This design comes from an exercise in tuning for small area on the open sky130 flow, not from production work.
Where RTL was checked, it was by simulation tests only, not by an equivalence proof against the original.
Not every run is shown, and edits may drop behaviour that the tests do not exercise.
Only the layout flow was run in runs 2 and 6 to 9; the RTL was not checked for function there.
The clock port is modelled as an ideal driver; clocking choices that lean on that would not hold on a real chip.
Power figures rest on the tool's default switching activity, not on a simulated workload.

File: design/flow/config.mk
export PLATFORM = sky130hd
export DESIGN_NAME = jt51
export DESIGN_NICKNAME = jt51
export VERILOG_FILES = /design/flow/design.v
export SDC_FILE = /design/flow/constraint.sdc
export NUM_CORES = 4
export LEC_CHECK = 0
export CAP_MARGIN = 20
export CORE_MARGIN = 2
export CORE_UTILIZATION = 40
export SLEW_MARGIN = 20
export SYNTH_MEMORY_MAX_BITS = 65536
File: design/flow/design.v
`timescale 1ns / 1ps
module jt51_phinc_rom(
	input  		[9:0]	keycode,
	output reg	[11:0]	phinc
);
always @(*) begin : read_lut	
	case( keycode )   
        10'd0:   phinc = { 12'd1299 };  
        10'd1:   phinc = { 12'd1300 };  
        10'd2:   phinc = { 12'd1301 };  
        10'd3:   phinc = { 12'd1302 };  
        10'd4:   phinc = { 12'd1303 };  
        10'd5:   phinc = { 12'd1304 };  
        10'd6:   phinc = { 12'd1305 };  
        10'd7:   phinc = { 12'd1306 };  
        10'd8:   phinc = { 12'd1308 };  
        10'd9:   phinc = { 12'd1309 };  
        10'd10:  phinc = { 12'd1310 };  
        10'd11:  phinc = { 12'd1311 };  
        10'd12:  phinc = { 12'd1313 };  
        10'd13:  phinc = { 12'd1314 };  
        10'd14:  phinc = { 12'd1315 };  
        10'd15:  phinc = { 12'd1316 };  
        10'd16:  phinc = { 12'd1318 };  
        10'd17:  phinc = { 12'd1319 };  
        10'd18:  phinc = { 12'd1320 };  
        10'd19:  phinc = { 12'd1321 };  
        10'd20:  phinc = { 12'd1322 };  
        10'd21:  phinc = { 12'd1323 };  
        10'd22:  phinc = { 12'd1324 };  
        10'd23:  phinc = { 12'd1325 };  
        10'd24:  phinc = { 12'd1327 };  
        10'd25:  phinc = { 12'd1328 };  
        10'd26:  phinc = { 12'd1329 };  
        10'd27:  phinc = { 12'd1330 };  
        10'd28:  phinc = { 12'd1332 };  
        10'd29:  phinc = { 12'd1333 };  
        10'd30:  phinc = { 12'd1334 };  
        10'd31:  phinc = { 12'd1335 };  
        10'd32:  phinc = { 12'd1337 };  
        10'd33:  phinc = { 12'd1338 };  
        10'd34:  phinc = { 12'd1339 };  
        10'd35:  phinc = { 12'd1340 };  
        10'd36:  phinc = { 12'd1341 };  
        10'd37:  phinc = { 12'd1342 };  
        10'd38:  phinc = { 12'd1343 };  
        10'd39:  phinc = { 12'd1344 };  
        10'd40:  phinc = { 12'd1346 };  
        10'd41:  phinc = { 12'd1347 };  
        10'd42:  phinc = { 12'd1348 };  
        10'd43:  phinc = { 12'd1349 };  
        10'd44:  phinc = { 12'd1351 };  
        10'd45:  phinc = { 12'd1352 };  
        10'd46:  phinc = { 12'd1353 };  
        10'd47:  phinc = { 12'd1354 };  
        10'd48:  phinc = { 12'd1356 };  
        10'd49:  phinc = { 12'd1357 };  
        10'd50:  phinc = { 12'd1358 };  
        10'd51:  phinc = { 12'd1359 };  
        10'd52:  phinc = { 12'd1361 };  
        10'd53:  phinc = { 12'd1362 };  
        10'd54:  phinc = { 12'd1363 };  
        10'd55:  phinc = { 12'd1364 };  
        10'd56:  phinc = { 12'd1366 };  
        10'd57:  phinc = { 12'd1367 };  
        10'd58:  phinc = { 12'd1368 };  
        10'd59:  phinc = { 12'd1369 };  
        10'd60:  phinc = { 12'd1371 };  
        10'd61:  phinc = { 12'd1372 };  
        10'd62:  phinc = { 12'd1373 };  
        10'd63:  phinc = { 12'd1374 };  
        10'd64:  phinc = { 12'd1376 };  
        10'd65:  phinc = { 12'd1377 };  
        10'd66:  phinc = { 12'd1378 };  
        10'd67:  phinc = { 12'd1379 };  
        10'd68:  phinc = { 12'd1381 };  
        10'd69:  phinc = { 12'd1382 };  
        10'd70:  phinc = { 12'd1383 };  
        10'd71:  phinc = { 12'd1384 };  
        10'd72:  phinc = { 12'd1386 };  
        10'd73:  phinc = { 12'd1387 };  
        10'd74:  phinc = { 12'd1388 };  
        10'd75:  phinc = { 12'd1389 };  
        10'd76:  phinc = { 12'd1391 };  
        10'd77:  phinc = { 12'd1392 };  
        10'd78:  phinc = { 12'd1393 };  
        10'd79:  phinc = { 12'd1394 };  
        10'd80:  phinc = { 12'd1396 };  
        10'd81:  phinc = { 12'd1397 };  
        10'd82:  phinc = { 12'd1398 };  
        10'd83:  phinc = { 12'd1399 };  
        10'd84:  phinc = { 12'd1401 };  
        10'd85:  phinc = { 12'd1402 };  
        10'd86:  phinc = { 12'd1403 };  
        10'd87:  phinc = { 12'd1404 };  
        10'd88:  phinc = { 12'd1406 };  
        10'd89:  phinc = { 12'd1407 };  
        10'd90:  phinc = { 12'd1408 };  
        10'd91:  phinc = { 12'd1409 };  
        10'd92:  phinc = { 12'd1411 };  
        10'd93:  phinc = { 12'd1412 };  
        10'd94:  phinc = { 12'd1413 };  
        10'd95:  phinc = { 12'd1414 };  
        10'd96:  phinc = { 12'd1416 };  
        10'd97:  phinc = { 12'd1417 };  
        10'd98:  phinc = { 12'd1418 };  
        10'd99:  phinc = { 12'd1419 };  
        10'd100:     phinc = { 12'd1421 };  
        10'd101:     phinc = { 12'd1422 };  
        10'd102:     phinc = { 12'd1423 };  
        10'd103:     phinc = { 12'd1424 };  
        10'd104:     phinc = { 12'd1426 };  
        10'd105:     phinc = { 12'd1427 };  
        10'd106:     phinc = { 12'd1429 };  
        10'd107:     phinc = { 12'd1430 };  
        10'd108:     phinc = { 12'd1431 };  
        10'd109:     phinc = { 12'd1432 };  
        10'd110:     phinc = { 12'd1434 };  
        10'd111:     phinc = { 12'd1435 };  
        10'd112:     phinc = { 12'd1437 };  
        10'd113:     phinc = { 12'd1438 };  
        10'd114:     phinc = { 12'd1439 };  
        10'd115:     phinc = { 12'd1440 };  
        10'd116:     phinc = { 12'd1442 };  
        10'd117:     phinc = { 12'd1443 };  
        10'd118:     phinc = { 12'd1444 };  
        10'd119:     phinc = { 12'd1445 };  
        10'd120:     phinc = { 12'd1447 };  
        10'd121:     phinc = { 12'd1448 };  
        10'd122:     phinc = { 12'd1449 };  
        10'd123:     phinc = { 12'd1450 };  
        10'd124:     phinc = { 12'd1452 };  
        10'd125:     phinc = { 12'd1453 };  
        10'd126:     phinc = { 12'd1454 };  
        10'd127:     phinc = { 12'd1455 };  
        10'd128:     phinc = { 12'd1458 };  
        10'd129:     phinc = { 12'd1459 };  
        10'd130:     phinc = { 12'd1460 };  
        10'd131:     phinc = { 12'd1461 };  
        10'd132:     phinc = { 12'd1463 };  
        10'd133:     phinc = { 12'd1464 };  
        10'd134:     phinc = { 12'd1465 };  
        10'd135:     phinc = { 12'd1466 };  
        10'd136:     phinc = { 12'd1468 };  
        10'd137:     phinc = { 12'd1469 };  
        10'd138:     phinc = { 12'd1471 };  
        10'd139:     phinc = { 12'd1472 };  
        10'd140:     phinc = { 12'd1473 };  
        10'd141:     phinc = { 12'd1474 };  
        10'd142:     phinc = { 12'd1476 };  
        10'd143:     phinc = { 12'd1477 };  
        10'd144:     phinc = { 12'd1479 };  
        10'd145:     phinc = { 12'd1480 };  
        10'd146:     phinc = { 12'd1481 };  
        10'd147:     phinc = { 12'd1482 };  
        10'd148:     phinc = { 12'd1484 };  
        10'd149:     phinc = { 12'd1485 };  
        10'd150:     phinc = { 12'd1486 };  
        10'd151:     phinc = { 12'd1487 };  
        10'd152:     phinc = { 12'd1489 };  
        10'd153:     phinc = { 12'd1490 };  
        10'd154:     phinc = { 12'd1492 };  
        10'd155:     phinc = { 12'd1493 };  
        10'd156:     phinc = { 12'd1494 };  
        10'd157:     phinc = { 12'd1495 };  
        10'd158:     phinc = { 12'd1497 };  
        10'd159:     phinc = { 12'd1498 };  
        10'd160:     phinc = { 12'd1501 };  
        10'd161:     phinc = { 12'd1502 };  
        10'd162:     phinc = { 12'd1503 };  
        10'd163:     phinc = { 12'd1504 };  
        10'd164:     phinc = { 12'd1506 };  
        10'd165:     phinc = { 12'd1507 };  
        10'd166:     phinc = { 12'd1509 };  
        10'd167:     phinc = { 12'd1510 };  
        10'd168:     phinc = { 12'd1512 };  
        10'd169:     phinc = { 12'd1513 };  
        10'd170:     phinc = { 12'd1514 };  
        10'd171:     phinc = { 12'd1515 };  
        10'd172:     phinc = { 12'd1517 };  
        10'd173:     phinc = { 12'd1518 };  
        10'd174:     phinc = { 12'd1520 };  
        10'd175:     phinc = { 12'd1521 };  
        10'd176:     phinc = { 12'd1523 };  
        10'd177:     phinc = { 12'd1524 };  
        10'd178:     phinc = { 12'd1525 };  
        10'd179:     phinc = { 12'd1526 };  
        10'd180:     phinc = { 12'd1528 };  
        10'd181:     phinc = { 12'd1529 };  
        10'd182:     phinc = { 12'd1531 };  
        10'd183:     phinc = { 12'd1532 };  
        10'd184:     phinc = { 12'd1534 };  
        10'd185:     phinc = { 12'd1535 };  
        10'd186:     phinc = { 12'd1536 };  
        10'd187:     phinc = { 12'd1537 };  
        10'd188:     phinc = { 12'd1539 };  
        10'd189:     phinc = { 12'd1540 };  
        10'd190:     phinc = { 12'd1542 };  
        10'd191:     phinc = { 12'd1543 };  
        10'd192:     phinc = { 12'd1458 };  
        10'd193:     phinc = { 12'd1459 };  
        10'd194:     phinc = { 12'd1460 };  
        10'd195:     phinc = { 12'd1461 };  
        10'd196:     phinc = { 12'd1463 };  
        10'd197:     phinc = { 12'd1464 };  
        10'd198:     phinc = { 12'd1465 };  
        10'd199:     phinc = { 12'd1466 };  
        10'd200:     phinc = { 12'd1468 };  
        10'd201:     phinc = { 12'd1469 };  
        10'd202:     phinc = { 12'd1471 };  
        10'd203:     phinc = { 12'd1472 };  
        10'd204:     phinc = { 12'd1473 };  
        10'd205:     phinc = { 12'd1474 };  
        10'd206:     phinc = { 12'd1476 };  
        10'd207:     phinc = { 12'd1477 };  
        10'd208:     phinc = { 12'd1479 };  
        10'd209:     phinc = { 12'd1480 };  
        10'd210:     phinc = { 12'd1481 };  
        10'd211:     phinc = { 12'd1482 };  
        10'd212:     phinc = { 12'd1484 };  
        10'd213:     phinc = { 12'd1485 };  
        10'd214:     phinc = { 12'd1486 };  
        10'd215:     phinc = { 12'd1487 };  
        10'd216:     phinc = { 12'd1489 };  
        10'd217:     phinc = { 12'd1490 };  
        10'd218:     phinc = { 12'd1492 };  
        10'd219:     phinc = { 12'd1493 };  
        10'd220:     phinc = { 12'd1494 };  
        10'd221:     phinc = { 12'd1495 };  
        10'd222:     phinc = { 12'd1497 };  
        10'd223:     phinc = { 12'd1498 };  
        10'd224:     phinc = { 12'd1501 };  
        10'd225:     phinc = { 12'd1502 };  
        10'd226:     phinc = { 12'd1503 };  
        10'd227:     phinc = { 12'd1504 };  
        10'd228:     phinc = { 12'd1506 };  
        10'd229:     phinc = { 12'd1507 };  
        10'd230:     phinc = { 12'd1509 };  
        10'd231:     phinc = { 12'd1510 };  
        10'd232:     phinc = { 12'd1512 };  
        10'd233:     phinc = { 12'd1513 };  
        10'd234:     phinc = { 12'd1514 };  
        10'd235:     phinc = { 12'd1515 };  
        10'd236:     phinc = { 12'd1517 };  
        10'd237:     phinc = { 12'd1518 };  
        10'd238:     phinc = { 12'd1520 };  
        10'd239:     phinc = { 12'd1521 };  
        10'd240:     phinc = { 12'd1523 };  
        10'd241:     phinc = { 12'd1524 };  
        10'd242:     phinc = { 12'd1525 };  
        10'd243:     phinc = { 12'd1526 };  
        10'd244:     phinc = { 12'd1528 };  
        10'd245:     phinc = { 12'd1529 };  
        10'd246:     phinc = { 12'd1531 };  
        10'd247:     phinc = { 12'd1532 };  
        10'd248:     phinc = { 12'd1534 };  
        10'd249:     phinc = { 12'd1535 };  
        10'd250:     phinc = { 12'd1536 };  
        10'd251:     phinc = { 12'd1537 };  
        10'd252:     phinc = { 12'd1539 };  
        10'd253:     phinc = { 12'd1540 };  
        10'd254:     phinc = { 12'd1542 };  
        10'd255:     phinc = { 12'd1543 };  
        10'd256:     phinc = { 12'd1545 };  
        10'd257:     phinc = { 12'd1546 };  
        10'd258:     phinc = { 12'd1547 };  
        10'd259:     phinc = { 12'd1548 };  
        10'd260:     phinc = { 12'd1550 };  
        10'd261:     phinc = { 12'd1551 };  
        10'd262:     phinc = { 12'd1553 };  
        10'd263:     phinc = { 12'd1554 };  
        10'd264:     phinc = { 12'd1556 };  
        10'd265:     phinc = { 12'd1557 };  
        10'd266:     phinc = { 12'd1558 };  
        10'd267:     phinc = { 12'd1559 };  
        10'd268:     phinc = { 12'd1561 };  
        10'd269:     phinc = { 12'd1562 };  
        10'd270:     phinc = { 12'd1564 };  
        10'd271:     phinc = { 12'd1565 };  
        10'd272:     phinc = { 12'd1567 };  
        10'd273:     phinc = { 12'd1568 };  
        10'd274:     phinc = { 12'd1569 };  
        10'd275:     phinc = { 12'd1570 };  
        10'd276:     phinc = { 12'd1572 };  
        10'd277:     phinc = { 12'd1573 };  
        10'd278:     phinc = { 12'd1575 };  
        10'd279:     phinc = { 12'd1576 };  
        10'd280:     phinc = { 12'd1578 };  
        10'd281:     phinc = { 12'd1579 };  
        10'd282:     phinc = { 12'd1580 };  
        10'd283:     phinc = { 12'd1581 };  
        10'd284:     phinc = { 12'd1583 };  
        10'd285:     phinc = { 12'd1584 };  
        10'd286:     phinc = { 12'd1586 };  
        10'd287:     phinc = { 12'd1587 };  
        10'd288:     phinc = { 12'd1590 };  
        10'd289:     phinc = { 12'd1591 };  
        10'd290:     phinc = { 12'd1592 };  
        10'd291:     phinc = { 12'd1593 };  
        10'd292:     phinc = { 12'd1595 };  
        10'd293:     phinc = { 12'd1596 };  
        10'd294:     phinc = { 12'd1598 };  
        10'd295:     phinc = { 12'd1599 };  
        10'd296:     phinc = { 12'd1601 };  
        10'd297:     phinc = { 12'd1602 };  
        10'd298:     phinc = { 12'd1604 };  
        10'd299:     phinc = { 12'd1605 };  
        10'd300:     phinc = { 12'd1607 };  
        10'd301:     phinc = { 12'd1608 };  
        10'd302:     phinc = { 12'd1609 };  
        10'd303:     phinc = { 12'd1610 };  
        10'd304:     phinc = { 12'd1613 };  
        10'd305:     phinc = { 12'd1614 };  
        10'd306:     phinc = { 12'd1615 };  
        10'd307:     phinc = { 12'd1616 };  
        10'd308:     phinc = { 12'd1618 };  
        10'd309:     phinc = { 12'd1619 };  
        10'd310:     phinc = { 12'd1621 };  
        10'd311:     phinc = { 12'd1622 };  
        10'd312:     phinc = { 12'd1624 };  
        10'd313:     phinc = { 12'd1625 };  
        10'd314:     phinc = { 12'd1627 };  
        10'd315:     phinc = { 12'd1628 };  
        10'd316:     phinc = { 12'd1630 };  
        10'd317:     phinc = { 12'd1631 };  
        10'd318:     phinc = { 12'd1632 };  
        10'd319:     phinc = { 12'd1633 };  
        10'd320:     phinc = { 12'd1637 };  
        10'd321:     phinc = { 12'd1638 };  
        10'd322:     phinc = { 12'd1639 };  
        10'd323:     phinc = { 12'd1640 };  
        10'd324:     phinc = { 12'd1642 };  
        10'd325:     phinc = { 12'd1643 };  
        10'd326:     phinc = { 12'd1645 };  
        10'd327:     phinc = { 12'd1646 };  
        10'd328:     phinc = { 12'd1648 };  
        10'd329:     phinc = { 12'd1649 };  
        10'd330:     phinc = { 12'd1651 };  
        10'd331:     phinc = { 12'd1652 };  
        10'd332:     phinc = { 12'd1654 };  
        10'd333:     phinc = { 12'd1655 };  
        10'd334:     phinc = { 12'd1656 };  
        10'd335:     phinc = { 12'd1657 };  
        10'd336:     phinc = { 12'd1660 };  
        10'd337:     phinc = { 12'd1661 };  
        10'd338:     phinc = { 12'd1663 };  
        10'd339:     phinc = { 12'd1664 };  
        10'd340:     phinc = { 12'd1666 };  
        10'd341:     phinc = { 12'd1667 };  
        10'd342:     phinc = { 12'd1669 };  
        10'd343:     phinc = { 12'd1670 };  
        10'd344:     phinc = { 12'd1672 };  
        10'd345:     phinc = { 12'd1673 };  
        10'd346:     phinc = { 12'd1675 };  
        10'd347:     phinc = { 12'd1676 };  
        10'd348:     phinc = { 12'd1678 };  
        10'd349:     phinc = { 12'd1679 };  
        10'd350:     phinc = { 12'd1681 };  
        10'd351:     phinc = { 12'd1682 };  
        10'd352:     phinc = { 12'd1685 };  
        10'd353:     phinc = { 12'd1686 };  
        10'd354:     phinc = { 12'd1688 };  
        10'd355:     phinc = { 12'd1689 };  
        10'd356:     phinc = { 12'd1691 };  
        10'd357:     phinc = { 12'd1692 };  
        10'd358:     phinc = { 12'd1694 };  
        10'd359:     phinc = { 12'd1695 };  
        10'd360:     phinc = { 12'd1697 };  
        10'd361:     phinc = { 12'd1698 };  
        10'd362:     phinc = { 12'd1700 };  
        10'd363:     phinc = { 12'd1701 };  
        10'd364:     phinc = { 12'd1703 };  
        10'd365:     phinc = { 12'd1704 };  
        10'd366:     phinc = { 12'd1706 };  
        10'd367:     phinc = { 12'd1707 };  
        10'd368:     phinc = { 12'd1709 };  
        10'd369:     phinc = { 12'd1710 };  
        10'd370:     phinc = { 12'd1712 };  
        10'd371:     phinc = { 12'd1713 };  
        10'd372:     phinc = { 12'd1715 };  
        10'd373:     phinc = { 12'd1716 };  
        10'd374:     phinc = { 12'd1718 };  
        10'd375:     phinc = { 12'd1719 };  
        10'd376:     phinc = { 12'd1721 };  
        10'd377:     phinc = { 12'd1722 };  
        10'd378:     phinc = { 12'd1724 };  
        10'd379:     phinc = { 12'd1725 };  
        10'd380:     phinc = { 12'd1727 };  
        10'd381:     phinc = { 12'd1728 };  
        10'd382:     phinc = { 12'd1730 };  
        10'd383:     phinc = { 12'd1731 };  
        10'd384:     phinc = { 12'd1734 };  
        10'd385:     phinc = { 12'd1735 };  
        10'd386:     phinc = { 12'd1737 };  
        10'd387:     phinc = { 12'd1738 };  
        10'd388:     phinc = { 12'd1740 };  
        10'd389:     phinc = { 12'd1741 };  
        10'd390:     phinc = { 12'd1743 };  
        10'd391:     phinc = { 12'd1744 };  
        10'd392:     phinc = { 12'd1746 };  
        10'd393:     phinc = { 12'd1748 };  
        10'd394:     phinc = { 12'd1749 };  
        10'd395:     phinc = { 12'd1751 };  
        10'd396:     phinc = { 12'd1752 };  
        10'd397:     phinc = { 12'd1754 };  
        10'd398:     phinc = { 12'd1755 };  
        10'd399:     phinc = { 12'd1757 };  
        10'd400:     phinc = { 12'd1759 };  
        10'd401:     phinc = { 12'd1760 };  
        10'd402:     phinc = { 12'd1762 };  
        10'd403:     phinc = { 12'd1763 };  
        10'd404:     phinc = { 12'd1765 };  
        10'd405:     phinc = { 12'd1766 };  
        10'd406:     phinc = { 12'd1768 };  
        10'd407:     phinc = { 12'd1769 };  
        10'd408:     phinc = { 12'd1771 };  
        10'd409:     phinc = { 12'd1773 };  
        10'd410:     phinc = { 12'd1774 };  
        10'd411:     phinc = { 12'd1776 };  
        10'd412:     phinc = { 12'd1777 };  
        10'd413:     phinc = { 12'd1779 };  
        10'd414:     phinc = { 12'd1780 };  
        10'd415:     phinc = { 12'd1782 };  
        10'd416:     phinc = { 12'd1785 };  
        10'd417:     phinc = { 12'd1786 };  
        10'd418:     phinc = { 12'd1788 };  
        10'd419:     phinc = { 12'd1789 };  
        10'd420:     phinc = { 12'd1791 };  
        10'd421:     phinc = { 12'd1793 };  
        10'd422:     phinc = { 12'd1794 };  
        10'd423:     phinc = { 12'd1796 };  
        10'd424:     phinc = { 12'd1798 };  
        10'd425:     phinc = { 12'd1799 };  
        10'd426:     phinc = { 12'd1801 };  
        10'd427:     phinc = { 12'd1802 };  
        10'd428:     phinc = { 12'd1804 };  
        10'd429:     phinc = { 12'd1806 };  
        10'd430:     phinc = { 12'd1807 };  
        10'd431:     phinc = { 12'd1809 };  
        10'd432:     phinc = { 12'd1811 };  
        10'd433:     phinc = { 12'd1812 };  
        10'd434:     phinc = { 12'd1814 };  
        10'd435:     phinc = { 12'd1815 };  
        10'd436:     phinc = { 12'd1817 };  
        10'd437:     phinc = { 12'd1819 };  
        10'd438:     phinc = { 12'd1820 };  
        10'd439:     phinc = { 12'd1822 };  
        10'd440:     phinc = { 12'd1824 };  
        10'd441:     phinc = { 12'd1825 };  
        10'd442:     phinc = { 12'd1827 };  
        10'd443:     phinc = { 12'd1828 };  
        10'd444:     phinc = { 12'd1830 };  
        10'd445:     phinc = { 12'd1832 };  
        10'd446:     phinc = { 12'd1833 };  
        10'd447:     phinc = { 12'd1835 };  
        10'd448:     phinc = { 12'd1734 };  
        10'd449:     phinc = { 12'd1735 };  
        10'd450:     phinc = { 12'd1737 };  
        10'd451:     phinc = { 12'd1738 };  
        10'd452:     phinc = { 12'd1740 };  
        10'd453:     phinc = { 12'd1741 };  
        10'd454:     phinc = { 12'd1743 };  
        10'd455:     phinc = { 12'd1744 };  
        10'd456:     phinc = { 12'd1746 };  
        10'd457:     phinc = { 12'd1748 };  
        10'd458:     phinc = { 12'd1749 };  
        10'd459:     phinc = { 12'd1751 };  
        10'd460:     phinc = { 12'd1752 };  
        10'd461:     phinc = { 12'd1754 };  
        10'd462:     phinc = { 12'd1755 };  
        10'd463:     phinc = { 12'd1757 };  
        10'd464:     phinc = { 12'd1759 };  
        10'd465:     phinc = { 12'd1760 };  
        10'd466:     phinc = { 12'd1762 };  
        10'd467:     phinc = { 12'd1763 };  
        10'd468:     phinc = { 12'd1765 };  
        10'd469:     phinc = { 12'd1766 };  
        10'd470:     phinc = { 12'd1768 };  
        10'd471:     phinc = { 12'd1769 };  
        10'd472:     phinc = { 12'd1771 };  
        10'd473:     phinc = { 12'd1773 };  
        10'd474:     phinc = { 12'd1774 };  
        10'd475:     phinc = { 12'd1776 };  
        10'd476:     phinc = { 12'd1777 };  
        10'd477:     phinc = { 12'd1779 };  
        10'd478:     phinc = { 12'd1780 };  
        10'd479:     phinc = { 12'd1782 };  
        10'd480:     phinc = { 12'd1785 };  
        10'd481:     phinc = { 12'd1786 };  
        10'd482:     phinc = { 12'd1788 };  
        10'd483:     phinc = { 12'd1789 };  
        10'd484:     phinc = { 12'd1791 };  
        10'd485:     phinc = { 12'd1793 };  
        10'd486:     phinc = { 12'd1794 };  
        10'd487:     phinc = { 12'd1796 };  
        10'd488:     phinc = { 12'd1798 };  
        10'd489:     phinc = { 12'd1799 };  
        10'd490:     phinc = { 12'd1801 };  
        10'd491:     phinc = { 12'd1802 };  
        10'd492:     phinc = { 12'd1804 };  
        10'd493:     phinc = { 12'd1806 };  
        10'd494:     phinc = { 12'd1807 };  
        10'd495:     phinc = { 12'd1809 };  
        10'd496:     phinc = { 12'd1811 };  
        10'd497:     phinc = { 12'd1812 };  
        10'd498:     phinc = { 12'd1814 };  
        10'd499:     phinc = { 12'd1815 };  
        10'd500:     phinc = { 12'd1817 };  
        10'd501:     phinc = { 12'd1819 };  
        10'd502:     phinc = { 12'd1820 };  
        10'd503:     phinc = { 12'd1822 };  
        10'd504:     phinc = { 12'd1824 };  
        10'd505:     phinc = { 12'd1825 };  
        10'd506:     phinc = { 12'd1827 };  
        10'd507:     phinc = { 12'd1828 };  
        10'd508:     phinc = { 12'd1830 };  
        10'd509:     phinc = { 12'd1832 };  
        10'd510:     phinc = { 12'd1833 };  
        10'd511:     phinc = { 12'd1835 };  
        10'd512:     phinc = { 12'd1837 };  
        10'd513:     phinc = { 12'd1838 };  
        10'd514:     phinc = { 12'd1840 };  
        10'd515:     phinc = { 12'd1841 };  
        10'd516:     phinc = { 12'd1843 };  
        10'd517:     phinc = { 12'd1845 };  
        10'd518:     phinc = { 12'd1846 };  
        10'd519:     phinc = { 12'd1848 };  
        10'd520:     phinc = { 12'd1850 };  
        10'd521:     phinc = { 12'd1851 };  
        10'd522:     phinc = { 12'd1853 };  
        10'd523:     phinc = { 12'd1854 };  
        10'd524:     phinc = { 12'd1856 };  
        10'd525:     phinc = { 12'd1858 };  
        10'd526:     phinc = { 12'd1859 };  
        10'd527:     phinc = { 12'd1861 };  
        10'd528:     phinc = { 12'd1864 };  
        10'd529:     phinc = { 12'd1865 };  
        10'd530:     phinc = { 12'd1867 };  
        10'd531:     phinc = { 12'd1868 };  
        10'd532:     phinc = { 12'd1870 };  
        10'd533:     phinc = { 12'd1872 };  
        10'd534:     phinc = { 12'd1873 };  
        10'd535:     phinc = { 12'd1875 };  
        10'd536:     phinc = { 12'd1877 };  
        10'd537:     phinc = { 12'd1879 };  
        10'd538:     phinc = { 12'd1880 };  
        10'd539:     phinc = { 12'd1882 };  
        10'd540:     phinc = { 12'd1884 };  
        10'd541:     phinc = { 12'd1885 };  
        10'd542:     phinc = { 12'd1887 };  
        10'd543:     phinc = { 12'd1888 };  
        10'd544:     phinc = { 12'd1891 };  
        10'd545:     phinc = { 12'd1892 };  
        10'd546:     phinc = { 12'd1894 };  
        10'd547:     phinc = { 12'd1895 };  
        10'd548:     phinc = { 12'd1897 };  
        10'd549:     phinc = { 12'd1899 };  
        10'd550:     phinc = { 12'd1900 };  
        10'd551:     phinc = { 12'd1902 };  
        10'd552:     phinc = { 12'd1904 };  
        10'd553:     phinc = { 12'd1906 };  
        10'd554:     phinc = { 12'd1907 };  
        10'd555:     phinc = { 12'd1909 };  
        10'd556:     phinc = { 12'd1911 };  
        10'd557:     phinc = { 12'd1912 };  
        10'd558:     phinc = { 12'd1914 };  
        10'd559:     phinc = { 12'd1915 };  
        10'd560:     phinc = { 12'd1918 };  
        10'd561:     phinc = { 12'd1919 };  
        10'd562:     phinc = { 12'd1921 };  
        10'd563:     phinc = { 12'd1923 };  
        10'd564:     phinc = { 12'd1925 };  
        10'd565:     phinc = { 12'd1926 };  
        10'd566:     phinc = { 12'd1928 };  
        10'd567:     phinc = { 12'd1930 };  
        10'd568:     phinc = { 12'd1932 };  
        10'd569:     phinc = { 12'd1933 };  
        10'd570:     phinc = { 12'd1935 };  
        10'd571:     phinc = { 12'd1937 };  
        10'd572:     phinc = { 12'd1939 };  
        10'd573:     phinc = { 12'd1940 };  
        10'd574:     phinc = { 12'd1942 };  
        10'd575:     phinc = { 12'd1944 };  
        10'd576:     phinc = { 12'd1946 };  
        10'd577:     phinc = { 12'd1947 };  
        10'd578:     phinc = { 12'd1949 };  
        10'd579:     phinc = { 12'd1951 };  
        10'd580:     phinc = { 12'd1953 };  
        10'd581:     phinc = { 12'd1954 };  
        10'd582:     phinc = { 12'd1956 };  
        10'd583:     phinc = { 12'd1958 };  
        10'd584:     phinc = { 12'd1960 };  
        10'd585:     phinc = { 12'd1961 };  
        10'd586:     phinc = { 12'd1963 };  
        10'd587:     phinc = { 12'd1965 };  
        10'd588:     phinc = { 12'd1967 };  
        10'd589:     phinc = { 12'd1968 };  
        10'd590:     phinc = { 12'd1970 };  
        10'd591:     phinc = { 12'd1972 };  
        10'd592:     phinc = { 12'd1975 };  
        10'd593:     phinc = { 12'd1976 };  
        10'd594:     phinc = { 12'd1978 };  
        10'd595:     phinc = { 12'd1980 };  
        10'd596:     phinc = { 12'd1982 };  
        10'd597:     phinc = { 12'd1983 };  
        10'd598:     phinc = { 12'd1985 };  
        10'd599:     phinc = { 12'd1987 };  
        10'd600:     phinc = { 12'd1989 };  
        10'd601:     phinc = { 12'd1990 };  
        10'd602:     phinc = { 12'd1992 };  
        10'd603:     phinc = { 12'd1994 };  
        10'd604:     phinc = { 12'd1996 };  
        10'd605:     phinc = { 12'd1997 };  
        10'd606:     phinc = { 12'd1999 };  
        10'd607:     phinc = { 12'd2001 };  
        10'd608:     phinc = { 12'd2003 };  
        10'd609:     phinc = { 12'd2004 };  
        10'd610:     phinc = { 12'd2006 };  
        10'd611:     phinc = { 12'd2008 };  
        10'd612:     phinc = { 12'd2010 };  
        10'd613:     phinc = { 12'd2011 };  
        10'd614:     phinc = { 12'd2013 };  
        10'd615:     phinc = { 12'd2015 };  
        10'd616:     phinc = { 12'd2017 };  
        10'd617:     phinc = { 12'd2019 };  
        10'd618:     phinc = { 12'd2021 };  
        10'd619:     phinc = { 12'd2022 };  
        10'd620:     phinc = { 12'd2024 };  
        10'd621:     phinc = { 12'd2026 };  
        10'd622:     phinc = { 12'd2028 };  
        10'd623:     phinc = { 12'd2029 };  
        10'd624:     phinc = { 12'd2032 };  
        10'd625:     phinc = { 12'd2033 };  
        10'd626:     phinc = { 12'd2035 };  
        10'd627:     phinc = { 12'd2037 };  
        10'd628:     phinc = { 12'd2039 };  
        10'd629:     phinc = { 12'd2041 };  
        10'd630:     phinc = { 12'd2043 };  
        10'd631:     phinc = { 12'd2044 };  
        10'd632:     phinc = { 12'd2047 };  
        10'd633:     phinc = { 12'd2048 };  
        10'd634:     phinc = { 12'd2050 };  
        10'd635:     phinc = { 12'd2052 };  
        10'd636:     phinc = { 12'd2054 };  
        10'd637:     phinc = { 12'd2056 };  
        10'd638:     phinc = { 12'd2058 };  
        10'd639:     phinc = { 12'd2059 };  
        10'd640:     phinc = { 12'd2062 };  
        10'd641:     phinc = { 12'd2063 };  
        10'd642:     phinc = { 12'd2065 };  
        10'd643:     phinc = { 12'd2067 };  
        10'd644:     phinc = { 12'd2069 };  
        10'd645:     phinc = { 12'd2071 };  
        10'd646:     phinc = { 12'd2073 };  
        10'd647:     phinc = { 12'd2074 };  
        10'd648:     phinc = { 12'd2077 };  
        10'd649:     phinc = { 12'd2078 };  
        10'd650:     phinc = { 12'd2080 };  
        10'd651:     phinc = { 12'd2082 };  
        10'd652:     phinc = { 12'd2084 };  
        10'd653:     phinc = { 12'd2086 };  
        10'd654:     phinc = { 12'd2088 };  
        10'd655:     phinc = { 12'd2089 };  
        10'd656:     phinc = { 12'd2092 };  
        10'd657:     phinc = { 12'd2093 };  
        10'd658:     phinc = { 12'd2095 };  
        10'd659:     phinc = { 12'd2097 };  
        10'd660:     phinc = { 12'd2099 };  
        10'd661:     phinc = { 12'd2101 };  
        10'd662:     phinc = { 12'd2103 };  
        10'd663:     phinc = { 12'd2104 };  
        10'd664:     phinc = { 12'd2107 };  
        10'd665:     phinc = { 12'd2108 };  
        10'd666:     phinc = { 12'd2110 };  
        10'd667:     phinc = { 12'd2112 };  
        10'd668:     phinc = { 12'd2114 };  
        10'd669:     phinc = { 12'd2116 };  
        10'd670:     phinc = { 12'd2118 };  
        10'd671:     phinc = { 12'd2119 };  
        10'd672:     phinc = { 12'd2122 };  
        10'd673:     phinc = { 12'd2123 };  
        10'd674:     phinc = { 12'd2125 };  
        10'd675:     phinc = { 12'd2127 };  
        10'd676:     phinc = { 12'd2129 };  
        10'd677:     phinc = { 12'd2131 };  
        10'd678:     phinc = { 12'd2133 };  
        10'd679:     phinc = { 12'd2134 };  
        10'd680:     phinc = { 12'd2137 };  
        10'd681:     phinc = { 12'd2139 };  
        10'd682:     phinc = { 12'd2141 };  
        10'd683:     phinc = { 12'd2142 };  
        10'd684:     phinc = { 12'd2145 };  
        10'd685:     phinc = { 12'd2146 };  
        10'd686:     phinc = { 12'd2148 };  
        10'd687:     phinc = { 12'd2150 };  
        10'd688:     phinc = { 12'd2153 };  
        10'd689:     phinc = { 12'd2154 };  
        10'd690:     phinc = { 12'd2156 };  
        10'd691:     phinc = { 12'd2158 };  
        10'd692:     phinc = { 12'd2160 };  
        10'd693:     phinc = { 12'd2162 };  
        10'd694:     phinc = { 12'd2164 };  
        10'd695:     phinc = { 12'd2165 };  
        10'd696:     phinc = { 12'd2168 };  
        10'd697:     phinc = { 12'd2170 };  
        10'd698:     phinc = { 12'd2172 };  
        10'd699:     phinc = { 12'd2173 };  
        10'd700:     phinc = { 12'd2176 };  
        10'd701:     phinc = { 12'd2177 };  
        10'd702:     phinc = { 12'd2179 };  
        10'd703:     phinc = { 12'd2181 };  
        10'd704:     phinc = { 12'd2062 };  
        10'd705:     phinc = { 12'd2063 };  
        10'd706:     phinc = { 12'd2065 };  
        10'd707:     phinc = { 12'd2067 };  
        10'd708:     phinc = { 12'd2069 };  
        10'd709:     phinc = { 12'd2071 };  
        10'd710:     phinc = { 12'd2073 };  
        10'd711:     phinc = { 12'd2074 };  
        10'd712:     phinc = { 12'd2077 };  
        10'd713:     phinc = { 12'd2078 };  
        10'd714:     phinc = { 12'd2080 };  
        10'd715:     phinc = { 12'd2082 };  
        10'd716:     phinc = { 12'd2084 };  
        10'd717:     phinc = { 12'd2086 };  
        10'd718:     phinc = { 12'd2088 };  
        10'd719:     phinc = { 12'd2089 };  
        10'd720:     phinc = { 12'd2092 };  
        10'd721:     phinc = { 12'd2093 };  
        10'd722:     phinc = { 12'd2095 };  
        10'd723:     phinc = { 12'd2097 };  
        10'd724:     phinc = { 12'd2099 };  
        10'd725:     phinc = { 12'd2101 };  
        10'd726:     phinc = { 12'd2103 };  
        10'd727:     phinc = { 12'd2104 };  
        10'd728:     phinc = { 12'd2107 };  
        10'd729:     phinc = { 12'd2108 };  
        10'd730:     phinc = { 12'd2110 };  
        10'd731:     phinc = { 12'd2112 };  
        10'd732:     phinc = { 12'd2114 };  
        10'd733:     phinc = { 12'd2116 };  
        10'd734:     phinc = { 12'd2118 };  
        10'd735:     phinc = { 12'd2119 };  
        10'd736:     phinc = { 12'd2122 };  
        10'd737:     phinc = { 12'd2123 };  
        10'd738:     phinc = { 12'd2125 };  
        10'd739:     phinc = { 12'd2127 };  
        10'd740:     phinc = { 12'd2129 };  
        10'd741:     phinc = { 12'd2131 };  
        10'd742:     phinc = { 12'd2133 };  
        10'd743:     phinc = { 12'd2134 };  
        10'd744:     phinc = { 12'd2137 };  
        10'd745:     phinc = { 12'd2139 };  
        10'd746:     phinc = { 12'd2141 };  
        10'd747:     phinc = { 12'd2142 };  
        10'd748:     phinc = { 12'd2145 };  
        10'd749:     phinc = { 12'd2146 };  
        10'd750:     phinc = { 12'd2148 };  
        10'd751:     phinc = { 12'd2150 };  
        10'd752:     phinc = { 12'd2153 };  
        10'd753:     phinc = { 12'd2154 };  
        10'd754:     phinc = { 12'd2156 };  
        10'd755:     phinc = { 12'd2158 };  
        10'd756:     phinc = { 12'd2160 };  
        10'd757:     phinc = { 12'd2162 };  
        10'd758:     phinc = { 12'd2164 };  
        10'd759:     phinc = { 12'd2165 };  
        10'd760:     phinc = { 12'd2168 };  
        10'd761:     phinc = { 12'd2170 };  
        10'd762:     phinc = { 12'd2172 };  
        10'd763:     phinc = { 12'd2173 };  
        10'd764:     phinc = { 12'd2176 };  
        10'd765:     phinc = { 12'd2177 };  
        10'd766:     phinc = { 12'd2179 };  
        10'd767:     phinc = { 12'd2181 };  
        10'd768:     phinc = { 12'd2185 };  
        10'd769:     phinc = { 12'd2186 };  
        10'd770:     phinc = { 12'd2188 };  
        10'd771:     phinc = { 12'd2190 };  
        10'd772:     phinc = { 12'd2192 };  
        10'd773:     phinc = { 12'd2194 };  
        10'd774:     phinc = { 12'd2196 };  
        10'd775:     phinc = { 12'd2197 };  
        10'd776:     phinc = { 12'd2200 };  
        10'd777:     phinc = { 12'd2202 };  
        10'd778:     phinc = { 12'd2204 };  
        10'd779:     phinc = { 12'd2205 };  
        10'd780:     phinc = { 12'd2208 };  
        10'd781:     phinc = { 12'd2209 };  
        10'd782:     phinc = { 12'd2211 };  
        10'd783:     phinc = { 12'd2213 };  
        10'd784:     phinc = { 12'd2216 };  
        10'd785:     phinc = { 12'd2218 };  
        10'd786:     phinc = { 12'd2220 };  
        10'd787:     phinc = { 12'd2222 };  
        10'd788:     phinc = { 12'd2223 };  
        10'd789:     phinc = { 12'd2226 };  
        10'd790:     phinc = { 12'd2227 };  
        10'd791:     phinc = { 12'd2230 };  
        10'd792:     phinc = { 12'd2232 };  
        10'd793:     phinc = { 12'd2234 };  
        10'd794:     phinc = { 12'd2236 };  
        10'd795:     phinc = { 12'd2238 };  
        10'd796:     phinc = { 12'd2239 };  
        10'd797:     phinc = { 12'd2242 };  
        10'd798:     phinc = { 12'd2243 };  
        10'd799:     phinc = { 12'd2246 };  
        10'd800:     phinc = { 12'd2249 };  
        10'd801:     phinc = { 12'd2251 };  
        10'd802:     phinc = { 12'd2253 };  
        10'd803:     phinc = { 12'd2255 };  
        10'd804:     phinc = { 12'd2256 };  
        10'd805:     phinc = { 12'd2259 };  
        10'd806:     phinc = { 12'd2260 };  
        10'd807:     phinc = { 12'd2263 };  
        10'd808:     phinc = { 12'd2265 };  
        10'd809:     phinc = { 12'd2267 };  
        10'd810:     phinc = { 12'd2269 };  
        10'd811:     phinc = { 12'd2271 };  
        10'd812:     phinc = { 12'd2272 };  
        10'd813:     phinc = { 12'd2275 };  
        10'd814:     phinc = { 12'd2276 };  
        10'd815:     phinc = { 12'd2279 };  
        10'd816:     phinc = { 12'd2281 };  
        10'd817:     phinc = { 12'd2283 };  
        10'd818:     phinc = { 12'd2285 };  
        10'd819:     phinc = { 12'd2287 };  
        10'd820:     phinc = { 12'd2288 };  
        10'd821:     phinc = { 12'd2291 };  
        10'd822:     phinc = { 12'd2292 };  
        10'd823:     phinc = { 12'd2295 };  
        10'd824:     phinc = { 12'd2297 };  
        10'd825:     phinc = { 12'd2299 };  
        10'd826:     phinc = { 12'd2301 };  
        10'd827:     phinc = { 12'd2303 };  
        10'd828:     phinc = { 12'd2304 };  
        10'd829:     phinc = { 12'd2307 };  
        10'd830:     phinc = { 12'd2308 };  
        10'd831:     phinc = { 12'd2311 };  
        10'd832:     phinc = { 12'd2315 };  
        10'd833:     phinc = { 12'd2317 };  
        10'd834:     phinc = { 12'd2319 };  
        10'd835:     phinc = { 12'd2321 };  
        10'd836:     phinc = { 12'd2322 };  
        10'd837:     phinc = { 12'd2325 };  
        10'd838:     phinc = { 12'd2326 };  
        10'd839:     phinc = { 12'd2329 };  
        10'd840:     phinc = { 12'd2331 };  
        10'd841:     phinc = { 12'd2333 };  
        10'd842:     phinc = { 12'd2335 };  
        10'd843:     phinc = { 12'd2337 };  
        10'd844:     phinc = { 12'd2338 };  
        10'd845:     phinc = { 12'd2341 };  
        10'd846:     phinc = { 12'd2342 };  
        10'd847:     phinc = { 12'd2345 };  
        10'd848:     phinc = { 12'd2348 };  
        10'd849:     phinc = { 12'd2350 };  
        10'd850:     phinc = { 12'd2352 };  
        10'd851:     phinc = { 12'd2354 };  
        10'd852:     phinc = { 12'd2355 };  
        10'd853:     phinc = { 12'd2358 };  
        10'd854:     phinc = { 12'd2359 };  
        10'd855:     phinc = { 12'd2362 };  
        10'd856:     phinc = { 12'd2364 };  
        10'd857:     phinc = { 12'd2366 };  
        10'd858:     phinc = { 12'd2368 };  
        10'd859:     phinc = { 12'd2370 };  
        10'd860:     phinc = { 12'd2371 };  
        10'd861:     phinc = { 12'd2374 };  
        10'd862:     phinc = { 12'd2375 };  
        10'd863:     phinc = { 12'd2378 };  
        10'd864:     phinc = { 12'd2382 };  
        10'd865:     phinc = { 12'd2384 };  
        10'd866:     phinc = { 12'd2386 };  
        10'd867:     phinc = { 12'd2388 };  
        10'd868:     phinc = { 12'd2389 };  
        10'd869:     phinc = { 12'd2392 };  
        10'd870:     phinc = { 12'd2393 };  
        10'd871:     phinc = { 12'd2396 };  
        10'd872:     phinc = { 12'd2398 };  
        10'd873:     phinc = { 12'd2400 };  
        10'd874:     phinc = { 12'd2402 };  
        10'd875:     phinc = { 12'd2404 };  
        10'd876:     phinc = { 12'd2407 };  
        10'd877:     phinc = { 12'd2410 };  
        10'd878:     phinc = { 12'd2411 };  
        10'd879:     phinc = { 12'd2414 };  
        10'd880:     phinc = { 12'd2417 };  
        10'd881:     phinc = { 12'd2419 };  
        10'd882:     phinc = { 12'd2421 };  
        10'd883:     phinc = { 12'd2423 };  
        10'd884:     phinc = { 12'd2424 };  
        10'd885:     phinc = { 12'd2427 };  
        10'd886:     phinc = { 12'd2428 };  
        10'd887:     phinc = { 12'd2431 };  
        10'd888:     phinc = { 12'd2433 };  
        10'd889:     phinc = { 12'd2435 };  
        10'd890:     phinc = { 12'd2437 };  
        10'd891:     phinc = { 12'd2439 };  
        10'd892:     phinc = { 12'd2442 };  
        10'd893:     phinc = { 12'd2445 };  
        10'd894:     phinc = { 12'd2446 };  
        10'd895:     phinc = { 12'd2449 };  
        10'd896:     phinc = { 12'd2452 };  
        10'd897:     phinc = { 12'd2454 };  
        10'd898:     phinc = { 12'd2456 };  
        10'd899:     phinc = { 12'd2458 };  
        10'd900:     phinc = { 12'd2459 };  
        10'd901:     phinc = { 12'd2462 };  
        10'd902:     phinc = { 12'd2463 };  
        10'd903:     phinc = { 12'd2466 };  
        10'd904:     phinc = { 12'd2468 };  
        10'd905:     phinc = { 12'd2470 };  
        10'd906:     phinc = { 12'd2472 };  
        10'd907:     phinc = { 12'd2474 };  
        10'd908:     phinc = { 12'd2477 };  
        10'd909:     phinc = { 12'd2480 };  
        10'd910:     phinc = { 12'd2481 };  
        10'd911:     phinc = { 12'd2484 };  
        10'd912:     phinc = { 12'd2488 };  
        10'd913:     phinc = { 12'd2490 };  
        10'd914:     phinc = { 12'd2492 };  
        10'd915:     phinc = { 12'd2494 };  
        10'd916:     phinc = { 12'd2495 };  
        10'd917:     phinc = { 12'd2498 };  
        10'd918:     phinc = { 12'd2499 };  
        10'd919:     phinc = { 12'd2502 };  
        10'd920:     phinc = { 12'd2504 };  
        10'd921:     phinc = { 12'd2506 };  
        10'd922:     phinc = { 12'd2508 };  
        10'd923:     phinc = { 12'd2510 };  
        10'd924:     phinc = { 12'd2513 };  
        10'd925:     phinc = { 12'd2516 };  
        10'd926:     phinc = { 12'd2517 };  
        10'd927:     phinc = { 12'd2520 };  
        10'd928:     phinc = { 12'd2524 };  
        10'd929:     phinc = { 12'd2526 };  
        10'd930:     phinc = { 12'd2528 };  
        10'd931:     phinc = { 12'd2530 };  
        10'd932:     phinc = { 12'd2531 };  
        10'd933:     phinc = { 12'd2534 };  
        10'd934:     phinc = { 12'd2535 };  
        10'd935:     phinc = { 12'd2538 };  
        10'd936:     phinc = { 12'd2540 };  
        10'd937:     phinc = { 12'd2542 };  
        10'd938:     phinc = { 12'd2544 };  
        10'd939:     phinc = { 12'd2546 };  
        10'd940:     phinc = { 12'd2549 };  
        10'd941:     phinc = { 12'd2552 };  
        10'd942:     phinc = { 12'd2553 };  
        10'd943:     phinc = { 12'd2556 };  
        10'd944:     phinc = { 12'd2561 };  
        10'd945:     phinc = { 12'd2563 };  
        10'd946:     phinc = { 12'd2565 };  
        10'd947:     phinc = { 12'd2567 };  
        10'd948:     phinc = { 12'd2568 };  
        10'd949:     phinc = { 12'd2571 };  
        10'd950:     phinc = { 12'd2572 };  
        10'd951:     phinc = { 12'd2575 };  
        10'd952:     phinc = { 12'd2577 };  
        10'd953:     phinc = { 12'd2579 };  
        10'd954:     phinc = { 12'd2581 };  
        10'd955:     phinc = { 12'd2583 };  
        10'd956:     phinc = { 12'd2586 };  
        10'd957:     phinc = { 12'd2589 };  
        10'd958:     phinc = { 12'd2590 };  
        10'd959:     phinc = { 12'd2593 };  
        10'd960:     phinc = { 12'd2452 };  
        10'd961:     phinc = { 12'd2454 };  
        10'd962:     phinc = { 12'd2456 };  
        10'd963:     phinc = { 12'd2458 };  
        10'd964:     phinc = { 12'd2459 };  
        10'd965:     phinc = { 12'd2462 };  
        10'd966:     phinc = { 12'd2463 };  
        10'd967:     phinc = { 12'd2466 };  
        10'd968:     phinc = { 12'd2468 };  
        10'd969:     phinc = { 12'd2470 };  
        10'd970:     phinc = { 12'd2472 };  
        10'd971:     phinc = { 12'd2474 };  
        10'd972:     phinc = { 12'd2477 };  
        10'd973:     phinc = { 12'd2480 };  
        10'd974:     phinc = { 12'd2481 };  
        10'd975:     phinc = { 12'd2484 };  
        10'd976:     phinc = { 12'd2488 };  
        10'd977:     phinc = { 12'd2490 };  
        10'd978:     phinc = { 12'd2492 };  
        10'd979:     phinc = { 12'd2494 };  
        10'd980:     phinc = { 12'd2495 };  
        10'd981:     phinc = { 12'd2498 };  
        10'd982:     phinc = { 12'd2499 };  
        10'd983:     phinc = { 12'd2502 };  
        10'd984:     phinc = { 12'd2504 };  
        10'd985:     phinc = { 12'd2506 };  
        10'd986:     phinc = { 12'd2508 };  
        10'd987:     phinc = { 12'd2510 };  
        10'd988:     phinc = { 12'd2513 };  
        10'd989:     phinc = { 12'd2516 };  
        10'd990:     phinc = { 12'd2517 };  
        10'd991:     phinc = { 12'd2520 };  
        10'd992:     phinc = { 12'd2524 };  
        10'd993:     phinc = { 12'd2526 };  
        10'd994:     phinc = { 12'd2528 };  
        10'd995:     phinc = { 12'd2530 };  
        10'd996:     phinc = { 12'd2531 };  
        10'd997:     phinc = { 12'd2534 };  
        10'd998:     phinc = { 12'd2535 };  
        10'd999:     phinc = { 12'd2538 };  
        10'd1000:    phinc = { 12'd2540 };  
        10'd1001:    phinc = { 12'd2542 };  
        10'd1002:    phinc = { 12'd2544 };  
        10'd1003:    phinc = { 12'd2546 };  
        10'd1004:    phinc = { 12'd2549 };  
        10'd1005:    phinc = { 12'd2552 };  
        10'd1006:    phinc = { 12'd2553 };  
        10'd1007:    phinc = { 12'd2556 };  
        10'd1008:    phinc = { 12'd2561 };  
        10'd1009:    phinc = { 12'd2563 };  
        10'd1010:    phinc = { 12'd2565 };  
        10'd1011:    phinc = { 12'd2567 };  
        10'd1012:    phinc = { 12'd2568 };  
        10'd1013:    phinc = { 12'd2571 };  
        10'd1014:    phinc = { 12'd2572 };  
        10'd1015:    phinc = { 12'd2575 };  
        10'd1016:    phinc = { 12'd2577 };  
        10'd1017:    phinc = { 12'd2579 };  
        10'd1018:    phinc = { 12'd2581 };  
        10'd1019:    phinc = { 12'd2583 };  
        10'd1020:    phinc = { 12'd2586 };  
        10'd1021:    phinc = { 12'd2589 };  
        10'd1022:    phinc = { 12'd2590 };  
        10'd1023:    phinc = { 12'd2593 };  
    endcase
end
endmodule
`timescale 1ns / 1ps
module jt51_exprom
(
    input [4:0]         addr,
    input               rst,
    input               clk,
    input               cen,
    output reg [44:0]   exp
);
    reg [44:0] explut[31:0];
    initial
    begin
    explut[0] = 45'b111110101011010110001011010000010010111011011;
    explut[1] = 45'b111101010011010101000011001100101110110101011;
    explut[2] = 45'b111011111011010011110111001000110010101110011;
    explut[3] = 45'b111010100101010010101111000100110010101000011;
    explut[4] = 45'b111001001101010001100111000000110010100001011;
    explut[5] = 45'b110111111011010000011110111101010010011011011;
    explut[6] = 45'b110110100011001111010110111001010010010100100;
    explut[7] = 45'b110101001011001110001110110101110010001110011;
    explut[8] = 45'b110011111011001101000110110001110010001000011;
    explut[9] = 45'b110010100011001011111110101110010010000010011;
    explut[10] = 45'b110001010011001010111010101010010001111011011;
    explut[11] = 45'b101111111011001001110010100110110001110101011;
    explut[12] = 45'b101110101011001000101010100011001101101111011;
    explut[13] = 45'b101101010101000111100110011111010001101001011;
    explut[14] = 45'b101100000011000110100010011011110001100011011;
    explut[15] = 45'b101010110011000101011110011000010001011101011;
    explut[16] = 45'b101001100011000100011010010100101101010111011;
    explut[17] = 45'b101000010011000011010010010001001101010001011;
    explut[18] = 45'b100111000011000010010010001101101101001011011;
    explut[19] = 45'b100101110011000001001110001010001101000101011;
    explut[20] = 45'b100100100011000000001010000110010000111111011;
    explut[21] = 45'b100011010010111111001010000011001100111001011;
    explut[22] = 45'b100010000010111110000101111111101100110011011;
    explut[23] = 45'b100000110010111101000001111100001100101101011;
    explut[24] = 45'b011111101010111100000001111000101100101000010;
    explut[25] = 45'b011110011010111011000001110101001100100010011;
    explut[26] = 45'b011101001010111010000001110001110000011100011;
    explut[27] = 45'b011100000010111001000001101110010000010110011;
    explut[28] = 45'b011010110010111000000001101011001100010001011;
    explut[29] = 45'b011001101010110111000001100111101100001011011;
    explut[30] = 45'b011000100000110110000001100100010000000110010;
    explut[31] = 45'b010111010010110101000001100001001100000000011;
    end
    always @(posedge clk, posedge rst) if( rst ) begin exp <= 0; end else if(cen) begin
        exp <= explut[addr];
    end
endmodule
`timescale 1ns / 1ps
module jt51_phrom
(
	input [4:0] addr,
	input rst,
	input clk,
	input cen,
	output reg [45:0] ph
);
	reg [45:0] sinetable[31:0];
	initial
	begin
	sinetable[5'd0 ] = 46'b0001100000100100010001000010101010101001010010;
	sinetable[5'd1 ] = 46'b0001100000110100000100000010010001001101000001;
	sinetable[5'd2 ] = 46'b0001100000110100000100110010001011001101100000;
	sinetable[5'd3 ] = 46'b0001110000010000000000110010110001001101110010;
	sinetable[5'd4 ] = 46'b0001110000010000001100000010111010001101101001;
	sinetable[5'd5 ] = 46'b0001110000010100001001100010000000101101111010;
	sinetable[5'd6 ] = 46'b0001110000010100001101100010010011001101011010;
	sinetable[5'd7 ] = 46'b0001110000011100000101010010111000101111111100;
	sinetable[5'd8 ] = 46'b0001110000111000000001110010101110001101110111;
	sinetable[5'd9 ] = 46'b0001110000111000010100111000011101011010100110;
	sinetable[5'd10] = 46'b0001110000111100011000011000111100001001111010;
	sinetable[5'd11] = 46'b0001110000111100011100111001101011001001110111;
	sinetable[5'd12] = 46'b0100100001010000010001011001001000111010110111;
	sinetable[5'd13] = 46'b0100100001010100010001001001110001111100101010;
	sinetable[5'd14] = 46'b0100100001010100010101101101111110100101000110;
	sinetable[5'd15] = 46'b0100100011100000001000011001010110101101111001;
	sinetable[5'd16] = 46'b0100100011100100001000101011100101001011101111;
	sinetable[5'd17] = 46'b0100100011101100000111011010000001011010110001;
	sinetable[5'd18] = 46'b0100110011001000000111101010000010111010111111;
	sinetable[5'd19] = 46'b0100110011001100001011011110101110110110000001;
	sinetable[5'd20] = 46'b0100110011101000011010111011001010001101110001;
	sinetable[5'd21] = 46'b0100110011101101011010110101111001010100001111;
	sinetable[5'd22] = 46'b0111000010000001010111000101010101010110010111;
	sinetable[5'd23] = 46'b0111000010000101010111110111110101010010111011;
	sinetable[5'd24] = 46'b0111000010110101101000101100001000010000011001;
	sinetable[5'd25] = 46'b0111010010011001100100011110100100010010010010;
	sinetable[5'd26] = 46'b0111010010111010100101100101000000110100100011;
	sinetable[5'd27] = 46'b1010000010011010101101011101100001110010011010;
	sinetable[5'd28] = 46'b1010000010111111111100100111010100010000111001;
	sinetable[5'd29] = 46'b1010010111110100110010001100111001010110100000;
	sinetable[5'd30] = 46'b1011010111010011111011011110000100110010100001;
	sinetable[5'd31] = 46'b1110011011110001111011100111100001110110100111;
	end
	always @(posedge clk, posedge rst) if( rst ) begin ph <= 0; end else if(cen)
		ph <= sinetable[addr];
endmodule
`timescale 1ns / 1ps
module jt51_lin2exp(
  input      [15:0] lin,
  output reg [9:0] man,
  output reg [2:0] exp
);
always @(*) begin
  casez( lin[15:9] )
    7'b10?????: begin
        man = lin[15:6];
        exp = 3'd7;
      end
    7'b110????: begin
        man = lin[14:5];
        exp = 3'd6;
      end
    7'b1110???: begin
        man = lin[13:4];
        exp = 3'd5;
      end
    7'b11110??: begin
        man = lin[12:3];
        exp = 3'd4;
      end
    7'b111110?: begin
        man = lin[11:2];
        exp = 3'd3;
      end
    7'b1111110: begin
        man = lin[10:1];
        exp = 3'd2;
      end
    7'b1111111: begin
        man = lin[ 9:0];
        exp = 3'd1;
      end    
    7'b01?????: begin
        man = lin[15:6];
        exp = 3'd7;
      end
    7'b001????: begin
        man = lin[14:5];
        exp = 3'd6;
      end
    7'b0001???: begin
        man = lin[13:4];
        exp = 3'd5;
      end
    7'b00001??: begin
        man = lin[12:3];
        exp = 3'd4;
      end
    7'b000001?: begin
        man = lin[11:2];
        exp = 3'd3;
      end
    7'b0000001: begin
        man = lin[10:1];
        exp = 3'd2;
      end
    7'b0000000: begin
        man = lin[ 9:0];
        exp = 3'd1;
      end
    default: begin
        man = lin[9:0];
        exp = 3'd1;
      end
  endcase
end
endmodule
`timescale 1ns / 1ps
module jt51_exp2lin(
  output	reg signed 	[15:0] 	lin,
  input 		signed	[9:0] 	man,
  input			[2:0] 	exp
);
always @(*) begin
	case( exp )
		3'd7: lin = { man, 6'b0 };
		3'd6: lin = { {1{man[9]}}, man, 5'b0 };
		3'd5: lin = { {2{man[9]}}, man, 4'b0 };
		3'd4: lin = { {3{man[9]}}, man, 3'b0 };
		3'd3: lin = { {4{man[9]}}, man, 2'b0 };
		3'd2: lin = { {5{man[9]}}, man, 1'b0 };
		3'd1: lin = { {6{man[9]}}, man };
		3'd0: lin = 16'd0;		
	endcase	
end
endmodule
`timescale 1ns / 1ps
module jt51_mmr(
    input           rst,
    input           clk,
    input           cen,         
    input   [7:0]   din,
    input           write,
    input           a0,
    output  reg     busy,
    output  reg     ct1,
    output  reg     ct2,
    output  reg         ne,
    output  reg [4:0]   nfrq,
    output  reg [7:0]   lfo_freq,
    output  reg [1:0]   lfo_w,
    output  reg [6:0]   lfo_amd,
    output  reg [6:0]   lfo_pmd,
    output  reg         lfo_rst,
    output  reg [9:0]   value_A,
    output  reg [7:0]   value_B,
    output  reg         load_A,
    output  reg         load_B,
    output  reg         enable_irq_A,
    output  reg         enable_irq_B,
    output  reg         clr_flag_A,
    output  reg         clr_flag_B,
    input               overflow_A,
    output  [1:0]   rl_I,
    output  [2:0]   fb_II,
    output  [2:0]   con_I,
    output  [6:0]   kc_I,
    output  [5:0]   kf_I,
    output  [2:0]   pms_I,
    output  [1:0]   ams_VII,
    output  [2:0]   dt1_II,
    output  [3:0]   mul_VI,
    output  [6:0]   tl_VII,
    output  [1:0]   ks_III,
    output  [4:0]   arate_II,
    output          amsen_VII,
    output  [4:0]   rate1_II,
    output  [1:0]   dt2_I,
    output  [4:0]   rate2_II,
    output  [3:0]   d1l_I,
    output  [3:0]   rrate_II,
    output          keyon_II,
    output  [1:0]   cur_op,
    output          op31_no,
    output          op31_acc,
    output          zero,
    output          m1_enters,
    output          m2_enters,
    output          c1_enters,
    output          c2_enters,
    output          use_prevprev1,
    output          use_internal_x,
    output          use_internal_y,
    output          use_prev2,
    output          use_prev1
);
reg [7:0] selected_register, din_copy ;
reg       up_rl,  up_kc,  up_kf,  up_pms,
          up_dt1, up_tl,  up_ks,  up_dt2,
          up_d1l, up_keyon,   up_amsen;
reg [1:0] up_op;
reg [2:0] up_ch;
wire    busy_reg;
parameter   REG_TEST    =   8'h01,
            REG_TEST2   =   8'h02,
            REG_KON     =   8'h08,
            REG_NOISE   =   8'h0f,
            REG_CLKA1   =   8'h10,
            REG_CLKA2   =   8'h11,
            REG_CLKB    =   8'h12,
            REG_TIMER   =   8'h14,
            REG_LFRQ    =   8'h18,
            REG_PMDAMD  =   8'h19,
            REG_CTW     =   8'h1b,
            REG_DUMP    =   8'h1f;
reg csm;
always @(posedge clk, posedge rst) begin : memory_mapped_registers
    if( rst ) begin
        selected_register   <= 8'h0;
        { up_rl, up_kc, up_kf, up_pms, up_dt1, up_tl,
                up_ks, up_amsen, up_dt2, up_d1l, up_keyon } <= 11'd0;
        nfrq <= 5'b0;
        ne   <= 1'b0;
        { value_A, value_B } <= 18'd0;
        { clr_flag_B, clr_flag_A,
        enable_irq_B, enable_irq_A, load_B, load_A } <= 6'd0;
        { lfo_amd, lfo_pmd }    <= 14'h0;
        lfo_freq        <= 8'd0;
        lfo_w           <= 2'd0;
        lfo_rst         <= 1'b0;
        { ct2, ct1 }    <= 2'd0;
        csm             <= 1'b0;
        din_copy        <= 8'd0;
        up_op           <= 2'd0;
        up_ch           <= 3'd0;
    end else begin
        if( write ) begin
            if( !a0 )
                selected_register <= din;
            else begin
                din_copy <= din;
                up_op    <= selected_register[4:3];  
                up_ch    <= selected_register[2:0];  
                up_rl    <= 1'b0;
                up_kc    <= 1'b0;
                up_kf    <= 1'b0;
                up_pms   <= 1'b0;
                up_dt1   <= 1'b0;
                up_tl    <= 1'b0;
                up_ks    <= 1'b0;
                up_amsen <= 1'b0;
                up_dt2   <= 1'b0;
                up_d1l   <= 1'b0;
                up_keyon <= 1'b0;
                if( selected_register < 8'h20 ) begin
                    case( selected_register)
                    REG_TEST:   lfo_rst <= 1'b1;  
                    REG_KON:    up_keyon     <= 1'b1;
                    REG_NOISE:  { ne, nfrq } <= { din[7], din[4:0] };
                    REG_CLKA1:  value_A[9:2] <= din;
                    REG_CLKA2:  value_A[1:0] <= din[1:0];
                    REG_CLKB:   value_B      <= din;
                    REG_TIMER: begin
                        csm <= din[7];
                        { clr_flag_B, clr_flag_A,
                          enable_irq_B, enable_irq_A,
                          load_B, load_A } <= din[5:0];
                        end
                    REG_LFRQ:   lfo_freq <= din;
                    REG_PMDAMD: begin
                        if( !din[7] )
                            lfo_amd <= din[6:0];
                        else
                            lfo_pmd <= din[6:0];
                        end
                    REG_CTW: begin
                        { ct2, ct1 } <= din[7:6];
                        lfo_w        <= din[1:0];
                        end
                    default:;
                    endcase
                end else
                if( selected_register < 8'h40 ) begin
                    case( selected_register[4:3] )
                        2'h0: up_rl <= 1'b1;
                        2'h1: up_kc <= 1'b1;
                        2'h2: up_kf <= 1'b1;
                        2'h3: up_pms<= 1'b1;
                    endcase
                end
                else
                begin
                    case( selected_register[7:5] )
                        3'h2: up_dt1    <= 1'b1;
                        3'h3: up_tl     <= 1'b1;
                        3'h4: up_ks     <= 1'b1;
                        3'h5: up_amsen  <= 1'b1;
                        3'h6: up_dt2    <= 1'b1;
                        3'h7: up_d1l    <= 1'b1;
                        default:;
                    endcase
                end
            end
        end
        else begin  
            csm     <= 1'b0;
            lfo_rst <= 1'b0;
            { clr_flag_B, clr_flag_A } <= 2'd0;
        end
    end
end
reg [4:0] busy_cnt;  
reg       old_write;
always @(posedge clk, posedge rst) if( rst ) begin busy <= 0; busy_cnt <= 0; old_write <= 0; end else
    if( rst ) begin
        busy <= 1'b0;
        busy_cnt <= 5'd0;
    end
    else begin
        old_write <= write;
        if (!old_write && write && a0 ) begin  
            busy <= 1'b1;
            busy_cnt <= 5'd0;
        end
        else if(cen) begin
            if( busy_cnt == 5'd31 ) busy <= 1'b0;
            busy_cnt <= busy_cnt+5'd1;
        end
    end
jt51_reg u_reg(
    .rst        ( rst       ),
    .clk        ( clk       ),       
    .cen        ( cen       ),       
    .din        ( din_copy  ),
    .up_rl      ( up_rl     ),
    .up_kc      ( up_kc     ),
    .up_kf      ( up_kf     ),
    .up_pms     ( up_pms    ),
    .up_dt1     ( up_dt1    ),
    .up_tl      ( up_tl     ),
    .up_ks      ( up_ks     ),
    .up_amsen   ( up_amsen  ),
    .up_dt2     ( up_dt2    ),
    .up_d1l     ( up_d1l    ),
    .up_keyon   ( up_keyon  ),
    .op         ( up_op     ),       
    .ch         ( up_ch     ),       
    .csm        ( csm       ),
    .overflow_A ( overflow_A),
    .busy       ( busy_reg  ),
    .rl_I       ( rl_I      ),
    .fb_II      ( fb_II     ),
    .con_I      ( con_I     ),
    .kc_I       ( kc_I      ),
    .kf_I       ( kf_I      ),
    .pms_I      ( pms_I     ),
    .ams_VII    ( ams_VII   ),
    .dt1_II     ( dt1_II    ),
    .dt2_I      ( dt2_I     ),
    .mul_VI     ( mul_VI    ),
    .tl_VII     ( tl_VII    ),
    .ks_III     ( ks_III    ),
    .arate_II   ( arate_II  ),
    .amsen_VII  ( amsen_VII ),
    .rate1_II   ( rate1_II  ),
    .rate2_II   ( rate2_II  ),
    .rrate_II   ( rrate_II  ),
    .d1l_I      ( d1l_I     ),
    .keyon_II   ( keyon_II  ),
    .cur_op     ( cur_op    ),
    .op31_no    ( op31_no   ),
    .op31_acc   ( op31_acc  ),
    .zero       ( zero      ),
    .m1_enters  ( m1_enters ),
    .m2_enters  ( m2_enters ),
    .c1_enters  ( c1_enters ),
    .c2_enters  ( c2_enters ),
    .use_prevprev1  ( use_prevprev1     ),
    .use_internal_x ( use_internal_x    ),
    .use_internal_y ( use_internal_y    ),
    .use_prev2      ( use_prev2         ),
    .use_prev1      ( use_prev1         )
);
endmodule
`timescale 1ns / 1ps
module jt51_reg(
    input           rst,
    input           clk,
    input           cen,         
    input   [7:0]   din,
    input           up_rl,
    input           up_kc,
    input           up_kf,
    input           up_pms,
    input           up_dt1,
    input           up_tl,
    input           up_ks,
    input           up_amsen,
    input           up_dt2,
    input           up_d1l,
    input           up_keyon,
    input   [1:0]   op,      
    input   [2:0]   ch,      
    input           csm,
    input           overflow_A,
    output  reg     busy,
    output  [1:0]   rl_I,
    output  [2:0]   fb_II,
    output  [2:0]   con_I,
    output  [6:0]   kc_I,
    output  [5:0]   kf_I,
    output  [2:0]   pms_I,
    output  [1:0]   ams_VII,
    output  [2:0]   dt1_II,
    output  [3:0]   mul_VI,
    output  [6:0]   tl_VII,
    output  [1:0]   ks_III,
    output          amsen_VII,
    output  [4:0]   arate_II,
    output  [4:0]   rate1_II,
    output  [4:0]   rate2_II,
    output  [3:0]   rrate_II,
    output  [1:0]   dt2_I,
    output  [3:0]   d1l_I,
    output          keyon_II,
    output  reg     zero,
    output  reg     m1_enters,
    output  reg     m2_enters,
    output  reg     c1_enters,
    output  reg     c2_enters,
    output          use_prevprev1,
    output          use_internal_x,
    output          use_internal_y,
    output          use_prev2,
    output          use_prev1,
    output  [1:0]   cur_op,
    output  reg     op31_no,
    output  reg     op31_acc
);
reg     kon, koff;
reg [1:0] csm_state;
reg [4:0] csm_cnt;
wire csm_kon  = csm_state[0];
wire csm_koff = csm_state[1];
always @(*) begin
    m1_enters = cur_op == 2'b00;
    m2_enters = cur_op == 2'b01;
    c1_enters = cur_op == 2'b10;
    c2_enters = cur_op == 2'b11;
end
wire up =   up_rl | up_kc | up_kf | up_pms | up_dt1 | up_tl |
            up_ks | up_amsen | up_dt2 | up_d1l | up_keyon;
reg [4:0]   cur;
always @(posedge clk, posedge rst) if( rst ) begin op31_no <= 0; op31_acc <= 0; end else if(cen) begin
    op31_no  <= cur == 5'o10;
    op31_acc <= cur == 5'o16;
end
assign cur_op = cur[4:3];
wire [4:0] req_I   = { op, ch };
wire [4:0] req_II  = req_I   + 5'd1;
wire [4:0] req_III = req_II  + 5'd1;
wire [4:0] req_IV  = req_III + 5'd1;
wire [4:0] req_V   = req_IV  + 5'd1;
wire [4:0] req_VI  = req_V   + 5'd1;
wire [4:0] req_VII = req_VI  + 5'd1;
wire    update_op_I     = cur == req_I;
wire    update_op_II    = cur == req_II;
wire    update_op_III   = cur == req_III;
wire    update_op_IV    = cur == req_IV;
wire    update_op_V     = cur == req_V;
wire    update_op_VI    = cur == req_VI;
wire    update_op_VII   = cur == req_VII;
wire up_rl_ch   = up_rl     & update_op_I;
wire up_fb_ch   = up_rl     & update_op_II;
wire up_con_ch  = up_rl     & update_op_I;
wire up_kc_ch   = up_kc     & update_op_I;
wire up_kf_ch   = up_kf     & update_op_I;
wire up_pms_ch  = up_pms    & update_op_I;
wire up_ams_ch  = up_pms    & update_op_VII;
wire up_dt1_op  = up_dt1    & update_op_II;  
wire up_mul_op  = up_dt1    & update_op_VI;  
wire up_tl_op   = up_tl     & update_op_VII;
wire up_ks_op   = up_ks     & update_op_III;  
wire up_amsen_op= up_amsen  & update_op_VII;  
wire up_dt2_op  = up_dt2    & update_op_I;  
wire up_d1l_op  = up_d1l    & update_op_I;  
wire up_ar_op   = up_ks     & update_op_II;  
wire up_d1r_op  = up_amsen  & update_op_II;  
wire up_d2r_op  = up_dt2    & update_op_II;  
wire up_rr_op   = up_d1l    & update_op_II;  
wire [4:0] next = cur+5'd1;
always @(posedge clk, posedge rst) begin : up_counter
    if( rst ) begin
        cur     <= 5'h0;
        zero    <= 1'b0;
        busy    <= 1'b0;
    end
    else if(cen) begin
        cur     <= next;
        zero    <= next== 5'd0;
        if( &cur ) busy <= up && !busy;
    end
end
wire [2:0] cur_ch =  cur[2:0];
wire [3:0] keyon_op = din[6:3];
wire [2:0] keyon_ch = din[2:0];
jt51_kon u_kon (
    .rst       (rst       ),
    .clk       (clk       ),
    .cen       (cen       ),
    .keyon_op  (keyon_op  ),
    .keyon_ch  (keyon_ch  ),
    .cur_op    (cur_op    ),
    .cur_ch    (cur_ch    ),
    .up_keyon  (up_keyon && busy ),
    .csm       (csm       ),
    .overflow_A(overflow_A),
    .keyon_II  (keyon_II  )
);
jt51_mod u_mod(
    .alg_I      ( con_I ),
    .m1_enters  ( m1_enters ),
    .m2_enters  ( m2_enters ),
    .c1_enters  ( c1_enters ),
    .c2_enters  ( c2_enters ),
    .use_prevprev1 ( use_prevprev1  ),
    .use_internal_x( use_internal_x ),
    .use_internal_y( use_internal_y ),
    .use_prev2   ( use_prev2      ),
    .use_prev1   ( use_prev1      )
);
jt51_csr_op u_csr_op(
    .rst            (  rst          ),
    .clk            (  clk          ),
    .cen            (  cen          ),   
    .din            (  din          ),
    .up_dt1_op      (  up_dt1_op    ),
    .up_mul_op      (  up_mul_op    ),
    .up_tl_op       (  up_tl_op     ),
    .up_ks_op       (  up_ks_op     ),
    .up_amsen_op    (  up_amsen_op  ),
    .up_dt2_op      (  up_dt2_op    ),
    .up_d1l_op      (  up_d1l_op    ),
    .up_ar_op       (  up_ar_op     ),
    .up_d1r_op      (  up_d1r_op    ),
    .up_d2r_op      (  up_d2r_op    ),
    .up_rr_op       (  up_rr_op     ),
    .dt1            (  dt1_II       ),
    .mul            (  mul_VI       ),
    .tl             (  tl_VII       ),
    .ks             (  ks_III       ),
    .amsen          (  amsen_VII    ),
    .dt2            (  dt2_I        ),
    .d1l            (  d1l_I        ),
    .arate          (  arate_II     ),
    .rate1          (  rate1_II     ),
    .rate2          (  rate2_II     ),
    .rrate          (  rrate_II     )
);
jt51_csr_ch u_csr_ch(
    .rst        (  rst          ),
    .clk        (  clk          ),
    .cen        (  cen          ),
    .din        (  din          ),
    .up_rl_ch   (  up_rl_ch     ),
    .up_fb_ch   (  up_fb_ch     ),
    .up_con_ch  (  up_con_ch    ),
    .up_kc_ch   (  up_kc_ch     ),
    .up_kf_ch   (  up_kf_ch     ),
    .up_ams_ch  (  up_ams_ch    ),
    .up_pms_ch  (  up_pms_ch    ),
    .rl         (  rl_I         ),
    .fb         (  fb_II        ),
    .con        (  con_I        ),
    .kc         (  kc_I         ),
    .kf         (  kf_I         ),
    .ams        (  ams_VII      ),
    .pms        (  pms_I        )
);
endmodule
`timescale 1ns / 1ps
module jt51(
    input               rst,     
    input               clk,     
    input               cen,     
    input               cen_p1,  
    input               cs_n,    
    input               wr_n,    
    input               a0,
    input       [7:0]   din,  
    output      [7:0]   dout,  
    output              ct1,
    output              ct2,
    output              irq_n,   
    output              sample,  
    output  signed  [15:0] left,
    output  signed  [15:0] right,
    output  signed  [15:0] xleft,
    output  signed  [15:0] xright,
    output  [15:0] dacleft,
    output  [15:0] dacright
);
assign dacleft  = { ~xleft [15],  xleft[14:0] };
assign dacright = { ~xright[15], xright[14:0] };
wire [9:0]  value_A;
wire [7:0]  value_B;
wire        load_A, load_B;
wire        enable_irq_A, enable_irq_B;
wire        clr_flag_A, clr_flag_B;
wire        flag_A, flag_B, overflow_A;
wire        zero;
jt51_timers u_timers( 
    .clk        ( clk           ),
    .cen        ( cen_p1        ),
    .rst        ( rst           ),
    .zero       ( zero          ),
    .value_A    ( value_A       ),
    .value_B    ( value_B       ),
    .load_A     ( load_A        ),
    .load_B     ( load_B        ),
    .enable_irq_A( enable_irq_A ),
    .enable_irq_B( enable_irq_B ),
    .clr_flag_A ( clr_flag_A    ),
    .clr_flag_B ( clr_flag_B    ),
    .flag_A     ( flag_A        ),
    .flag_B     ( flag_B        ),
    .overflow_A ( overflow_A    ),
    .irq_n      ( irq_n         )
);
/*verilator tracing_off*/
wire    [1:0]   rl_I;
wire    [2:0]   fb_II;
wire    [2:0]   con_I;
wire    [6:0]   kc_I;
wire    [5:0]   kf_I;
wire    [2:0]   pms_I;
wire    [1:0]   ams_VII;
wire    [2:0]   dt1_II;
wire    [3:0]   mul_VI;
wire    [6:0]   tl_VII;
wire    [1:0]   ks_III;
wire    [4:0]   arate_II;
wire            amsen_VII;
wire    [4:0]   rate1_II;
wire    [1:0]   dt2_I;
wire    [4:0]   rate2_II;
wire    [3:0]   d1l_I;
wire    [3:0]   rrate_II;
wire    [1:0]   cur_op;
assign  sample =zero;
wire            keyon_II;
wire    [7:0]   lfo_freq;
wire    [1:0]   lfo_w;
wire            lfo_rst;
wire    [6:0]   am;
wire    [7:0]   pm;
wire    [6:0]   amd, pmd;
wire m1_enters, m2_enters, c1_enters, c2_enters;
wire use_prevprev1,use_internal_x,use_internal_y, use_prev2,use_prev1;
jt51_lfo u_lfo(
    .rst        ( rst       ),
    .clk        ( clk       ),
    .cen        ( cen       ),   
    .zero       ( zero      ),
    .lfo_rst    ( lfo_rst   ),
    .lfo_freq   ( lfo_freq  ),
    .lfo_w      ( lfo_w     ),
    .lfo_amd    ( amd       ),
    .lfo_pmd    ( pmd       ),
    .am         ( am        ),
    .pm_u       ( pm        )
);
wire    [ 4:0]  keycode_III;
wire    [ 9:0]  ph_X;
wire            pg_rst_III;
jt51_pg u_pg(
    .rst        ( rst       ),
    .clk        ( clk       ),               
    .cen        ( cen_p1    ),
    .zero       ( zero      ),
    .kc_I       ( kc_I      ),
    .kf_I       ( kf_I      ),
    .mul_VI     ( mul_VI    ),
    .dt1_II     ( dt1_II    ),
    .dt2_I      ( dt2_I     ),
    .pms_I      ( pms_I     ),
    .pm         ( pm        ),
    .pg_rst_III ( pg_rst_III    ),
    .keycode_III( keycode_III   ),
    .pg_phase_X ( ph_X          )
);
wire [9:0]  eg_XI;
jt51_eg u_eg(
    .rst        ( rst       ),
    .clk        ( clk       ),
    .cen        ( cen_p1    ),
    .zero       ( zero      ),
    .keycode_III(keycode_III),   
    .arate_II   ( arate_II  ),
    .rate1_II   ( rate1_II  ),
    .rate2_II   ( rate2_II  ),
    .rrate_II   ( rrate_II  ),
    .d1l_I      ( d1l_I     ),
    .ks_III     ( ks_III    ),
    .keyon_II   ( keyon_II  ),
    .pg_rst_III ( pg_rst_III),
    .tl_VII     ( tl_VII    ),
    .am         ( am        ),
    .ams_VII    ( ams_VII   ),
    .amsen_VII  ( amsen_VII ),
    .eg_XI      ( eg_XI )
);
wire signed [13:0] op_out;
jt51_op u_op(
    .rst            ( rst               ),
    .clk            ( clk               ),
    .cen            ( cen_p1            ),
    .pg_phase_X     ( ph_X              ),
    .con_I          ( con_I             ),
    .fb_II          ( fb_II             ),
    .eg_atten_XI    ( eg_XI             ),
    .m1_enters      ( m1_enters         ),
    .c1_enters      ( c1_enters         ),
    .use_prevprev1  ( use_prevprev1     ),
    .use_internal_x ( use_internal_x    ),
    .use_internal_y ( use_internal_y    ),
    .use_prev2      ( use_prev2         ),
    .use_prev1      ( use_prev1         ),  
    .test_214       ( 1'b0              ),
    .op_XVII        ( op_out            )
);
wire    [4:0] nfrq;
wire    [10:0] noise_out;
wire          ne, op31_acc, op31_no;
jt51_noise u_noise(
    .rst    ( rst       ),
    .clk    ( clk       ),
    .cen    ( cen_p1    ),
    .nfrq   ( nfrq      ),  
    .eg     ( eg_XI     ),
    .out    ( noise_out ),
    .op31_no( op31_no   )
);
jt51_acc u_acc(
    .rst        ( rst           ),
    .clk        ( clk           ),
    .cen        ( cen_p1        ),
    .m1_enters  ( m1_enters     ),
    .m2_enters  ( m2_enters     ),
    .c1_enters  ( c1_enters     ),
    .c2_enters  ( c2_enters     ),
    .op31_acc   ( op31_acc      ),
    .rl_I       ( rl_I          ),
    .con_I      ( con_I         ),
    .op_out     ( op_out        ),
    .ne         ( ne            ),
    .noise      ( noise_out     ),
    .left       ( left          ),
    .right      ( right         ),
    .xleft      ( xleft         ),
    .xright     ( xright        )
);
wire    busy;
wire    write = !cs_n && !wr_n;
assign  dout = { busy, 5'h0, flag_B, flag_A };
/*verilator tracing_on*/
jt51_mmr u_mmr(
    .rst        ( rst           ),
    .clk        ( clk           ),
    .cen        ( cen_p1        ),
    .a0         ( a0            ),
    .write      ( write         ),
    .din        ( din           ),
    .busy       ( busy          ),
    .ct1        ( ct1           ),
    .ct2        ( ct2           ),
    .lfo_freq   ( lfo_freq      ),
    .lfo_w      ( lfo_w         ),
    .lfo_amd    ( amd           ),
    .lfo_pmd    ( pmd           ),
    .lfo_rst    ( lfo_rst       ),
    .ne         ( ne            ),
    .nfrq       ( nfrq          ),
    .value_A    ( value_A       ),
    .value_B    ( value_B       ),
    .load_A     ( load_A        ),
    .load_B     ( load_B        ),
    .enable_irq_A( enable_irq_A ),
    .enable_irq_B( enable_irq_B ),
    .clr_flag_A ( clr_flag_A    ),
    .clr_flag_B ( clr_flag_B    ),  
    .overflow_A ( overflow_A    ),
    .rl_I       ( rl_I          ),
    .fb_II      ( fb_II         ),
    .con_I      ( con_I         ),
    .kc_I       ( kc_I          ),
    .kf_I       ( kf_I          ),
    .pms_I      ( pms_I         ),
    .ams_VII    ( ams_VII       ),
    .dt1_II     ( dt1_II        ),
    .mul_VI     ( mul_VI        ),
    .tl_VII     ( tl_VII        ),
    .ks_III     ( ks_III        ),
    .arate_II   ( arate_II      ),
    .amsen_VII  ( amsen_VII     ),
    .rate1_II   ( rate1_II      ),
    .dt2_I      ( dt2_I         ),
    .rate2_II   ( rate2_II      ),
    .d1l_I      ( d1l_I         ),
    .rrate_II   ( rrate_II      ),
    .keyon_II   ( keyon_II      ),
    .cur_op     ( cur_op        ),
    .op31_no    ( op31_no       ),
    .op31_acc   ( op31_acc      ),
    .zero       ( zero          ),
    .m1_enters  ( m1_enters     ),
    .m2_enters  ( m2_enters     ),
    .c1_enters  ( c1_enters     ),
    .c2_enters  ( c2_enters     ),
    .use_prevprev1  ( use_prevprev1     ),
    .use_internal_x ( use_internal_x    ),
    .use_internal_y ( use_internal_y    ),
    .use_prev2      ( use_prev2         ),
    .use_prev1      ( use_prev1         )
);
endmodule
`timescale 1ns / 1ps
module jt51_acc(
    input                   rst,
    input                   clk,
    input                   cen,
    input                   m1_enters,
    input                   m2_enters,
    input                   c1_enters,
    input                   c2_enters,
    input                   op31_acc,
    input           [1:0]   rl_I,
    input           [2:0]   con_I,
    input   signed  [13:0]  op_out,
    input                   ne,      
    input   signed  [10:0]  noise,
    output  signed  [15:0]  left,
    output  signed  [15:0]  right,
    output  reg signed  [15:0]  xleft,   
    output  reg signed  [15:0]  xright    
);
reg signed [13:0] op_val;
always @(*) begin
    if( ne && op31_acc )  
        op_val = { {2{noise[10]}}, noise, 1'd0 };
    else
        op_val = op_out;
end
reg sum_en;
always @(*) begin
    case ( con_I )
        3'd0,3'd1,3'd2,3'd3:    sum_en = m2_enters;
        3'd4:                   sum_en = m1_enters | m2_enters;
        3'd5,3'd6:              sum_en = ~c1_enters;        
        3'd7:                   sum_en = 1'b1;
        default:                sum_en = 1'bx;
    endcase
end
wire ren = rl_I[1];
wire len = rl_I[0];
reg signed [16:0] pre_left, pre_right;
wire signed [15:0] total;
wire signed [16:0] total_ex = {total[15],total};
reg sum_all;
wire rst_sum = c2_enters;
function signed [15:0] lim16;
    input signed [16:0] din;
    lim16 = !din[16] &&  din[15] ? 16'h7fff : 
           ( din[16] && !din[15] ? 16'h8000 : din[15:0] );
endfunction
always @(posedge clk, posedge rst) if( rst ) begin sum_all <= 0; pre_right <= 0; pre_left <= 0; xleft <= 0; xright <= 0; end else begin
    if( rst ) begin
        sum_all <= 1'b0;
    end
    else if(cen) begin
        if( rst_sum )  begin
            sum_all <= 1'b1;
            if( !sum_all ) begin
                pre_right <= ren ? total_ex : 17'd0;
                pre_left  <= len ? total_ex : 17'd0;
            end
            else begin
                pre_right <= pre_right + (ren ? total_ex : 17'd0);
                pre_left  <= pre_left  + (len ? total_ex : 17'd0);
            end
        end
        if( c1_enters ) begin
            sum_all <= 1'b0;
            xleft  <= lim16(pre_left);
            xright <= lim16(pre_right);
        end
    end
end
reg  signed [15:0] opsum;
wire signed [16:0] opsum10 = {{3{op_val[13]}},op_val}+{total[15],total};
always @(*) begin
    if( rst_sum )
        opsum = sum_en ? { {2{op_val[13]}}, op_val } : 16'd0;
    else begin
        if( sum_en )
            if( opsum10[16]==opsum10[15] )
                opsum = opsum10[15:0];
            else begin
                opsum = opsum10[16] ? 16'h8000 : 16'h7fff;
            end
        else
            opsum = total;
    end
end
jt51_sh #(.width(16),.stages(8)) u_acc(
    .rst    ( rst       ),
    .clk    ( clk       ),
    .cen    ( cen       ),
    .din    ( opsum     ),
    .drop   ( total     )
);
wire signed [9:0] left_man, right_man;
wire [2:0] left_exp, right_exp;
jt51_exp2lin left_reconstruct(
    .lin( left      ),
    .man( left_man  ),
    .exp( left_exp  )
);
jt51_exp2lin right_reconstruct(
    .lin( right     ),
    .man( right_man ),
    .exp( right_exp )
);
jt51_lin2exp left2exp(
  .lin( xleft    ),
  .man( left_man ),
  .exp( left_exp ) );
jt51_lin2exp right2exp(
  .lin( xright    ),
  .man( right_man ),
  .exp( right_exp ) );
endmodule
`timescale 1ns / 1ps
module jt51_timers(
    input         rst,
    input         clk,
    input         cen,
    input         zero,
    input [9:0]   value_A,
    input [7:0]   value_B,
    input         load_A,
    input         load_B,
    input         clr_flag_A,
    input         clr_flag_B,
    input         enable_irq_A,
    input         enable_irq_B,
    output        flag_A,
    output        flag_B,
    output        overflow_A,
    output        irq_n
);
assign irq_n = ~( (flag_A&enable_irq_A) | (flag_B&enable_irq_B) );
jt51_timer #(.counter_width(10)) timer_A(
    .rst        ( rst       ),
    .clk        ( clk       ), 
    .cen        ( cen       ), 
    .zero       ( zero      ),
    .start_value( value_A   ),  
    .load       ( load_A    ),
    .clr_flag   ( clr_flag_A),
    .flag       ( flag_A    ),
    .overflow   ( overflow_A)
);
jt51_timer #(.counter_width(12)) timer_B(
    .rst        ( rst           ),
    .clk        ( clk           ), 
    .cen        ( cen           ), 
    .zero       ( zero          ),
    .start_value( {value_B,4'b0}),  
    .load       ( load_B        ),
    .clr_flag   ( clr_flag_B    ),
    .flag       ( flag_B        ),
    .overflow   (               )
);
endmodule
module jt51_timer #(parameter counter_width = 10 )
(
    input   rst,
    input   clk, 
    input   cen, 
    input   zero, 
    input   [counter_width-1:0] start_value,
    input   load,
    input   clr_flag,
    output reg flag,
    output reg overflow
);
reg last_load;
reg [counter_width-1:0] cnt, next;
always@(posedge clk, posedge rst)
    if( rst )
        flag <= 1'b0;
    else   begin
        if( clr_flag )
            flag <= 1'b0;
        else if(overflow) flag<=1'b1;
    end
always @(*) begin
    {overflow, next } = { 1'b0, cnt } + 1'b1;
end
always @(posedge clk, posedge rst) if( rst ) begin
    last_load <= 1'b0;
    cnt       <= {counter_width{1'b0}};
end else if(cen && zero) begin : counter
    last_load <= load;
    if( (load && !last_load) || overflow ) begin
      cnt  <= start_value;
    end     
    else if( last_load ) cnt <= next;
end
endmodule
`timescale 1ns / 1ps
module jt51_eg(
    input               rst,
    input               clk,
    input               cen,
    input               zero,
    input       [4:0]   keycode_III,
    input       [4:0]   arate_II,
    input       [4:0]   rate1_II,
    input       [4:0]   rate2_II,
    input       [3:0]   rrate_II,
    input       [3:0]   d1l_I,
    input       [1:0]   ks_III,
    input               keyon_II,
    output  reg         pg_rst_III,
    input       [6:0]   tl_VII,
    input       [6:0]   am,
    input       [1:0]   ams_VII,
    input               amsen_VII,
    output      [9:0]   eg_XI
);
localparam ATTACK=2'd0,
           DECAY1=2'd1,
           DECAY2=2'd2,
           RELEASE=2'd3;
reg     [4:0]   d1level_II;
reg     [2:0]   cnt_V;
reg     [5:0]   rate_IV;
wire    [9:0]   eg_VI;
reg     [9:0]   eg_VII, eg_VIII;
wire    [9:0]   eg_II;
reg     [11:0]  sum_eg_tl_VII;
reg     step_V, step_VI;
reg     sum_up;
reg     [5:0]   rate_V;
reg     [5:1]   rate_VI;
reg     [1:0]   eg_cnt_base;
reg     [14:0]  eg_cnt;
reg     [8:0]   am_final_VII;
always @(posedge clk) begin : envelope_counter
    if( rst ) begin
        eg_cnt_base <= 2'd0;
        eg_cnt      <=15'd0;
    end
    else if(cen) begin
        if( zero ) begin
            if( eg_cnt_base == 2'd2 ) begin
                eg_cnt      <= eg_cnt + 1'b1;
                eg_cnt_base <= 2'd0;
            end
            else eg_cnt_base <= eg_cnt_base + 1'b1;
        end
    end
end
wire            cnt_out;  
reg     [6:0]   pre_rate_III;
reg     [4:0]   cfg_III;
always @(*) begin : pre_rate_calc
    if( cfg_III == 5'd0 )
        pre_rate_III = 7'd0;
    else
        case( ks_III )
            2'd3:   pre_rate_III = { 1'b0, cfg_III, 1'b0 } + { 2'b0, keycode_III      };
            2'd2:   pre_rate_III = { 1'b0, cfg_III, 1'b0 } + { 3'b0, keycode_III[4:1] };
            2'd1:   pre_rate_III = { 1'b0, cfg_III, 1'b0 } + { 4'b0, keycode_III[4:2] };
            2'd0:   pre_rate_III = { 1'b0, cfg_III, 1'b0 } + { 5'b0, keycode_III[4:3] };
        endcase
end
reg [7:0]   step_idx;
reg [1:0]   state_in_III, state_in_IV, state_in_V, state_in_VI;
always @(*) begin : rate_step
    if( rate_V[5:4]==2'b11 ) begin  
        if( rate_V[5:2]==4'hf && state_in_V == ATTACK)
            step_idx = 8'b11111111;  
        else
        case( rate_V[1:0] )
            2'd0: step_idx = 8'b00000000;
            2'd1: step_idx = 8'b10001000;  
            2'd2: step_idx = 8'b10101010;  
            2'd3: step_idx = 8'b11101110;  
        endcase
    end
    else begin
        if( rate_V[5:2]==4'd0 && state_in_V != ATTACK)
            step_idx = 8'b11111110;  
        else
        case( rate_V[1:0] )
            2'd0: step_idx = 8'b10101010;  
            2'd1: step_idx = 8'b11101010;  
            2'd2: step_idx = 8'b11101110;  
            2'd3: step_idx = 8'b11111110;  
        endcase
    end
    step_V = rate_V[5:1]==5'd0 ? 1'b0 : step_idx[ cnt_V ];
end
wire    ar_off_VI;
always @(posedge clk, posedge rst) if( rst ) begin d1level_II <= 0; end else if(cen) begin
    if( d1l_I == 4'd15 )
        d1level_II <= 5'h10;  
    else
        d1level_II <= {1'b0,d1l_I};
end
wire    keyon_last_II;
wire    keyon_now_II  = !keyon_last_II && keyon_II;
wire    keyoff_now_II = keyon_last_II && !keyon_II;
wire    ar_off_II = keyon_now_II && (arate_II == 5'h1f);
wire [1:0]  state_II;
always @(posedge clk, posedge rst) if( rst ) begin pg_rst_III <= 0; cfg_III <= 0; state_in_III <= 0; end else if(cen) begin
    pg_rst_III <= keyon_now_II;
    if( keyoff_now_II ) begin
        cfg_III <= { rrate_II, 1'b1 };
        state_in_III <= RELEASE;
    end
    else begin
        if( keyon_now_II ) begin
            cfg_III <= arate_II;
            state_in_III <= ATTACK;
        end
        else begin : sel_rate
            case ( state_II )
                ATTACK: begin
                    if( eg_II==10'd0 ) begin
                        state_in_III <= DECAY1;
                        cfg_III      <= rate1_II;
                    end
                    else begin
                        state_in_III <= state_II;  
                        cfg_III      <= arate_II;
                    end
                end
                DECAY1: begin
                    if( eg_II[9:5] >= d1level_II ) begin
                        cfg_III      <= rate2_II;
                        state_in_III <= DECAY2;
                    end
                    else begin
                        cfg_III      <= rate1_II;
                        state_in_III <= state_II;    
                    end
                end
                DECAY2: begin
                        cfg_III      <= rate2_II;
                        state_in_III <= state_II;    
                    end
                RELEASE: begin
                        cfg_III      <= { rrate_II, 1'b1 };
                        state_in_III <= state_II;    
                    end
            endcase
        end
    end
end
always @(posedge clk, posedge rst) if( rst ) begin state_in_IV <= 0; rate_IV <= 0; end else if(cen) begin
    state_in_IV <= state_in_III;
    rate_IV <= pre_rate_III[6] ? 6'd63 : pre_rate_III[5:0];
end
always @(posedge clk, posedge rst) if( rst ) begin state_in_V <= 0; rate_V <= 0; cnt_V <= 0; end else if(cen) begin
    state_in_V  <= state_in_IV;
    rate_V <= rate_IV;
    if( state_in_IV == ATTACK )
        case( rate_IV[5:2] )
            4'h0: cnt_V <= eg_cnt[13:11];
            4'h1: cnt_V <= eg_cnt[12:10];
            4'h2: cnt_V <= eg_cnt[11: 9];
            4'h3: cnt_V <= eg_cnt[10: 8];
            4'h4: cnt_V <= eg_cnt[ 9: 7];
            4'h5: cnt_V <= eg_cnt[ 8: 6];
            4'h6: cnt_V <= eg_cnt[ 7: 5];
            4'h7: cnt_V <= eg_cnt[ 6: 4];
            4'h8: cnt_V <= eg_cnt[ 5: 3];
            4'h9: cnt_V <= eg_cnt[ 4: 2];
            4'ha: cnt_V <= eg_cnt[ 3: 1];
            default: cnt_V <= eg_cnt[ 2: 0];
        endcase
    else
        case( rate_IV[5:2] )
            4'h0: cnt_V <= eg_cnt[14:12];
            4'h1: cnt_V <= eg_cnt[13:11];
            4'h2: cnt_V <= eg_cnt[12:10];
            4'h3: cnt_V <= eg_cnt[11: 9];
            4'h4: cnt_V <= eg_cnt[10: 8];
            4'h5: cnt_V <= eg_cnt[ 9: 7];
            4'h6: cnt_V <= eg_cnt[ 8: 6];
            4'h7: cnt_V <= eg_cnt[ 7: 5];
            4'h8: cnt_V <= eg_cnt[ 6: 4];
            4'h9: cnt_V <= eg_cnt[ 5: 3];
            4'ha: cnt_V <= eg_cnt[ 4: 2];
            4'hb: cnt_V <= eg_cnt[ 3: 1];
            default: cnt_V <= eg_cnt[ 2: 0];
        endcase
end
always @(posedge clk, posedge rst) if( rst ) begin state_in_VI <= 0; rate_VI <= 0; sum_up <= 0; step_VI <= 0; end else if(cen) begin
    state_in_VI <= state_in_V;
    rate_VI     <= rate_V[5:1];
    sum_up      <= cnt_V[0] != cnt_out;
    step_VI     <= step_V;
end
reg [8:0] ar_sum0_VI;
reg [9:0] ar_result_VI, ar_sum_VI;
always @(*) begin : ar_calculation
    casez( rate_VI[5:2] )
        default: ar_sum0_VI = { 3'd0, eg_VI[9:4] } + 9'd1;
        4'b1100: ar_sum0_VI = { 3'd0, eg_VI[9:4] } + 9'd1;
        4'b1101: ar_sum0_VI = { 2'd0, eg_VI[9:3] } + 9'd1;
        4'b111?: ar_sum0_VI = { 1'd0, eg_VI[9:2] } + 9'd1;
    endcase
    if( rate_VI[5:4] == 2'b11 )
        ar_sum_VI = step_VI ? { ar_sum0_VI, 1'b0 } : { 1'b0, ar_sum0_VI };
    else
        ar_sum_VI = step_VI ? { 1'b0, ar_sum0_VI } : 10'd0;
    ar_result_VI = ar_sum_VI<eg_VI ? eg_VI-ar_sum_VI : 10'd0;
end
always @(posedge clk, posedge rst) if( rst ) begin eg_VII <= 0; end else if(cen) begin
    if( ar_off_VI )
        eg_VII <= 10'd0;
    else
    if( state_in_VI == ATTACK ) begin
        if( sum_up && eg_VI != 10'd0 )
            if( rate_VI[5:1]==5'hf )
                eg_VII <= 10'd0;
            else
                eg_VII <= ar_result_VI;
        else
            eg_VII <= eg_VI;
    end
    else begin : DECAY_SUM
        if( sum_up ) begin
            if ( eg_VI<= (10'd1023-10'd8) )
                case( rate_VI[5:2] )
                    4'b1100: eg_VII <= eg_VI + { 8'd0, step_VI, ~step_VI };  
                    4'b1101: eg_VII <= eg_VI + { 7'd0, step_VI, ~step_VI, 1'b0 };  
                    4'b1110: eg_VII <= eg_VI + { 6'd0, step_VI, ~step_VI, 2'b0 };  
                    4'b1111: eg_VII <= eg_VI + 10'd8; 
                    default: eg_VII <= eg_VI + { 8'd0, step_VI, 1'b0 };
                endcase
            else eg_VII <= 10'h3FF;
        end
        else eg_VII <= eg_VI;
    end
end
always @(*) begin : sum_eg_and_tl
    casez( {amsen_VII, ams_VII } )
        3'b0??,3'b100: am_final_VII = 9'd0;
        3'b101: am_final_VII = { 2'b00, am };
        3'b110: am_final_VII = { 1'b0, am, 1'b0};
        3'b111: am_final_VII = { am, 2'b0      };
    endcase
    sum_eg_tl_VII = { 2'b0, tl_VII,   3'd0 }
               + {2'b0, eg_VII}
               + {2'b0, am_final_VII, 1'b0 };
end
always @(posedge clk, posedge rst) if( rst ) begin eg_VIII <= 0; end else if(cen) begin
    eg_VIII <= sum_eg_tl_VII[11:10] > 2'b0 ? {10{1'b1}} : sum_eg_tl_VII[9:0];
end
jt51_sh #( .width(10), .stages(3) ) u_egpadding (
    .rst    ( rst       ),
    .clk    ( clk       ),
    .cen    ( cen       ),
    .din    ( eg_VIII   ),
    .drop   ( eg_XI     )
);
jt51_sh #( .width(10), .stages(32-7+2), .rstval(1'b1) ) u_eg1sh(
    .rst    ( rst       ),
    .clk    ( clk       ),
    .cen    ( cen       ),
    .din    ( eg_VII    ),
    .drop   ( eg_II     )
);
jt51_sh #( .width(10), .stages(4), .rstval(1'b1) ) u_eg2sh(
    .rst    ( rst       ),
    .clk    ( clk       ),
    .cen    ( cen       ),
    .din    ( eg_II     ),
    .drop   ( eg_VI     )
);
jt51_sh #( .width(1), .stages(4) ) u_aroffsh(
    .rst    ( rst       ),
    .clk    ( clk       ),
    .cen    ( cen       ),
    .din    ( ar_off_II ),
    .drop   ( ar_off_VI )
);
jt51_sh #( .width(1), .stages(32) ) u_konsh(
    .rst    ( rst       ),
    .clk    ( clk       ),
    .din    ( keyon_II  ),
    .cen    ( cen       ),
    .drop   ( keyon_last_II )
);
jt51_sh #( .width(1), .stages(32) ) u_cntsh(
    .rst    ( rst       ),
    .clk    ( clk       ),
    .cen    ( cen       ),
    .din    ( cnt_V[0]  ),
    .drop   ( cnt_out   )
);
jt51_sh #( .width(2), .stages(32-3+2), .rstval(1'b1) ) u_statesh(
    .rst    ( rst       ),
    .clk    ( clk       ),
    .cen    ( cen       ),
    .din    ( state_in_III  ),
    .drop   ( state_II )
);
endmodule
`timescale 1ns / 1ps
module jt51_op(
    input               rst,
    input               clk,
    input               cen,             
    input       [9:0]   pg_phase_X,
    input       [2:0]   con_I,
    input       [2:0]   fb_II,
    input       [9:0]   eg_atten_XI,
    input               use_prevprev1,
    input               use_internal_x,
    input               use_internal_y,    
    input               use_prev2,
    input               use_prev1,
    input               test_214,
    input               m1_enters,
    input               c1_enters,
    output signed   [13:0]  op_XVII
);
wire signed [13:0] prev1, prevprev1, prev2;
jt51_sh #( .width(14), .stages(8)) prev1_buffer(
    .rst    ( rst   ),
    .clk    ( clk   ),
    .cen    ( cen   ),
    .din    ( c1_enters ? op_XVII : prev1 ),
    .drop   ( prev1 )
);
jt51_sh #( .width(14), .stages(8)) prevprev1_buffer(
    .rst    ( rst   ),
    .clk    ( clk   ),
    .cen    ( cen   ),
    .din    ( c1_enters ? prev1 : prevprev1 ),
    .drop   ( prevprev1 )
);
jt51_sh #( .width(14), .stages(8)) prev2_buffer(
    .rst    ( rst   ),
    .clk    ( clk   ),
    .cen    ( cen   ),
    .din    ( m1_enters ? op_XVII : prev2 ),
    .drop   ( prev2 )
);
reg [13:0]  x,  y;
reg [14:0]  xs, ys, pm_preshift_II;
reg         m1_II;
always @(*) begin
    x  = ( {14{use_prevprev1}}  & prevprev1 ) |
          ( {14{use_internal_x}} & op_XVII ) |
          ( {14{use_prev2}}      & prev2 );
    y  = ( {14{use_prev1}}      & prev1 ) |
          ( {14{use_internal_y}} & op_XVII );
    xs = { x[13], x };  
    ys = { y[13], y };  
end
always @(posedge clk, posedge rst) if( rst ) begin pm_preshift_II <= 0; m1_II <= 0; end else if(cen) begin
    pm_preshift_II <= xs + ys;  
    m1_II <= m1_enters;
end
reg  [9:0]  phasemod_II;
wire [9:0]  phasemod_X;
always @(*) begin
    if (!m1_II )  
        phasemod_II = pm_preshift_II[10:1];  
    else  
        case( fb_II )
            3'd0: phasemod_II = 10'd0;      
            3'd1: phasemod_II = { {4{pm_preshift_II[14]}}, pm_preshift_II[14:9] };
            3'd2: phasemod_II = { {3{pm_preshift_II[14]}}, pm_preshift_II[14:8] };
            3'd3: phasemod_II = { {2{pm_preshift_II[14]}}, pm_preshift_II[14:7] };
            3'd4: phasemod_II = {    pm_preshift_II[14],   pm_preshift_II[14:6] };
            3'd5: phasemod_II = pm_preshift_II[14:5];
            3'd6: phasemod_II = pm_preshift_II[13:4];
            3'd7: phasemod_II = pm_preshift_II[12:3];
            default: phasemod_II = 10'dx;
        endcase
end
jt51_sh #( .width(10), .stages(8)) phasemod_sh(
    .rst    ( rst           ),
    .clk    ( clk           ),
    .cen    ( cen           ),
    .din    ( phasemod_II   ),
    .drop   ( phasemod_X    )
);
reg [ 9:0]  phase;
reg [ 7:0]  phaselo_XI, aux_X;
reg signbit_X;
always @(*) begin
    phase   = phasemod_X + pg_phase_X;
    aux_X   = phase[7:0] ^ {8{~phase[8]}};
    signbit_X = phase[9];
end
always @(posedge clk, posedge rst) if( rst ) begin phaselo_XI <= 0; end else if(cen) begin    
    phaselo_XI <= aux_X;
end
wire [45:0] sta_XI;
jt51_phrom u_phrom(
    .rst    ( rst       ),
    .clk    ( clk       ),
    .cen    ( cen       ),
    .addr   ( aux_X[5:1]),
    .ph     ( sta_XI    )
);
reg [18:0]  stb;
reg [10:0]  stf, stg;
reg [11:0]  logsin;
reg [10:0]  subtresult;
reg [11:0]  atten_internal_XI;
always @(*) begin
    case( phaselo_XI[7:6] )
        2'b00: stb = { 10'b0, sta_XI[29], sta_XI[25], 2'b0, sta_XI[18], 
            sta_XI[14], 1'b0, sta_XI[7] , sta_XI[3] };
        2'b01: stb = { 6'b0 , sta_XI[37], sta_XI[34], 2'b0, sta_XI[28], 
            sta_XI[24], 2'b0, sta_XI[17], sta_XI[13], sta_XI[10], sta_XI[6], sta_XI[2] };
        2'b10: stb = { 2'b0, sta_XI[43], sta_XI[41], 2'b0, sta_XI[36],
            sta_XI[33], 2'b0, sta_XI[27], sta_XI[23], 1'b0, sta_XI[20],
            sta_XI[16], sta_XI[12], sta_XI[9], sta_XI[5], sta_XI[1] };
        2'b11: stb = {
              sta_XI[45], sta_XI[44], sta_XI[42], sta_XI[40]
            , sta_XI[39], sta_XI[38], sta_XI[35], sta_XI[32]
            , sta_XI[31], sta_XI[30], sta_XI[26], sta_XI[22]
            , sta_XI[21], sta_XI[19], sta_XI[15], sta_XI[11]
            , sta_XI[8], sta_XI[4], sta_XI[0] };
        default: stb = 19'dx;
    endcase
    stf = { stb[18:15], stb[12:11], stb[8:7], stb[4:3], stb[0] };
    if( phaselo_XI[0] )
        stg = { 2'b0, stb[14], stb[14:13], stb[10:9], stb[6:5], stb[2:1] };
    else
        stg = 11'd0;
    logsin = stf + stg;  
    subtresult = eg_atten_XI + logsin[11:2];
    atten_internal_XI = { subtresult[9:0], logsin[1:0] } | {12{subtresult[10]}};
end
wire [44:0] exp_XII;
reg  [11:0] totalatten_XII;
reg  [12:0] etb;
reg  [ 9:0] etf;
reg  [ 2:0] etg;
jt51_exprom u_exprom(
    .rst    ( rst           ),
    .clk    ( clk           ),
    .cen    ( cen           ),
    .addr   ( atten_internal_XI[5:1] ),
    .exp    ( exp_XII       )
);
always @(posedge clk, posedge rst) if( rst ) begin totalatten_XII <= 0; end else if(cen) begin
    totalatten_XII <= atten_internal_XI;
end
always @(*) begin    
    case( totalatten_XII[7:6] )
        2'b00: begin
                etf = { 1'b1, exp_XII[44:36]  };
                etg = { 1'b1, exp_XII[35:34] };             
            end
        2'b01: begin
                etf = exp_XII[33:24];
                etg = { 2'b10, exp_XII[23] };               
            end
        2'b10: begin
                etf = { 1'b0, exp_XII[22:14]  };
                etg = exp_XII[13:11];               
            end
        2'b11: begin
                etf = { 2'b00, exp_XII[10:3]  };
                etg = exp_XII[2:0];
            end
    endcase 
end
reg [9:0]   mantissa_XIII;
reg [3:0]   exponent_XIII;
always @(posedge clk, posedge rst) if( rst ) begin mantissa_XIII <= 0; exponent_XIII <= 0; end else if(cen) begin
    mantissa_XIII <= etf + { 7'd0, totalatten_XII[0] ? 3'd0 : etg };  
    exponent_XIII <= totalatten_XII[11:8];
end
reg [12:0]  shifter, shifter_2, shifter_3;
always @(*) begin    
    shifter = { 3'b001, mantissa_XIII };
    case( ~exponent_XIII[1:0] )
        2'b00: shifter_2 = { 1'b0, shifter[12:1] };  
        2'b01: shifter_2 = shifter;
        2'b10: shifter_2 = { shifter[11:0], 1'b0 };
        2'b11: shifter_2 = { shifter[10:0], 2'b0 };
    endcase
    case( ~exponent_XIII[3:2] )
        2'b00: shifter_3 = {12'b0, shifter_2[12]   };
        2'b01: shifter_3 = { 8'b0, shifter_2[12:8] };
        2'b10: shifter_3 = { 4'b0, shifter_2[12:4] };
        2'b11: shifter_3 = shifter_2;
    endcase
end
reg signed [13:0] op_XIII;
wire signbit_XIII;
always @(*) begin
    op_XIII = ({ test_214, shifter_3 } ^ {14{signbit_XIII}}) + {13'd0, signbit_XIII};               
end
jt51_sh #( .width(14), .stages(4)) out_padding(
    .rst    ( rst       ),
    .clk    ( clk       ),
    .cen    ( cen       ),
    .din    ( op_XIII   ),  
    .drop   ( op_XVII   )
);
jt51_sh #( .width(1), .stages(3)) shsignbit(
    .rst    ( rst       ),
    .clk    ( clk       ),
    .cen    ( cen       ),
    .din    ( signbit_X ),
    .drop   ( signbit_XIII  )
);
endmodule
`timescale 1ns / 1ps
module jt51_sh #(parameter width=5, stages=32, rstval=1'b0 ) (
    input                           rst,
    input                           clk,
    input                           cen,
    input       [width-1:0]         din,
    output      [width-1:0]         drop
);
reg [stages-1:0] bits[width-1:0];
genvar i;
generate
    for (i=0; i < width; i=i+1) begin: bit_shifter
        always @(posedge clk, posedge rst) begin
            if(rst)
                bits[i] <= {stages{rstval}};
            else if(cen)
                bits[i] <= {bits[i][stages-2:0], din[i]};
        end
        assign drop[i] = bits[i][stages-1];
    end
endgenerate
endmodule
`timescale 1ns / 1ps
module jt51_pg(
    input               rst,
    input               clk,
    input               cen  ,
    input               zero,
    input       [6:0]   kc_I,
    input       [5:0]   kf_I,
    input       [3:0]   mul_VI,
    input       [2:0]   dt1_II,
    input       [1:0]   dt2_I,
    input       [7:0]   pm,
    input       [2:0]   pms_I,
    input               pg_rst_III,
    output  reg [ 4:0]  keycode_III,
    output      [ 9:0]  pg_phase_X
);
wire [19:0] ph_VII;
reg [19:0]  phase_base_VI, phase_step_VII, ph_VIII;
reg [17:0]  phase_base_IV, phase_base_V;
wire pg_rst_VII;
wire        [11:0]  phinc_III;
reg [ 9:0]  phinc_addr_III;
reg [13:0]  keycode_II;
reg [5:0]   dt1_kf_III;
reg [ 2:0]  dt1_kf_IV;
reg [4:0]   pow2;
reg [4:0]   dt1_offset_V;
reg [2:0]   pow2ind_IV;
reg  [2:0]  dt1_III, dt1_IV, dt1_V;
jt51_phinc_rom u_phinctable(
    .keycode( phinc_addr_III[9:0]  ),
    .phinc  ( phinc_III    )
);
always @(*) begin : calcpow2
    case( pow2ind_IV )
        3'd0: pow2 = 5'd16;
        3'd1: pow2 = 5'd17;
        3'd2: pow2 = 5'd19;
        3'd3: pow2 = 5'd20;
        3'd4: pow2 = 5'd22;
        3'd5: pow2 = 5'd24;
        3'd6: pow2 = 5'd26;
        3'd7: pow2 = 5'd29;
    endcase
end
reg [5:0] dt1_limit, dt1_unlimited;
reg [4:0] dt1_limited_IV;
always @(*) begin : dt1_limit_mux
    case( dt1_IV[1:0] )
        default: dt1_limit = 6'd8;
        2'd1: dt1_limit    = 6'd8;
        2'd2: dt1_limit    = 6'd16;
        2'd3: dt1_limit    = 6'd22;
    endcase
    case( dt1_kf_IV )
        3'd0:   dt1_unlimited = { 5'd0, pow2[4]   };  
        3'd1:   dt1_unlimited = { 4'd0, pow2[4:3] };  
        3'd2:   dt1_unlimited = { 3'd0, pow2[4:2] };  
        3'd3:   dt1_unlimited = { 2'd0, pow2[4:1] };
        3'd4:   dt1_unlimited = { 1'd0, pow2[4:0] };
        3'd5:   dt1_unlimited = { pow2[4:0], 1'd0 };
        default:dt1_unlimited = 6'd0;
    endcase
    dt1_limited_IV = dt1_unlimited > dt1_limit ? 
                            dt1_limit[4:0] : dt1_unlimited[4:0]; 
end
reg signed [8:0] mod_I;
always @(*) begin
    case( pms_I )  
        3'd0: mod_I = 9'd0;
        3'd1: mod_I = { 7'd0, pm[6:5] };
        3'd2: mod_I = { 6'd0, pm[6:4] };
        3'd3: mod_I = { 5'd0, pm[6:3] };
        3'd4: mod_I = { 4'd0, pm[6:2] };
        3'd5: mod_I = { 3'd0, pm[6:1] };
        3'd6: mod_I = { 1'd0, pm[6:0], 1'b0 };
        3'd7: mod_I = {      pm[6:0], 2'b0 };
    endcase     
end
reg [3:0]   octave_III;
wire [12:0] keycode_I;
jt51_pm u_pm(
    .kc_I   ( kc_I      ),
    .kf_I   ( kf_I      ),
    .add    ( ~pm[7]    ),
    .mod_I  ( mod_I     ),
    .kcex   ( keycode_I )
);
parameter dt2_lim2 = 8'd11 + 8'd64;
parameter dt2_lim3 = 8'd31 + 8'd64;
always @(posedge clk, posedge rst) if( rst ) begin keycode_II <= 0; end else if(cen) begin : phase_calculation
    case ( dt2_I )
        2'd0: keycode_II <=  { 1'b0, keycode_I } +
            (keycode_I[7:6]==2'd3 ? 14'd64:14'd0);
        2'd1: keycode_II <= { 1'b0, keycode_I } + 14'd512 +
            (keycode_I[7:6]==2'd3 ? 14'd64:14'd0);
        2'd2: keycode_II <= { 1'b0, keycode_I } + 14'd628 +
            (keycode_I[7:0]>dt2_lim2 ? 14'd64:14'd0);
        2'd3: keycode_II <= { 1'b0, keycode_I } + 14'd800 + 
            (keycode_I[7:0]>dt2_lim3  ? 14'd64:14'd0);
    endcase
end
always @(posedge clk, posedge rst) if( rst ) begin phinc_addr_III <= 0; octave_III <= 0; keycode_III <= 0; dt1_kf_III <= 0; dt1_III <= 0; end else if(cen) begin 
    phinc_addr_III  <= keycode_II[9:0];
    octave_III  <= keycode_II[13:10];
    keycode_III <=  keycode_II[12:8];
    case( dt1_II[1:0] )
        2'd1:   dt1_kf_III  <=  keycode_II[13:8]    - (6'b1<<2);
        2'd2:   dt1_kf_III  <=  keycode_II[13:8]    + (6'b1<<2);
        2'd3:   dt1_kf_III  <=  keycode_II[13:8]    + (6'b1<<3);
        default:dt1_kf_III  <=  keycode_II[13:8];
    endcase
    dt1_III   <= dt1_II;
end
always @(posedge clk, posedge rst) if( rst ) begin phase_base_IV <= 0; pow2ind_IV <= 0; dt1_IV <= 0; dt1_kf_IV <= 0; end else if(cen) begin
    case( octave_III )
        4'd0:   phase_base_IV   <=  { 8'd0, phinc_III[11:2] };
        4'd1:   phase_base_IV   <=  { 7'd0, phinc_III[11:1] };
        4'd2:   phase_base_IV   <=  { 6'd0, phinc_III[11:0] };
        4'd3:   phase_base_IV   <=  { 5'd0, phinc_III[11:0], 1'b0 };
        4'd4:   phase_base_IV   <=  { 4'd0, phinc_III[11:0], 2'b0 };
        4'd5:   phase_base_IV   <=  { 3'd0, phinc_III[11:0], 3'b0 };
        4'd6:   phase_base_IV   <=  { 2'd0, phinc_III[11:0], 4'b0 };
        4'd7:   phase_base_IV   <=  { 1'd0, phinc_III[11:0], 5'b0 };
        4'd8:   phase_base_IV   <=  {       phinc_III[11:0], 6'b0 };
        default:phase_base_IV   <=  18'd0;
    endcase
    pow2ind_IV  <= dt1_kf_III[2:0];
    dt1_IV      <= dt1_III;
    dt1_kf_IV   <= dt1_kf_III[5:3];
end
always @(posedge clk, posedge rst) if( rst ) begin phase_base_V <= 0; dt1_offset_V <= 0; dt1_V <= 0; end else if(cen) begin
    if( phase_base_IV > 18'd82976 ) 
        phase_base_V <= 18'd82976;
    else
        phase_base_V <= phase_base_IV;
    dt1_offset_V <= dt1_limited_IV;
    dt1_V <= dt1_IV;
end
always @(posedge clk, posedge rst) if( rst ) begin phase_base_VI <= 0; end else if(cen) begin
    if( dt1_V[1:0]==2'd0 )
        phase_base_VI   <=  {2'b0, phase_base_V};
    else begin
        if( !dt1_V[2] )
            phase_base_VI   <= {2'b0, phase_base_V} + { 15'd0, dt1_offset_V };
        else
            phase_base_VI   <= {2'b0, phase_base_V} - { 15'd0, dt1_offset_V };
    end
end
always @(posedge clk, posedge rst) if( rst ) begin phase_step_VII <= 0; end else if(cen) begin
    if( mul_VI==4'd0 )
        phase_step_VII  <= { 1'b0, phase_base_VI[19:1] };
    else
        phase_step_VII  <= phase_base_VI * mul_VI;
end
always @(posedge clk, posedge rst) begin
    if( rst )
        ph_VIII <= 20'd0;
    else if(cen) begin 
        ph_VIII <= pg_rst_VII ? 20'd0 : ph_VII + phase_step_VII;
    end
end
reg [19:0] ph_IX;
always @(posedge clk, posedge rst) begin
    if( rst )
        ph_IX <= 20'd0;
    else if(cen) begin
        ph_IX <= ph_VIII[19:0];
    end
end
reg [19:0] ph_X;
assign pg_phase_X = ph_X[19:10];
always @(posedge clk, posedge rst) begin
    if( rst ) begin
        ph_X  <= 20'd0;
    end else if(cen) begin
        ph_X  <= ph_IX;
    end
end
jt51_sh #( .width(20), .stages(32-3) ) u_phsh(
    .rst    ( rst       ),    
    .clk    ( clk       ),
    .cen    ( cen       ),
    .din    ( ph_X      ),
    .drop   ( ph_VII    )
);
jt51_sh #( .width(1), .stages(4) ) u_pgrstsh(
    .rst    ( rst       ),
    .clk    ( clk       ),
    .cen    ( cen       ),
    .din    ( pg_rst_III),
    .drop   ( pg_rst_VII)
);
endmodule
`timescale 1ns / 1ps
module jt51_lfo(
    input               rst,
    input               clk,
    input               cen,
    input               zero,
    input               lfo_rst,
    input       [7:0]   lfo_freq,
    input       [6:0]   lfo_amd,
    input       [6:0]   lfo_pmd,    
    input       [1:0]   lfo_w,
    output  reg [6:0]   am,
    output  reg [7:0]   pm_u
);
reg signed [7:0] pm;
always @(*) begin: signed_to_unsigned
    if( pm[7] ) begin
        pm_u[7] = pm[7];
        pm_u[6:0] = ~pm[6:0];
    end
    else pm_u = pm;
end
wire [6:0] noise_am;
wire [7:0] noise_pm;
parameter b0=3;
reg [15+b0:0] base;
always @(posedge clk) begin : base_counter
    if( rst ) begin
        base    <= {b0+16{1'b0}};
    end
    else if(cen) begin
        if( zero ) base <= base + 1'b1;
    end
end
reg sel_base;
reg [4:0] freq_sel;
always @(*) begin : base_mux
    freq_sel = {1'b0,lfo_freq[7:4]} 
        + ( lfo_w==2'd2 ? 5'b1 : 5'b0 );
    case( freq_sel )
        5'h10: sel_base = base[b0-1]; 
        5'hf: sel_base = base[b0+0]; 
        5'he: sel_base = base[b0+1]; 
        5'hd: sel_base = base[b0+2]; 
        5'hc: sel_base = base[b0+3]; 
        5'hb: sel_base = base[b0+4]; 
        5'ha: sel_base = base[b0+5]; 
        5'h9: sel_base = base[b0+6]; 
        5'h8: sel_base = base[b0+7]; 
        5'h7: sel_base = base[b0+8]; 
        5'h6: sel_base = base[b0+9]; 
        5'h5: sel_base = base[b0+10]; 
        5'h4: sel_base = base[b0+11]; 
        5'h3: sel_base = base[b0+12]; 
        5'h2: sel_base = base[b0+13]; 
        5'h1: sel_base = base[b0+14]; 
        5'h0: sel_base = base[b0+15]; 
        default: sel_base = base[b0-1]; 
    endcase
end
reg [7:0] cnt, cnt_lim;
reg signed [10:0] am_bresenham;
reg signed [ 9:0] pm_bresenham;
always @(*) begin : counter_limit
    case( lfo_freq[3:0] )
        4'hf: cnt_lim = 8'd66;
        4'he: cnt_lim = 8'd68;
        4'hd: cnt_lim = 8'd70;
        4'hc: cnt_lim = 8'd73;
        4'hb: cnt_lim = 8'd76;
        4'ha: cnt_lim = 8'd79;
        4'h9: cnt_lim = 8'd82;
        4'h8: cnt_lim = 8'd85;
        4'h7: cnt_lim = 8'd89;
        4'h6: cnt_lim = 8'd93;
        4'h5: cnt_lim = 8'd98;
        4'h4: cnt_lim = 8'd102;
        4'h3: cnt_lim = 8'd108;
        4'h2: cnt_lim = 8'd114;
        4'h1: cnt_lim = 8'd120;
        4'h0: cnt_lim = 8'd128;
    endcase
end
wire signed [7:0] pmd_min = (~{1'b0, lfo_pmd[6:0]})+8'b1;
reg lfo_clk, last_base, am_up, pm_up;
always @(posedge clk, posedge rst) 
    if( rst ) begin
        last_base   <= 1'd0;
        lfo_clk     <= 1'b0;
        cnt         <= 8'd0;
        am          <= 7'd0;
        pm          <= 8'd0;
        am_up       <= 1'b1;
        pm_up       <= 1'b1;
        am_bresenham <= 11'd0;
        pm_bresenham <= 10'd0;
    end else begin
        if( lfo_rst ) begin  
            last_base   <= 1'd0;
            lfo_clk     <= 1'b0;
            cnt         <= 8'd0;
            am          <= 7'd0;
            pm          <= 8'd0;
            am_up       <= 1'b1;
            pm_up       <= 1'b1;
            am_bresenham <= 11'd0;
            pm_bresenham <= 10'd0;
        end else if ( cen ) begin
        last_base <= sel_base;
        if( last_base != sel_base ) begin
            case( lfo_w )
            2'd0: begin  
                if( am_bresenham > 0 ) begin
                    if( am == lfo_amd ) begin
                        am <= 7'd0;
                        am_bresenham <= 11'd0;
                    end
                    else begin
                        am <= am + 1'b1;
                        am_bresenham <= am_bresenham 
                        - { 2'd0, cnt_lim, 1'b0} + {4'd0,lfo_amd};               
                    end
                end
                else am_bresenham <= am_bresenham + {4'd0,lfo_amd};
                if( pm_bresenham > 0 ) begin
                    if( pm == { 1'b0, lfo_pmd } ) begin
                        pm <= pmd_min;
                        pm_bresenham <= 10'd0;
                    end
                    else begin
                        pm <= pm + 1'b1;
                        pm_bresenham <= pm_bresenham 
                        - {2'd0,cnt_lim} + {3'd0,lfo_pmd};
                    end
                end
                else pm_bresenham <= pm_bresenham + {3'b0,lfo_pmd};
                end
            2'd1:  
                if( cnt == cnt_lim ) begin
                    cnt <= 8'd0;
                    lfo_clk <= ~lfo_clk;
                    am <= lfo_clk ? lfo_amd : 7'd0;
                    pm <= lfo_clk ? {1'b0, lfo_pmd } : pmd_min;
                end
                else cnt <= cnt + 1'd1;         
            2'd2:  begin  
                if( am_bresenham > 0 ) begin
                    if( am == lfo_amd && am_up) begin
                        am_up <= 1'b0;
                        am_bresenham <= 11'd0;
                    end
                    else if( am == 7'd0 && !am_up) begin
                        am_up <= 1'b1;
                        am_bresenham <= 11'd0;
                    end
                    else begin
                        am <= am_up ? am+1'b1 : am-1'b1;
                        am_bresenham <= am_bresenham 
                        - { 2'b0, cnt_lim, 1'b0} + {4'd0,lfo_amd};               
                    end
                end
                else am_bresenham <= am_bresenham + {4'd0,lfo_amd};
                if( pm_bresenham > 0 ) begin
                    if( pm == {1'b0, lfo_pmd} && pm_up) begin
                        pm_up <= 1'b0;
                        pm_bresenham <= 10'd0;
                    end
                    else if( pm == pmd_min && !pm_up) begin
                        pm_up <= 1'b1;
                        pm_bresenham <= 10'd0;
                    end
                    else begin
                        pm <= pm_up ? pm+1'b1 : pm-1'b1;
                        pm_bresenham <= pm_bresenham 
                        - {2'd0,cnt_lim} + {3'd0,lfo_pmd};
                    end
                end
                else pm_bresenham <= pm_bresenham + {3'd0,lfo_pmd};
                end
            2'd3: begin 
                casez( lfo_amd )  
                    7'b1??????: am <= noise_am[6:0];
                    7'b01?????: am <= { 1'b0, noise_am[5:0] };
                    7'b001????: am <= { 2'b0, noise_am[4:0] };
                    7'b0001???: am <= { 3'b0, noise_am[3:0] };
                    7'b00001??: am <= { 4'b0, noise_am[2:0] };
                    7'b000001?: am <= { 5'b0, noise_am[1:0] };
                    7'b0000001: am <= { 6'b0, noise_am[0]   };
                    default:    am <= 7'd0;
                endcase
                casez( lfo_pmd ) 
                    7'b1??????: pm <= noise_pm;
                    7'b01?????: pm <= { {2{noise_pm[7]}}, noise_pm[5:0] };
                    7'b001????: pm <= { {3{noise_pm[7]}}, noise_pm[4:0] };
                    7'b0001???: pm <= { {4{noise_pm[7]}}, noise_pm[3:0] };
                    7'b00001??: pm <= { {5{noise_pm[7]}}, noise_pm[2:0] };
                    7'b000001?: pm <= { {6{noise_pm[7]}}, noise_pm[1:0] };
                    7'b0000001: pm <= { {7{noise_pm[7]}}, noise_pm[0]   };
                    default:    pm <= 8'd0;
                endcase 
                end         
            endcase
        end
    end
end
genvar aux;
generate
    for( aux=0; aux<7; aux=aux+1 ) begin : amnoise
        jt51_lfo_lfsr #(.init(aux*aux+aux) ) u_noise_am(
            .rst( rst ),
            .clk( clk ),
            .cen( cen ),
            .base(sel_base),
            .out( noise_am[aux] )
        );
    end
    for( aux=0; aux<8; aux=aux+1 ) begin : pmnoise
        jt51_lfo_lfsr #(.init(4*aux*aux-3*aux+40) ) u_noise_pm(
            .rst( rst ),
            .clk( clk ),
            .cen( cen ),
            .base(sel_base),
            .out( noise_pm[aux] )
        );
    end
endgenerate
endmodule
`timescale 1ns / 1ps
module jt51_lfo_lfsr #(parameter init=220 )(
    input   rst,
    input   clk,
    input   cen,
    input   base,
    output  out
);
reg [18:0] bb;
assign out = bb[18];
reg last_base;
always @(posedge clk, posedge rst) begin : base_counter
    if( rst ) begin
        bb          <= init[18:0];
        last_base   <= 1'b0;
    end
    else if(cen) begin
        last_base <= base;
        if( last_base != base ) begin   
            bb[18:1]    <= bb[17:0];
            bb[0]       <= ^{bb[0],bb[1],bb[14],bb[15],bb[17],bb[18]};
        end
    end
end
endmodule
`timescale 1ns / 1ps
module jt51_pm(
	input	[6:0]	kc_I,
    input	[5:0]	kf_I,
    input	[8:0]	mod_I,
    input			add,
    output	reg [12:0] kcex
);
reg [9:0] lim;
reg [13:0] kcex0, kcex1;
reg [1:0] extra;
reg [6:0] kcin;
reg carry;
always @(*) begin: kc_input_cleaner
	{ carry, kcin } = kc_I[1:0]==2'd3 ? { 1'b0, kc_I } + 8'd1 : {1'b0,kc_I};
end
always @(*) begin : addition
	lim = { 1'd0, mod_I } +  { 4'd0, kf_I };
    case( kcin[3:0] )
		default:
        	if( lim>=10'd448 ) extra = 2'd2;
            else if( lim>=10'd256 ) extra = 2'd1;
            else extra = 2'd0;
         4'd1,4'd5,4'd9,4'd13:
        	if( lim>=10'd384 ) extra = 2'd2;
            else if( lim>=10'd192 ) extra = 2'd1;
            else extra = 2'd0;
         4'd2,4'd6,4'd10,4'd14:
        	if( lim>=10'd512 ) extra = 2'd3;
        	else if( lim>=10'd320 ) extra = 2'd2;
            else if( lim>=10'd128 ) extra = 2'd1;
            else extra = 2'd0;            
    endcase
    kcex0 = {1'b0,kcin,kf_I} + { 6'd0, extra, 6'd0 } + { 5'd0, mod_I };
    kcex1 = kcex0[7:6]==2'd3 ? kcex0 + 14'd64 : kcex0;    
end
reg signed [9:0] slim;
reg [1:0] sextra;
reg [13:0] skcex0, skcex1;
always @(*) begin : subtraction
	slim = { 1'd0, mod_I } - { 4'd0, kf_I };
    case( kcin[3:0] )
		default:
        	if( slim>=10'sd449 ) sextra = 2'd3;
        	else if( slim>=10'sd257 ) sextra = 2'd2;
            else if( slim>=10'sd65 ) sextra = 2'd1;
            else sextra = 2'd0;
         4'd1,4'd5,4'd9,4'd13:
	        if( slim>=10'sd321 ) sextra = 2'd2;
            else if( slim>=10'sd129 ) sextra = 2'd1;
            else sextra = 2'd0;
         4'd2,4'd6,4'd10,4'd14:
        	if( slim>=10'sd385 ) sextra = 2'd2;
            else if( slim>=10'sd193 ) sextra = 2'd1;
            else sextra = 2'd0;            
    endcase
    skcex0 = {1'b0,kcin,kf_I} - { 6'd0, sextra, 6'd0 } - { 5'd0, mod_I };
    skcex1 = skcex0[7:6]==2'd3 ? skcex0 - 14'd64 : skcex0;
end
always @(*) begin : mux
	if ( add )
	    kcex = kcex1[13] | carry ? {3'd7, 4'd14, 6'd63} : kcex1[12:0];
    else
	    kcex = carry ? {3'd7, 4'd14, 6'd63} : (skcex1[13] ? 13'd0 : skcex1[12:0]);
end
endmodule
`timescale 1ns / 1ps
module jt51_noise(
    input           rst,
    input           clk,
    input           cen,
    input   [4:0]   nfrq,
    input   [9:0]   eg,
    input           op31_no,
    output  reg [10:0]  out
);
reg         base;
reg [3:0]   cnt;
always @(posedge clk, posedge rst)
    if( rst ) begin
        cnt  <= 4'b0;
        base <= 1'b0;
    end
    else if(cen) begin
        if( op31_no ) begin
            if ( &cnt ) begin               
                cnt  <= nfrq[4:1];  
            end
            else cnt <= cnt + 4'b1;
            base <= &cnt;
        end
        else base <= 1'b0;
    end
wire rnd_sign;
always @(posedge clk, posedge rst) if( rst ) begin out <= 0; end else if(cen) begin
    if( op31_no )
        out <= { rnd_sign, {10{~rnd_sign}}^eg };
end
jt51_noise_lfsr #(.init(90)) u_lfsr (
    .rst    ( rst      ),
    .clk    ( clk      ),
    .cen    ( cen      ),
    .base   ( base     ),
    .out    ( rnd_sign )
);
endmodule
`timescale 1ns / 1ps
module jt51_noise_lfsr #(parameter init=14220 )(
    input   rst,
    input   clk,
    input   cen,
    input   base,
    output  out
);
reg [16:0] bb;
assign out = bb[16];
always @(posedge clk, posedge rst) begin : base_counter
    if( rst ) begin
        bb          <= init[16:0];
    end
    else if(cen) begin
        if(  base ) begin   
            bb[16:1]    <= bb[15:0];
            bb[0]       <= ~(bb[16]^bb[13]);
        end
    end
end
endmodule
`timescale 1ns / 1ps
module jt51_kon(
    input           rst,
    input           clk,
    input           cen,
    input   [3:0]   keyon_op,
    input   [2:0]   keyon_ch,
    input   [1:0]   cur_op,
    input   [2:0]   cur_ch,
    input           up_keyon,
    input           csm,
    input           overflow_A,
    output  reg     keyon_II
);
reg din;
wire drop;
reg [3:0] cur_op_hot;
always @(posedge clk, posedge rst) if( rst ) begin keyon_II <= 0; end else if (cen)
    keyon_II <= (csm&&overflow_A) || drop;
always @(*) begin
    case( cur_op )
        2'd0: cur_op_hot = 4'b0001;  
        2'd1: cur_op_hot = 4'b0100;  
        2'd2: cur_op_hot = 4'b0010;  
        2'd3: cur_op_hot = 4'b1000;  
    endcase
    din = keyon_ch==cur_ch && up_keyon ? |(keyon_op&cur_op_hot) : drop;
end
jt51_sh #(.width(1),.stages(32)) u_konch(
    .rst    ( rst       ),
    .clk    ( clk       ),
    .cen    ( cen       ),
    .din    ( din       ),
    .drop   ( drop      )
);
endmodule
`timescale 1ns / 1ps
module jt51_mod(
    input       m1_enters,
    input       m2_enters,
    input       c1_enters,
    input       c2_enters,
    input [2:0] alg_I,
    output reg  use_prevprev1,
    output reg  use_internal_x,
    output reg  use_internal_y,    
    output reg  use_prev2,
    output reg  use_prev1       
);
reg [7:0] alg_hot;
always @(*) begin
    case( alg_I )
        3'd0: alg_hot = 8'h1;   
        3'd1: alg_hot = 8'h2;   
        3'd2: alg_hot = 8'h4;   
        3'd3: alg_hot = 8'h8;   
        3'd4: alg_hot = 8'h10;  
        3'd5: alg_hot = 8'h20;  
        3'd6: alg_hot = 8'h40;  
        3'd7: alg_hot = 8'h80;  
        default: alg_hot = 8'hx;
    endcase
end
always @(*) begin
    use_prevprev1   = m1_enters | (m2_enters&alg_hot[5]);
    use_prev2       = (m2_enters&(|alg_hot[2:0])) | (c2_enters&alg_hot[3]);
    use_internal_x  = c2_enters & alg_hot[2];
    use_internal_y  = c2_enters & (|{alg_hot[4:3],alg_hot[1:0]});
    use_prev1       = m1_enters | (m2_enters&alg_hot[1]) |
        (c1_enters&(|{alg_hot[6:3],alg_hot[0]}) )|
        (c2_enters&(|{alg_hot[5],alg_hot[2]}));
end
endmodule
module jt51_csr_op(
    input               rst,
    input               clk,
    input               cen,
    input        [ 7:0] din,
    input               up_dt1_op,  
    input               up_mul_op,  
    input               up_tl_op,   
    input               up_ks_op,   
    input               up_amsen_op,
    input               up_dt2_op,  
    input               up_d1l_op,  
    input               up_ar_op,   
    input               up_d1r_op,  
    input               up_d2r_op,  
    input               up_rr_op, 
    output        [2:0] dt1,
    output        [3:0] mul,
    output        [6:0] tl,
    output        [1:0] ks,
    output              amsen, 
    output        [1:0] dt2,
    output        [3:0] d1l,
    output        [4:0] arate,
    output        [4:0] rate1,
    output        [4:0] rate2,
    output        [3:0] rrate
);
wire    [2:0]   dt1_in  = din[6:4];
wire    [3:0]   mul_in  = din[3:0];
wire    [6:0]   tl_in   = din[6:0];
wire    [1:0]   ks_in   = din[7:6];
wire            amsen_in= din[7];
wire    [1:0]   dt2_in  = din[7:6];
wire    [3:0]   d1l_in  = din[7:4];
wire    [4:0]   ar_in   = din[4:0];
wire    [4:0]   d1r_in  = din[4:0];
wire    [4:0]   d2r_in  = din[4:0];
wire    [3:0]   rr_in   = din[3:0];
wire [30:0] reg0_in = {   
        up_dt1_op   ? dt1_in    : dt1,           
        up_mul_op   ? mul_in    : mul,           
        up_ks_op    ? ks_in     : ks,            
        up_amsen_op ? amsen_in  : amsen,         
        up_dt2_op   ? dt2_in    : dt2,           
        up_d1l_op   ? d1l_in    : d1l,           
        up_ar_op    ? ar_in     : arate,         
        up_d1r_op   ? d1r_in    : rate1,         
        up_d2r_op   ? d2r_in    : rate2    };    
wire [10:0] reg1_in = {
        up_tl_op    ? tl_in     : tl,            
        up_rr_op    ? rr_in     : rrate    };    
wire [30:0] reg0_out;
wire [10:0] reg1_out;
assign { dt1, mul, ks, amsen, dt2, d1l, arate, rate1, rate2, tl, rrate  } 
    = {reg0_out, reg1_out};
jt51_sh #( .width(31), .stages(32)) u_reg0op(
    .rst    ( rst      ),
    .clk    ( clk      ),
    .cen    ( cen      ),
    .din    ( reg0_in  ),
    .drop   ( reg0_out )
);
jt51_sh #( .width(11), .stages(32), .rstval(1'b1)) u_reg1op(
    .rst    ( rst      ),
    .clk    ( clk      ),
    .cen    ( cen      ),
    .din    ( reg1_in  ),
    .drop   ( reg1_out )
);
endmodule
module jt51_csr_ch(
    input         rst,
    input         clk,
    input         cen,
    input  [ 7:0] din,
    input         up_rl_ch,  
    input         up_fb_ch,  
    input         up_con_ch, 
    input         up_kc_ch,  
    input         up_kf_ch,  
    input         up_ams_ch, 
    input         up_pms_ch, 
    output  [1:0] rl,
    output  [2:0] fb,
    output  [2:0] con,
    output  [6:0] kc,
    output  [5:0] kf,
    output  [1:0] ams,
    output  [2:0] pms
);
wire    [1:0]   rl_in   = din[7:6];
wire    [2:0]   fb_in   = din[5:3];
wire    [2:0]   con_in  = din[2:0];
wire    [6:0]   kc_in   = din[6:0];
wire    [5:0]   kf_in   = din[7:2];
wire    [1:0]   ams_in  = din[1:0];
wire    [2:0]   pms_in  = din[6:4];
wire [25:0] reg_in = {   
        up_rl_ch    ? rl_in     : rl,
        up_fb_ch    ? fb_in     : fb,
        up_con_ch   ? con_in    : con,
        up_kc_ch    ? kc_in     : kc,
        up_kf_ch    ? kf_in     : kf,
        up_ams_ch   ? ams_in    : ams,
        up_pms_ch   ? pms_in    : pms   };
wire [25:0] reg_out;
assign { rl, fb, con, kc, kf, ams, pms  } = reg_out;
jt51_sh #( .width(26), .stages(8)) u_regop(
    .rst    ( rst     ),
    .clk    ( clk     ),
    .cen    ( cen     ),
    .din    ( reg_in  ),
    .drop   ( reg_out )
);
endmodule
File: design/flow/constraint.sdc
create_clock -name core_clock -period 12.0 [get_ports {clk}]
set_input_delay 2.4000 -clock core_clock [delete_from_list [all_inputs] [get_ports {clk}]]
set_output_delay 2.4000 -clock core_clock [all_outputs]
set_load 0.01 [all_outputs]
File: design/flow/run.sh
#!/bin/bash
# synth_recipe.tcl (not shown) runs the flow's synth.tcl, then flattens the netlist and writes it again
# the make line also repeats each setting of config.mk as NAME=value (left out here)
make -C /OpenROAD-flow-scripts/flow DESIGN_CONFIG=/design/flow/config.mk WORK_HOME=/design/flow/orfs CLKGATE_MAP_FILE= SYNTH_SCRIPT=/design/flow/synth_recipe.tcl finish
### Metal 1, run 1

Bar = 200 um.
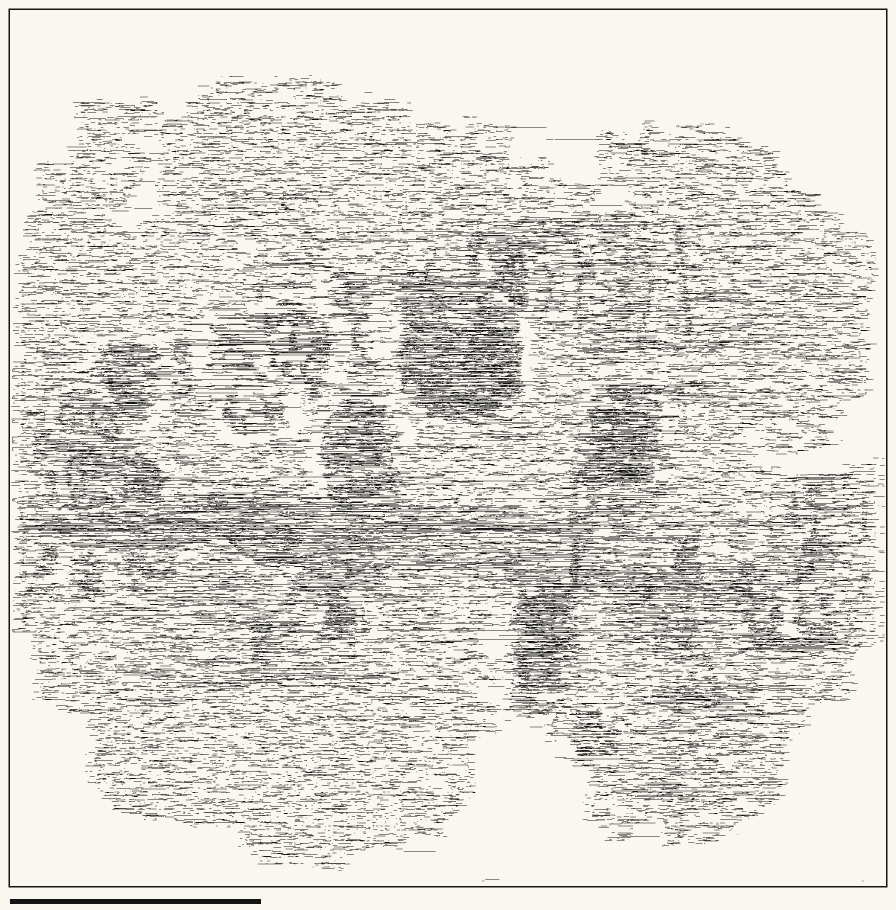
main direction: horizontal
share of all routed wire: 48%

### The metal 2 layer, run 1

Bar = 200 um.
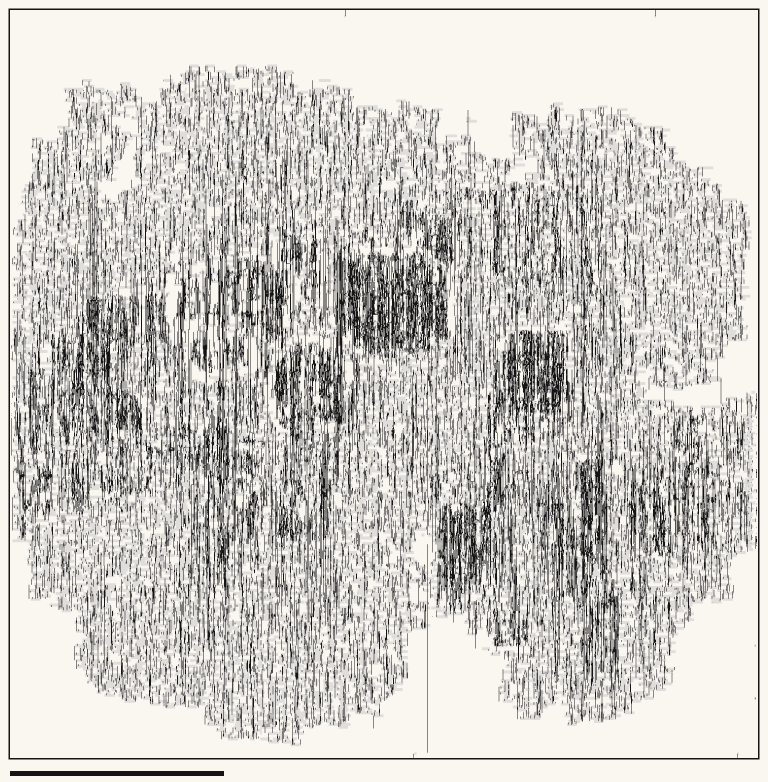
wire length on this layer: 174 mm
nets with wire on the layer: 13473
share of all routed wire: 45%
longest straight run: 257 um
met2 usage in global routing: 0.244
via count: 114000
Total Wirelength: 385 mm

==> impl_metrics.json, run 1 <==
{
  "crit_start": "u_mmr.u_reg.u_csr_ch.u_regop.bits[1][7]",
  "clock_latency_ns": 1.00,
  "drive_gt1_frac": 0.350,
  "synth_xor_xnor_area_share": 0.0222,
  "largestRegisters": "u_mmr.u_reg.u_csr_op.u_reg0op.bits x992, u_pg.u_phsh.bits x580, u_mmr.u_reg.u_csr_op.u_reg1op.bits x352",
  "grt.met3_usage": 0.0195,
  "htreeDepth": 5,
  "clockRootBuffer": "clkbuf_16",
  "port_buffers": 117,
  "ys_top_cells_by_area": "dfrtp_1 44%, mux2_2 21%, dfstp_2 11%",
  "ir_drop_mv": 0.693,
  "track_usage": 0.156,
  "min_period_ns": 10.12,
  "synthCells": 15300,
  "yosysMostFrequentCell": "mux2_2",
  "p_sw_frac": 0.357,
  "synthMuxAreaShare": 0.226,
  "rsz0062_at_grt": "false",
  "drv_cap": 0,
  "use_met1": 0.225,
  "multi_input_area_sq_um": 80900,
  "seq_area_sq_um": 106000,
  "multi_input_area_share": 0.377,
  "setup_violations": 0,
  "clk_pin_slew_ns": 0.06,
  "diodes": 2,
  "place_area_sq_um": 200000,
  "path_class": "reg2reg",
  "post-place-ws_ns": 1.88,
  "synthAdderAreaFrac": 0.0325,
  "yosys.area.top_type_share": 0.443,
  "worstMarginPinSlew_ns": 1.23,
  "cts_made_buffers": 438,
  "clock_cell_area_share": 0.0700,
  "ios": 123,
  "synth_top_family_by_area": "multiplexers",
  "min_period_over_period": 0.843,
  "sh_seq_area": 0.495,
  "cp_slowest_cell": "dfrtp_1",
  "design_area_sq_um": 215000,
  "taps": 6400,
  "synth_enable_flop_cells": 0,
  "ys_seq_area_frac": 0.552,
  "fmax_mhz": 98.8,
  "dominant_cells": "sequential cells",
  "cts_resized": 0,
  "post-place-cells": 21000,
  "numClockSinks": 4221,
  "worstHoldStart": "u_mmr.clr_flag_A",
  "drc": 0,
  "ys.flop_type": "dfrtp_1",
  "grt_pass1_vias": 114000,
  "final_cell_mix": "3573 x mux2_2, 3403 x dfrtp_1, 791 x nand2_1",
  "endpoint_kind": "flip-flop",
  "regMostFlops": "u_mmr.u_reg.u_csr_op.u_reg0op.bits",
  "tns_ns": 0,
  "routed_via_density": 5.25,
  "synth_commonest_cells": "3573 x mux2_2, 3410 x dfrtp_1, 795 x clkbuf_1",
  "ys_ff_latch": 4221,
  "antenna_left": 0,
  "ctsHoldBuffers": 0,
  "final_nets": 15500,
  "syn_to_final_growth_pct": 11.4,
  "internal-power_mw": 37.5,
  "final_common_cell": "mux2_2",
  "largest_reg_flops": 992,
  "hold_viol": 0,
  "inv_count": 384,
  "cp_data_required_time_ns": 12.89,
  "grt_busiest_layer": "met2",
  "finalPower_mw": 58.3,
  "bufAreaShareNonClock": 0.0137,
  "synthSimpleGateAreaFrac": 0.0594,
  "synth.distinct_cells": 139,
  "clockPowerShare": 0.239,
  "cts_max_path_buffers": 4,
  "postCtsSetupBuffers": 0,
  "max_slew_margin": 0.175,
  "ys_warn_count": 64,
  "place.gp.congestion": 0.881,
  "die_area_sq_um": 487000,
  "utilization": 0.448,
  "die_h_um": 698,
  "synth_compound_area_frac": 0.0794,
  "synth_top_area_cell": "dfrtp_1",
  "wl_met3_mm": 15.6,
  "topRoutingLayerUsed": "met5",
  "slew_violations": 0,
  "power_density_nw_per_um2": 271,
  "worst_r2r_startpoint": "u_mmr.u_reg.u_csr_ch.u_regop.bits[1][7]",
  "syn_area_sq_um": 193000,
  "wl_met2_mm": 174,
  "fin_skew_ns": 0.0694,
  "combPwrFrac": 0.366,
  "coreArea_sq_um": 479000,
  "dieWidth_um": 698,
  "whs_ns": 0.423,
  "grt.overflow.total": 0,
  "synthArstFlopShare": 0.991,
  "num-multi-input-gates": 9689,
  "wl_per_cell_um": 17.6,
  "cts_tree": "built",
  "n_sequential_cell": 4221,
  "status": "timing/DRC/antenna clean",
  "dp_hpwl_mm": 246,
  "initial_core_util": 0.402,
  "stdcell_count": 21800,
  "min_path_type": "reg2reg",
  "power.net_switching_mw": 20.8,
  "grt_max_degree": 212,
  "postSynthAreaPerCell_sq_um": 12.6,
  "power_frac_seq": 0.394,
  "rows": 254,
  "startpoint_type": "flip-flop",
  "fin_ws_ns": 1.88,
  "p_leak_nw": 95.0,
  "n_clock_buffer": 664,
  "n_all_buffers": 302,
  "drt-met1-wl_mm": 184,
  "slowest_delay_ns": 0.80,
  "nFillCells": 44000,
  "antenna_found_initial": 10,
  "dr.pass1.iters": 8,
  "worst-endpoint-arrival_ns": 11.01,
  "drt_iter0_markers": 8030,
  "grt_pass1_wl_mm": 634,
  "worstPathMaxFanout": 21
}
### Signal wires on met3, run 1

Bar = 200 um.
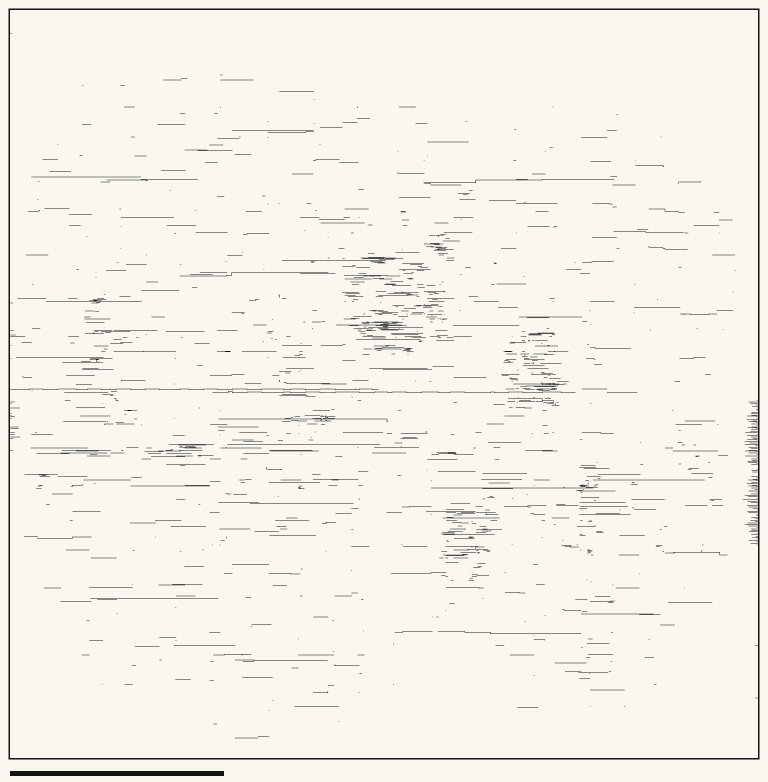
share of all routed wire: 4.1%
longest straight run: 157 um
main direction: horizontal

### Signal wires on met4, run 1

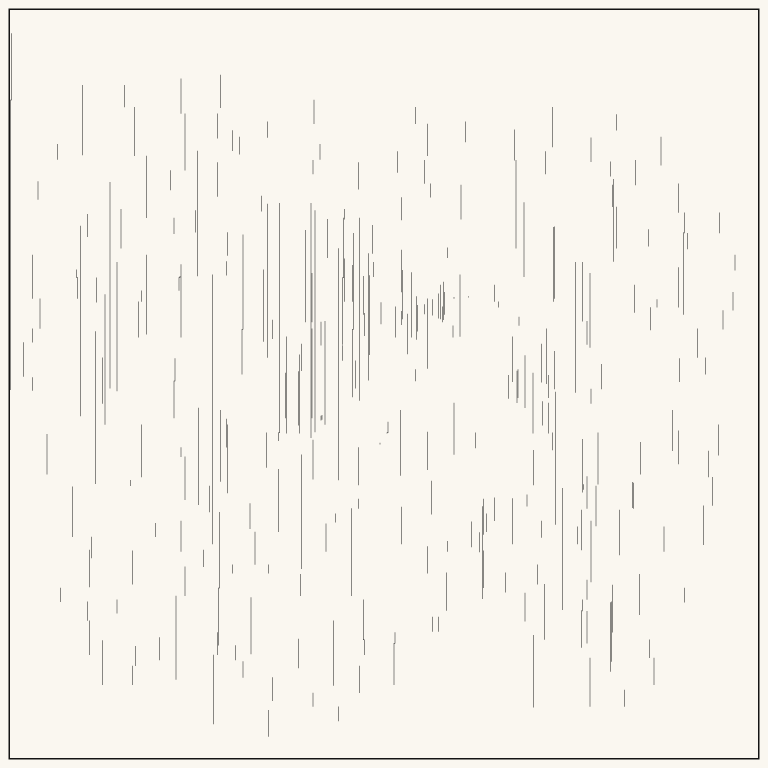
main direction: vertical
longest straight run: 270 um

[run 1: path summary, 6_finish.rpt]
kind / depth (start not counted) / to / slack, ns
setup / recovery: 41 / u_pg.keycode_II[12] / 1.88
hold / removal: 1 / u_timers.timer_A.flag / 0.42
min in group asynchronous: 2 / u_op.prevprev1_buffer.bits[9][6] / 1.65
max in group asynchronous: 5 / u_op.prev1_buffer.bits[12][2] / 7.41
setup reg to reg: 41 / u_pg.keycode_II[12] / 1.88
hold reg to reg: 1 / u_timers.timer_A.flag / 0.42
[run 1: critical path: cells and delay by family, from the launching register on]
| kind | cells | cell delay, ns |
|---|---|---|
| mux | 1 | 0.44 |
| buf+inv | 3 | 0.29 |
| fa+ha+maj | 6 | 2.08 |
| compound gates | 18 | 3.91 |
| simple gates | 13 | 2.47 |
| flops | 1 | 0.80 |
[run 1: power groups by stage]
stage	sequential [mW]	combinational [mW]	clock (mW)
floorplan	22.4	16.8	0
detailed placement	23.3	21.2	0
CTS	23.1	21.3	14.4
global route	23.7	23.5	15.1
finish	23.0	21.4	14.0
global placement	23.2	21.0	0
### Finished layout with every layer on, run 1

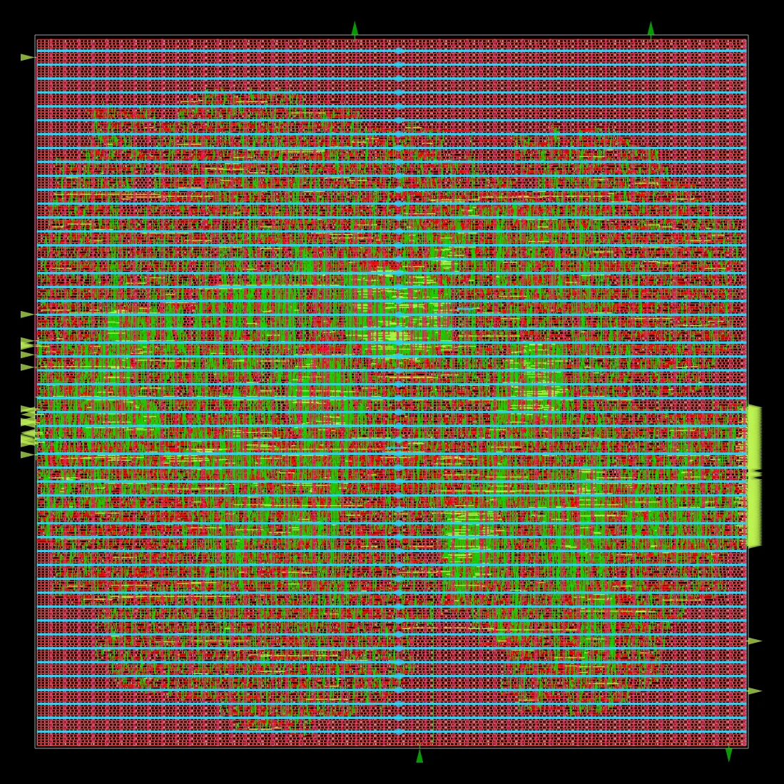

==> inputs of run 2 (changes only) <==
--- a/design/flow/design.v
+++ b/design/flow/design.v
@@ -1279,3 +1279,9 @@
     output          use_prev2,
-    output          use_prev1
+    output          use_prev1,
+    output  [41:0]  csrop_din,
+    input   [41:0]  csrop_q,
+    output  [25:0]  csrch_din,
+    input   [25:0]  csrch_q,
+    output          kon_din,
+    input           kon_q
 );
@@ -1466,3 +1472,9 @@
     .use_prev2      ( use_prev2         ),
-    .use_prev1      ( use_prev1         )
+    .use_prev1      ( use_prev1         ),
+    .csrop_din      ( csrop_din         ),
+    .csrop_q        ( csrop_q           ),
+    .csrch_din      ( csrch_din         ),
+    .csrch_q        ( csrch_q           ),
+    .kon_din        ( kon_din           ),
+    .kon_q          ( kon_q             )
 );
@@ -1522,3 +1534,9 @@
     output  reg     op31_no,
-    output  reg     op31_acc
+    output  reg     op31_acc,
+    output  [41:0]  csrop_din,
+    input   [41:0]  csrop_q,
+    output  [25:0]  csrch_din,
+    input   [25:0]  csrch_q,
+    output          kon_din,
+    input           kon_q
 );
@@ -1602,2 +1620,4 @@
     .overflow_A(overflow_A),
+    .kon_din   (kon_din   ),
+    .kon_q     (kon_q     ),
     .keyon_II  (keyon_II  )
@@ -1642,3 +1662,5 @@
     .rate2          (  rate2_II     ),
-    .rrate          (  rrate_II     )
+    .rrate          (  rrate_II     ),
+    .ring_din       (  csrop_din    ),
+    .ring_q         (  csrop_q      )
 );
@@ -1662,3 +1684,5 @@
     .ams        (  ams_VII      ),
-    .pms        (  pms_I        )
+    .pms        (  pms_I        ),
+    .ring_din   (  csrch_din    ),
+    .ring_q     (  csrch_q      )
 );
@@ -1774,3 +1798,7 @@
     .keycode_III( keycode_III   ),
-    .pg_phase_X ( ph_X          )
+    .pg_phase_X ( ph_X          ),
+    .ph_din     ( ph_din        ),
+    .ph_VII     ( ph_VII        ),
+    .ph_X_q     ( ph_X_q        ),
+    .pg_rst_VII ( pg_rst_VII    )
 );
@@ -1795,3 +1823,14 @@
     .amsen_VII  ( amsen_VII ),
-    .eg_XI      ( eg_XI )
+    .eg_XI      ( eg_XI ),
+    .eg_din     ( eg_din        ),
+    .eg_VII     ( eg_VII        ),
+    .eg_II      ( eg_II         ),
+    .eg_VI      ( eg_VI         ),
+    .ar_off_II  ( ar_off_II     ),
+    .ar_off_VI  ( ar_off_VI     ),
+    .keyon_last_II( keyon_last_II ),
+    .cnt_V0     ( cnt_V0        ),
+    .cnt_out    ( cnt_out       ),
+    .state_in_III( state_in_III ),
+    .state_II   ( state_II      )
 );
@@ -1814,3 +1853,15 @@
     .test_214       ( 1'b0              ),
-    .op_XVII        ( op_out            )
+    .op_XVII        ( op_out            ),
+    .prev1_din      ( prev1_din         ),
+    .prevprev1_din  ( prevprev1_din     ),
+    .prev2_din      ( prev2_din         ),
+    .prev1          ( prev1             ),
+    .prevprev1      ( prevprev1         ),
+    .prev2          ( prev2             ),
+    .phasemod_din   ( phasemod_din      ),
+    .phasemod_X     ( phasemod_X        ),
+    .op_din         ( op_din            ),
+    .op_q           ( op_q              ),
+    .signbit_din    ( signbit_din       ),
+    .signbit_XIII   ( signbit_XIII      )
 );
@@ -1845,3 +1896,5 @@
     .xleft      ( xleft         ),
-    .xright     ( xright        )
+    .xright     ( xright        ),
+    .acc_din    ( acc_din       ),
+    .total      ( acc_total     )
 );
@@ -1908,4 +1961,74 @@
     .use_prev2      ( use_prev2         ),
-    .use_prev1      ( use_prev1         )
+    .use_prev1      ( use_prev1         ),
+    .csrop_din      ( csrop_din         ),
+    .csrop_q        ( csrop_q           ),
+    .csrch_din      ( csrch_din         ),
+    .csrch_q        ( csrch_q           ),
+    .kon_din        ( kon_din           ),
+    .kon_q          ( kon_q             )
 );
+reg [5:0] rcnt;
+always @(posedge clk, posedge rst)
+    if( rst )
+        rcnt <= 6'd0;
+    else if( cen_p1 && !rcnt[5] )
+        rcnt <= rcnt + 6'd1;
+wire v1  = rcnt != 6'd0;
+wire v3  = rcnt >= 6'd3;
+wire v4  = rcnt >= 6'd4;
+wire v8  = rcnt >= 6'd8;
+wire v28 = rcnt >= 6'd28;
+wire v31 = rcnt >= 6'd31;
+wire v32 = rcnt[5];
+wire r27 = rcnt == 6'd27;
+wire r31 = rcnt == 6'd31;
+wire [41:0] csrop_din, csrop_q;
+wire [19:0] ph_din, ph_VII;
+wire [ 9:0] ph_X_q;
+wire [ 9:0] eg_din, eg_VII, eg_II, eg_VI;
+wire [ 1:0] state_in_III, state_II;
+wire        kon_din, kon_q, keyon_last_II, cnt_V0, cnt_out;
+wire        ar_off_II, ar_off_VI, pg_rst_VII, signbit_din, signbit_XIII;
+wire [79:0] r32_din = { signbit_din, pg_rst_III, ar_off_II, cnt_V0, keyon_II,
+    kon_din, state_in_III, eg_din, ph_din, csrop_din };
+wire [16*32*5-1:0] r32;
+wire [79:0] r32_t1, r32_t3, r32_t4, r32_t28, r32_t31, r32_t32;
+jt51_ring #(.R(5),.S(32)) u_r32( .clk(clk), .ld(cen_p1), .din(r32_din), .q(r32) );
+jt51_rtap #(.R(5),.S(32),.M( 1)) u_r32t1 ( .q(r32), .w(r32_t1 ) );
+jt51_rtap #(.R(5),.S(32),.M( 3)) u_r32t3 ( .q(r32), .w(r32_t3 ) );
+jt51_rtap #(.R(5),.S(32),.M( 4)) u_r32t4 ( .q(r32), .w(r32_t4 ) );
+jt51_rtap #(.R(5),.S(32),.M(28)) u_r32t28( .q(r32), .w(r32_t28) );
+jt51_rtap #(.R(5),.S(32),.M(31)) u_r32t31( .q(r32), .w(r32_t31) );
+jt51_rtap #(.R(5),.S(32),.M(32)) u_r32t32( .q(r32), .w(r32_t32) );
+assign csrop_q      = v32 ? r32_t32[41:0] : { 31'd0, 11'h7ff };
+assign ph_VII       = v32 ? r32_t32[61:42] : 20'd0;
+assign ph_X_q       = v3  ? r32_t3[61:52]  : 10'd0;
+assign eg_VII       = v1  ? r32_t1[71:62]  : 10'd0;
+assign eg_II        = v28 ? r32_t28[71:62] : (r27 ? 10'd0 : 10'h3ff);
+assign eg_VI        = v32 ? r32_t32[71:62] : (r31 ? 10'd0 : 10'h3ff);
+assign state_II     = v31 ? r32_t31[73:72] : 2'd3;
+assign kon_q        = v32 & r32_t32[74];
+assign keyon_last_II= v32 & r32_t32[75];
+assign cnt_out      = v32 & r32_t32[76];
+assign ar_off_VI    = v4  & r32_t4[77];
+assign pg_rst_VII   = v4  & r32_t4[78];
+assign signbit_XIII = v3  & r32_t3[79];
+wire [25:0] csrch_din, csrch_q;
+wire [15:0] acc_din, acc_total;
+wire [13:0] prev1_din, prevprev1_din, prev2_din, prev1, prevprev1, prev2;
+wire [ 9:0] phasemod_din, phasemod_X;
+wire [95:0] r8_din = { 2'd0, phasemod_din, prev2_din, prevprev1_din, prev1_din,
+    acc_din, csrch_din };
+wire [16*8*6-1:0] r8;
+wire [95:0] r8_t8;
+jt51_ring #(.R(6),.S(8)) u_r8( .clk(clk), .ld(cen_p1), .din(r8_din), .q(r8) );
+jt51_rtap #(.R(6),.S(8),.M(8)) u_r8t8( .q(r8), .w(r8_t8) );
+assign { phasemod_X, prev2, prevprev1, prev1, acc_total, csrch_q } =
+    v8 ? r8_t8[93:0] : 94'd0;
+wire [13:0] op_din, op_q;
+wire [16*4-1:0] r4;
+wire [15:0] r4_t4;
+jt51_ring #(.R(1),.S(4)) u_r4( .clk(clk), .ld(cen_p1), .din({2'd0,op_din}), .q(r4) );
+jt51_rtap #(.R(1),.S(4),.M(4)) u_r4t4( .q(r4), .w(r4_t4) );
+assign op_q = v4 ? r4_t4[13:0] : 14'd0;
 endmodule
@@ -1929,3 +2052,5 @@
     output  reg signed  [15:0]  xleft,   
-    output  reg signed  [15:0]  xright    
+    output  reg signed  [15:0]  xright,
+    output  signed      [15:0]  acc_din,
+    input   signed      [15:0]  total
 );
@@ -1951,3 +2076,2 @@
 reg signed [16:0] pre_left, pre_right;
-wire signed [15:0] total;
 wire signed [16:0] total_ex = {total[15],total};
@@ -1999,9 +2123,3 @@
 end
-jt51_sh #(.width(16),.stages(8)) u_acc(
-    .rst    ( rst       ),
-    .clk    ( clk       ),
-    .cen    ( cen       ),
-    .din    ( opsum     ),
-    .drop   ( total     )
-);
+assign acc_din = opsum;
 wire signed [9:0] left_man, right_man;
@@ -2125,3 +2243,14 @@
     input               amsen_VII,
-    output      [9:0]   eg_XI
+    output      [9:0]   eg_XI,
+    output reg  [9:0]   eg_din,      
+    input       [9:0]   eg_VII,
+    input       [9:0]   eg_II,
+    input       [9:0]   eg_VI,
+    output              ar_off_II,
+    input               ar_off_VI,
+    input               keyon_last_II,
+    output              cnt_V0,
+    input               cnt_out,
+    output reg  [1:0]   state_in_III,
+    input       [1:0]   state_II
 );
@@ -2134,5 +2263,3 @@
 reg     [5:0]   rate_IV;
-wire    [9:0]   eg_VI;
-reg     [9:0]   eg_VII, eg_VIII;
-wire    [9:0]   eg_II;
+reg     [9:0]   eg_VIII;
 reg     [11:0]  sum_eg_tl_VII;
@@ -2160,3 +2287,2 @@
 end
-wire            cnt_out;  
 reg     [6:0]   pre_rate_III;
@@ -2175,3 +2301,4 @@
 reg [7:0]   step_idx;
-reg [1:0]   state_in_III, state_in_IV, state_in_V, state_in_VI;
+reg [1:0]   state_in_IV, state_in_V, state_in_VI;
+assign cnt_V0 = cnt_V[0];
 always @(*) begin : rate_step
@@ -2201,3 +2328,2 @@
 end
-wire    ar_off_VI;
 always @(posedge clk, posedge rst) if( rst ) begin d1level_II <= 0; end else if(cen) begin
@@ -2208,7 +2334,5 @@
 end
-wire    keyon_last_II;
 wire    keyon_now_II  = !keyon_last_II && keyon_II;
 wire    keyoff_now_II = keyon_last_II && !keyon_II;
-wire    ar_off_II = keyon_now_II && (arate_II == 5'h1f);
-wire [1:0]  state_II;
+assign  ar_off_II = keyon_now_II && (arate_II == 5'h1f);
 always @(posedge clk, posedge rst) if( rst ) begin pg_rst_III <= 0; cfg_III <= 0; state_in_III <= 0; end else if(cen) begin
@@ -2318,5 +2442,5 @@
 end
-always @(posedge clk, posedge rst) if( rst ) begin eg_VII <= 0; end else if(cen) begin
+always @(*) begin
     if( ar_off_VI )
-        eg_VII <= 10'd0;
+        eg_din = 10'd0;
     else
@@ -2325,7 +2449,7 @@
             if( rate_VI[5:1]==5'hf )
-                eg_VII <= 10'd0;
+                eg_din = 10'd0;
             else
-                eg_VII <= ar_result_VI;
+                eg_din = ar_result_VI;
         else
-            eg_VII <= eg_VI;
+            eg_din = eg_VI;
     end
@@ -2335,11 +2459,11 @@
                 case( rate_VI[5:2] )
-                    4'b1100: eg_VII <= eg_VI + { 8'd0, step_VI, ~step_VI };  
-                    4'b1101: eg_VII <= eg_VI + { 7'd0, step_VI, ~step_VI, 1'b0 };  
-                    4'b1110: eg_VII <= eg_VI + { 6'd0, step_VI, ~step_VI, 2'b0 };  
-                    4'b1111: eg_VII <= eg_VI + 10'd8; 
-                    default: eg_VII <= eg_VI + { 8'd0, step_VI, 1'b0 };
+                    4'b1100: eg_din = eg_VI + { 8'd0, step_VI, ~step_VI };  
+                    4'b1101: eg_din = eg_VI + { 7'd0, step_VI, ~step_VI, 1'b0 };  
+                    4'b1110: eg_din = eg_VI + { 6'd0, step_VI, ~step_VI, 2'b0 };  
+                    4'b1111: eg_din = eg_VI + 10'd8; 
+                    default: eg_din = eg_VI + { 8'd0, step_VI, 1'b0 };
                 endcase
-            else eg_VII <= 10'h3FF;
+            else eg_din = 10'h3FF;
         end
-        else eg_VII <= eg_VI;
+        else eg_din = eg_VI;
     end
@@ -2367,44 +2491,2 @@
 );
-jt51_sh #( .width(10), .stages(32-7+2), .rstval(1'b1) ) u_eg1sh(
-    .rst    ( rst       ),
-    .clk    ( clk       ),
-    .cen    ( cen       ),
-    .din    ( eg_VII    ),
-    .drop   ( eg_II     )
-);
-jt51_sh #( .width(10), .stages(4), .rstval(1'b1) ) u_eg2sh(
-    .rst    ( rst       ),
-    .clk    ( clk       ),
-    .cen    ( cen       ),
-    .din    ( eg_II     ),
-    .drop   ( eg_VI     )
-);
-jt51_sh #( .width(1), .stages(4) ) u_aroffsh(
-    .rst    ( rst       ),
-    .clk    ( clk       ),
-    .cen    ( cen       ),
-    .din    ( ar_off_II ),
-    .drop   ( ar_off_VI )
-);
-jt51_sh #( .width(1), .stages(32) ) u_konsh(
-    .rst    ( rst       ),
-    .clk    ( clk       ),
-    .din    ( keyon_II  ),
-    .cen    ( cen       ),
-    .drop   ( keyon_last_II )
-);
-jt51_sh #( .width(1), .stages(32) ) u_cntsh(
-    .rst    ( rst       ),
-    .clk    ( clk       ),
-    .cen    ( cen       ),
-    .din    ( cnt_V[0]  ),
-    .drop   ( cnt_out   )
-);
-jt51_sh #( .width(2), .stages(32-3+2), .rstval(1'b1) ) u_statesh(
-    .rst    ( rst       ),
-    .clk    ( clk       ),
-    .cen    ( cen       ),
-    .din    ( state_in_III  ),
-    .drop   ( state_II )
-);
 endmodule
@@ -2427,26 +2509,19 @@
     input               c1_enters,
-    output signed   [13:0]  op_XVII
-);
-wire signed [13:0] prev1, prevprev1, prev2;
-jt51_sh #( .width(14), .stages(8)) prev1_buffer(
-    .rst    ( rst   ),
-    .clk    ( clk   ),
-    .cen    ( cen   ),
-    .din    ( c1_enters ? op_XVII : prev1 ),
-    .drop   ( prev1 )
-);
-jt51_sh #( .width(14), .stages(8)) prevprev1_buffer(
-    .rst    ( rst   ),
-    .clk    ( clk   ),
-    .cen    ( cen   ),
-    .din    ( c1_enters ? prev1 : prevprev1 ),
-    .drop   ( prevprev1 )
-);
-jt51_sh #( .width(14), .stages(8)) prev2_buffer(
-    .rst    ( rst   ),
-    .clk    ( clk   ),
-    .cen    ( cen   ),
-    .din    ( m1_enters ? op_XVII : prev2 ),
-    .drop   ( prev2 )
-);
+    output signed   [13:0]  op_XVII,
+    output          [13:0]  prev1_din,
+    output          [13:0]  prevprev1_din,
+    output          [13:0]  prev2_din,
+    input   signed  [13:0]  prev1,
+    input   signed  [13:0]  prevprev1,
+    input   signed  [13:0]  prev2,
+    output          [ 9:0]  phasemod_din,
+    input           [ 9:0]  phasemod_X,
+    output          [13:0]  op_din,
+    input           [13:0]  op_q,
+    output                  signbit_din,
+    input                   signbit_XIII
+);
+assign prev1_din     = c1_enters ? op_XVII : prev1;
+assign prevprev1_din = c1_enters ? prev1   : prevprev1;
+assign prev2_din     = m1_enters ? op_XVII : prev2;
 reg [13:0]  x,  y;
@@ -2468,3 +2543,3 @@
 reg  [9:0]  phasemod_II;
-wire [9:0]  phasemod_X;
+assign phasemod_din = phasemod_II;
 always @(*) begin
@@ -2485,9 +2560,2 @@
 end
-jt51_sh #( .width(10), .stages(8)) phasemod_sh(
-    .rst    ( rst           ),
-    .clk    ( clk           ),
-    .cen    ( cen           ),
-    .din    ( phasemod_II   ),
-    .drop   ( phasemod_X    )
-);
 reg [ 9:0]  phase;
@@ -2600,3 +2668,2 @@
 reg signed [13:0] op_XIII;
-wire signbit_XIII;
 always @(*) begin
@@ -2604,16 +2671,5 @@
 end
-jt51_sh #( .width(14), .stages(4)) out_padding(
-    .rst    ( rst       ),
-    .clk    ( clk       ),
-    .cen    ( cen       ),
-    .din    ( op_XIII   ),  
-    .drop   ( op_XVII   )
-);
-jt51_sh #( .width(1), .stages(3)) shsignbit(
-    .rst    ( rst       ),
-    .clk    ( clk       ),
-    .cen    ( cen       ),
-    .din    ( signbit_X ),
-    .drop   ( signbit_XIII  )
-);
+assign op_din      = op_XIII;
+assign op_XVII     = op_q;
+assign signbit_din = signbit_X;
 endmodule
@@ -2656,8 +2712,10 @@
     output  reg [ 4:0]  keycode_III,
-    output      [ 9:0]  pg_phase_X
+    output      [ 9:0]  pg_phase_X,
+    output      [19:0]  ph_din,
+    input       [19:0]  ph_VII,
+    input       [ 9:0]  ph_X_q,
+    input               pg_rst_VII
 );
-wire [19:0] ph_VII;
-reg [19:0]  phase_base_VI, phase_step_VII, ph_VIII;
+reg [19:0]  phase_base_VI, phase_step_VII;
 reg [17:0]  phase_base_IV, phase_base_V;
-wire pg_rst_VII;
 wire        [11:0]  phinc_III;
@@ -2797,40 +2855,4 @@
 end
-always @(posedge clk, posedge rst) begin
-    if( rst )
-        ph_VIII <= 20'd0;
-    else if(cen) begin 
-        ph_VIII <= pg_rst_VII ? 20'd0 : ph_VII + phase_step_VII;
-    end
-end
-reg [19:0] ph_IX;
-always @(posedge clk, posedge rst) begin
-    if( rst )
-        ph_IX <= 20'd0;
-    else if(cen) begin
-        ph_IX <= ph_VIII[19:0];
-    end
-end
-reg [19:0] ph_X;
-assign pg_phase_X = ph_X[19:10];
-always @(posedge clk, posedge rst) begin
-    if( rst ) begin
-        ph_X  <= 20'd0;
-    end else if(cen) begin
-        ph_X  <= ph_IX;
-    end
-end
-jt51_sh #( .width(20), .stages(32-3) ) u_phsh(
-    .rst    ( rst       ),    
-    .clk    ( clk       ),
-    .cen    ( cen       ),
-    .din    ( ph_X      ),
-    .drop   ( ph_VII    )
-);
-jt51_sh #( .width(1), .stages(4) ) u_pgrstsh(
-    .rst    ( rst       ),
-    .clk    ( clk       ),
-    .cen    ( cen       ),
-    .din    ( pg_rst_III),
-    .drop   ( pg_rst_VII)
-);
+assign ph_din     = pg_rst_VII ? 20'd0 : ph_VII + phase_step_VII;
+assign pg_phase_X = ph_X_q;
 endmodule
@@ -3228,2 +3250,4 @@
     input           overflow_A,
+    output          kon_din,
+    input           kon_q,
     output  reg     keyon_II
@@ -3244,9 +3268,4 @@
 end
-jt51_sh #(.width(1),.stages(32)) u_konch(
-    .rst    ( rst       ),
-    .clk    ( clk       ),
-    .cen    ( cen       ),
-    .din    ( din       ),
-    .drop   ( drop      )
-);
+assign kon_din = din;
+assign drop    = kon_q;
 endmodule
@@ -3315,3 +3334,5 @@
     output        [4:0] rate2,
-    output        [3:0] rrate
+    output        [3:0] rrate,
+    output       [41:0] ring_din,
+    input        [41:0] ring_q
 );
@@ -3345,16 +3366,4 @@
     = {reg0_out, reg1_out};
-jt51_sh #( .width(31), .stages(32)) u_reg0op(
-    .rst    ( rst      ),
-    .clk    ( clk      ),
-    .cen    ( cen      ),
-    .din    ( reg0_in  ),
-    .drop   ( reg0_out )
-);
-jt51_sh #( .width(11), .stages(32), .rstval(1'b1)) u_reg1op(
-    .rst    ( rst      ),
-    .clk    ( clk      ),
-    .cen    ( cen      ),
-    .din    ( reg1_in  ),
-    .drop   ( reg1_out )
-);
+assign ring_din = { reg0_in, reg1_in };
+assign { reg0_out, reg1_out } = ring_q;
 endmodule
@@ -3378,3 +3387,5 @@
     output  [1:0] ams,
-    output  [2:0] pms
+    output  [2:0] pms,
+    output [25:0] ring_din,
+    input  [25:0] ring_q
 );
@@ -3397,9 +3408,33 @@
 assign { rl, fb, con, kc, kf, ams, pms  } = reg_out;
-jt51_sh #( .width(26), .stages(8)) u_regop(
-    .rst    ( rst     ),
-    .clk    ( clk     ),
-    .cen    ( cen     ),
-    .din    ( reg_in  ),
-    .drop   ( reg_out )
+assign ring_din = reg_in;
+assign reg_out  = ring_q;
+endmodule
+module jt51_ring #(parameter R=1, S=32) (
+    input                    clk,
+    input                    ld,
+    input      [16*R-1:0]    din,
+    output reg [16*S*R-1:0]  q
+);
+localparam D = 16*S;
+integer r;
+always @(posedge clk) begin
+    for( r=0; r<R; r=r+1 ) begin
+        q[r*D +: D] <= { q[r*D +: D-1], q[r*D+D-1] };
+        if( ld ) q[r*D +: 16] <= din[r*16 +: 16];
+    end
+end
+endmodule
+module jt51_rtap #(parameter R=1, S=32, M=1) (
+    input  [16*S*R-1:0] q,
+    output [16*R-1:0]   w
 );
+localparam D = 16*S;
+genvar r, i;
+generate
+    for( r=0; r<R; r=r+1 ) begin : g_r
+        for( i=0; i<16; i=i+1 ) begin : g_i
+            assign w[16*r+i] = q[r*D + (16*M-1+i)%D];
+        end
+    end
+endgenerate
 endmodule
### Finished layout with every layer on, run 2

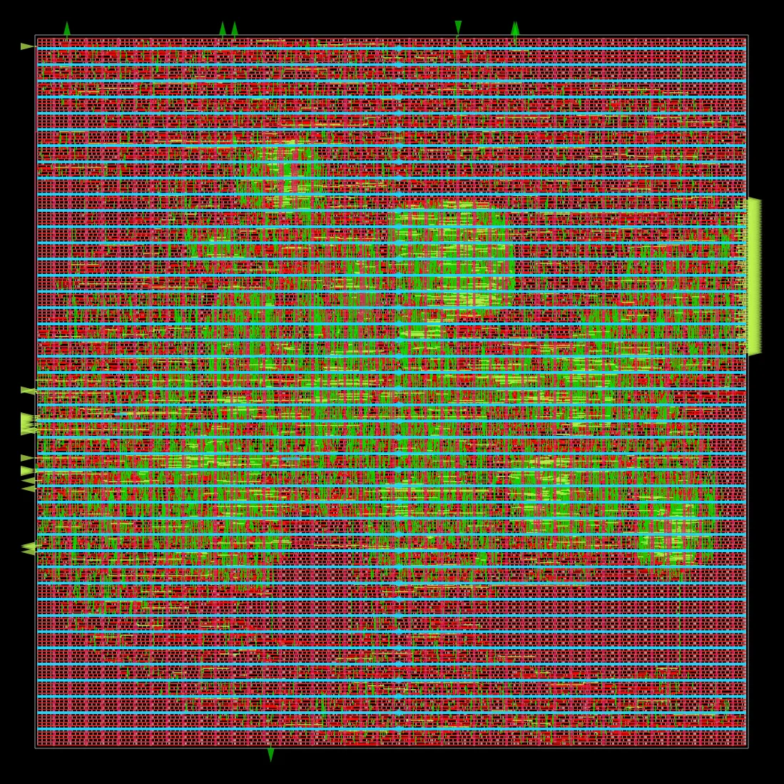
post-layout util: 0.461
die height: 599 um

### Signal wires on met4, run 2

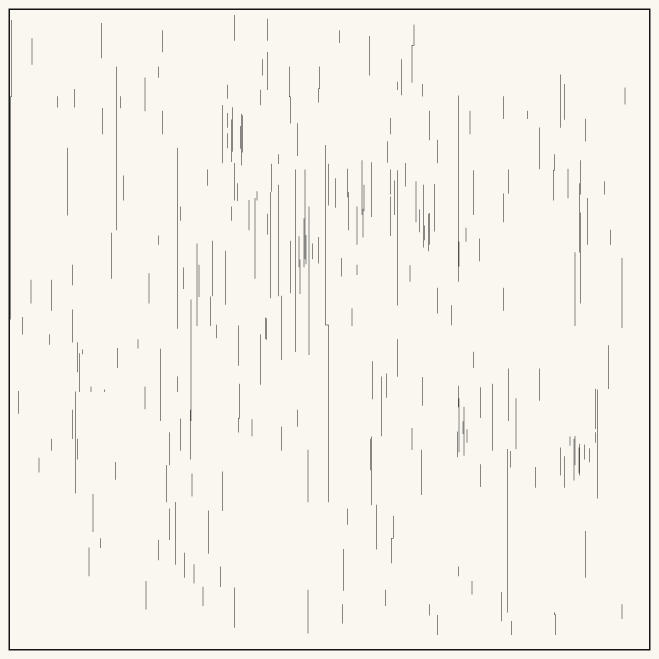
main direction: vertical
nets with wire on the layer: 115
share of all routed wire: 3.0%
longest straight run: 208 um

==> run 2 against run 1 <==
Net effect:
- still clean
- fmax decreased by 6.9%
- global-route usage grew 0.21 points
- sequential share of layout area increased by 6.8 points
- synthesized cell count shrank 22%
- worst hold slack got worse by 0.14 ns
- first-iteration DRC count shrank 13%
- sequential cell count up 117
- final area shrank 24%
==> impl_metrics.json, run 2 <==
{
  "initial_core_util": 0.402,
  "yosys.area.top_type_share": 0.485,
  "power.net_switching_mw": 15.3,
  "p_sw_frac": 0.342,
  "hold_end": "u_r32.q[691]",
  "drive_gt1_frac": 0.123,
  "cp_data_required_time_ns": 12.77,
  "p_seq_mw": 16.5,
  "cts_resized": 0,
  "slew_violations": 0,
  "ir_drop_mv": 0.460,
  "fmax_mhz": 92.1,
  "hold_viol": 0,
  "ys.flop_type": "dfxtp_1",
  "grt_pass1_vias": 82000,
  "worst-endpoint-arrival_ns": 11.64,
  "final_nets": 12500,
  "ys_ff_latch": 4338,
  "status": "timing/DRC/antenna clean",
  "startpoint_type": "flip-flop",
  "place_area_sq_um": 147000,
  "power_density_nw_per_um2": 274,
  "post-place-ws_ns": 1.15,
  "ios": 123,
  "pg_clk_mw": 14.1,
  "ys_warn_count": 40,
  "max_slew_margin": 0.228,
  "yosysMostFrequentCell": "dfxtp_1",
  "htreeDepth": 5,
  "finalPower_mw": 44.6,
  "coreArea_sq_um": 352000,
  "reg2reg_setup_slack_ns": 1.14,
  "whs_ns": 0.285,
  "clk_pin_slew_ns": 0.06,
  "cts_made_buffers": 423,
  "rows": 218,
  "port_buffers": 117,
  "fin_skew_ns": 0.0747,
  "path_class": "reg2reg",
  "clock_latency_ns": 0.98,
  "postSynthAreaPerCell_sq_um": 11.9,
  "final_common_cell": "dfxtp_1",
  "routed_via_density": 4.97,
  "p_comb_mw": 14.0,
  "critPathBufInv": 4,
  "setup_violations": 0,
  "antenna_found_initial": 7,
  "maxPowerGroup": "sequential cells",
  "cts_max_path_buffers": 4,
  "holdPathStages": 0,
  "min_period_ns": 10.86,
  "drv_cap": 0,
  "synthArstFlopShare": 0.210,
  "dp_hpwl_mm": 180,
  "vias": 85000,
  "cp_top_family": "compound AO/OA/AOI/OAI gates",
  "combPwrFrac": 0.314,
  "r2r_end": "u_pg.keycode_II[12]",
  "drt_iter0_markers": 6966,
  "cts_tree": "built",
  "synth_enable_flop_cells": 0,
  "grt_max_degree": 170,
  "ctsHoldBuffers": 0,
  "synth.distinct_cells": 103,
  "min_path_type": "reg2reg",
  "min_period_over_period": 0.905,
  "largestRegisters": "u_r32.q x2560, u_r8.q x768, u_lfo.pmnoise.u_noise_pm.bb x152",
  "grt.overflow.total": 0,
  "rr_worst_depth": 42,
  "synth_commonest_cells": "3428 x dfxtp_1, 880 x nand2_1, 859 x dfrtp_1"
}
==> run 2: stage by stage <==
step	TNS, ns	cells
2_1_floorplan	-2706.62	11900
3_3_place_gp	0	16300
3_5_place_dp	0	16300
4_1_cts	0	17100
5_1_grt	0	17100
6_report	0	17100
==> run 2: layer usage <==
layer,global-route usage,vias up,share of wire
met2,0.230,2347,0.42
met1,0.234,40700,0.49
li1,-,41400,-
met4,0.0514,4,0.030
met5,0,-,0.000073
met3,0.0294,557,0.064
==> run 2: cell families (layout without fill, tap and decap cells) <==
group           Yosys count  count (layout)  synth area share
mux                     630             630            0.0521
flops                  4338            4338             0.646
xor+xnor                501             501            0.0313
other cells               1              10         0.0000265
simple gates           2562            2562            0.0838
fa+ha+maj               458             458            0.0448
compound gates         2457            2457             0.113
buf+inv                 993            1403            0.0282
==> run 2: cell type report <==
type / instances / area [sq um]
sequential: 4338 / 91500
tap: 4730 / 5920
multi-input combinational: 6613 / 46200
antenna: 5 / 12.5
inverter: 369 / 1390
clock inverter: 206 / 2950
clock buffer: 588 / 12300
fill: 32000 / 190000
timing repair buffer: 240 / 2170
==> inputs of run 3 (changes only) <==
--- a/design/flow/design.v
+++ b/design/flow/design.v
@@ -1037,47 +1037,41 @@
 (
-    input [4:0]         addr,
-    input               rst,
-    input               clk,
-    input               cen,
+    input      [4:0]        addr,
     output reg [44:0]   exp
 );
-    reg [44:0] explut[31:0];
-    initial
-    begin
-    explut[0] = 45'b111110101011010110001011010000010010111011011;
-    explut[1] = 45'b111101010011010101000011001100101110110101011;
-    explut[2] = 45'b111011111011010011110111001000110010101110011;
-    explut[3] = 45'b111010100101010010101111000100110010101000011;
-    explut[4] = 45'b111001001101010001100111000000110010100001011;
-    explut[5] = 45'b110111111011010000011110111101010010011011011;
-    explut[6] = 45'b110110100011001111010110111001010010010100100;
-    explut[7] = 45'b110101001011001110001110110101110010001110011;
-    explut[8] = 45'b110011111011001101000110110001110010001000011;
-    explut[9] = 45'b110010100011001011111110101110010010000010011;
-    explut[10] = 45'b110001010011001010111010101010010001111011011;
-    explut[11] = 45'b101111111011001001110010100110110001110101011;
-    explut[12] = 45'b101110101011001000101010100011001101101111011;
-    explut[13] = 45'b101101010101000111100110011111010001101001011;
-    explut[14] = 45'b101100000011000110100010011011110001100011011;
-    explut[15] = 45'b101010110011000101011110011000010001011101011;
-    explut[16] = 45'b101001100011000100011010010100101101010111011;
-    explut[17] = 45'b101000010011000011010010010001001101010001011;
-    explut[18] = 45'b100111000011000010010010001101101101001011011;
-    explut[19] = 45'b100101110011000001001110001010001101000101011;
-    explut[20] = 45'b100100100011000000001010000110010000111111011;
-    explut[21] = 45'b100011010010111111001010000011001100111001011;
-    explut[22] = 45'b100010000010111110000101111111101100110011011;
-    explut[23] = 45'b100000110010111101000001111100001100101101011;
-    explut[24] = 45'b011111101010111100000001111000101100101000010;
-    explut[25] = 45'b011110011010111011000001110101001100100010011;
-    explut[26] = 45'b011101001010111010000001110001110000011100011;
-    explut[27] = 45'b011100000010111001000001101110010000010110011;
-    explut[28] = 45'b011010110010111000000001101011001100010001011;
-    explut[29] = 45'b011001101010110111000001100111101100001011011;
-    explut[30] = 45'b011000100000110110000001100100010000000110010;
-    explut[31] = 45'b010111010010110101000001100001001100000000011;
-    end
-    always @(posedge clk, posedge rst) if( rst ) begin exp <= 0; end else if(cen) begin
-        exp <= explut[addr];
-    end
+always @(*) begin
+    case( addr )
+        5'd0: exp = 45'b111110101011010110001011010000010010111011011;
+        5'd1: exp = 45'b111101010011010101000011001100101110110101011;
+        5'd2: exp = 45'b111011111011010011110111001000110010101110011;
+        5'd3: exp = 45'b111010100101010010101111000100110010101000011;
+        5'd4: exp = 45'b111001001101010001100111000000110010100001011;
+        5'd5: exp = 45'b110111111011010000011110111101010010011011011;
+        5'd6: exp = 45'b110110100011001111010110111001010010010100100;
+        5'd7: exp = 45'b110101001011001110001110110101110010001110011;
+        5'd8: exp = 45'b110011111011001101000110110001110010001000011;
+        5'd9: exp = 45'b110010100011001011111110101110010010000010011;
+        5'd10: exp = 45'b110001010011001010111010101010010001111011011;
+        5'd11: exp = 45'b101111111011001001110010100110110001110101011;
+        5'd12: exp = 45'b101110101011001000101010100011001101101111011;
+        5'd13: exp = 45'b101101010101000111100110011111010001101001011;
+        5'd14: exp = 45'b101100000011000110100010011011110001100011011;
+        5'd15: exp = 45'b101010110011000101011110011000010001011101011;
+        5'd16: exp = 45'b101001100011000100011010010100101101010111011;
+        5'd17: exp = 45'b101000010011000011010010010001001101010001011;
+        5'd18: exp = 45'b100111000011000010010010001101101101001011011;
+        5'd19: exp = 45'b100101110011000001001110001010001101000101011;
+        5'd20: exp = 45'b100100100011000000001010000110010000111111011;
+        5'd21: exp = 45'b100011010010111111001010000011001100111001011;
+        5'd22: exp = 45'b100010000010111110000101111111101100110011011;
+        5'd23: exp = 45'b100000110010111101000001111100001100101101011;
+        5'd24: exp = 45'b011111101010111100000001111000101100101000010;
+        5'd25: exp = 45'b011110011010111011000001110101001100100010011;
+        5'd26: exp = 45'b011101001010111010000001110001110000011100011;
+        5'd27: exp = 45'b011100000010111001000001101110010000010110011;
+        5'd28: exp = 45'b011010110010111000000001101011001100010001011;
+        5'd29: exp = 45'b011001101010110111000001100111101100001011011;
+        5'd30: exp = 45'b011000100000110110000001100100010000000110010;
+        5'd31: exp = 45'b010111010010110101000001100001001100000000011;
+    endcase
+end
 endmodule
@@ -1086,46 +1080,41 @@
 (
-	input [4:0] addr,
-	input rst,
-	input clk,
-	input cen,
-	output reg [45:0] ph
-);
-	reg [45:0] sinetable[31:0];
-	initial
-	begin
-	sinetable[5'd0 ] = 46'b0001100000100100010001000010101010101001010010;
-	sinetable[5'd1 ] = 46'b0001100000110100000100000010010001001101000001;
-	sinetable[5'd2 ] = 46'b0001100000110100000100110010001011001101100000;
-	sinetable[5'd3 ] = 46'b0001110000010000000000110010110001001101110010;
-	sinetable[5'd4 ] = 46'b0001110000010000001100000010111010001101101001;
-	sinetable[5'd5 ] = 46'b0001110000010100001001100010000000101101111010;
-	sinetable[5'd6 ] = 46'b0001110000010100001101100010010011001101011010;
-	sinetable[5'd7 ] = 46'b0001110000011100000101010010111000101111111100;
-	sinetable[5'd8 ] = 46'b0001110000111000000001110010101110001101110111;
-	sinetable[5'd9 ] = 46'b0001110000111000010100111000011101011010100110;
-	sinetable[5'd10] = 46'b0001110000111100011000011000111100001001111010;
-	sinetable[5'd11] = 46'b0001110000111100011100111001101011001001110111;
-	sinetable[5'd12] = 46'b0100100001010000010001011001001000111010110111;
-	sinetable[5'd13] = 46'b0100100001010100010001001001110001111100101010;
-	sinetable[5'd14] = 46'b0100100001010100010101101101111110100101000110;
-	sinetable[5'd15] = 46'b0100100011100000001000011001010110101101111001;
-	sinetable[5'd16] = 46'b0100100011100100001000101011100101001011101111;
-	sinetable[5'd17] = 46'b0100100011101100000111011010000001011010110001;
-	sinetable[5'd18] = 46'b0100110011001000000111101010000010111010111111;
-	sinetable[5'd19] = 46'b0100110011001100001011011110101110110110000001;
-	sinetable[5'd20] = 46'b0100110011101000011010111011001010001101110001;
-	sinetable[5'd21] = 46'b0100110011101101011010110101111001010100001111;
-	sinetable[5'd22] = 46'b0111000010000001010111000101010101010110010111;
-	sinetable[5'd23] = 46'b0111000010000101010111110111110101010010111011;
-	sinetable[5'd24] = 46'b0111000010110101101000101100001000010000011001;
-	sinetable[5'd25] = 46'b0111010010011001100100011110100100010010010010;
-	sinetable[5'd26] = 46'b0111010010111010100101100101000000110100100011;
-	sinetable[5'd27] = 46'b1010000010011010101101011101100001110010011010;
-	sinetable[5'd28] = 46'b1010000010111111111100100111010100010000111001;
-	sinetable[5'd29] = 46'b1010010111110100110010001100111001010110100000;
-	sinetable[5'd30] = 46'b1011010111010011111011011110000100110010100001;
-	sinetable[5'd31] = 46'b1110011011110001111011100111100001110110100111;
-	end
-	always @(posedge clk, posedge rst) if( rst ) begin ph <= 0; end else if(cen)
-		ph <= sinetable[addr];
+    input      [4:0]        addr,
+    output reg [45:0]   ph
+);
+always @(*) begin
+    case( addr )
+        5'd0: ph = 46'b0001100000100100010001000010101010101001010010;
+        5'd1: ph = 46'b0001100000110100000100000010010001001101000001;
+        5'd2: ph = 46'b0001100000110100000100110010001011001101100000;
+        5'd3: ph = 46'b0001110000010000000000110010110001001101110010;
+        5'd4: ph = 46'b0001110000010000001100000010111010001101101001;
+        5'd5: ph = 46'b0001110000010100001001100010000000101101111010;
+        5'd6: ph = 46'b0001110000010100001101100010010011001101011010;
+        5'd7: ph = 46'b0001110000011100000101010010111000101111111100;
+        5'd8: ph = 46'b0001110000111000000001110010101110001101110111;
+        5'd9: ph = 46'b0001110000111000010100111000011101011010100110;
+        5'd10: ph = 46'b0001110000111100011000011000111100001001111010;
+        5'd11: ph = 46'b0001110000111100011100111001101011001001110111;
+        5'd12: ph = 46'b0100100001010000010001011001001000111010110111;
+        5'd13: ph = 46'b0100100001010100010001001001110001111100101010;
+        5'd14: ph = 46'b0100100001010100010101101101111110100101000110;
+        5'd15: ph = 46'b0100100011100000001000011001010110101101111001;
+        5'd16: ph = 46'b0100100011100100001000101011100101001011101111;
+        5'd17: ph = 46'b0100100011101100000111011010000001011010110001;
+        5'd18: ph = 46'b0100110011001000000111101010000010111010111111;
+        5'd19: ph = 46'b0100110011001100001011011110101110110110000001;
+        5'd20: ph = 46'b0100110011101000011010111011001010001101110001;
+        5'd21: ph = 46'b0100110011101101011010110101111001010100001111;
+        5'd22: ph = 46'b0111000010000001010111000101010101010110010111;
+        5'd23: ph = 46'b0111000010000101010111110111110101010010111011;
+        5'd24: ph = 46'b0111000010110101101000101100001000010000011001;
+        5'd25: ph = 46'b0111010010011001100100011110100100010010010010;
+        5'd26: ph = 46'b0111010010111010100101100101000000110100100011;
+        5'd27: ph = 46'b1010000010011010101101011101100001110010011010;
+        5'd28: ph = 46'b1010000010111111111100100111010100010000111001;
+        5'd29: ph = 46'b1010010111110100110010001100111001010110100000;
+        5'd30: ph = 46'b1011010111010011111011011110000100110010100001;
+        5'd31: ph = 46'b1110011011110001111011100111100001110110100111;
+    endcase
+end
 endmodule
@@ -1713,2 +1702,68 @@
 assign dacright = { ~xright[15], xright[14:0] };
+wire            keyon_II;
+wire            pg_rst_III;
+reg [5:0] rcnt;
+always @(posedge clk, posedge rst)
+    if( rst )
+        rcnt <= 6'd0;
+    else if( cen_p1 && !rcnt[5] )
+        rcnt <= rcnt + 6'd1;
+wire v1  = rcnt != 6'd0;
+wire v3  = rcnt >= 6'd3;
+wire v4  = rcnt >= 6'd4;
+wire v8  = rcnt >= 6'd8;
+wire v28 = rcnt >= 6'd28;
+wire v31 = rcnt >= 6'd31;
+wire v32 = rcnt[5];
+wire r27 = rcnt == 6'd27;
+wire r31 = rcnt == 6'd31;
+wire [41:0] csrop_din, csrop_q;
+wire [19:0] ph_din, ph_VII;
+wire [ 9:0] ph_X_q;
+wire [ 9:0] eg_din, eg_VII, eg_II, eg_VI;
+wire [ 1:0] state_in_III, state_II;
+wire        kon_din, kon_q, keyon_last_II, cnt_V0, cnt_out;
+wire        ar_off_II, ar_off_VI, pg_rst_VII, signbit_din, signbit_XIII;
+wire [79:0] r32_din = { signbit_din, pg_rst_III, ar_off_II, cnt_V0, keyon_II,
+    kon_din, state_in_III, eg_din, ph_din, csrop_din };
+wire [16*32*5-1:0] r32;
+wire [79:0] r32_t1, r32_t3, r32_t4, r32_t28, r32_t31, r32_t32;
+jt51_ring #(.R(5),.S(32)) u_r32( .clk(clk), .ld(cen_p1), .din(r32_din), .q(r32) );
+jt51_rtap #(.R(5),.S(32),.M( 1)) u_r32t1 ( .q(r32), .w(r32_t1 ) );
+jt51_rtap #(.R(5),.S(32),.M( 3)) u_r32t3 ( .q(r32), .w(r32_t3 ) );
+jt51_rtap #(.R(5),.S(32),.M( 4)) u_r32t4 ( .q(r32), .w(r32_t4 ) );
+jt51_rtap #(.R(5),.S(32),.M(28)) u_r32t28( .q(r32), .w(r32_t28) );
+jt51_rtap #(.R(5),.S(32),.M(31)) u_r32t31( .q(r32), .w(r32_t31) );
+jt51_rtap #(.R(5),.S(32),.M(32)) u_r32t32( .q(r32), .w(r32_t32) );
+assign csrop_q      = v32 ? r32_t32[41:0] : { 31'd0, 11'h7ff };
+assign ph_VII       = v32 ? r32_t32[61:42] : 20'd0;
+assign ph_X_q       = v3  ? r32_t3[61:52]  : 10'd0;
+assign eg_VII       = v1  ? r32_t1[71:62]  : 10'd0;
+assign eg_II        = v28 ? r32_t28[71:62] : (r27 ? 10'd0 : 10'h3ff);
+assign eg_VI        = v32 ? r32_t32[71:62] : (r31 ? 10'd0 : 10'h3ff);
+assign state_II     = v31 ? r32_t31[73:72] : 2'd3;
+assign kon_q        = v32 & r32_t32[74];
+assign keyon_last_II= v32 & r32_t32[75];
+assign cnt_out      = v32 & r32_t32[76];
+assign ar_off_VI    = v4  & r32_t4[77];
+assign pg_rst_VII   = v4  & r32_t4[78];
+assign signbit_XIII = v3  & r32_t3[79];
+wire [25:0] csrch_din, csrch_q;
+wire [15:0] acc_din, acc_total;
+wire [13:0] prev1_din, prevprev1_din, prev2_din, prev1, prevprev1, prev2;
+wire [ 9:0] phasemod_din, phasemod_X;
+wire [95:0] r8_din = { 2'd0, phasemod_din, prev2_din, prevprev1_din, prev1_din,
+    acc_din, csrch_din };
+wire [16*8*6-1:0] r8;
+wire [95:0] r8_t8;
+jt51_ring #(.R(6),.S(8)) u_r8( .clk(clk), .ld(cen_p1), .din(r8_din), .q(r8) );
+jt51_rtap #(.R(6),.S(8),.M(8)) u_r8t8( .q(r8), .w(r8_t8) );
+assign { phasemod_X, prev2, prevprev1, prev1, acc_total, csrch_q } =
+    v8 ? r8_t8[93:0] : 94'd0;
+wire [13:0] op_din, op_q;
+wire [16*4-1:0] r4;
+wire [15:0] r4_t4;
+jt51_ring #(.R(1),.S(4)) u_r4( .clk(clk), .ld(cen_p1), .din({2'd0,op_din}), .q(r4) );
+jt51_rtap #(.R(1),.S(4),.M(4)) u_r4t4( .q(r4), .w(r4_t4) );
+assign op_q = v4 ? r4_t4[13:0] : 14'd0;
 wire [9:0]  value_A;
@@ -1759,3 +1814,2 @@
 assign  sample =zero;
-wire            keyon_II;
 wire    [7:0]   lfo_freq;
@@ -1783,3 +1837,2 @@
 wire    [ 9:0]  ph_X;
-wire            pg_rst_III;
 jt51_pg u_pg(
@@ -1865,3 +1918,4 @@
     .signbit_din    ( signbit_din       ),
-    .signbit_XIII   ( signbit_XIII      )
+    .signbit_XIII   ( signbit_XIII      ),
+    .v1             ( v1                )
 );
@@ -1969,66 +2023,2 @@
 );
-reg [5:0] rcnt;
-always @(posedge clk, posedge rst)
-    if( rst )
-        rcnt <= 6'd0;
-    else if( cen_p1 && !rcnt[5] )
-        rcnt <= rcnt + 6'd1;
-wire v1  = rcnt != 6'd0;
-wire v3  = rcnt >= 6'd3;
-wire v4  = rcnt >= 6'd4;
-wire v8  = rcnt >= 6'd8;
-wire v28 = rcnt >= 6'd28;
-wire v31 = rcnt >= 6'd31;
-wire v32 = rcnt[5];
-wire r27 = rcnt == 6'd27;
-wire r31 = rcnt == 6'd31;
-wire [41:0] csrop_din, csrop_q;
-wire [19:0] ph_din, ph_VII;
-wire [ 9:0] ph_X_q;
-wire [ 9:0] eg_din, eg_VII, eg_II, eg_VI;
-wire [ 1:0] state_in_III, state_II;
-wire        kon_din, kon_q, keyon_last_II, cnt_V0, cnt_out;
-wire        ar_off_II, ar_off_VI, pg_rst_VII, signbit_din, signbit_XIII;
-wire [79:0] r32_din = { signbit_din, pg_rst_III, ar_off_II, cnt_V0, keyon_II,
-    kon_din, state_in_III, eg_din, ph_din, csrop_din };
-wire [16*32*5-1:0] r32;
-wire [79:0] r32_t1, r32_t3, r32_t4, r32_t28, r32_t31, r32_t32;
-jt51_ring #(.R(5),.S(32)) u_r32( .clk(clk), .ld(cen_p1), .din(r32_din), .q(r32) );
-jt51_rtap #(.R(5),.S(32),.M( 1)) u_r32t1 ( .q(r32), .w(r32_t1 ) );
-jt51_rtap #(.R(5),.S(32),.M( 3)) u_r32t3 ( .q(r32), .w(r32_t3 ) );
-jt51_rtap #(.R(5),.S(32),.M( 4)) u_r32t4 ( .q(r32), .w(r32_t4 ) );
-jt51_rtap #(.R(5),.S(32),.M(28)) u_r32t28( .q(r32), .w(r32_t28) );
-jt51_rtap #(.R(5),.S(32),.M(31)) u_r32t31( .q(r32), .w(r32_t31) );
-jt51_rtap #(.R(5),.S(32),.M(32)) u_r32t32( .q(r32), .w(r32_t32) );
-assign csrop_q      = v32 ? r32_t32[41:0] : { 31'd0, 11'h7ff };
-assign ph_VII       = v32 ? r32_t32[61:42] : 20'd0;
-assign ph_X_q       = v3  ? r32_t3[61:52]  : 10'd0;
-assign eg_VII       = v1  ? r32_t1[71:62]  : 10'd0;
-assign eg_II        = v28 ? r32_t28[71:62] : (r27 ? 10'd0 : 10'h3ff);
-assign eg_VI        = v32 ? r32_t32[71:62] : (r31 ? 10'd0 : 10'h3ff);
-assign state_II     = v31 ? r32_t31[73:72] : 2'd3;
-assign kon_q        = v32 & r32_t32[74];
-assign keyon_last_II= v32 & r32_t32[75];
-assign cnt_out      = v32 & r32_t32[76];
-assign ar_off_VI    = v4  & r32_t4[77];
-assign pg_rst_VII   = v4  & r32_t4[78];
-assign signbit_XIII = v3  & r32_t3[79];
-wire [25:0] csrch_din, csrch_q;
-wire [15:0] acc_din, acc_total;
-wire [13:0] prev1_din, prevprev1_din, prev2_din, prev1, prevprev1, prev2;
-wire [ 9:0] phasemod_din, phasemod_X;
-wire [95:0] r8_din = { 2'd0, phasemod_din, prev2_din, prevprev1_din, prev1_din,
-    acc_din, csrch_din };
-wire [16*8*6-1:0] r8;
-wire [95:0] r8_t8;
-jt51_ring #(.R(6),.S(8)) u_r8( .clk(clk), .ld(cen_p1), .din(r8_din), .q(r8) );
-jt51_rtap #(.R(6),.S(8),.M(8)) u_r8t8( .q(r8), .w(r8_t8) );
-assign { phasemod_X, prev2, prevprev1, prev1, acc_total, csrch_q } =
-    v8 ? r8_t8[93:0] : 94'd0;
-wire [13:0] op_din, op_q;
-wire [16*4-1:0] r4;
-wire [15:0] r4_t4;
-jt51_ring #(.R(1),.S(4)) u_r4( .clk(clk), .ld(cen_p1), .din({2'd0,op_din}), .q(r4) );
-jt51_rtap #(.R(1),.S(4),.M(4)) u_r4t4( .q(r4), .w(r4_t4) );
-assign op_q = v4 ? r4_t4[13:0] : 14'd0;
 endmodule
@@ -2521,3 +2511,4 @@
     output                  signbit_din,
-    input                   signbit_XIII
+    input                   signbit_XIII,
+    input                   v1           
 );
@@ -2573,6 +2564,3 @@
 jt51_phrom u_phrom(
-    .rst    ( rst       ),
-    .clk    ( clk       ),
-    .cen    ( cen       ),
-    .addr   ( aux_X[5:1]),
+    .addr   ( phaselo_XI[5:1] ),
     .ph     ( sta_XI    )
@@ -2607,2 +2595,3 @@
     logsin = stf + stg;  
+    if( !v1 ) logsin = 12'd0;
     subtresult = eg_atten_XI + logsin[11:2];
@@ -2616,6 +2605,3 @@
 jt51_exprom u_exprom(
-    .rst    ( rst           ),
-    .clk    ( clk           ),
-    .cen    ( cen           ),
-    .addr   ( atten_internal_XI[5:1] ),
+    .addr   ( totalatten_XII[5:1] ),
     .exp    ( exp_XII       )
@@ -2648,3 +2634,3 @@
 always @(posedge clk, posedge rst) if( rst ) begin mantissa_XIII <= 0; exponent_XIII <= 0; end else if(cen) begin
-    mantissa_XIII <= etf + { 7'd0, totalatten_XII[0] ? 3'd0 : etg };  
+    mantissa_XIII <= !v1 ? 10'h204 : etf + { 7'd0, totalatten_XII[0] ? 3'd0 : etg };  
     exponent_XIII <= totalatten_XII[11:8];
@@ -3063,23 +3049,34 @@
 end
-genvar aux;
-generate
-    for( aux=0; aux<7; aux=aux+1 ) begin : amnoise
-        jt51_lfo_lfsr #(.init(aux*aux+aux) ) u_noise_am(
-            .rst( rst ),
-            .clk( clk ),
-            .cen( cen ),
-            .base(sel_base),
-            .out( noise_am[aux] )
-        );
-    end
-    for( aux=0; aux<8; aux=aux+1 ) begin : pmnoise
-        jt51_lfo_lfsr #(.init(4*aux*aux-3*aux+40) ) u_noise_pm(
-            .rst( rst ),
-            .clk( clk ),
-            .cen( cen ),
-            .base(sel_base),
-            .out( noise_pm[aux] )
-        );
+reg [18:0] nbb;
+reg        nlast_base;
+always @(posedge clk, posedge rst) begin : noise_lfsr
+    if( rst ) begin
+        nbb        <= 19'd1;
+        nlast_base <= 1'b0;
     end
-endgenerate
+    else if(cen) begin
+        nlast_base <= sel_base;
+        if( nlast_base != sel_base ) begin
+            nbb[18:1] <= nbb[17:0];
+            nbb[0]    <= ^{nbb[0],nbb[1],nbb[14],nbb[15],nbb[17],nbb[18]};
+        end
+    end
+end
+assign noise_am = {
+    nbb[13]^nbb[14]^nbb[16]^nbb[18],             
+    nbb[14]^nbb[16]^nbb[17],                     
+    nbb[14]^nbb[15]^nbb[17]^nbb[18],             
+    nbb[15]^nbb[18],                             
+    nbb[16],                                     
+    nbb[17]^nbb[18],                             
+    1'b0 };                                      
+assign noise_pm = {
+    nbb[11]^nbb[15]^nbb[18],                     
+    nbb[11]^nbb[12]^nbb[14]^nbb[15]^nbb[16],     
+    nbb[12]^nbb[14]^nbb[15]^nbb[16],             
+    nbb[12]^nbb[13]^nbb[16]^nbb[18],             
+    nbb[12]^nbb[13]^nbb[14]^nbb[17],             
+    nbb[13]^nbb[16]^nbb[17]^nbb[18],             
+    nbb[13]^nbb[14]^nbb[16]^nbb[17]^nbb[18],     
+    nbb[13]^nbb[14]^nbb[16]^nbb[17] };           
 endmodule
--- a/design/flow/config.mk
+++ b/design/flow/config.mk
@@ -10,2 +10,4 @@
 export CORE_UTILIZATION = 40
+export CTS_BUF_LIST = sky130_fd_sc_hd__clkbuf_4 sky130_fd_sc_hd__clkbuf_8
+export CTS_CLUSTER_SIZE = 20
 export SLEW_MARGIN = 20
### Finished layout with every layer on, run 3

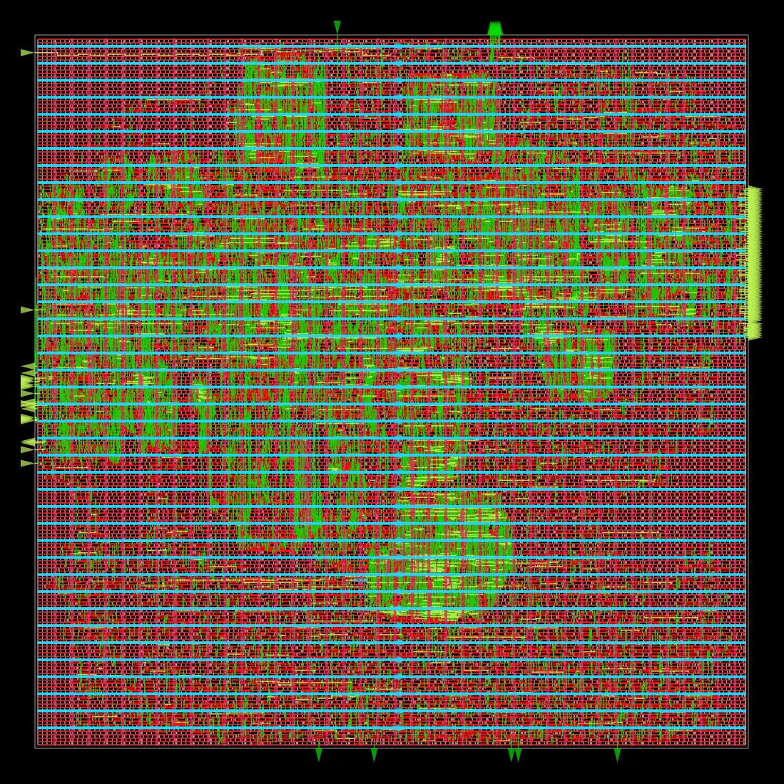
post-layout util: 0.461
die height: 569 um

### Signal wires on met3, run 3

Bar = 200 um.
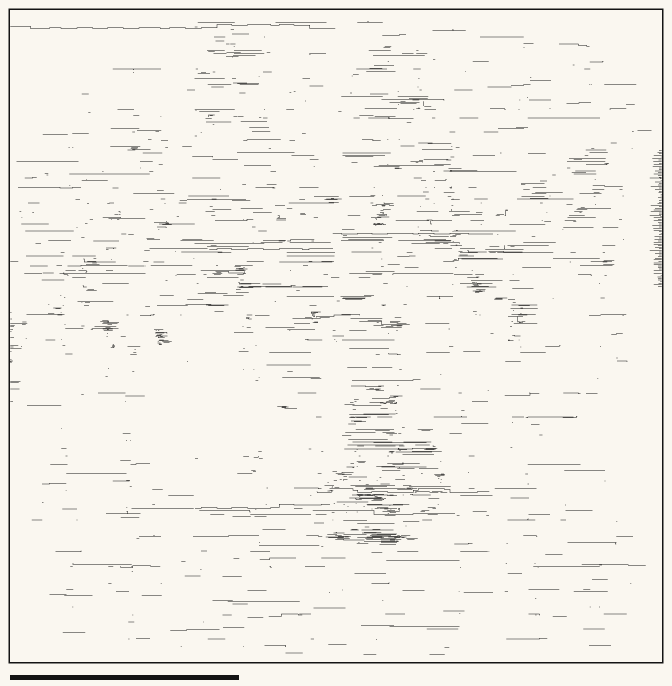
nets with wire on the layer: 748
longest straight run: 74.8 um
wire length on this layer: 15700 um
share of all routed wire: 5.6%
main direction: horizontal
met3 Use GR: 0.0316
via count: 81100
Total Wirelength: 283 mm

==> run 3 against run 2 <==
Net effect:
- register-to-register slack better by 0.86 ns
- routed wire length decreased by 1.6%
- synthesized cell count decreased by 6.6%
- utilization about the same
==> impl_metrics.json, run 3 <==
{
  "place.gp.congestion": 0.885,
  "bufAreaShareNonClock": 0.0132,
  "min_period_over_period": 0.834,
  "clockRootBuffer": "clkbuf_8",
  "htreeDepth": 6,
  "post-place-cells": 15000,
  "drc": 0,
  "clk_pin_slew_ns": 0.06,
  "design_area_sq_um": 147000,
  "dieWidth_um": 569,
  "synth.distinct_cells": 97,
  "postSynthAreaPerCell_sq_um": 11.5,
  "worstPathMaxFanout": 18,
  "port_buffers": 117,
  "cp_top_family": "compound AO/OA/AOI/OAI gates",
  "multi_input_area_share": 0.282,
  "die_area_sq_um": 324000,
  "n_clock_buffer": 944,
  "worstHoldStart": "u_r8.q[340]",
  "fin_skew_ns": 0.0822,
  "ys_seq_area_frac": 0.647,
  "ios": 123,
  "cp_data_required_time_ns": 12.96,
  "r2r_end": "u_pg.keycode_II[11]",
  "dominant_cells": "sequential cells",
  "drive_gt1_frac": 0.129,
  "track_usage": 0.171,
  "p_seq_mw": 15.5,
  "drt_iter0_markers": 5879,
  "tns_ns": 0,
  "numClockSinks": 3992,
  "dr.pass1.iters": 10,
  "path_class": "reg2reg",
  "p_sw_frac": 0.327,
  "whs_ns": 0.244,
  "synth_enable_flop_cells": 0,
  "synthArstFlopShare": 0.141,
  "pg_clk_mw": 12.2,
  "inv_count": 380,
  "max_slew_margin": 0.252,
  "reg2reg_setup_slack_ns": 1.99,
  "p_leak_nw": 60.8,
  "cp_slowest_cell": "dfxtp_1",
  "initial_core_util": 0.402,
  "wl_per_cell_um": 17.6,
  "p_comb_mw": 9.64,
  "syn_area_sq_um": 128000,
  "synthSimpleGateAreaFrac": 0.0943,
  "cp_num_cells": 38,
  "synth_top_area_cell": "dfxtp_1",
  "maxPowerGroup": "sequential cells",
  "place_area_sq_um": 133000,
  "ctsHoldBuffers": 0,
  "syn_to_final_growth_pct": 14.6,
  "combPwrFrac": 0.258,
  "post-place-ws_ns": 2.08,
  "synthCells": 11200,
  "power_density_nw_per_um2": 255,
  "seq_area_sq_um": 82800,
  "clockPowerShare": 0.327,
  "synth_commonest_cells": "3428 x dfxtp_1, 947 x nand2_1, 703 x o21ai_0",
  "ys_warn_count": 25,
  "min_period_ns": 10.01,
  "largest_reg_flops": 2560,
  "routed_via_density": 5.05,
  "synthMuxAreaShare": 0.0313,
  "antenna_found_initial": 8,
  "ys_ff_latch": 3992,
  "n_all_buffers": 214,
  "cts_max_path_buffers": 4,
  "multi_input_area_sq_um": 41300,
  "synth_top_family_by_area": "compound AO/OA/AOI/OAI gates",
  "synthAdderAreaFrac": 0.0490,
  "clock_latency_ns": 1.19,
  "final_cell_mix": "3428 x dfxtp_1, 946 x nand2_1, 747 x clkbuf_8",
  "worst_r2r_startpoint": "u_r8.q[127]",
  "sh_seq_area": 0.565,
  "setup_violations": 0,
  "synth_compound_area_frac": 0.120,
  "worstMarginPinSlew_ns": 1.11,
  "hold_viol": 0,
  "yosysMostFrequentCell": "dfxtp_1",
  "n_sequential_cell": 3992,
  "antenna_left": 0,
  "rr_worst_depth": 38,
  "status": "timing/DRC/antenna clean",
  "hold_end": "u_r8.q[341]",
  "startpoint_type": "flip-flop",
  "power.net_switching_mw": 12.2
}
[run 3: cell types whose count changed after synthesis, moves of 32 or more]
| cell | before | now |
|---|---|---|
| a31oi_1 | 106 | 73 |
| o21ai_0 | 625 | 703 |
| nand2_1 | 880 | 947 |
| xor2_1 | 180 | 148 |
| dfstp_2 | 51 | 7 |
| dfrtp_1 | 859 | 557 |
| nand2b_1 | 92 | 125 |
| xnor2_1 | 317 | 267 |
| buf_2 | 85 | 27 |
| nor2_1 | 701 | 666 |
| mux2_2 | 475 | 214 |
[run 3: worst max-delay path by stage]
stage,slack (ns),from,endpoint
floorplan,-0.52,rst,u_mmr.busy_cnt[0]
global placement,2.07,u_r8.q[0],u_pg.keycode_II[12]
detailed placement,2.08,u_r8.q[127],u_pg.keycode_II[11]
CTS,1.98,u_r8.q[127],u_pg.keycode_II[11]
global route,1.20,u_r8.q[127],u_pg.keycode_II[11]
finish,1.99,u_r8.q[127],u_pg.keycode_II[11]
[run 3: per-layer routing]
layer	GRT usage	share of wire
met2	0.262	0.44
met1	0.239	0.47
met4	0.0669	0.033
met5	0	0.000032
met3	0.0316	0.056
==> inputs of run 4 (changes only) <==
--- a/design/flow/config.mk
+++ b/design/flow/config.mk
@@ -7,2 +7,3 @@
 export LEC_CHECK = 0
+export ABC_AREA = 1
 export CAP_MARGIN = 20
@@ -10,4 +11,2 @@
 export CORE_UTILIZATION = 40
-export CTS_BUF_LIST = sky130_fd_sc_hd__clkbuf_4 sky130_fd_sc_hd__clkbuf_8
-export CTS_CLUSTER_SIZE = 20
 export SLEW_MARGIN = 20
### Signal wires on met4, run 4

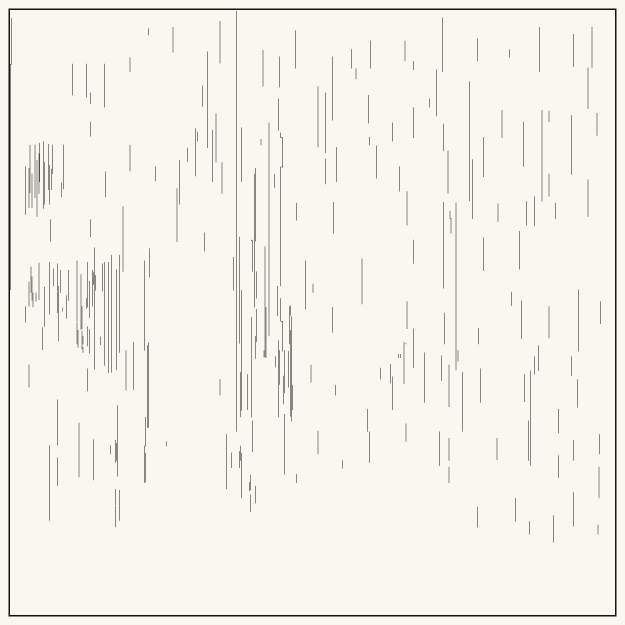
nets with wire on the layer: 159
main direction: vertical
wire length on this layer: 9850 um

### Finished layout with every layer on, run 4

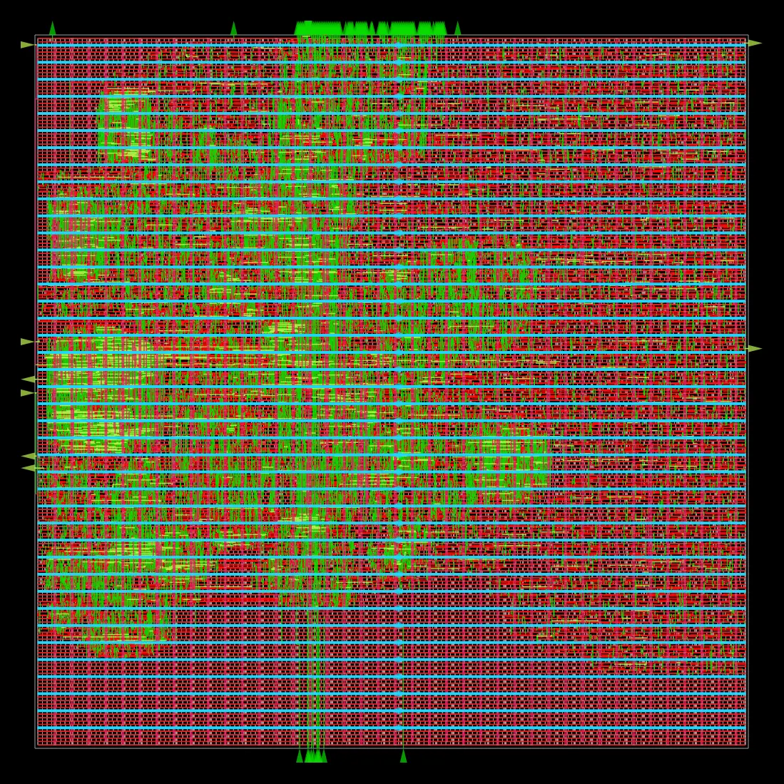
Layout Cells excl Fill: 17200
# rows: 207
post-layout util: 0.458
die height: 569 um

==> run 4 against run 3 <==
Net effect:
- register-to-register slack improved by 0.17 ns
- synthesized cell count grew 13%
- highest routed layer is now met4
- count of clock-buffer cells in the layout shrank 417
- routed wire length is 3.0% lower
- area after synthesis shrank 0.28%
- first-iteration DRC count is 5.7% higher
- worst setup slack better by 0.17 ns
==> impl_metrics.json, run 4 <==
{
  "cts_made_buffers": 372,
  "cts_max_path_buffers": 4,
  "cp_slowest_cell": "xnor2_1",
  "numClockSinks": 3992,
  "ctsHoldBuffers": 0,
  "htreeDepth": 5,
  "grt_busiest_layer": "met2",
  "startpoint_type": "flip-flop",
  "grt_pass1_vias": 79400,
  "setup_violations": 0,
  "dr.pass1.iters": 6,
  "post-place-cells": 16600,
  "post-place-ws_ns": 2.25,
  "ys_warn_count": 25,
  "wl_met3_mm": 14.9,
  "endpoint_kind": "flip-flop",
  "use_met1": 0.242,
  "drc": 0,
  "whs_ns": 0.282,
  "critPathBufInv": 9,
  "worstHoldStart": "u_r32.q[540]",
  "cp-endpoint": "u_pg.keycode_II[12]",
  "p_sw_frac": 0.318,
  "min_path_type": "reg2reg",
  "yosys.area.top_type_share": 0.538,
  "ios": 123,
  "worst_r2r_startpoint": "u_lfo.pm[7]",
  "worst-endpoint-arrival_ns": 10.55,
  "clockRootBuffer": "clkbuf_16",
  "clock_latency_ns": 0.87,
  "hold_viol": 0,
  "cts_resized": 0,
  "multi_input_area_sq_um": 38400,
  "power_frac_seq": 0.431,
  "syn_area_sq_um": 127000,
  "coreArea_sq_um": 318000,
  "worstMarginPinSlew_ns": 1.13,
  "grt.overflow.total": 0,
  "regMostFlops": "u_r32.q",
  "combPwrFrac": 0.237,
  "synth_enable_flop_cells": 0,
  "final_nets": 13200,
  "p_seq_mw": 15.4,
  "syn_to_final_growth_pct": 14.2,
  "cp_top_family": "simple AND/OR/NAND/NOR gates",
  "design_area_sq_um": 146000,
  "min_period_over_period": 0.820,
  "pg_clk_mw": 11.9,
  "antenna_found_initial": 9,
  "r2r_end": "u_pg.keycode_II[12]",
  "slew_violations": 0,
  "cts_tree": "built",
  "place.gp.congestion": 0.918,
  "dp_hpwl_mm": 181,
  "p_leak_nw": 63.2,
  "tns_ns": 0,
  "maxPowerGroup": "sequential cells",
  "max_slew_margin": 0.240,
  "rr_worst_depth": 55,
  "initial_core_util": 0.401,
  "postSynthAreaPerCell_sq_um": 10.1,
  "synth.distinct_cells": 81,
  "wl_met2_mm": 115,
  "cp_data_required_time_ns": 12.71,
  "ys.flop_type": "dfxtp_1",
  "clockPowerShare": 0.332,
  "track_usage": 0.167,
  "ir_drop_mv": 0.164,
  "synth_top_area_cell": "dfxtp_1",
  "synthCells": 12600,
  "ys_top_cells_by_area": "dfxtp_1 54%, dfrtp_1 11%, nand2_1 5.9%",
  "hold_end": "u_r32.q[541]",
  "worstPathMaxFanout": 16,
  "slowest_delay_ns": 0.87,
  "postCtsSetupBuffers": 0,
  "fin_ws_ns": 2.17,
  "port_buffers": 117,
  "seq_area_sq_um": 82800,
  "grt_pass1_wl_mm": 441,
  "synth_commonest_cells": "3428 x dfxtp_1, 2014 x nand2_1, 1185 x inv_1",
  "grt_max_degree": 158,
  "final_cell_mix": "3428 x dfxtp_1, 2013 x nand2_1, 1184 x inv_1",
  "synthArstFlopShare": 0.141,
  "yosysMostFrequentCell": "dfxtp_1",
  "status": "timing/DRC/antenna clean",
  "grt.met3_usage": 0.0265,
  "wl_per_cell_um": 15.9,
  "largest_reg_flops": 2560,
  "power.net_switching_mw": 11.4
}
==> run 4: changes by cell type after synthesis, moves of 170 or more <==
cell / change
inv_1: +816
clkbuf_1: -180
nand2_1: +1067
nand3_1: +277
mux2_2: -210
nor2_1: +268
xnor2_1: -170
o21ai_0: +336
==> run 4: logic make-up (layout without fill, tap and decap cells) <==
logic type | Yosys count | after routing | share of synthesized area
flip-flops | 3992 | 3992 | 0.649
AND/OR/NAND/NOR | 3770 | 3770 | 0.122
AO/OA/AOI/OAI | 2422 | 2422 | 0.108
buffers and inverters | 1648 | 2123 | 0.0504
adder cells (fa/ha/maj) | 451 | 451 | 0.0491
XOR/XNOR | 289 | 289 | 0.0202
multiplexers | 4 | 4 | 0.000353
other | 1 | 9 | 0.0000294
==> run 4: cell type report <==
cell class / count / area share
Antenna cell: 4 / 0.0000688
Timing Repair Buffer: 200 / 0.0125
Clock buffer: 527 / 0.0740
Inverter: 1244 / 0.0322
Tap cell: 4180 / 0.0359
Clock inverter: 152 / 0.0134
Sequential cell: 3992 / 0.568
Multi-Input combinational cell: 6941 / 0.264
==> inputs of run 5 (changes only) <==
--- a/design/flow/config.mk
+++ b/design/flow/config.mk
@@ -7,3 +7,2 @@
 export LEC_CHECK = 0
-export ABC_AREA = 1
 export CAP_MARGIN = 20
### Metal 1, run 5

Bar = 200 um.
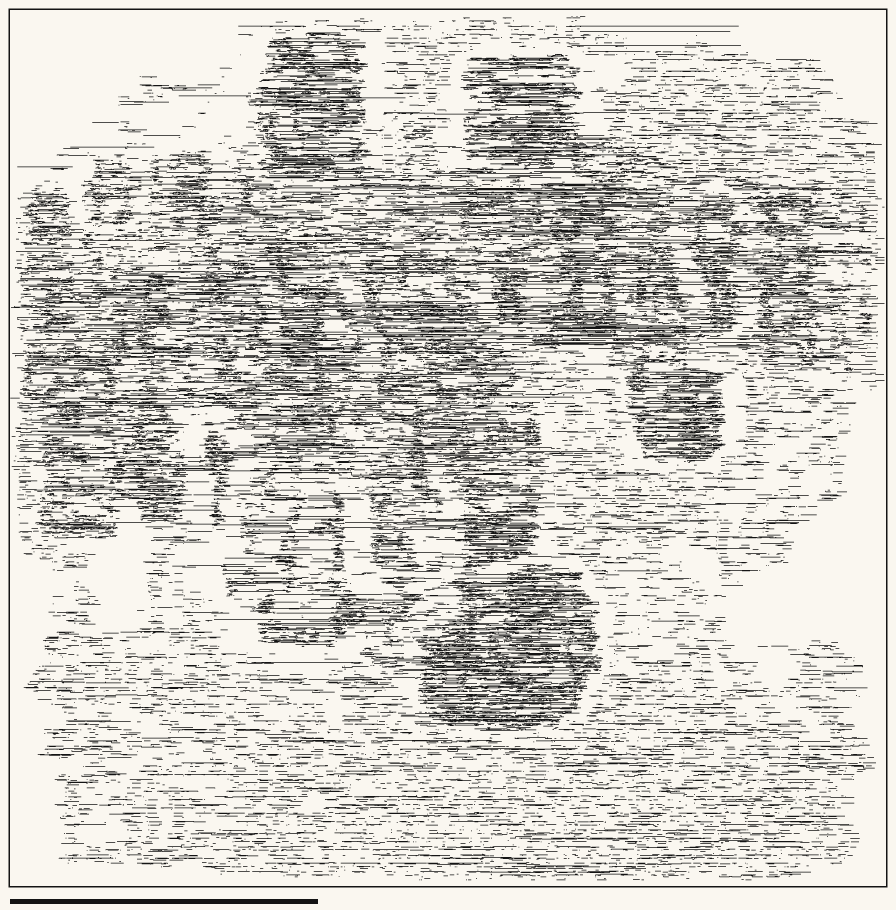
nets with wire on the layer: 11105
main direction: horizontal
share of all routed wire: 47%
longest straight run: 110 um

==> run 5 against run 4 <==
Net effect:
- clock power up 3%
- synthesized cell count down 11%
- final area up 0.41%
- clock skew down 0.0011 ns
- sequential cell count unchanged
- combinational power up 13%
- fmax down 1.2%
- sequential power about the same
- area after synthesis up 0.28%
- sequential share of layout area down 0.22 points
- total power up 4.5%
- utilization up 0.11 points
==> impl_metrics.json, run 5 <==
{
  "synth.distinct_cells": 97,
  "power_density_nw_per_um2": 256,
  "die_area_sq_um": 324000,
  "slew_violations": 0,
  "design_area_sq_um": 146000,
  "synthSimpleGateAreaFrac": 0.0943,
  "status": "timing/DRC/antenna clean",
  "drt_iter0_markers": 5951,
  "grt.met3_usage": 0.0273,
  "post-place-ws_ns": 2.08,
  "grt_pass1_vias": 79700,
  "grt_pass1_wl_mm": 448,
  "dp_hpwl_mm": 180,
  "cp_data_required_time_ns": 12.78,
  "endpoint_kind": "flip-flop",
  "ys_warn_count": 25,
  "final_cell_mix": "3428 x dfxtp_1, 946 x nand2_1, 703 x o21ai_0",
  "clockPowerShare": 0.330,
  "grt_max_degree": 156,
  "hold_viol": 0,
  "htreeDepth": 5,
  "port_buffers": 117,
  "dr.pass1.iters": 8,
  "min_path_type": "reg2reg",
  "worstMarginPinSlew_ns": 1.11,
  "largest_reg_flops": 2560,
  "synth_commonest_cells": "3428 x dfxtp_1, 947 x nand2_1, 703 x o21ai_0",
  "tns_ns": 0,
  "antenna_found_initial": 9,
  "power.net_switching_mw": 12.0,
  "min_period_ns": 9.95,
  "power_frac_seq": 0.413,
  "drive_gt1_frac": 0.0953,
  "place.gp.congestion": 0.885,
  "r2r_end": "u_pg.keycode_II[11]",
  "final_common_cell": "dfxtp_1",
  "ys_ff_latch": 3992,
  "wl_per_cell_um": 17.8,
  "ios": 123,
  "wl_met2_mm": 123,
  "drt-met1-wl_mm": 132,
  "cts_tree": "built",
  "p_comb_mw": 9.63,
  "cts_resized": 0,
  "finalPower_mw": 37.5,
  "ys.flop_type": "dfxtp_1",
  "synth_enable_flop_cells": 0,
  "synth_compound_area_frac": 0.120,
  "worstHoldStart": "u_r8.q[308]",
  "final_nets": 11600,
  "antenna_left": 0,
  "synthCells": 11200,
  "fin_ws_ns": 2.05,
  "startpoint_type": "flip-flop",
  "cp_slowest_cell": "dfxtp_1",
  "ir_drop_mv": 0.146,
  "p_seq_mw": 15.5,
  "cts_made_buffers": 385,
  "synthAdderAreaFrac": 0.0490,
  "p_sw_frac": 0.321,
  "numClockSinks": 3992,
  "path_class": "reg2reg",
  "drc": 0,
  "ys_seq_area_frac": 0.647,
  "crit_start": "u_r8.q[127]",
  "postCtsSetupBuffers": 0,
  "cp_top_family": "compound AO/OA/AOI/OAI gates",
  "largestRegisters": "u_r32.q x2560, u_r8.q x768, u_r4.q x64",
  "topRoutingLayerUsed": "met5",
  "combPwrFrac": 0.257,
  "stdcell_count": 15700,
  "cts_max_path_buffers": 4,
  "yosys.area.top_type_share": 0.537,
  "ctsHoldBuffers": 0,
  "maxPowerGroup": "sequential cells",
  "p_leak_nw": 60.1,
  "worstPathMaxFanout": 18
}
### The metal 2 layer, run 5

Bar = 200 um.
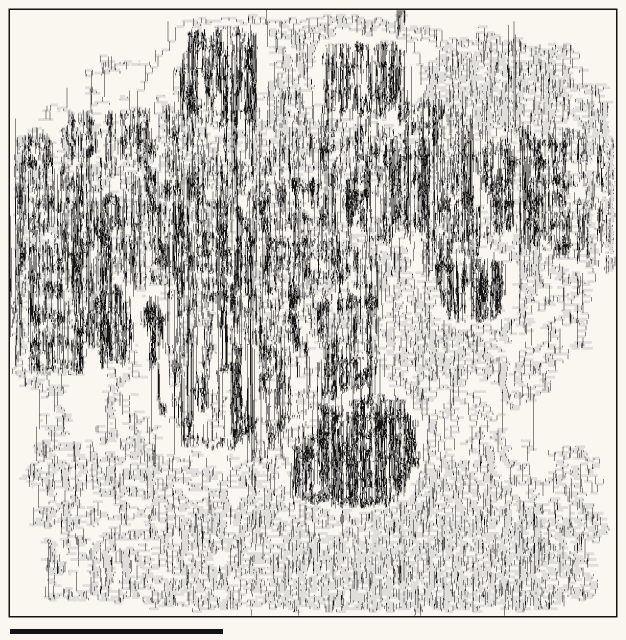
wire length on this layer: 123 mm
longest straight run: 157 um
nets with wire on the layer: 9793
Total Wirelength: 279 mm
met2 usage in global routing: 0.262

-- run 5: how the worst max path moves through the flow --
stage | end | slack, ns | depth (start not counted)
after floorplan | u_mmr.busy_cnt[0] | -0.52 | 4
after global placement | u_pg.keycode_II[12] | 2.07 | 40
after detailed placement | u_pg.keycode_II[11] | 2.08 | 38
after CTS | u_pg.keycode_II[11] | 2.06 | 38
after global routing | u_pg.keycode_II[11] | 1.23 | 39
final | u_pg.keycode_II[11] | 2.05 | 38
-- run 5: area by class of cell --
type / count / area [sq um]
diodes: 6 / 15.0
clock buffers: 544 / 11400
clock inverters: 173 / 2110
fillers: 28700 / 172000
inverters: 380 / 1430
multi-input cells: 6200 / 41300
flip-flops and latches: 3992 / 82800
well taps: 4180 / 5230
repair buffers: 214 / 1940
-- run 5: logic make-up (layout without fill, tap and decap cells) --
kind of cell	Yosys count	after routing
multiplexers	341	341
XOR/XNOR	415	415
other	1	11
buffers and inverters	967	1311
flip-flops	3992	3992
AND/OR/NAND/NOR	2602	2602
adder cells (fa/ha/maj)	452	452
AO/OA/AOI/OAI	2385	2385
==> inputs of run 6 (changes only) <==
--- a/design/flow/design.v
+++ b/design/flow/design.v
@@ -1711,2 +1711,3 @@
 wire v1  = rcnt != 6'd0;
+wire v2  = rcnt >= 6'd2;
 wire v3  = rcnt >= 6'd3;
@@ -1729,5 +1730,6 @@
 wire [16*32*5-1:0] r32;
-wire [79:0] r32_t1, r32_t3, r32_t4, r32_t28, r32_t31, r32_t32;
+wire [79:0] r32_t1, r32_t2, r32_t3, r32_t4, r32_t28, r32_t31, r32_t32;
 jt51_ring #(.R(5),.S(32)) u_r32( .clk(clk), .ld(cen_p1), .din(r32_din), .q(r32) );
 jt51_rtap #(.R(5),.S(32),.M( 1)) u_r32t1 ( .q(r32), .w(r32_t1 ) );
+jt51_rtap #(.R(5),.S(32),.M( 2)) u_r32t2 ( .q(r32), .w(r32_t2 ) );
 jt51_rtap #(.R(5),.S(32),.M( 3)) u_r32t3 ( .q(r32), .w(r32_t3 ) );
@@ -1744,2 +1746,5 @@
 assign state_II     = v31 ? r32_t31[73:72] : 2'd3;
+wire [1:0] state_in_IV = v1 ? r32_t1[73:72] : 2'd0;
+wire [1:0] state_in_V  = v2 ? r32_t2[73:72] : 2'd0;
+wire [1:0] state_in_VI = v3 ? r32_t3[73:72] : 2'd0;
 assign kon_q        = v32 & r32_t32[74];
@@ -1887,3 +1892,6 @@
     .state_in_III( state_in_III ),
-    .state_II   ( state_II      )
+    .state_II   ( state_II      ),
+    .state_in_IV( state_in_IV   ),
+    .state_in_V ( state_in_V    ),
+    .state_in_VI( state_in_VI   )
 );
@@ -2244,3 +2252,6 @@
     output reg  [1:0]   state_in_III,
-    input       [1:0]   state_II
+    input       [1:0]   state_II,
+    input       [1:0]   state_in_IV,
+    input       [1:0]   state_in_V,
+    input       [1:0]   state_in_VI
 );
@@ -2291,3 +2302,2 @@
 reg [7:0]   step_idx;
-reg [1:0]   state_in_IV, state_in_V, state_in_VI;
 assign cnt_V0 = cnt_V[0];
@@ -2372,8 +2382,6 @@
 end
-always @(posedge clk, posedge rst) if( rst ) begin state_in_IV <= 0; rate_IV <= 0; end else if(cen) begin
-    state_in_IV <= state_in_III;
+always @(posedge clk, posedge rst) if( rst ) begin rate_IV <= 0; end else if(cen) begin
     rate_IV <= pre_rate_III[6] ? 6'd63 : pre_rate_III[5:0];
 end
-always @(posedge clk, posedge rst) if( rst ) begin state_in_V <= 0; rate_V <= 0; cnt_V <= 0; end else if(cen) begin
-    state_in_V  <= state_in_IV;
+always @(posedge clk, posedge rst) if( rst ) begin rate_V <= 0; cnt_V <= 0; end else if(cen) begin
     rate_V <= rate_IV;
@@ -2411,4 +2419,3 @@
 end
-always @(posedge clk, posedge rst) if( rst ) begin state_in_VI <= 0; rate_VI <= 0; sum_up <= 0; step_VI <= 0; end else if(cen) begin
-    state_in_VI <= state_in_V;
+always @(posedge clk, posedge rst) if( rst ) begin rate_VI <= 0; sum_up <= 0; step_VI <= 0; end else if(cen) begin
     rate_VI     <= rate_V[5:1];
==> design/flow/flow/run.sh (new file) <==
#!/bin/bash
# The standard layout (standard.sh), with one change: the clock tree is
# built without dummy loads (clock_tree_synthesis -dont_use_dummy_load).
# The other clock_tree_synthesis arguments are the ones ORFS's cts.tcl uses
# by default. The make output goes to standard.log; ORFS writes each step's
# own log under orfs/logs/.
set -euo pipefail
export CTS_ARGS="-sink_clustering_enable -repair_clock_nets -dont_use_dummy_load"
bash standard.sh finish > standard.log 2>&1
==> design/flow/standard.sh (new file) <==
#!/bin/bash
# synth_recipe.tcl (not shown) runs the flow's synth.tcl, then flattens the netlist and writes it again
# the make line also repeats each setting of config.mk as NAME=value (left out here)
make -C /OpenROAD-flow-scripts/flow DESIGN_CONFIG=/design/flow/config.mk WORK_HOME=/design/flow/orfs CLKGATE_MAP_FILE= SYNTH_SCRIPT=/design/flow/synth_recipe.tcl "${@:-finish}"
removed: design/flow/run.sh
### Congestion heat map, run 6

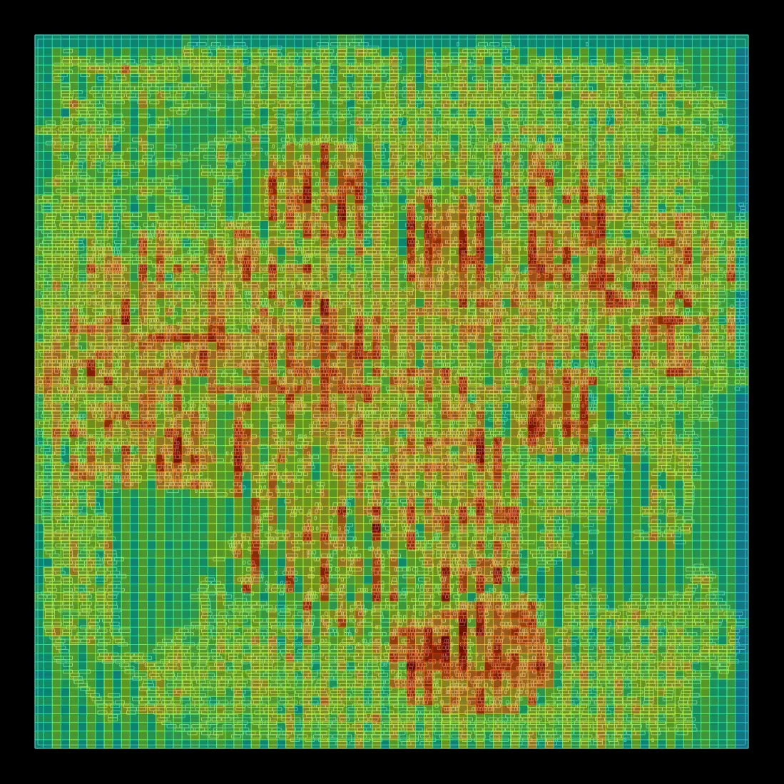
GRT busiest layer: met2
post-layout util: 0.448
Routed WL per cell: 18.0 um
met2 usage in global routing: 0.254
GRT Total Usage: 0.166

==> run 6 against run 5 <==
Net effect:
- highest routed layer unchanged
- total power is 13% lower
- clock power is 19% lower
- critical path depth is 4 higher
- still clean on timing, DRC and antenna
- fmax is 2.4% lower
- area after synthesis hardly changed
- synthesized cell count is 0.74% lower
- worst setup slack worse by 0.24 ns
- sequential share of layout area is 1.4 points higher
- final area is 2.6% lower
==> impl_metrics.json, run 6 <==
{
  "p_comb_mw": 7.31,
  "whs_ns": 0.229,
  "wl_met2_mm": 119,
  "initial_core_util": 0.402,
  "post-place-cells": 14900,
  "numClockSinks": 3986,
  "worst_r2r_startpoint": "rcnt[3]",
  "cp_top_family": "compound AO/OA/AOI/OAI gates",
  "ctsHoldBuffers": 0,
  "combPwrFrac": 0.224,
  "worstHoldStart": "u_r32.q[389]",
  "drt-met1-wl_mm": 132,
  "ys.flop_type": "dfxtp_1",
  "endpoint_kind": "flip-flop",
  "fmax_mhz": 98.1,
  "syn_area_sq_um": 128000,
  "drive_gt1_frac": 0.0774,
  "power.net_switching_mw": 9.63,
  "coreArea_sq_um": 318000,
  "bufAreaShareNonClock": 0.0140,
  "clk_pin_slew_ns": 0.06,
  "power_density_nw_per_um2": 229,
  "p_seq_mw": 15.3,
  "startpoint_type": "flip-flop",
  "ys_seq_area_frac": 0.647,
  "die_area_sq_um": 324000,
  "yosysMostFrequentCell": "dfxtp_1",
  "min_period_over_period": 0.849,
  "ir_drop_mv": 0.140,
  "nFillCells": 28800,
  "multi_input_area_share": 0.291,
  "synth_commonest_cells": "3428 x dfxtp_1, 912 x nand2_1, 690 x o21ai_0",
  "multi_input_area_sq_um": 41500,
  "vias": 78500,
  "ys_warn_count": 25,
  "ys_top_cells_by_area": "dfxtp_1 54%, dfrtp_1 11%, ha_1 3.6%",
  "taps": 4180,
  "worst-endpoint-arrival_ns": 10.96,
  "fin_skew_ns": 0.101,
  "routed_via_density": 5.14,
  "postSynthAreaPerCell_sq_um": 11.5,
  "postCtsSetupBuffers": 0,
  "grt_max_degree": 139,
  "ios": 123,
  "final_cell_mix": "3428 x dfxtp_1, 912 x nand2_1, 689 x o21ai_0",
  "diodes": 4,
  "synth_enable_flop_cells": 0,
  "n_clock_buffer": 386,
  "dp_hpwl_mm": 178,
  "n_sequential_cell": 3986,
  "worstPathMaxFanout": 10,
  "path_class": "reg2reg",
  "num-multi-input-gates": 6152,
  "maxPowerGroup": "sequential cells",
  "reg2reg_setup_slack_ns": 1.81,
  "drv_cap": 0,
  "synth.distinct_cells": 111,
  "pg_clk_mw": 10.0,
  "grt_pass1_vias": 77900,
  "min_path_type": "reg2reg",
  "p_leak_nw": 58.5,
  "sh_seq_area": 0.580,
  "dominant_cells": "sequential cells",
  "cp_data_required_time_ns": 12.76,
  "cp_slowest_cell": "or3_2",
  "antenna_found_initial": 8,
  "clockPowerShare": 0.307,
  "status": "timing/DRC/antenna clean",
  "p_sw_frac": 0.295,
  "syn_to_final_growth_pct": 11.4,
  "clock_latency_ns": 0.93,
  "max_slew_margin": 0.242,
  "critPathBufInv": 4,
  "final_common_cell": "dfxtp_1",
  "synth_top_area_cell": "dfxtp_1",
  "min_period_ns": 10.19,
  "dr.pass1.iters": 6,
  "inv_count": 361,
  "clock_cell_area_share": 0.0679,
  "ys_ff_latch": 3986,
  "cp_common_cell": "o21ai_0",
  "worstMarginPinSlew_ns": 1.14,
  "cts_made_buffers": 386,
  "drc": 0,
  "internal-power_mw": 23.0,
  "wl_met3_mm": 15.4,
  "port_buffers": 117,
  "antenna_left": 0,
  "power_frac_seq": 0.468,
  "place_area_sq_um": 133000,
  "cts_resized": 0,
  "dieWidth_um": 569,
  "design_area_sq_um": 142000,
  "hold_viol": 0,
  "grt_pass1_wl_mm": 440,
  "final_nets": 11600,
  "grt.overflow.total": 0,
  "rows": 207,
  "synthArstFlopShare": 0.140,
  "largest_reg_flops": 2560,
  "rsz0062_at_grt": "false",
  "regMostFlops": "u_r32.q",
  "topRoutingLayerUsed": "met5",
  "place.gp.congestion": 0.873,
  "n_all_buffers": 220,
  "setup_violations": 0,
  "drt_iter0_markers": 5789,
  "tns_ns": 0,
  "crit_start": "rcnt[3]",
  "yosys.area.top_type_share": 0.537,
  "cts_tree": "built",
  "largestRegisters": "u_r32.q x2560, u_r8.q x768, u_r4.q x64",
  "seq_area_sq_um": 82600,
  "slowest_delay_ns": 0.62,
  "synthCells": 11100,
  "stdcell_count": 15300,
  "die_h_um": 569,
  "slew_violations": 0
}
### Metal 1, run 6

Bar = 200 um.
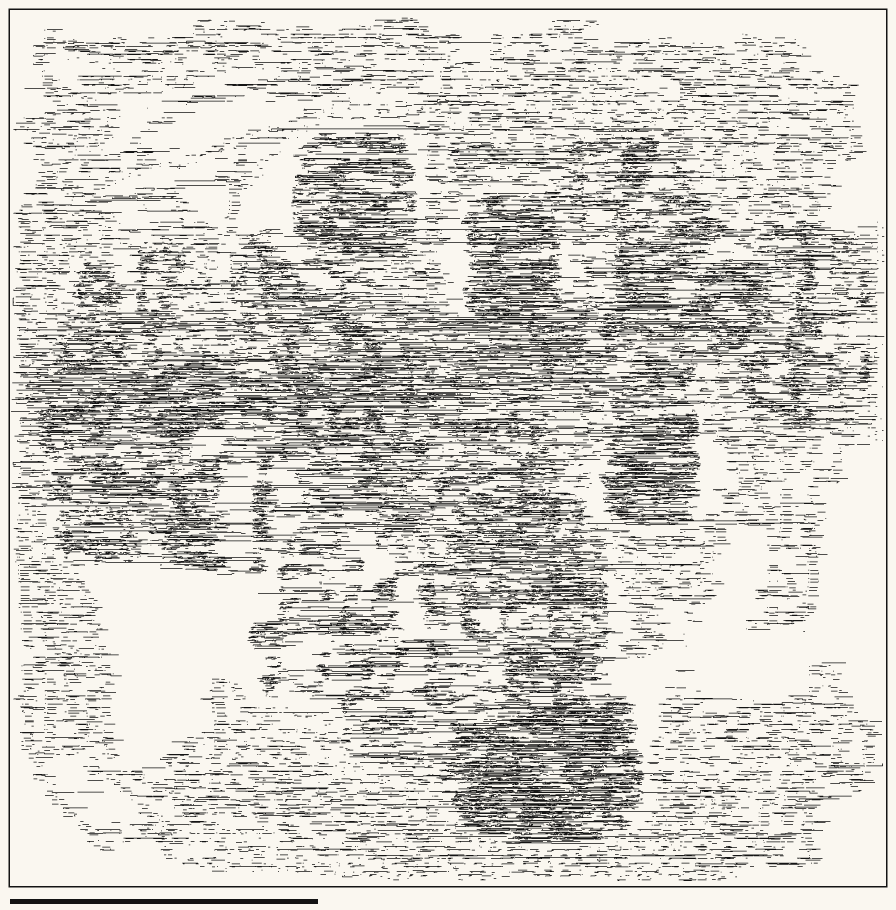
longest straight run: 103 um
nets with wire on the layer: 11038
met1 Use GR: 0.240
Total Wirelength: 275 mm

## run 6: cell families after synthesis
family | count (synthesis) | synth area share
DFF | 3986 | 0.647
and+or+nand+nor | 2533 | 0.0920
AOI/OAI and AO/OA | 2377 | 0.120
buffers and inverters | 938 | 0.0292
adders and majority gates | 457 | 0.0495
xor gates and xnor gates | 431 | 0.0296
muxes | 349 | 0.0328
other | 1 | 0.0000294
## run 6: metrics by stage
stage	setup WS (ns)	power, mW
2_1_floorplan	-0.561	20.6
3_3_place_gp	1.65	22.7
3_5_place_dp	1.83	22.8
4_1_cts	1.74	33.0
5_1_grt	0.880	34.4
6_report	1.81	32.6
## run 6: worst paths after layout
check | endpoint | cells after the start
setup / recovery | u_pg.keycode_II[12] | 42
hold / removal | u_r32.q[390] | 0
setup reg to reg | u_pg.keycode_II[12] | 42
hold reg to reg | u_r32.q[390] | 0
max in group asynchronous | u_mmr.lfo_pmd[4] | 6
min in group asynchronous | u_op.totalatten_XII[2] | 2
## run 6: metal layers
| metal | GRT usage | vias to the layer above |
|---|---|---|
| met5 | 0 | - |
| met1 | 0.240 | 38000 |
| met4 | 0.0570 | 2 |
| met3 | 0.0246 | 540 |
| li1 | - | 37800 |
| met2 | 0.254 | 2211 |
### The metal 2 layer, run 6

Bar = 200 um.
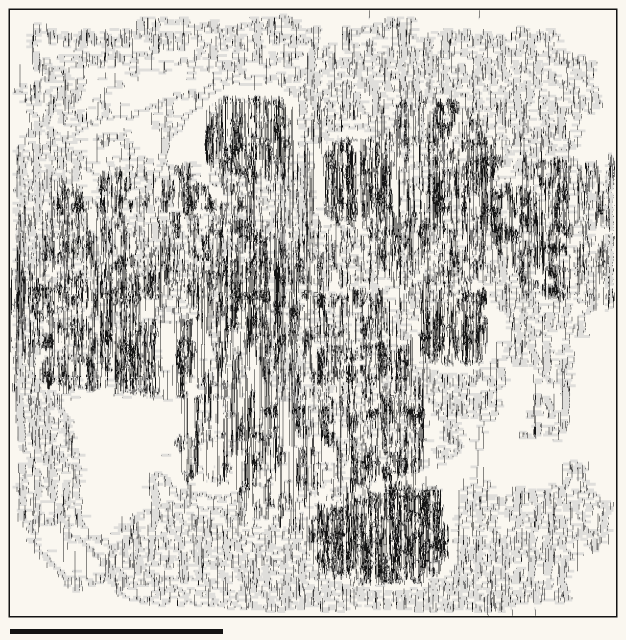

==> inputs of run 7 (changes only) <==
--- a/design/flow/design.v
+++ b/design/flow/design.v
@@ -2704,3 +2704,3 @@
     input               pg_rst_III,
-    output  reg [ 4:0]  keycode_III,
+    output      [ 4:0]  keycode_III,
     output      [ 9:0]  pg_phase_X,
@@ -2714,5 +2714,6 @@
 wire        [11:0]  phinc_III;
-reg [ 9:0]  phinc_addr_III;
+wire [ 9:0] phinc_addr_III;
 reg [13:0]  keycode_II;
 reg [5:0]   dt1_kf_III;
+reg [13:0]  keycode_II_III;  
 reg [ 2:0]  dt1_kf_IV;
@@ -2772,3 +2773,3 @@
 end
-reg [3:0]   octave_III;
+wire [3:0]  octave_III;
 wire [12:0] keycode_I;
@@ -2795,14 +2796,17 @@
 end
-always @(posedge clk, posedge rst) if( rst ) begin phinc_addr_III <= 0; octave_III <= 0; keycode_III <= 0; dt1_kf_III <= 0; dt1_III <= 0; end else if(cen) begin 
-    phinc_addr_III  <= keycode_II[9:0];
-    octave_III  <= keycode_II[13:10];
-    keycode_III <=  keycode_II[12:8];
-    case( dt1_II[1:0] )
-        2'd1:   dt1_kf_III  <=  keycode_II[13:8]    - (6'b1<<2);
-        2'd2:   dt1_kf_III  <=  keycode_II[13:8]    + (6'b1<<2);
-        2'd3:   dt1_kf_III  <=  keycode_II[13:8]    + (6'b1<<3);
-        default:dt1_kf_III  <=  keycode_II[13:8];
-    endcase
+always @(posedge clk, posedge rst) if( rst ) begin keycode_II_III <= 0; dt1_III <= 0; end else if(cen) begin
+    keycode_II_III <= keycode_II;
     dt1_III   <= dt1_II;
 end
+assign phinc_addr_III = keycode_II_III[9:0];
+assign octave_III     = keycode_II_III[13:10];
+assign keycode_III    = keycode_II_III[12:8];
+always @(*) begin
+    case( dt1_III[1:0] )
+        2'd1:   dt1_kf_III  =  keycode_II_III[13:8]    - (6'b1<<2);
+        2'd2:   dt1_kf_III  =  keycode_II_III[13:8]    + (6'b1<<2);
+        2'd3:   dt1_kf_III  =  keycode_II_III[13:8]    + (6'b1<<3);
+        default:dt1_kf_III  =  keycode_II_III[13:8];
+    endcase
+end
 always @(posedge clk, posedge rst) if( rst ) begin phase_base_IV <= 0; pow2ind_IV <= 0; dt1_IV <= 0; dt1_kf_IV <= 0; end else if(cen) begin
==> design/flow/run.sh (new file) <==
#!/bin/bash
# synth_recipe.tcl (not shown) runs the flow's synth.tcl, then flattens the netlist and writes it again
# the make line also repeats each setting of config.mk as NAME=value (left out here)
make -C /OpenROAD-flow-scripts/flow DESIGN_CONFIG=/design/flow/config.mk WORK_HOME=/design/flow/orfs CLKGATE_MAP_FILE= SYNTH_SCRIPT=/design/flow/synth_recipe.tcl finish
--- a/design/flow/config.mk
+++ b/design/flow/config.mk
@@ -7,2 +7,3 @@
 export LEC_CHECK = 0
+export ABC_AREA = 1
 export CAP_MARGIN = 20
@@ -10,2 +11,4 @@
 export CORE_UTILIZATION = 40
+export CTS_CLUSTER_DIAMETER = 60
+export CTS_CLUSTER_SIZE = 30
 export SLEW_MARGIN = 20
removed: design/flow/flow/run.sh
removed: design/flow/standard.sh
### The metal 2 layer, run 7

Bar = 200 um.
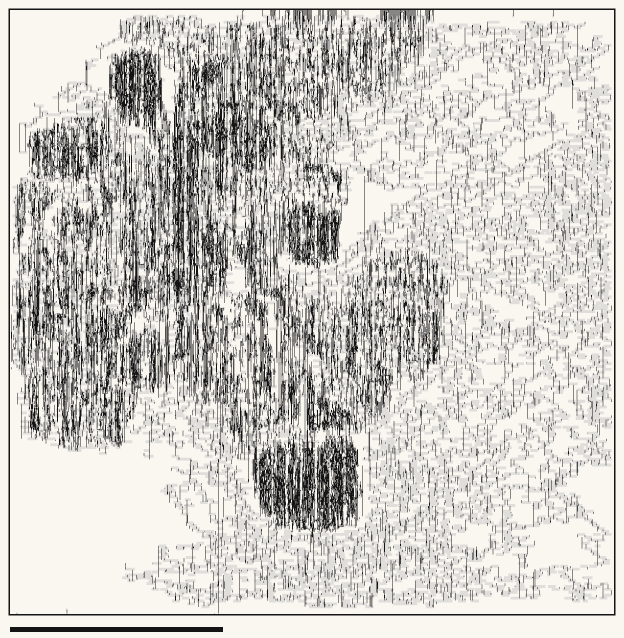
wire length on this layer: 110 mm
main direction: vertical
share of all routed wire: 42%

### Finished layout with every layer on, run 7

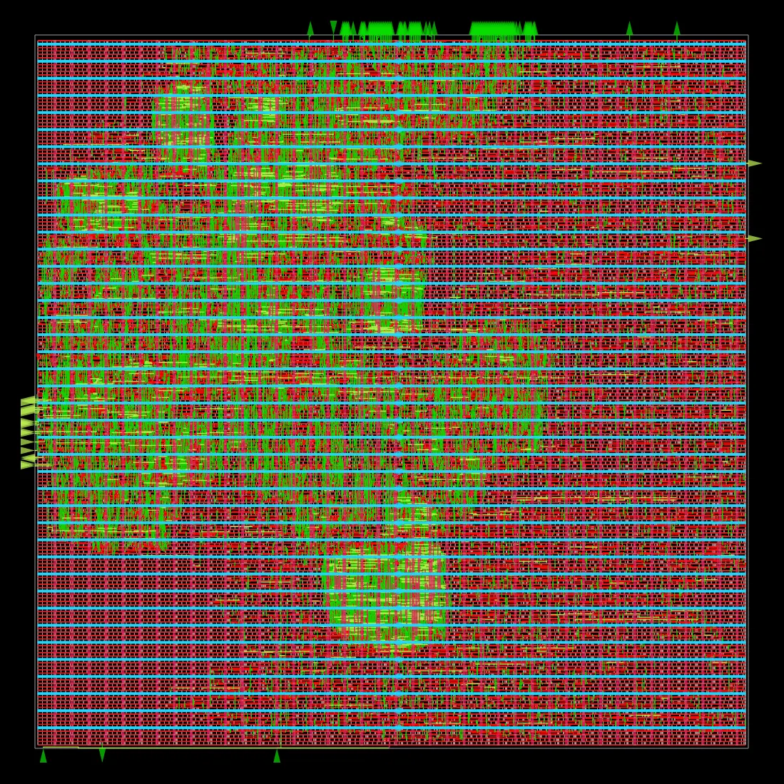
final instance area: 142000 sq um
Layout Cells excl Fill: 16900
DIE AREA: 322000 sq um
post-layout util: 0.450

==> run 7 against run 6 <==
Net effect:
- still clean on timing, DRC and antenna
- clock power is essentially flat
- via count grew 4.4%
- non-clock buffer count shrank 26
- critical path depth grew 12
- total power grew 2.0%
- count of clock-buffer cells in the layout shrank 84
- cell count grew 11%
- synthesized cell count grew 13%
- utilization grew 0.23 points
- sequential power is essentially flat
- routed wire length shrank 3.5%
- critical path type unchanged
- critical endpoint unchanged
==> impl_metrics.json, run 7 <==
{
  "status": "timing/DRC/antenna clean",
  "synth_top_family_by_area": "simple AND/OR/NAND/NOR gates",
  "cp-endpoint": "u_pg.keycode_II[12]",
  "cp_common_cell": "inv_1",
  "ys_ff_latch": 3982,
  "ir_drop_mv": 0.136,
  "initial_core_util": 0.403,
  "internal-power_mw": 22.2,
  "largest_reg_flops": 2560,
  "drc": 0,
  "ios": 123,
  "grt_busiest_layer": "met2",
  "cts_made_buffers": 268,
  "place.gp.congestion": 0.915,
  "synth_xor_xnor_area_share": 0.0206,
  "slew_violations": 0,
  "dp_hpwl_mm": 174,
  "grt_pass1_wl_mm": 430,
  "crit_start": "rcnt[5]",
  "postSynthAreaPerCell_sq_um": 10.2,
  "slowest_delay_ns": 0.62,
  "cts_max_path_buffers": 4,
  "vias": 82000,
  "worstHoldStart": "u_r8.q[145]",
  "ys.flop_type": "dfxtp_1",
  "drt-met1-wl_mm": 131,
  "critPathBufInv": 11,
  "postCtsSetupBuffers": 0,
  "worstMarginPinSlew_ns": 1.10,
  "syn_area_sq_um": 127000,
  "numClockSinks": 3982,
  "tns_ns": 0,
  "wl_met3_mm": 14.6,
  "endpoint_kind": "flip-flop",
  "largestRegisters": "u_r32.q x2560, u_r8.q x768, u_r4.q x64",
  "wirelength_mm": 265,
  "p_sw_frac": 0.333,
  "cp_data_required_time_ns": 12.74,
  "final_common_cell": "dfxtp_1",
  "track_usage": 0.162,
  "combPwrFrac": 0.238,
  "power_frac_seq": 0.463,
  "drt_iter0_markers": 6677,
  "min_period_over_period": 0.837,
  "wl_per_cell_um": 15.7,
  "drive_gt1_frac": 0.0541,
  "antenna_found_initial": 3,
  "power.net_switching_mw": 11.1,
  "setup_violations": 0,
  "rows": 206,
  "clockRootBuffer": "clkbuf_16",
  "place_area_sq_um": 132000,
  "final_nets": 13000,
  "multi_input_area_sq_um": 38100,
  "yosys.area.top_type_share": 0.540,
  "min_path_type": "reg2reg",
  "syn_to_final_growth_pct": 11.8,
  "port_buffers": 117,
  "fin_skew_ns": 0.101,
  "p_leak_nw": 61.6,
  "ys_warn_count": 25,
  "startpoint_type": "flip-flop",
  "synthArstFlopShare": 0.139,
  "synth_commonest_cells": "3428 x dfxtp_1, 2007 x nand2_1, 1207 x inv_1",
  "topRoutingLayerUsed": "met4",
  "synth_enable_flop_cells": 0,
  "grt_max_degree": 190,
  "worstPathMaxFanout": 28,
  "finalPower_mw": 33.2,
  "rsz0062_at_grt": "false",
  "yosysMostFrequentCell": "dfxtp_1",
  "synth.distinct_cells": 87,
  "worst_r2r_startpoint": "rcnt[5]",
  "die_h_um": 568,
  "final_cell_mix": "3428 x dfxtp_1, 2007 x nand2_1, 1204 x inv_1",
  "cts_resized": 0,
  "cp_slowest_cell": "nor4_1",
  "grt.met3_usage": 0.0232,
  "fmax_mhz": 99.5
}
## run 7: power by group through the flow
| stage | clock [mW] | sequential (mW) | combinational, mW |
|---|---|---|---|
| detailed placement | 0 | 15.7 | 7.78 |
| CTS | 10.3 | 15.4 | 7.82 |
| floorplan | 0 | 15.4 | 5.64 |
| finish | 9.94 | 15.4 | 7.92 |
| global placement | 0 | 15.7 | 7.77 |
| global route | 10.8 | 15.6 | 8.88 |
## run 7: cell type report
type                       count  share of cell area
multi-input combinational   6841               0.269
antenna                        1           0.0000176
clock buffer                 302              0.0501
timing repair buffer         194              0.0128
sequential                  3982               0.581
clock inverter               180              0.0179
tap                         4160              0.0366
inverter                    1248              0.0331
## run 7: how the worst min path moves through the flow
stage / end / slack (ns) / depth (start not counted)
after detailed placement: u_r32.q[1067] / 0.31 / 0
after floorplan: u_r32.q[1000] / 0.31 / 0
after global routing: u_r8.q[146] / 0.28 / 0
final: u_r8.q[146] / 0.29 / 0
after CTS: u_r8.q[146] / 0.27 / 0
after global placement: u_r32.q[1583] / 0.31 / 0
==> inputs of run 8 (changes only) <==
==> design/flow/flow/run.sh (new file) <==
#!/bin/bash
# The standard layout (standard.sh), with one change: the clock tree is
# built without dummy loads (clock_tree_synthesis -dont_use_dummy_load) and
# with larger sink clusters. The make output goes to standard.log; ORFS
# writes each step's own log under orfs/logs/.
set -euo pipefail
export CTS_ARGS="-sink_clustering_enable -repair_clock_nets -dont_use_dummy_load -sink_clustering_size 30 -sink_clustering_max_diameter 60"
bash standard.sh finish > standard.log 2>&1
==> design/flow/standard.sh (new file) <==
#!/bin/bash
# synth_recipe.tcl (not shown) runs the flow's synth.tcl, then flattens the netlist and writes it again
# the make line also repeats each setting of config.mk as NAME=value (left out here)
make -C /OpenROAD-flow-scripts/flow DESIGN_CONFIG=/design/flow/config.mk WORK_HOME=/design/flow/orfs CLKGATE_MAP_FILE= SYNTH_SCRIPT=/design/flow/synth_recipe.tcl "${@:-finish}"
--- a/design/flow/config.mk
+++ b/design/flow/config.mk
@@ -11,4 +11,2 @@
 export CORE_UTILIZATION = 40
-export CTS_CLUSTER_DIAMETER = 60
-export CTS_CLUSTER_SIZE = 30
 export SLEW_MARGIN = 20
removed: design/flow/run.sh
### Signal wires on met4, run 8

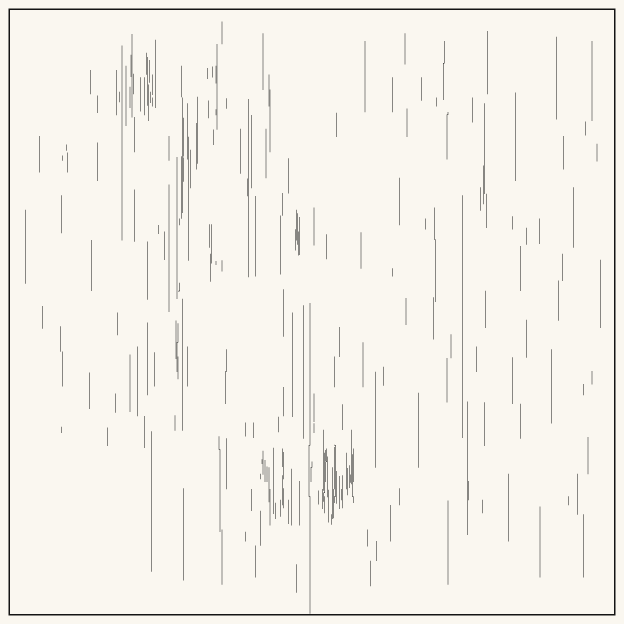
wire length on this layer: 9220 um
nets with wire on the layer: 146
main direction: vertical
share of all routed wire: 3.5%
longest straight run: 228 um
via count: 81400
Total Wirelength: 264 mm

==> run 8 against run 7 <==
Net effect:
- still clean
- clock power decreased by 19%
- worst hold slack worse by 0.035 ns
- die area did not move
- critical path depth unchanged
- final area decreased by 2.1%
- sequential share of layout area rose by 1.2 points
- fmax rose by 0.17%
- first-iteration DRC count grew 2.4%
- area after synthesis is the same
- critical endpoint unchanged
- largest power group unchanged
==> impl_metrics.json, run 8 <==
{
  "synth_xor_xnor_area_share": 0.0206,
  "whs_ns": 0.258,
  "n_all_buffers": 194,
  "n_sequential_cell": 3982,
  "critPathBufInv": 11,
  "synth_enable_flop_cells": 0,
  "bufAreaShareNonClock": 0.0130,
  "antenna_found_initial": 3,
  "ys_ff_latch": 3982,
  "grt.overflow.total": 0,
  "num-multi-input-gates": 6841,
  "power_frac_seq": 0.491,
  "synthCells": 12500,
  "p_seq_mw": 15.4,
  "clock_latency_ns": 0.90,
  "port_buffers": 117,
  "syn_to_final_growth_pct": 9.45,
  "min_period_ns": 10.03,
  "power_density_nw_per_um2": 225,
  "die_area_sq_um": 322000,
  "die_h_um": 568,
  "stdcell_count": 16700,
  "status": "timing/DRC/antenna clean",
  "taps": 4160,
  "track_usage": 0.161,
  "yosys.area.top_type_share": 0.540,
  "postSynthAreaPerCell_sq_um": 10.2,
  "worst-endpoint-arrival_ns": 10.75,
  "pg_clk_mw": 8.05,
  "cp_top_family": "simple AND/OR/NAND/NOR gates",
  "rows": 206,
  "drive_gt1_frac": 0.0389,
  "syn_area_sq_um": 127000,
  "postCtsSetupBuffers": 0,
  "synth_commonest_cells": "3428 x dfxtp_1, 2007 x nand2_1, 1207 x inv_1",
  "worstPathMaxFanout": 28,
  "yosysMostFrequentCell": "dfxtp_1",
  "min_path_type": "reg2reg",
  "seq_area_sq_um": 82500,
  "ys_seq_area_frac": 0.649,
  "cp_common_cell": "inv_1",
  "multi_input_area_sq_um": 38100,
  "dp_hpwl_mm": 174,
  "place_area_sq_um": 132000,
  "combPwrFrac": 0.253,
  "max_slew_margin": 0.256,
  "p_leak_nw": 60.3,
  "p_sw_frac": 0.321,
  "multi_input_area_share": 0.274,
  "final_cell_mix": "3428 x dfxtp_1, 2007 x nand2_1, 1204 x inv_1",
  "ios": 123,
  "inv_count": 1248,
  "nFillCells": 29900,
  "ys.flop_type": "dfxtp_1",
  "cts_resized": 0,
  "largest_reg_flops": 2560,
  "synthMuxAreaShare": 0.000354,
  "largestRegisters": "u_r32.q x2560, u_r8.q x768, u_r4.q x64",
  "ys_warn_count": 25,
  "power.net_switching_mw": 10.1,
  "synthArstFlopShare": 0.139,
  "regMostFlops": "u_r32.q",
  "ys_top_cells_by_area": "dfxtp_1 54%, dfrtp_1 11%, nand2_1 5.9%",
  "ir_drop_mv": 0.123,
  "worstHoldStart": "u_r32.q[1247]",
  "min_period_over_period": 0.836,
  "cts_tree": "built",
  "synth_top_family_by_area": "simple AND/OR/NAND/NOR gates",
  "endpoint_kind": "flip-flop",
  "slowest_delay_ns": 0.62,
  "worst_r2r_startpoint": "rcnt[5]",
  "dominant_cells": "sequential cells",
  "synthAdderAreaFrac": 0.0494,
  "routed_via_density": 4.88,
  "p_comb_mw": 7.92,
  "final_nets": 13000,
  "ctsHoldBuffers": 0,
  "utilization": 0.441,
  "coreArea_sq_um": 315000,
  "clock_cell_area_share": 0.0482,
  "post-place-ws_ns": 2.08,
  "finalPower_mw": 31.4,
  "clk_pin_slew_ns": 0.06,
  "cp_data_required_time_ns": 12.72,
  "clockPowerShare": 0.257,
  "drt_iter0_markers": 6834,
  "wl_per_cell_um": 15.8,
  "design_area_sq_um": 139000,
  "synth.distinct_cells": 87,
  "crit_start": "rcnt[5]",
  "fin_skew_ns": 0.128,
  "maxPowerGroup": "sequential cells",
  "cp_slowest_cell": "nor4_1",
  "fmax_mhz": 99.7,
  "slew_violations": 0,
  "initial_core_util": 0.403,
  "path_class": "reg2reg",
  "dieWidth_um": 568,
  "synthSimpleGateAreaFrac": 0.118,
  "post-place-cells": 16400,
  "antenna_left": 0,
  "place.gp.congestion": 0.915,
  "drc": 0,
  "final_common_cell": "dfxtp_1",
  "dr.pass1.iters": 6,
  "grt_pass1_wl_mm": 428,
  "synth_compound_area_frac": 0.111,
  "setup_violations": 0,
  "n_clock_buffer": 268,
  "tns_ns": 0,
  "synth_top_area_cell": "dfxtp_1",
  "rsz0062_at_grt": "false",
  "numClockSinks": 3982,
  "grt_pass1_vias": 78000,
  "cts_made_buffers": 268,
  "diodes": 1,
  "grt_max_degree": 190,
  "worstMarginPinSlew_ns": 1.11,
  "sh_seq_area": 0.593,
  "internal-power_mw": 21.3,
  "startpoint_type": "flip-flop",
  "hold_viol": 0,
  "drv_cap": 0,
  "fin_ws_ns": 1.97
}
### Signal wires on met3, run 8

Bar = 200 um.
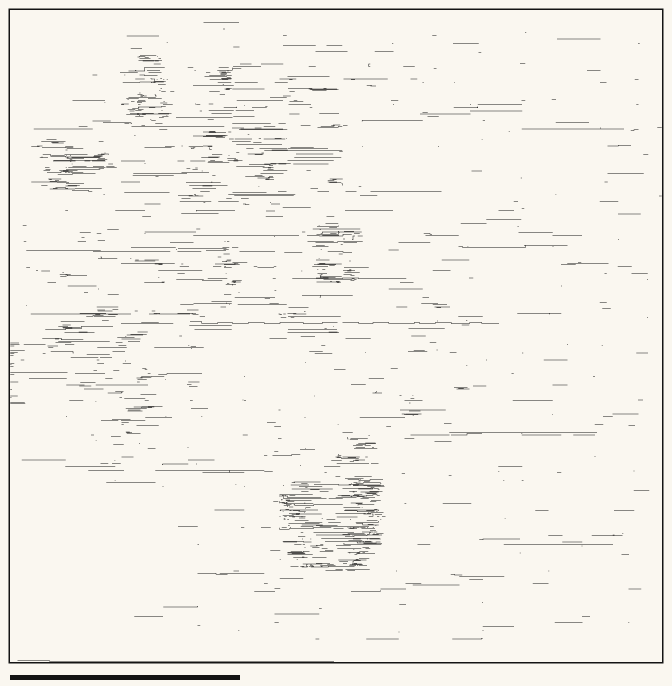
nets with wire on the layer: 650
wire length on this layer: 14600 um

-- run 8: cell types whose count changed in the layout (fill, tap and decap cells not counted), sizes merged --
cell	change
clkinv	-64
inv	-94
bufinv	-10
clkinvlp	-12
clkbuf	-34
-- run 8: kinds of logic (layout without fill, tap and decap cells) --
| logic type | after synthesis | count (layout) |
|---|---|---|
| xor gates and xnor gates | 296 | 296 |
| adders and majority gates | 452 | 452 |
| AOI/OAI and AO/OA | 2429 | 2429 |
| muxes | 4 | 4 |
| DFF | 3982 | 3982 |
| and+or+nand+nor | 3655 | 3655 |
| other | 1 | 6 |
| buffers and inverters | 1663 | 1710 |
-- run 8: final timing paths --
path / cells after the start / to / slack [ns]
max in group asynchronous: 4 / u_lfo.am_bresenham[7] / 8.19
max: 54 / u_pg.keycode_II[12] / 1.97
min reg2reg: 0 / u_r32.q[1248] / 0.26
min in group asynchronous: 3 / u_mmr.busy_cnt[4] / 2.17
max reg2reg: 54 / u_pg.keycode_II[12] / 1.97
min: 0 / u_r32.q[1248] / 0.26
-- run 8: layer usage --
layer	vias to the layer above	global-route usage	wire length, um
li1	40600	-	-
met1	38000	0.236	130000
met2	2141	0.241	110000
met3	582	0.0228	14600
met4	0	0.0591	9220
met5	-	0	0
==> inputs of run 9 (changes only) <==
--- a/design/flow/config.mk
+++ b/design/flow/config.mk
@@ -10,3 +10,3 @@
 export CORE_MARGIN = 2
-export CORE_UTILIZATION = 40
+export CORE_UTILIZATION = 60
 export SLEW_MARGIN = 20
### Finished layout with every layer on, run 9

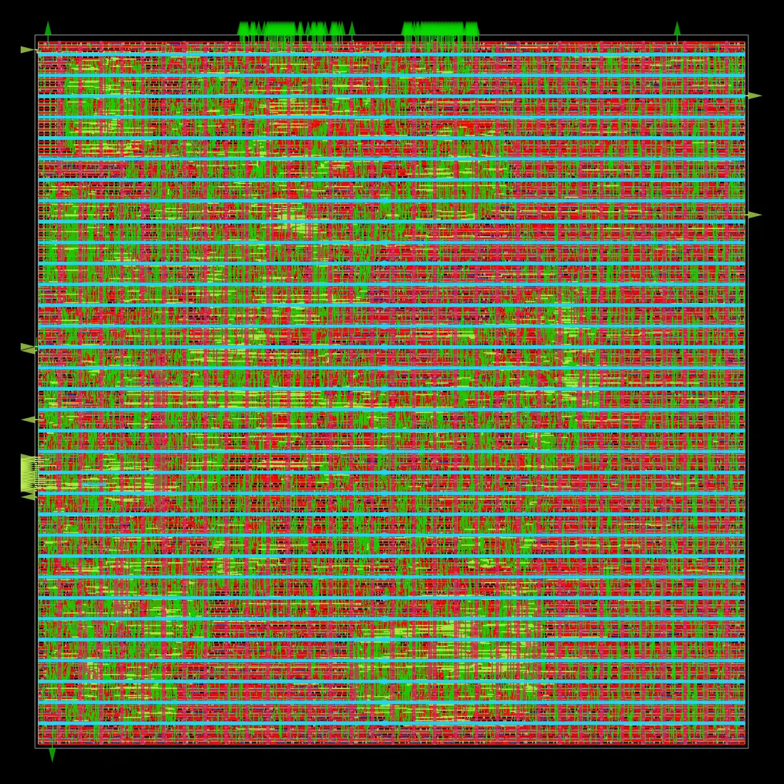
DIE AREA: 215000 sq um
final instance area: 136000 sq um
chip width: 464 um

==> run 9 against run 8 <==
Net effect:
- still clean on timing, DRC and antenna
- clock skew down 0.034 ns
- global-route usage up 11 points
- sequential share of layout area up 1.5 points
- fmax up 1.0%
- count of clock-buffer cells in the layout down 71
- critical endpoint unchanged
- largest cell class unchanged
- largest power group unchanged
==> impl_metrics.json, run 9 <==
{
  "power_frac_seq": 0.509,
  "synth_xor_xnor_area_share": 0.0206,
  "worst_r2r_startpoint": "rcnt[5]",
  "synth.distinct_cells": 87,
  "min_period_over_period": 0.827,
  "clockPowerShare": 0.224,
  "postSynthAreaPerCell_sq_um": 10.2,
  "ys_warn_count": 25,
  "nFillCells": 16100,
  "synthAdderAreaFrac": 0.0494,
  "seq_area_sq_um": 82500,
  "hold_viol": 0,
  "antenna_found_initial": 14,
  "internal-power_mw": 20.3,
  "synthArstFlopShare": 0.139,
  "ys_seq_area_frac": 0.649,
  "p_sw_frac": 0.333,
  "wl_per_cell_um": 19.1,
  "power_density_nw_per_um2": 224,
  "ctsHoldBuffers": 0,
  "syn_area_sq_um": 127000,
  "tns_ns": 0,
  "regMostFlops": "u_r32.q",
  "final_cell_mix": "3428 x dfxtp_1, 2007 x nand2_1, 1204 x inv_1",
  "worstHoldStart": "u_r32.q[1609]",
  "ios": 123,
  "rows": 168,
  "fmax_mhz": 101,
  "ir_drop_mv": 0.217,
  "synth_top_area_cell": "dfxtp_1",
  "maxPowerGroup": "sequential cells",
  "clock_latency_ns": 0.87,
  "multi_input_area_sq_um": 38100,
  "cp_top_family": "simple AND/OR/NAND/NOR gates",
  "whs_ns": 0.239,
  "cts_tree": "built",
  "worst-endpoint-arrival_ns": 10.63,
  "wl_met2_mm": 134,
  "ys_top_cells_by_area": "dfxtp_1 54%, dfrtp_1 11%, nand2_1 5.9%",
  "min_path_type": "reg2reg",
  "crit_start": "rcnt[5]",
  "cp_common_cell": "nand2_1",
  "coreArea_sq_um": 210000,
  "synth_enable_flop_cells": 0,
  "largest_reg_flops": 2560,
  "synth_top_family_by_area": "simple AND/OR/NAND/NOR gates",
  "cp_slowest_cell": "nor4_1",
  "postCtsSetupBuffers": 0,
  "final_common_cell": "dfxtp_1",
  "final_nets": 12900,
  "slew_violations": 0,
  "slowest_delay_ns": 0.63,
  "endpoint_kind": "flip-flop",
  "topRoutingLayerUsed": "met5",
  "antenna_left": 0,
  "ys_ff_latch": 3982,
  "min_period_ns": 9.93,
  "synth_commonest_cells": "3428 x dfxtp_1, 2007 x nand2_1, 1207 x inv_1",
  "drt_iter0_markers": 7620,
  "worstPathMaxFanout": 28,
  "fin_ws_ns": 2.07,
  "pg_clk_mw": 6.81,
  "utilization": 0.646,
  "yosys.area.top_type_share": 0.540,
  "combPwrFrac": 0.267,
  "grt.overflow.total": 0,
  "max_slew_margin": 0.267,
  "grt_pass1_vias": 83000,
  "p_seq_mw": 15.4,
  "drc": 0,
  "ys.flop_type": "dfxtp_1",
  "initial_core_util": 0.605,
  "numClockSinks": 3982,
  "dp_hpwl_mm": 190,
  "synthCells": 12500,
  "drt-met1-wl_mm": 132,
  "drv_cap": 0,
  "setup_violations": 0,
  "fin_skew_ns": 0.0940,
  "p_leak_nw": 59.4,
  "drive_gt1_frac": 0.0332,
  "place_area_sq_um": 131000,
  "synthSimpleGateAreaFrac": 0.118,
  "stdcell_count": 15300,
  "status": "timing/DRC/antenna clean",
  "place.gp.congestion": 0.943,
  "grt_max_degree": 187,
  "worstMarginPinSlew_ns": 1.10
}
### Signal wires on met3, run 9

Bar = 100 um.
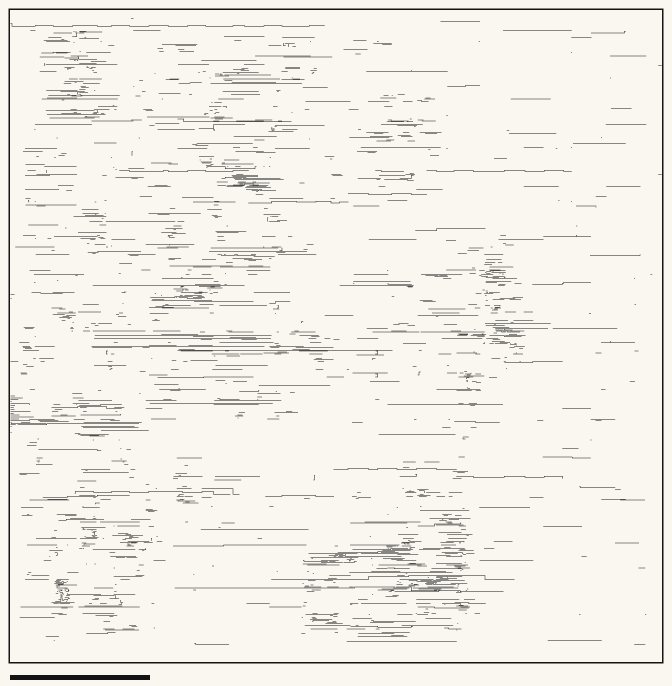
longest straight run: 153 um
share of all routed wire: 5.7%
wire length on this layer: 16700 um
main direction: horizontal
met3 Use GR: 0.0367
Total Wirelength: 292 mm
via count: 83600

==> run 9: cell count changes in the layout (fill, tap and decap cells not counted), sizes merged <==
cell / before / now
diode: 1 / 5
buf: 78 / 76
clkbuf: 268 / 197
==> run 9: metal layers <==
| metal | vias up | GRT usage |
|---|---|---|
| met2 | 2628 | 0.433 |
| met4 | 2 | 0.0788 |
| met1 | 39900 | 0.376 |
| met5 | - | 0 |
| li1 | 40500 | - |
| met3 | 569 | 0.0367 |
==> run 9: final cells by class <==
class,instances,share of cell area
flip-flops and latches,3982,0.609
multi-input cells,6841,0.281
clock buffers,197,0.0364
inverters,1248,0.0347
well taps,2805,0.0259
repair buffers,192,0.0130
diodes,5,0.0000923
==> run 9: worst paths after layout <==
| kind | endpoint | slack, ns | depth (start not counted) |
|---|---|---|---|
| min in group asynchronous | u_mmr.busy_cnt[4] | 2.47 | 2 |
| setup reg to reg | u_pg.keycode_II[12] | 2.07 | 56 |
| setup / recovery | u_pg.keycode_II[12] | 2.07 | 56 |
| max in group asynchronous | u_acc.xright[14] | 7.17 | 4 |
| hold / removal | u_r32.q[1610] | 0.24 | 0 |
| hold reg to reg | u_r32.q[1610] | 0.24 | 0 |
==> inputs of run 10 (changes only) <==
--- a/design/flow/design.v
+++ b/design/flow/design.v
@@ -1277,7 +1277,17 @@
 reg [7:0] selected_register, din_copy ;
-reg       up_rl,  up_kc,  up_kf,  up_pms,
-          up_dt1, up_tl,  up_ks,  up_dt2,
-          up_d1l, up_keyon,   up_amsen;
+reg       up_keyon;
+reg [2:0] up_grp;
 reg [1:0] up_op;
 reg [2:0] up_ch;
+wire      up_chreg = up_grp == 3'd1;
+wire      up_rl    = up_chreg && up_op == 2'd0;
+wire      up_kc    = up_chreg && up_op == 2'd1;
+wire      up_kf    = up_chreg && up_op == 2'd2;
+wire      up_pms   = up_chreg && up_op == 2'd3;
+wire      up_dt1   = up_grp == 3'd2;
+wire      up_tl    = up_grp == 3'd3;
+wire      up_ks    = up_grp == 3'd4;
+wire      up_amsen = up_grp == 3'd5;
+wire      up_dt2   = up_grp == 3'd6;
+wire      up_d1l   = up_grp == 3'd7;
 wire    busy_reg;
@@ -1299,4 +1309,4 @@
         selected_register   <= 8'h0;
-        { up_rl, up_kc, up_kf, up_pms, up_dt1, up_tl,
-                up_ks, up_amsen, up_dt2, up_d1l, up_keyon } <= 11'd0;
+        up_grp   <= 3'd0;
+        up_keyon <= 1'b0;
         nfrq <= 5'b0;
@@ -1323,12 +1333,3 @@
                 up_ch    <= selected_register[2:0];  
-                up_rl    <= 1'b0;
-                up_kc    <= 1'b0;
-                up_kf    <= 1'b0;
-                up_pms   <= 1'b0;
-                up_dt1   <= 1'b0;
-                up_tl    <= 1'b0;
-                up_ks    <= 1'b0;
-                up_amsen <= 1'b0;
-                up_dt2   <= 1'b0;
-                up_d1l   <= 1'b0;
+                up_grp   <= selected_register[7:5];
                 up_keyon <= 1'b0;
@@ -1361,22 +1362,2 @@
                     endcase
-                end else
-                if( selected_register < 8'h40 ) begin
-                    case( selected_register[4:3] )
-                        2'h0: up_rl <= 1'b1;
-                        2'h1: up_kc <= 1'b1;
-                        2'h2: up_kf <= 1'b1;
-                        2'h3: up_pms<= 1'b1;
-                    endcase
-                end
-                else
-                begin
-                    case( selected_register[7:5] )
-                        3'h2: up_dt1    <= 1'b1;
-                        3'h3: up_tl     <= 1'b1;
-                        3'h4: up_ks     <= 1'b1;
-                        3'h5: up_amsen  <= 1'b1;
-                        3'h6: up_dt2    <= 1'b1;
-                        3'h7: up_d1l    <= 1'b1;
-                        default:;
-                    endcase
                 end
--- a/design/flow/flow/run.sh
+++ b/design/flow/flow/run.sh
@@ -6,3 +6,3 @@
 set -euo pipefail
-export CTS_ARGS="-sink_clustering_enable -repair_clock_nets -dont_use_dummy_load -sink_clustering_size 30 -sink_clustering_max_diameter 60"
+export CTS_ARGS="-sink_clustering_enable -repair_clock_nets -dont_use_dummy_load -sink_clustering_size 24 -sink_clustering_max_diameter 60"
 bash standard.sh finish > standard.log 2>&1
--- a/design/flow/config.mk
+++ b/design/flow/config.mk
@@ -8,6 +8,7 @@
 export ABC_AREA = 1
-export CAP_MARGIN = 20
+export CAP_MARGIN = 0
 export CORE_MARGIN = 2
 export CORE_UTILIZATION = 60
-export SLEW_MARGIN = 20
+export GPL_TIMING_DRIVEN = 0
+export SLEW_MARGIN = 0
 export SYNTH_MEMORY_MAX_BITS = 65536
### Finished layout with every layer on, run 10

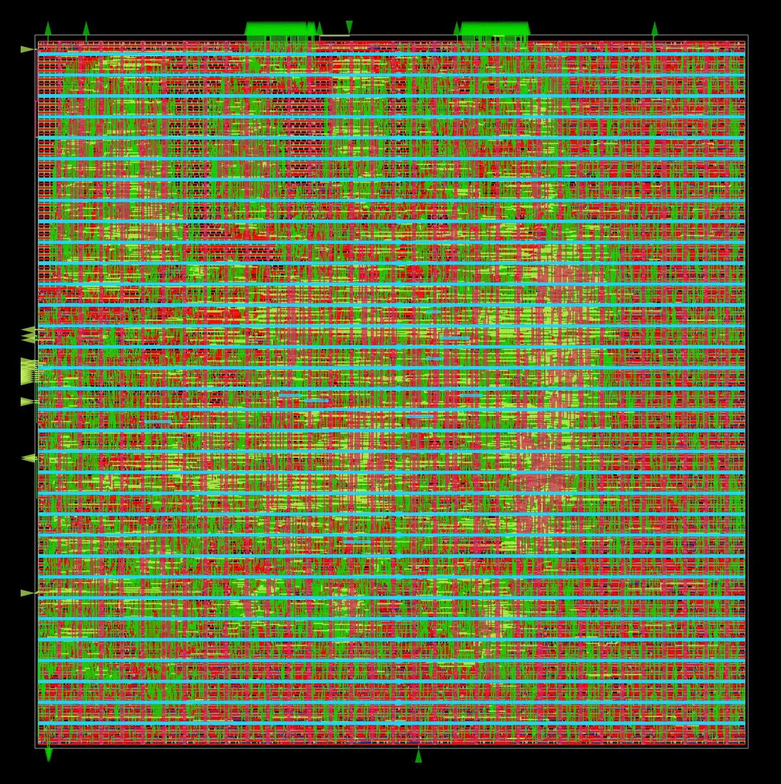
post-layout util: 0.653
chip width: 464 um

==> run 10 against run 9 <==
Net effect:
- the layout now fails its checks (max-capacitance violations, max-slew violations)
- worst hold slack better by 0.012 ns
- combinational power is 13% higher
- largest power group unchanged
- total power is 4.8% higher
- clock power increased by 6.9%
- worst setup slack got worse by 0.90 ns
- sequential share of layout area is 0.84 points lower
- largest cell class unchanged
- cell count increased by 2.6%
- utilization up 0.76 points
==> impl_metrics.json, run 10 <==
{
  "worstHoldStart": "u_r8.q[405]",
  "violatedChecks": "max-capacitance violations, max-slew violations",
  "antenna_found_initial": 25,
  "ir_drop_mv": 0.210,
  "slew_violations": 22,
  "drc": 0,
  "synthCells": 12500,
  "slowest_delay_ns": 1.01,
  "hold_viol": 0,
  "finalPower_mw": 31.8,
  "min_period_ns": 10.83,
  "worstPathMaxFanout": 10,
  "grt.overflow.total": 0,
  "grt_pass1_wl_mm": 557,
  "status": "failed layout checks",
  "cts_made_buffers": 217,
  "post-place-cells": 15500,
  "critPathBufInv": 11,
  "drive_gt1_frac": 0.0314,
  "ys_seq_area_frac": 0.649,
  "drv_cap": 3,
  "synth.distinct_cells": 87,
  "synth_top_area_cell": "dfxtp_1",
  "dp_hpwl_mm": 248,
  "worst_r2r_startpoint": "u_lfo.pm[7]"
}
### Signal wires on met3, run 10

Bar = 100 um.
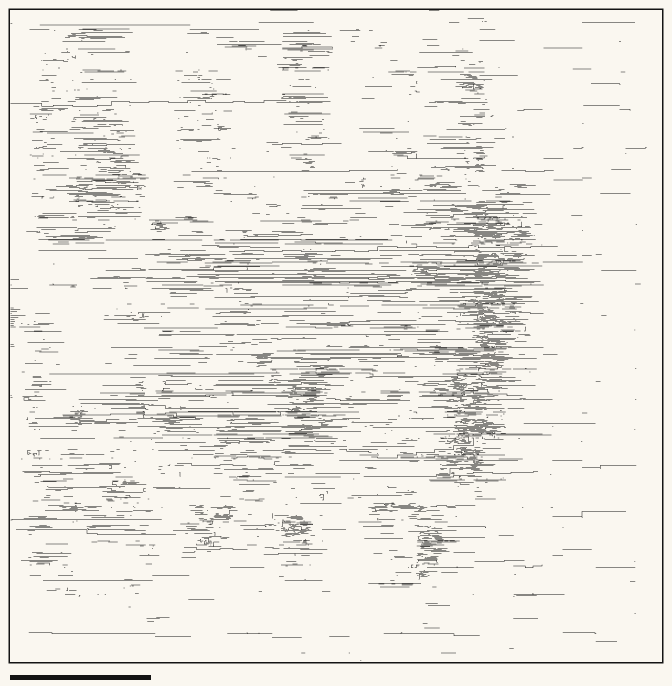
share of all routed wire: 8.6%
longest straight run: 160 um
nets with wire on the layer: 1644
main direction: horizontal

-- run 10: layout make-up --
cell class	count	area [sq um]
multi-input combinational	6863	38100
inverter	1282	4810
clock buffer	217	5430
buffer	406	1770
fill	15600	72800
timing repair buffer	118	1230
tap	2805	3510
antenna	6	15.0
sequential	3975	82300
-- run 10: power breakdown --
group	switching, mW	internal, mW
clock	4.09	3.19
combinational	6.23	2.90
sequential	0.935	14.5
total	11.2	20.6
-- run 10: repair_timing --
item                                    CTS  global route
buffers inserted                          0             0
resized for setup                         0             2
endpoints found under the setup margin    0             5
-- run 10: kinds of logic (layout without fill, tap and decap cells) --
logic type | after synthesis | after routing | share of synthesized area
compound gates | 2401 | 2401 | 0.109
other cells | 1 | 11 | 0.0000295
fa+ha+maj | 454 | 454 | 0.0496
mux | 11 | 11 | 0.000887
simple gates | 3693 | 3693 | 0.119
flops | 3975 | 3975 | 0.649
buf+inv | 1689 | 2023 | 0.0517
xor+xnor | 299 | 299 | 0.0210
-- run 10: layer usage --
metal	up-vias	global-route usage	part of all wire
met5	-	0	0.00033
met3	1380	0.0652	0.086
met1	43200	0.437	0.40
met2	4863	0.540	0.46
met4	18	0.163	0.057
li1	41200	-	-

Check on run 10: ideal ports give 1.174 ns setup slack; a clkbuf_16 on the clock port and buf_2 on the inputs give 1.174 ns; moving port delays by the midpoint clock arrival (0.956 ns) as well gives 1.174 ns.
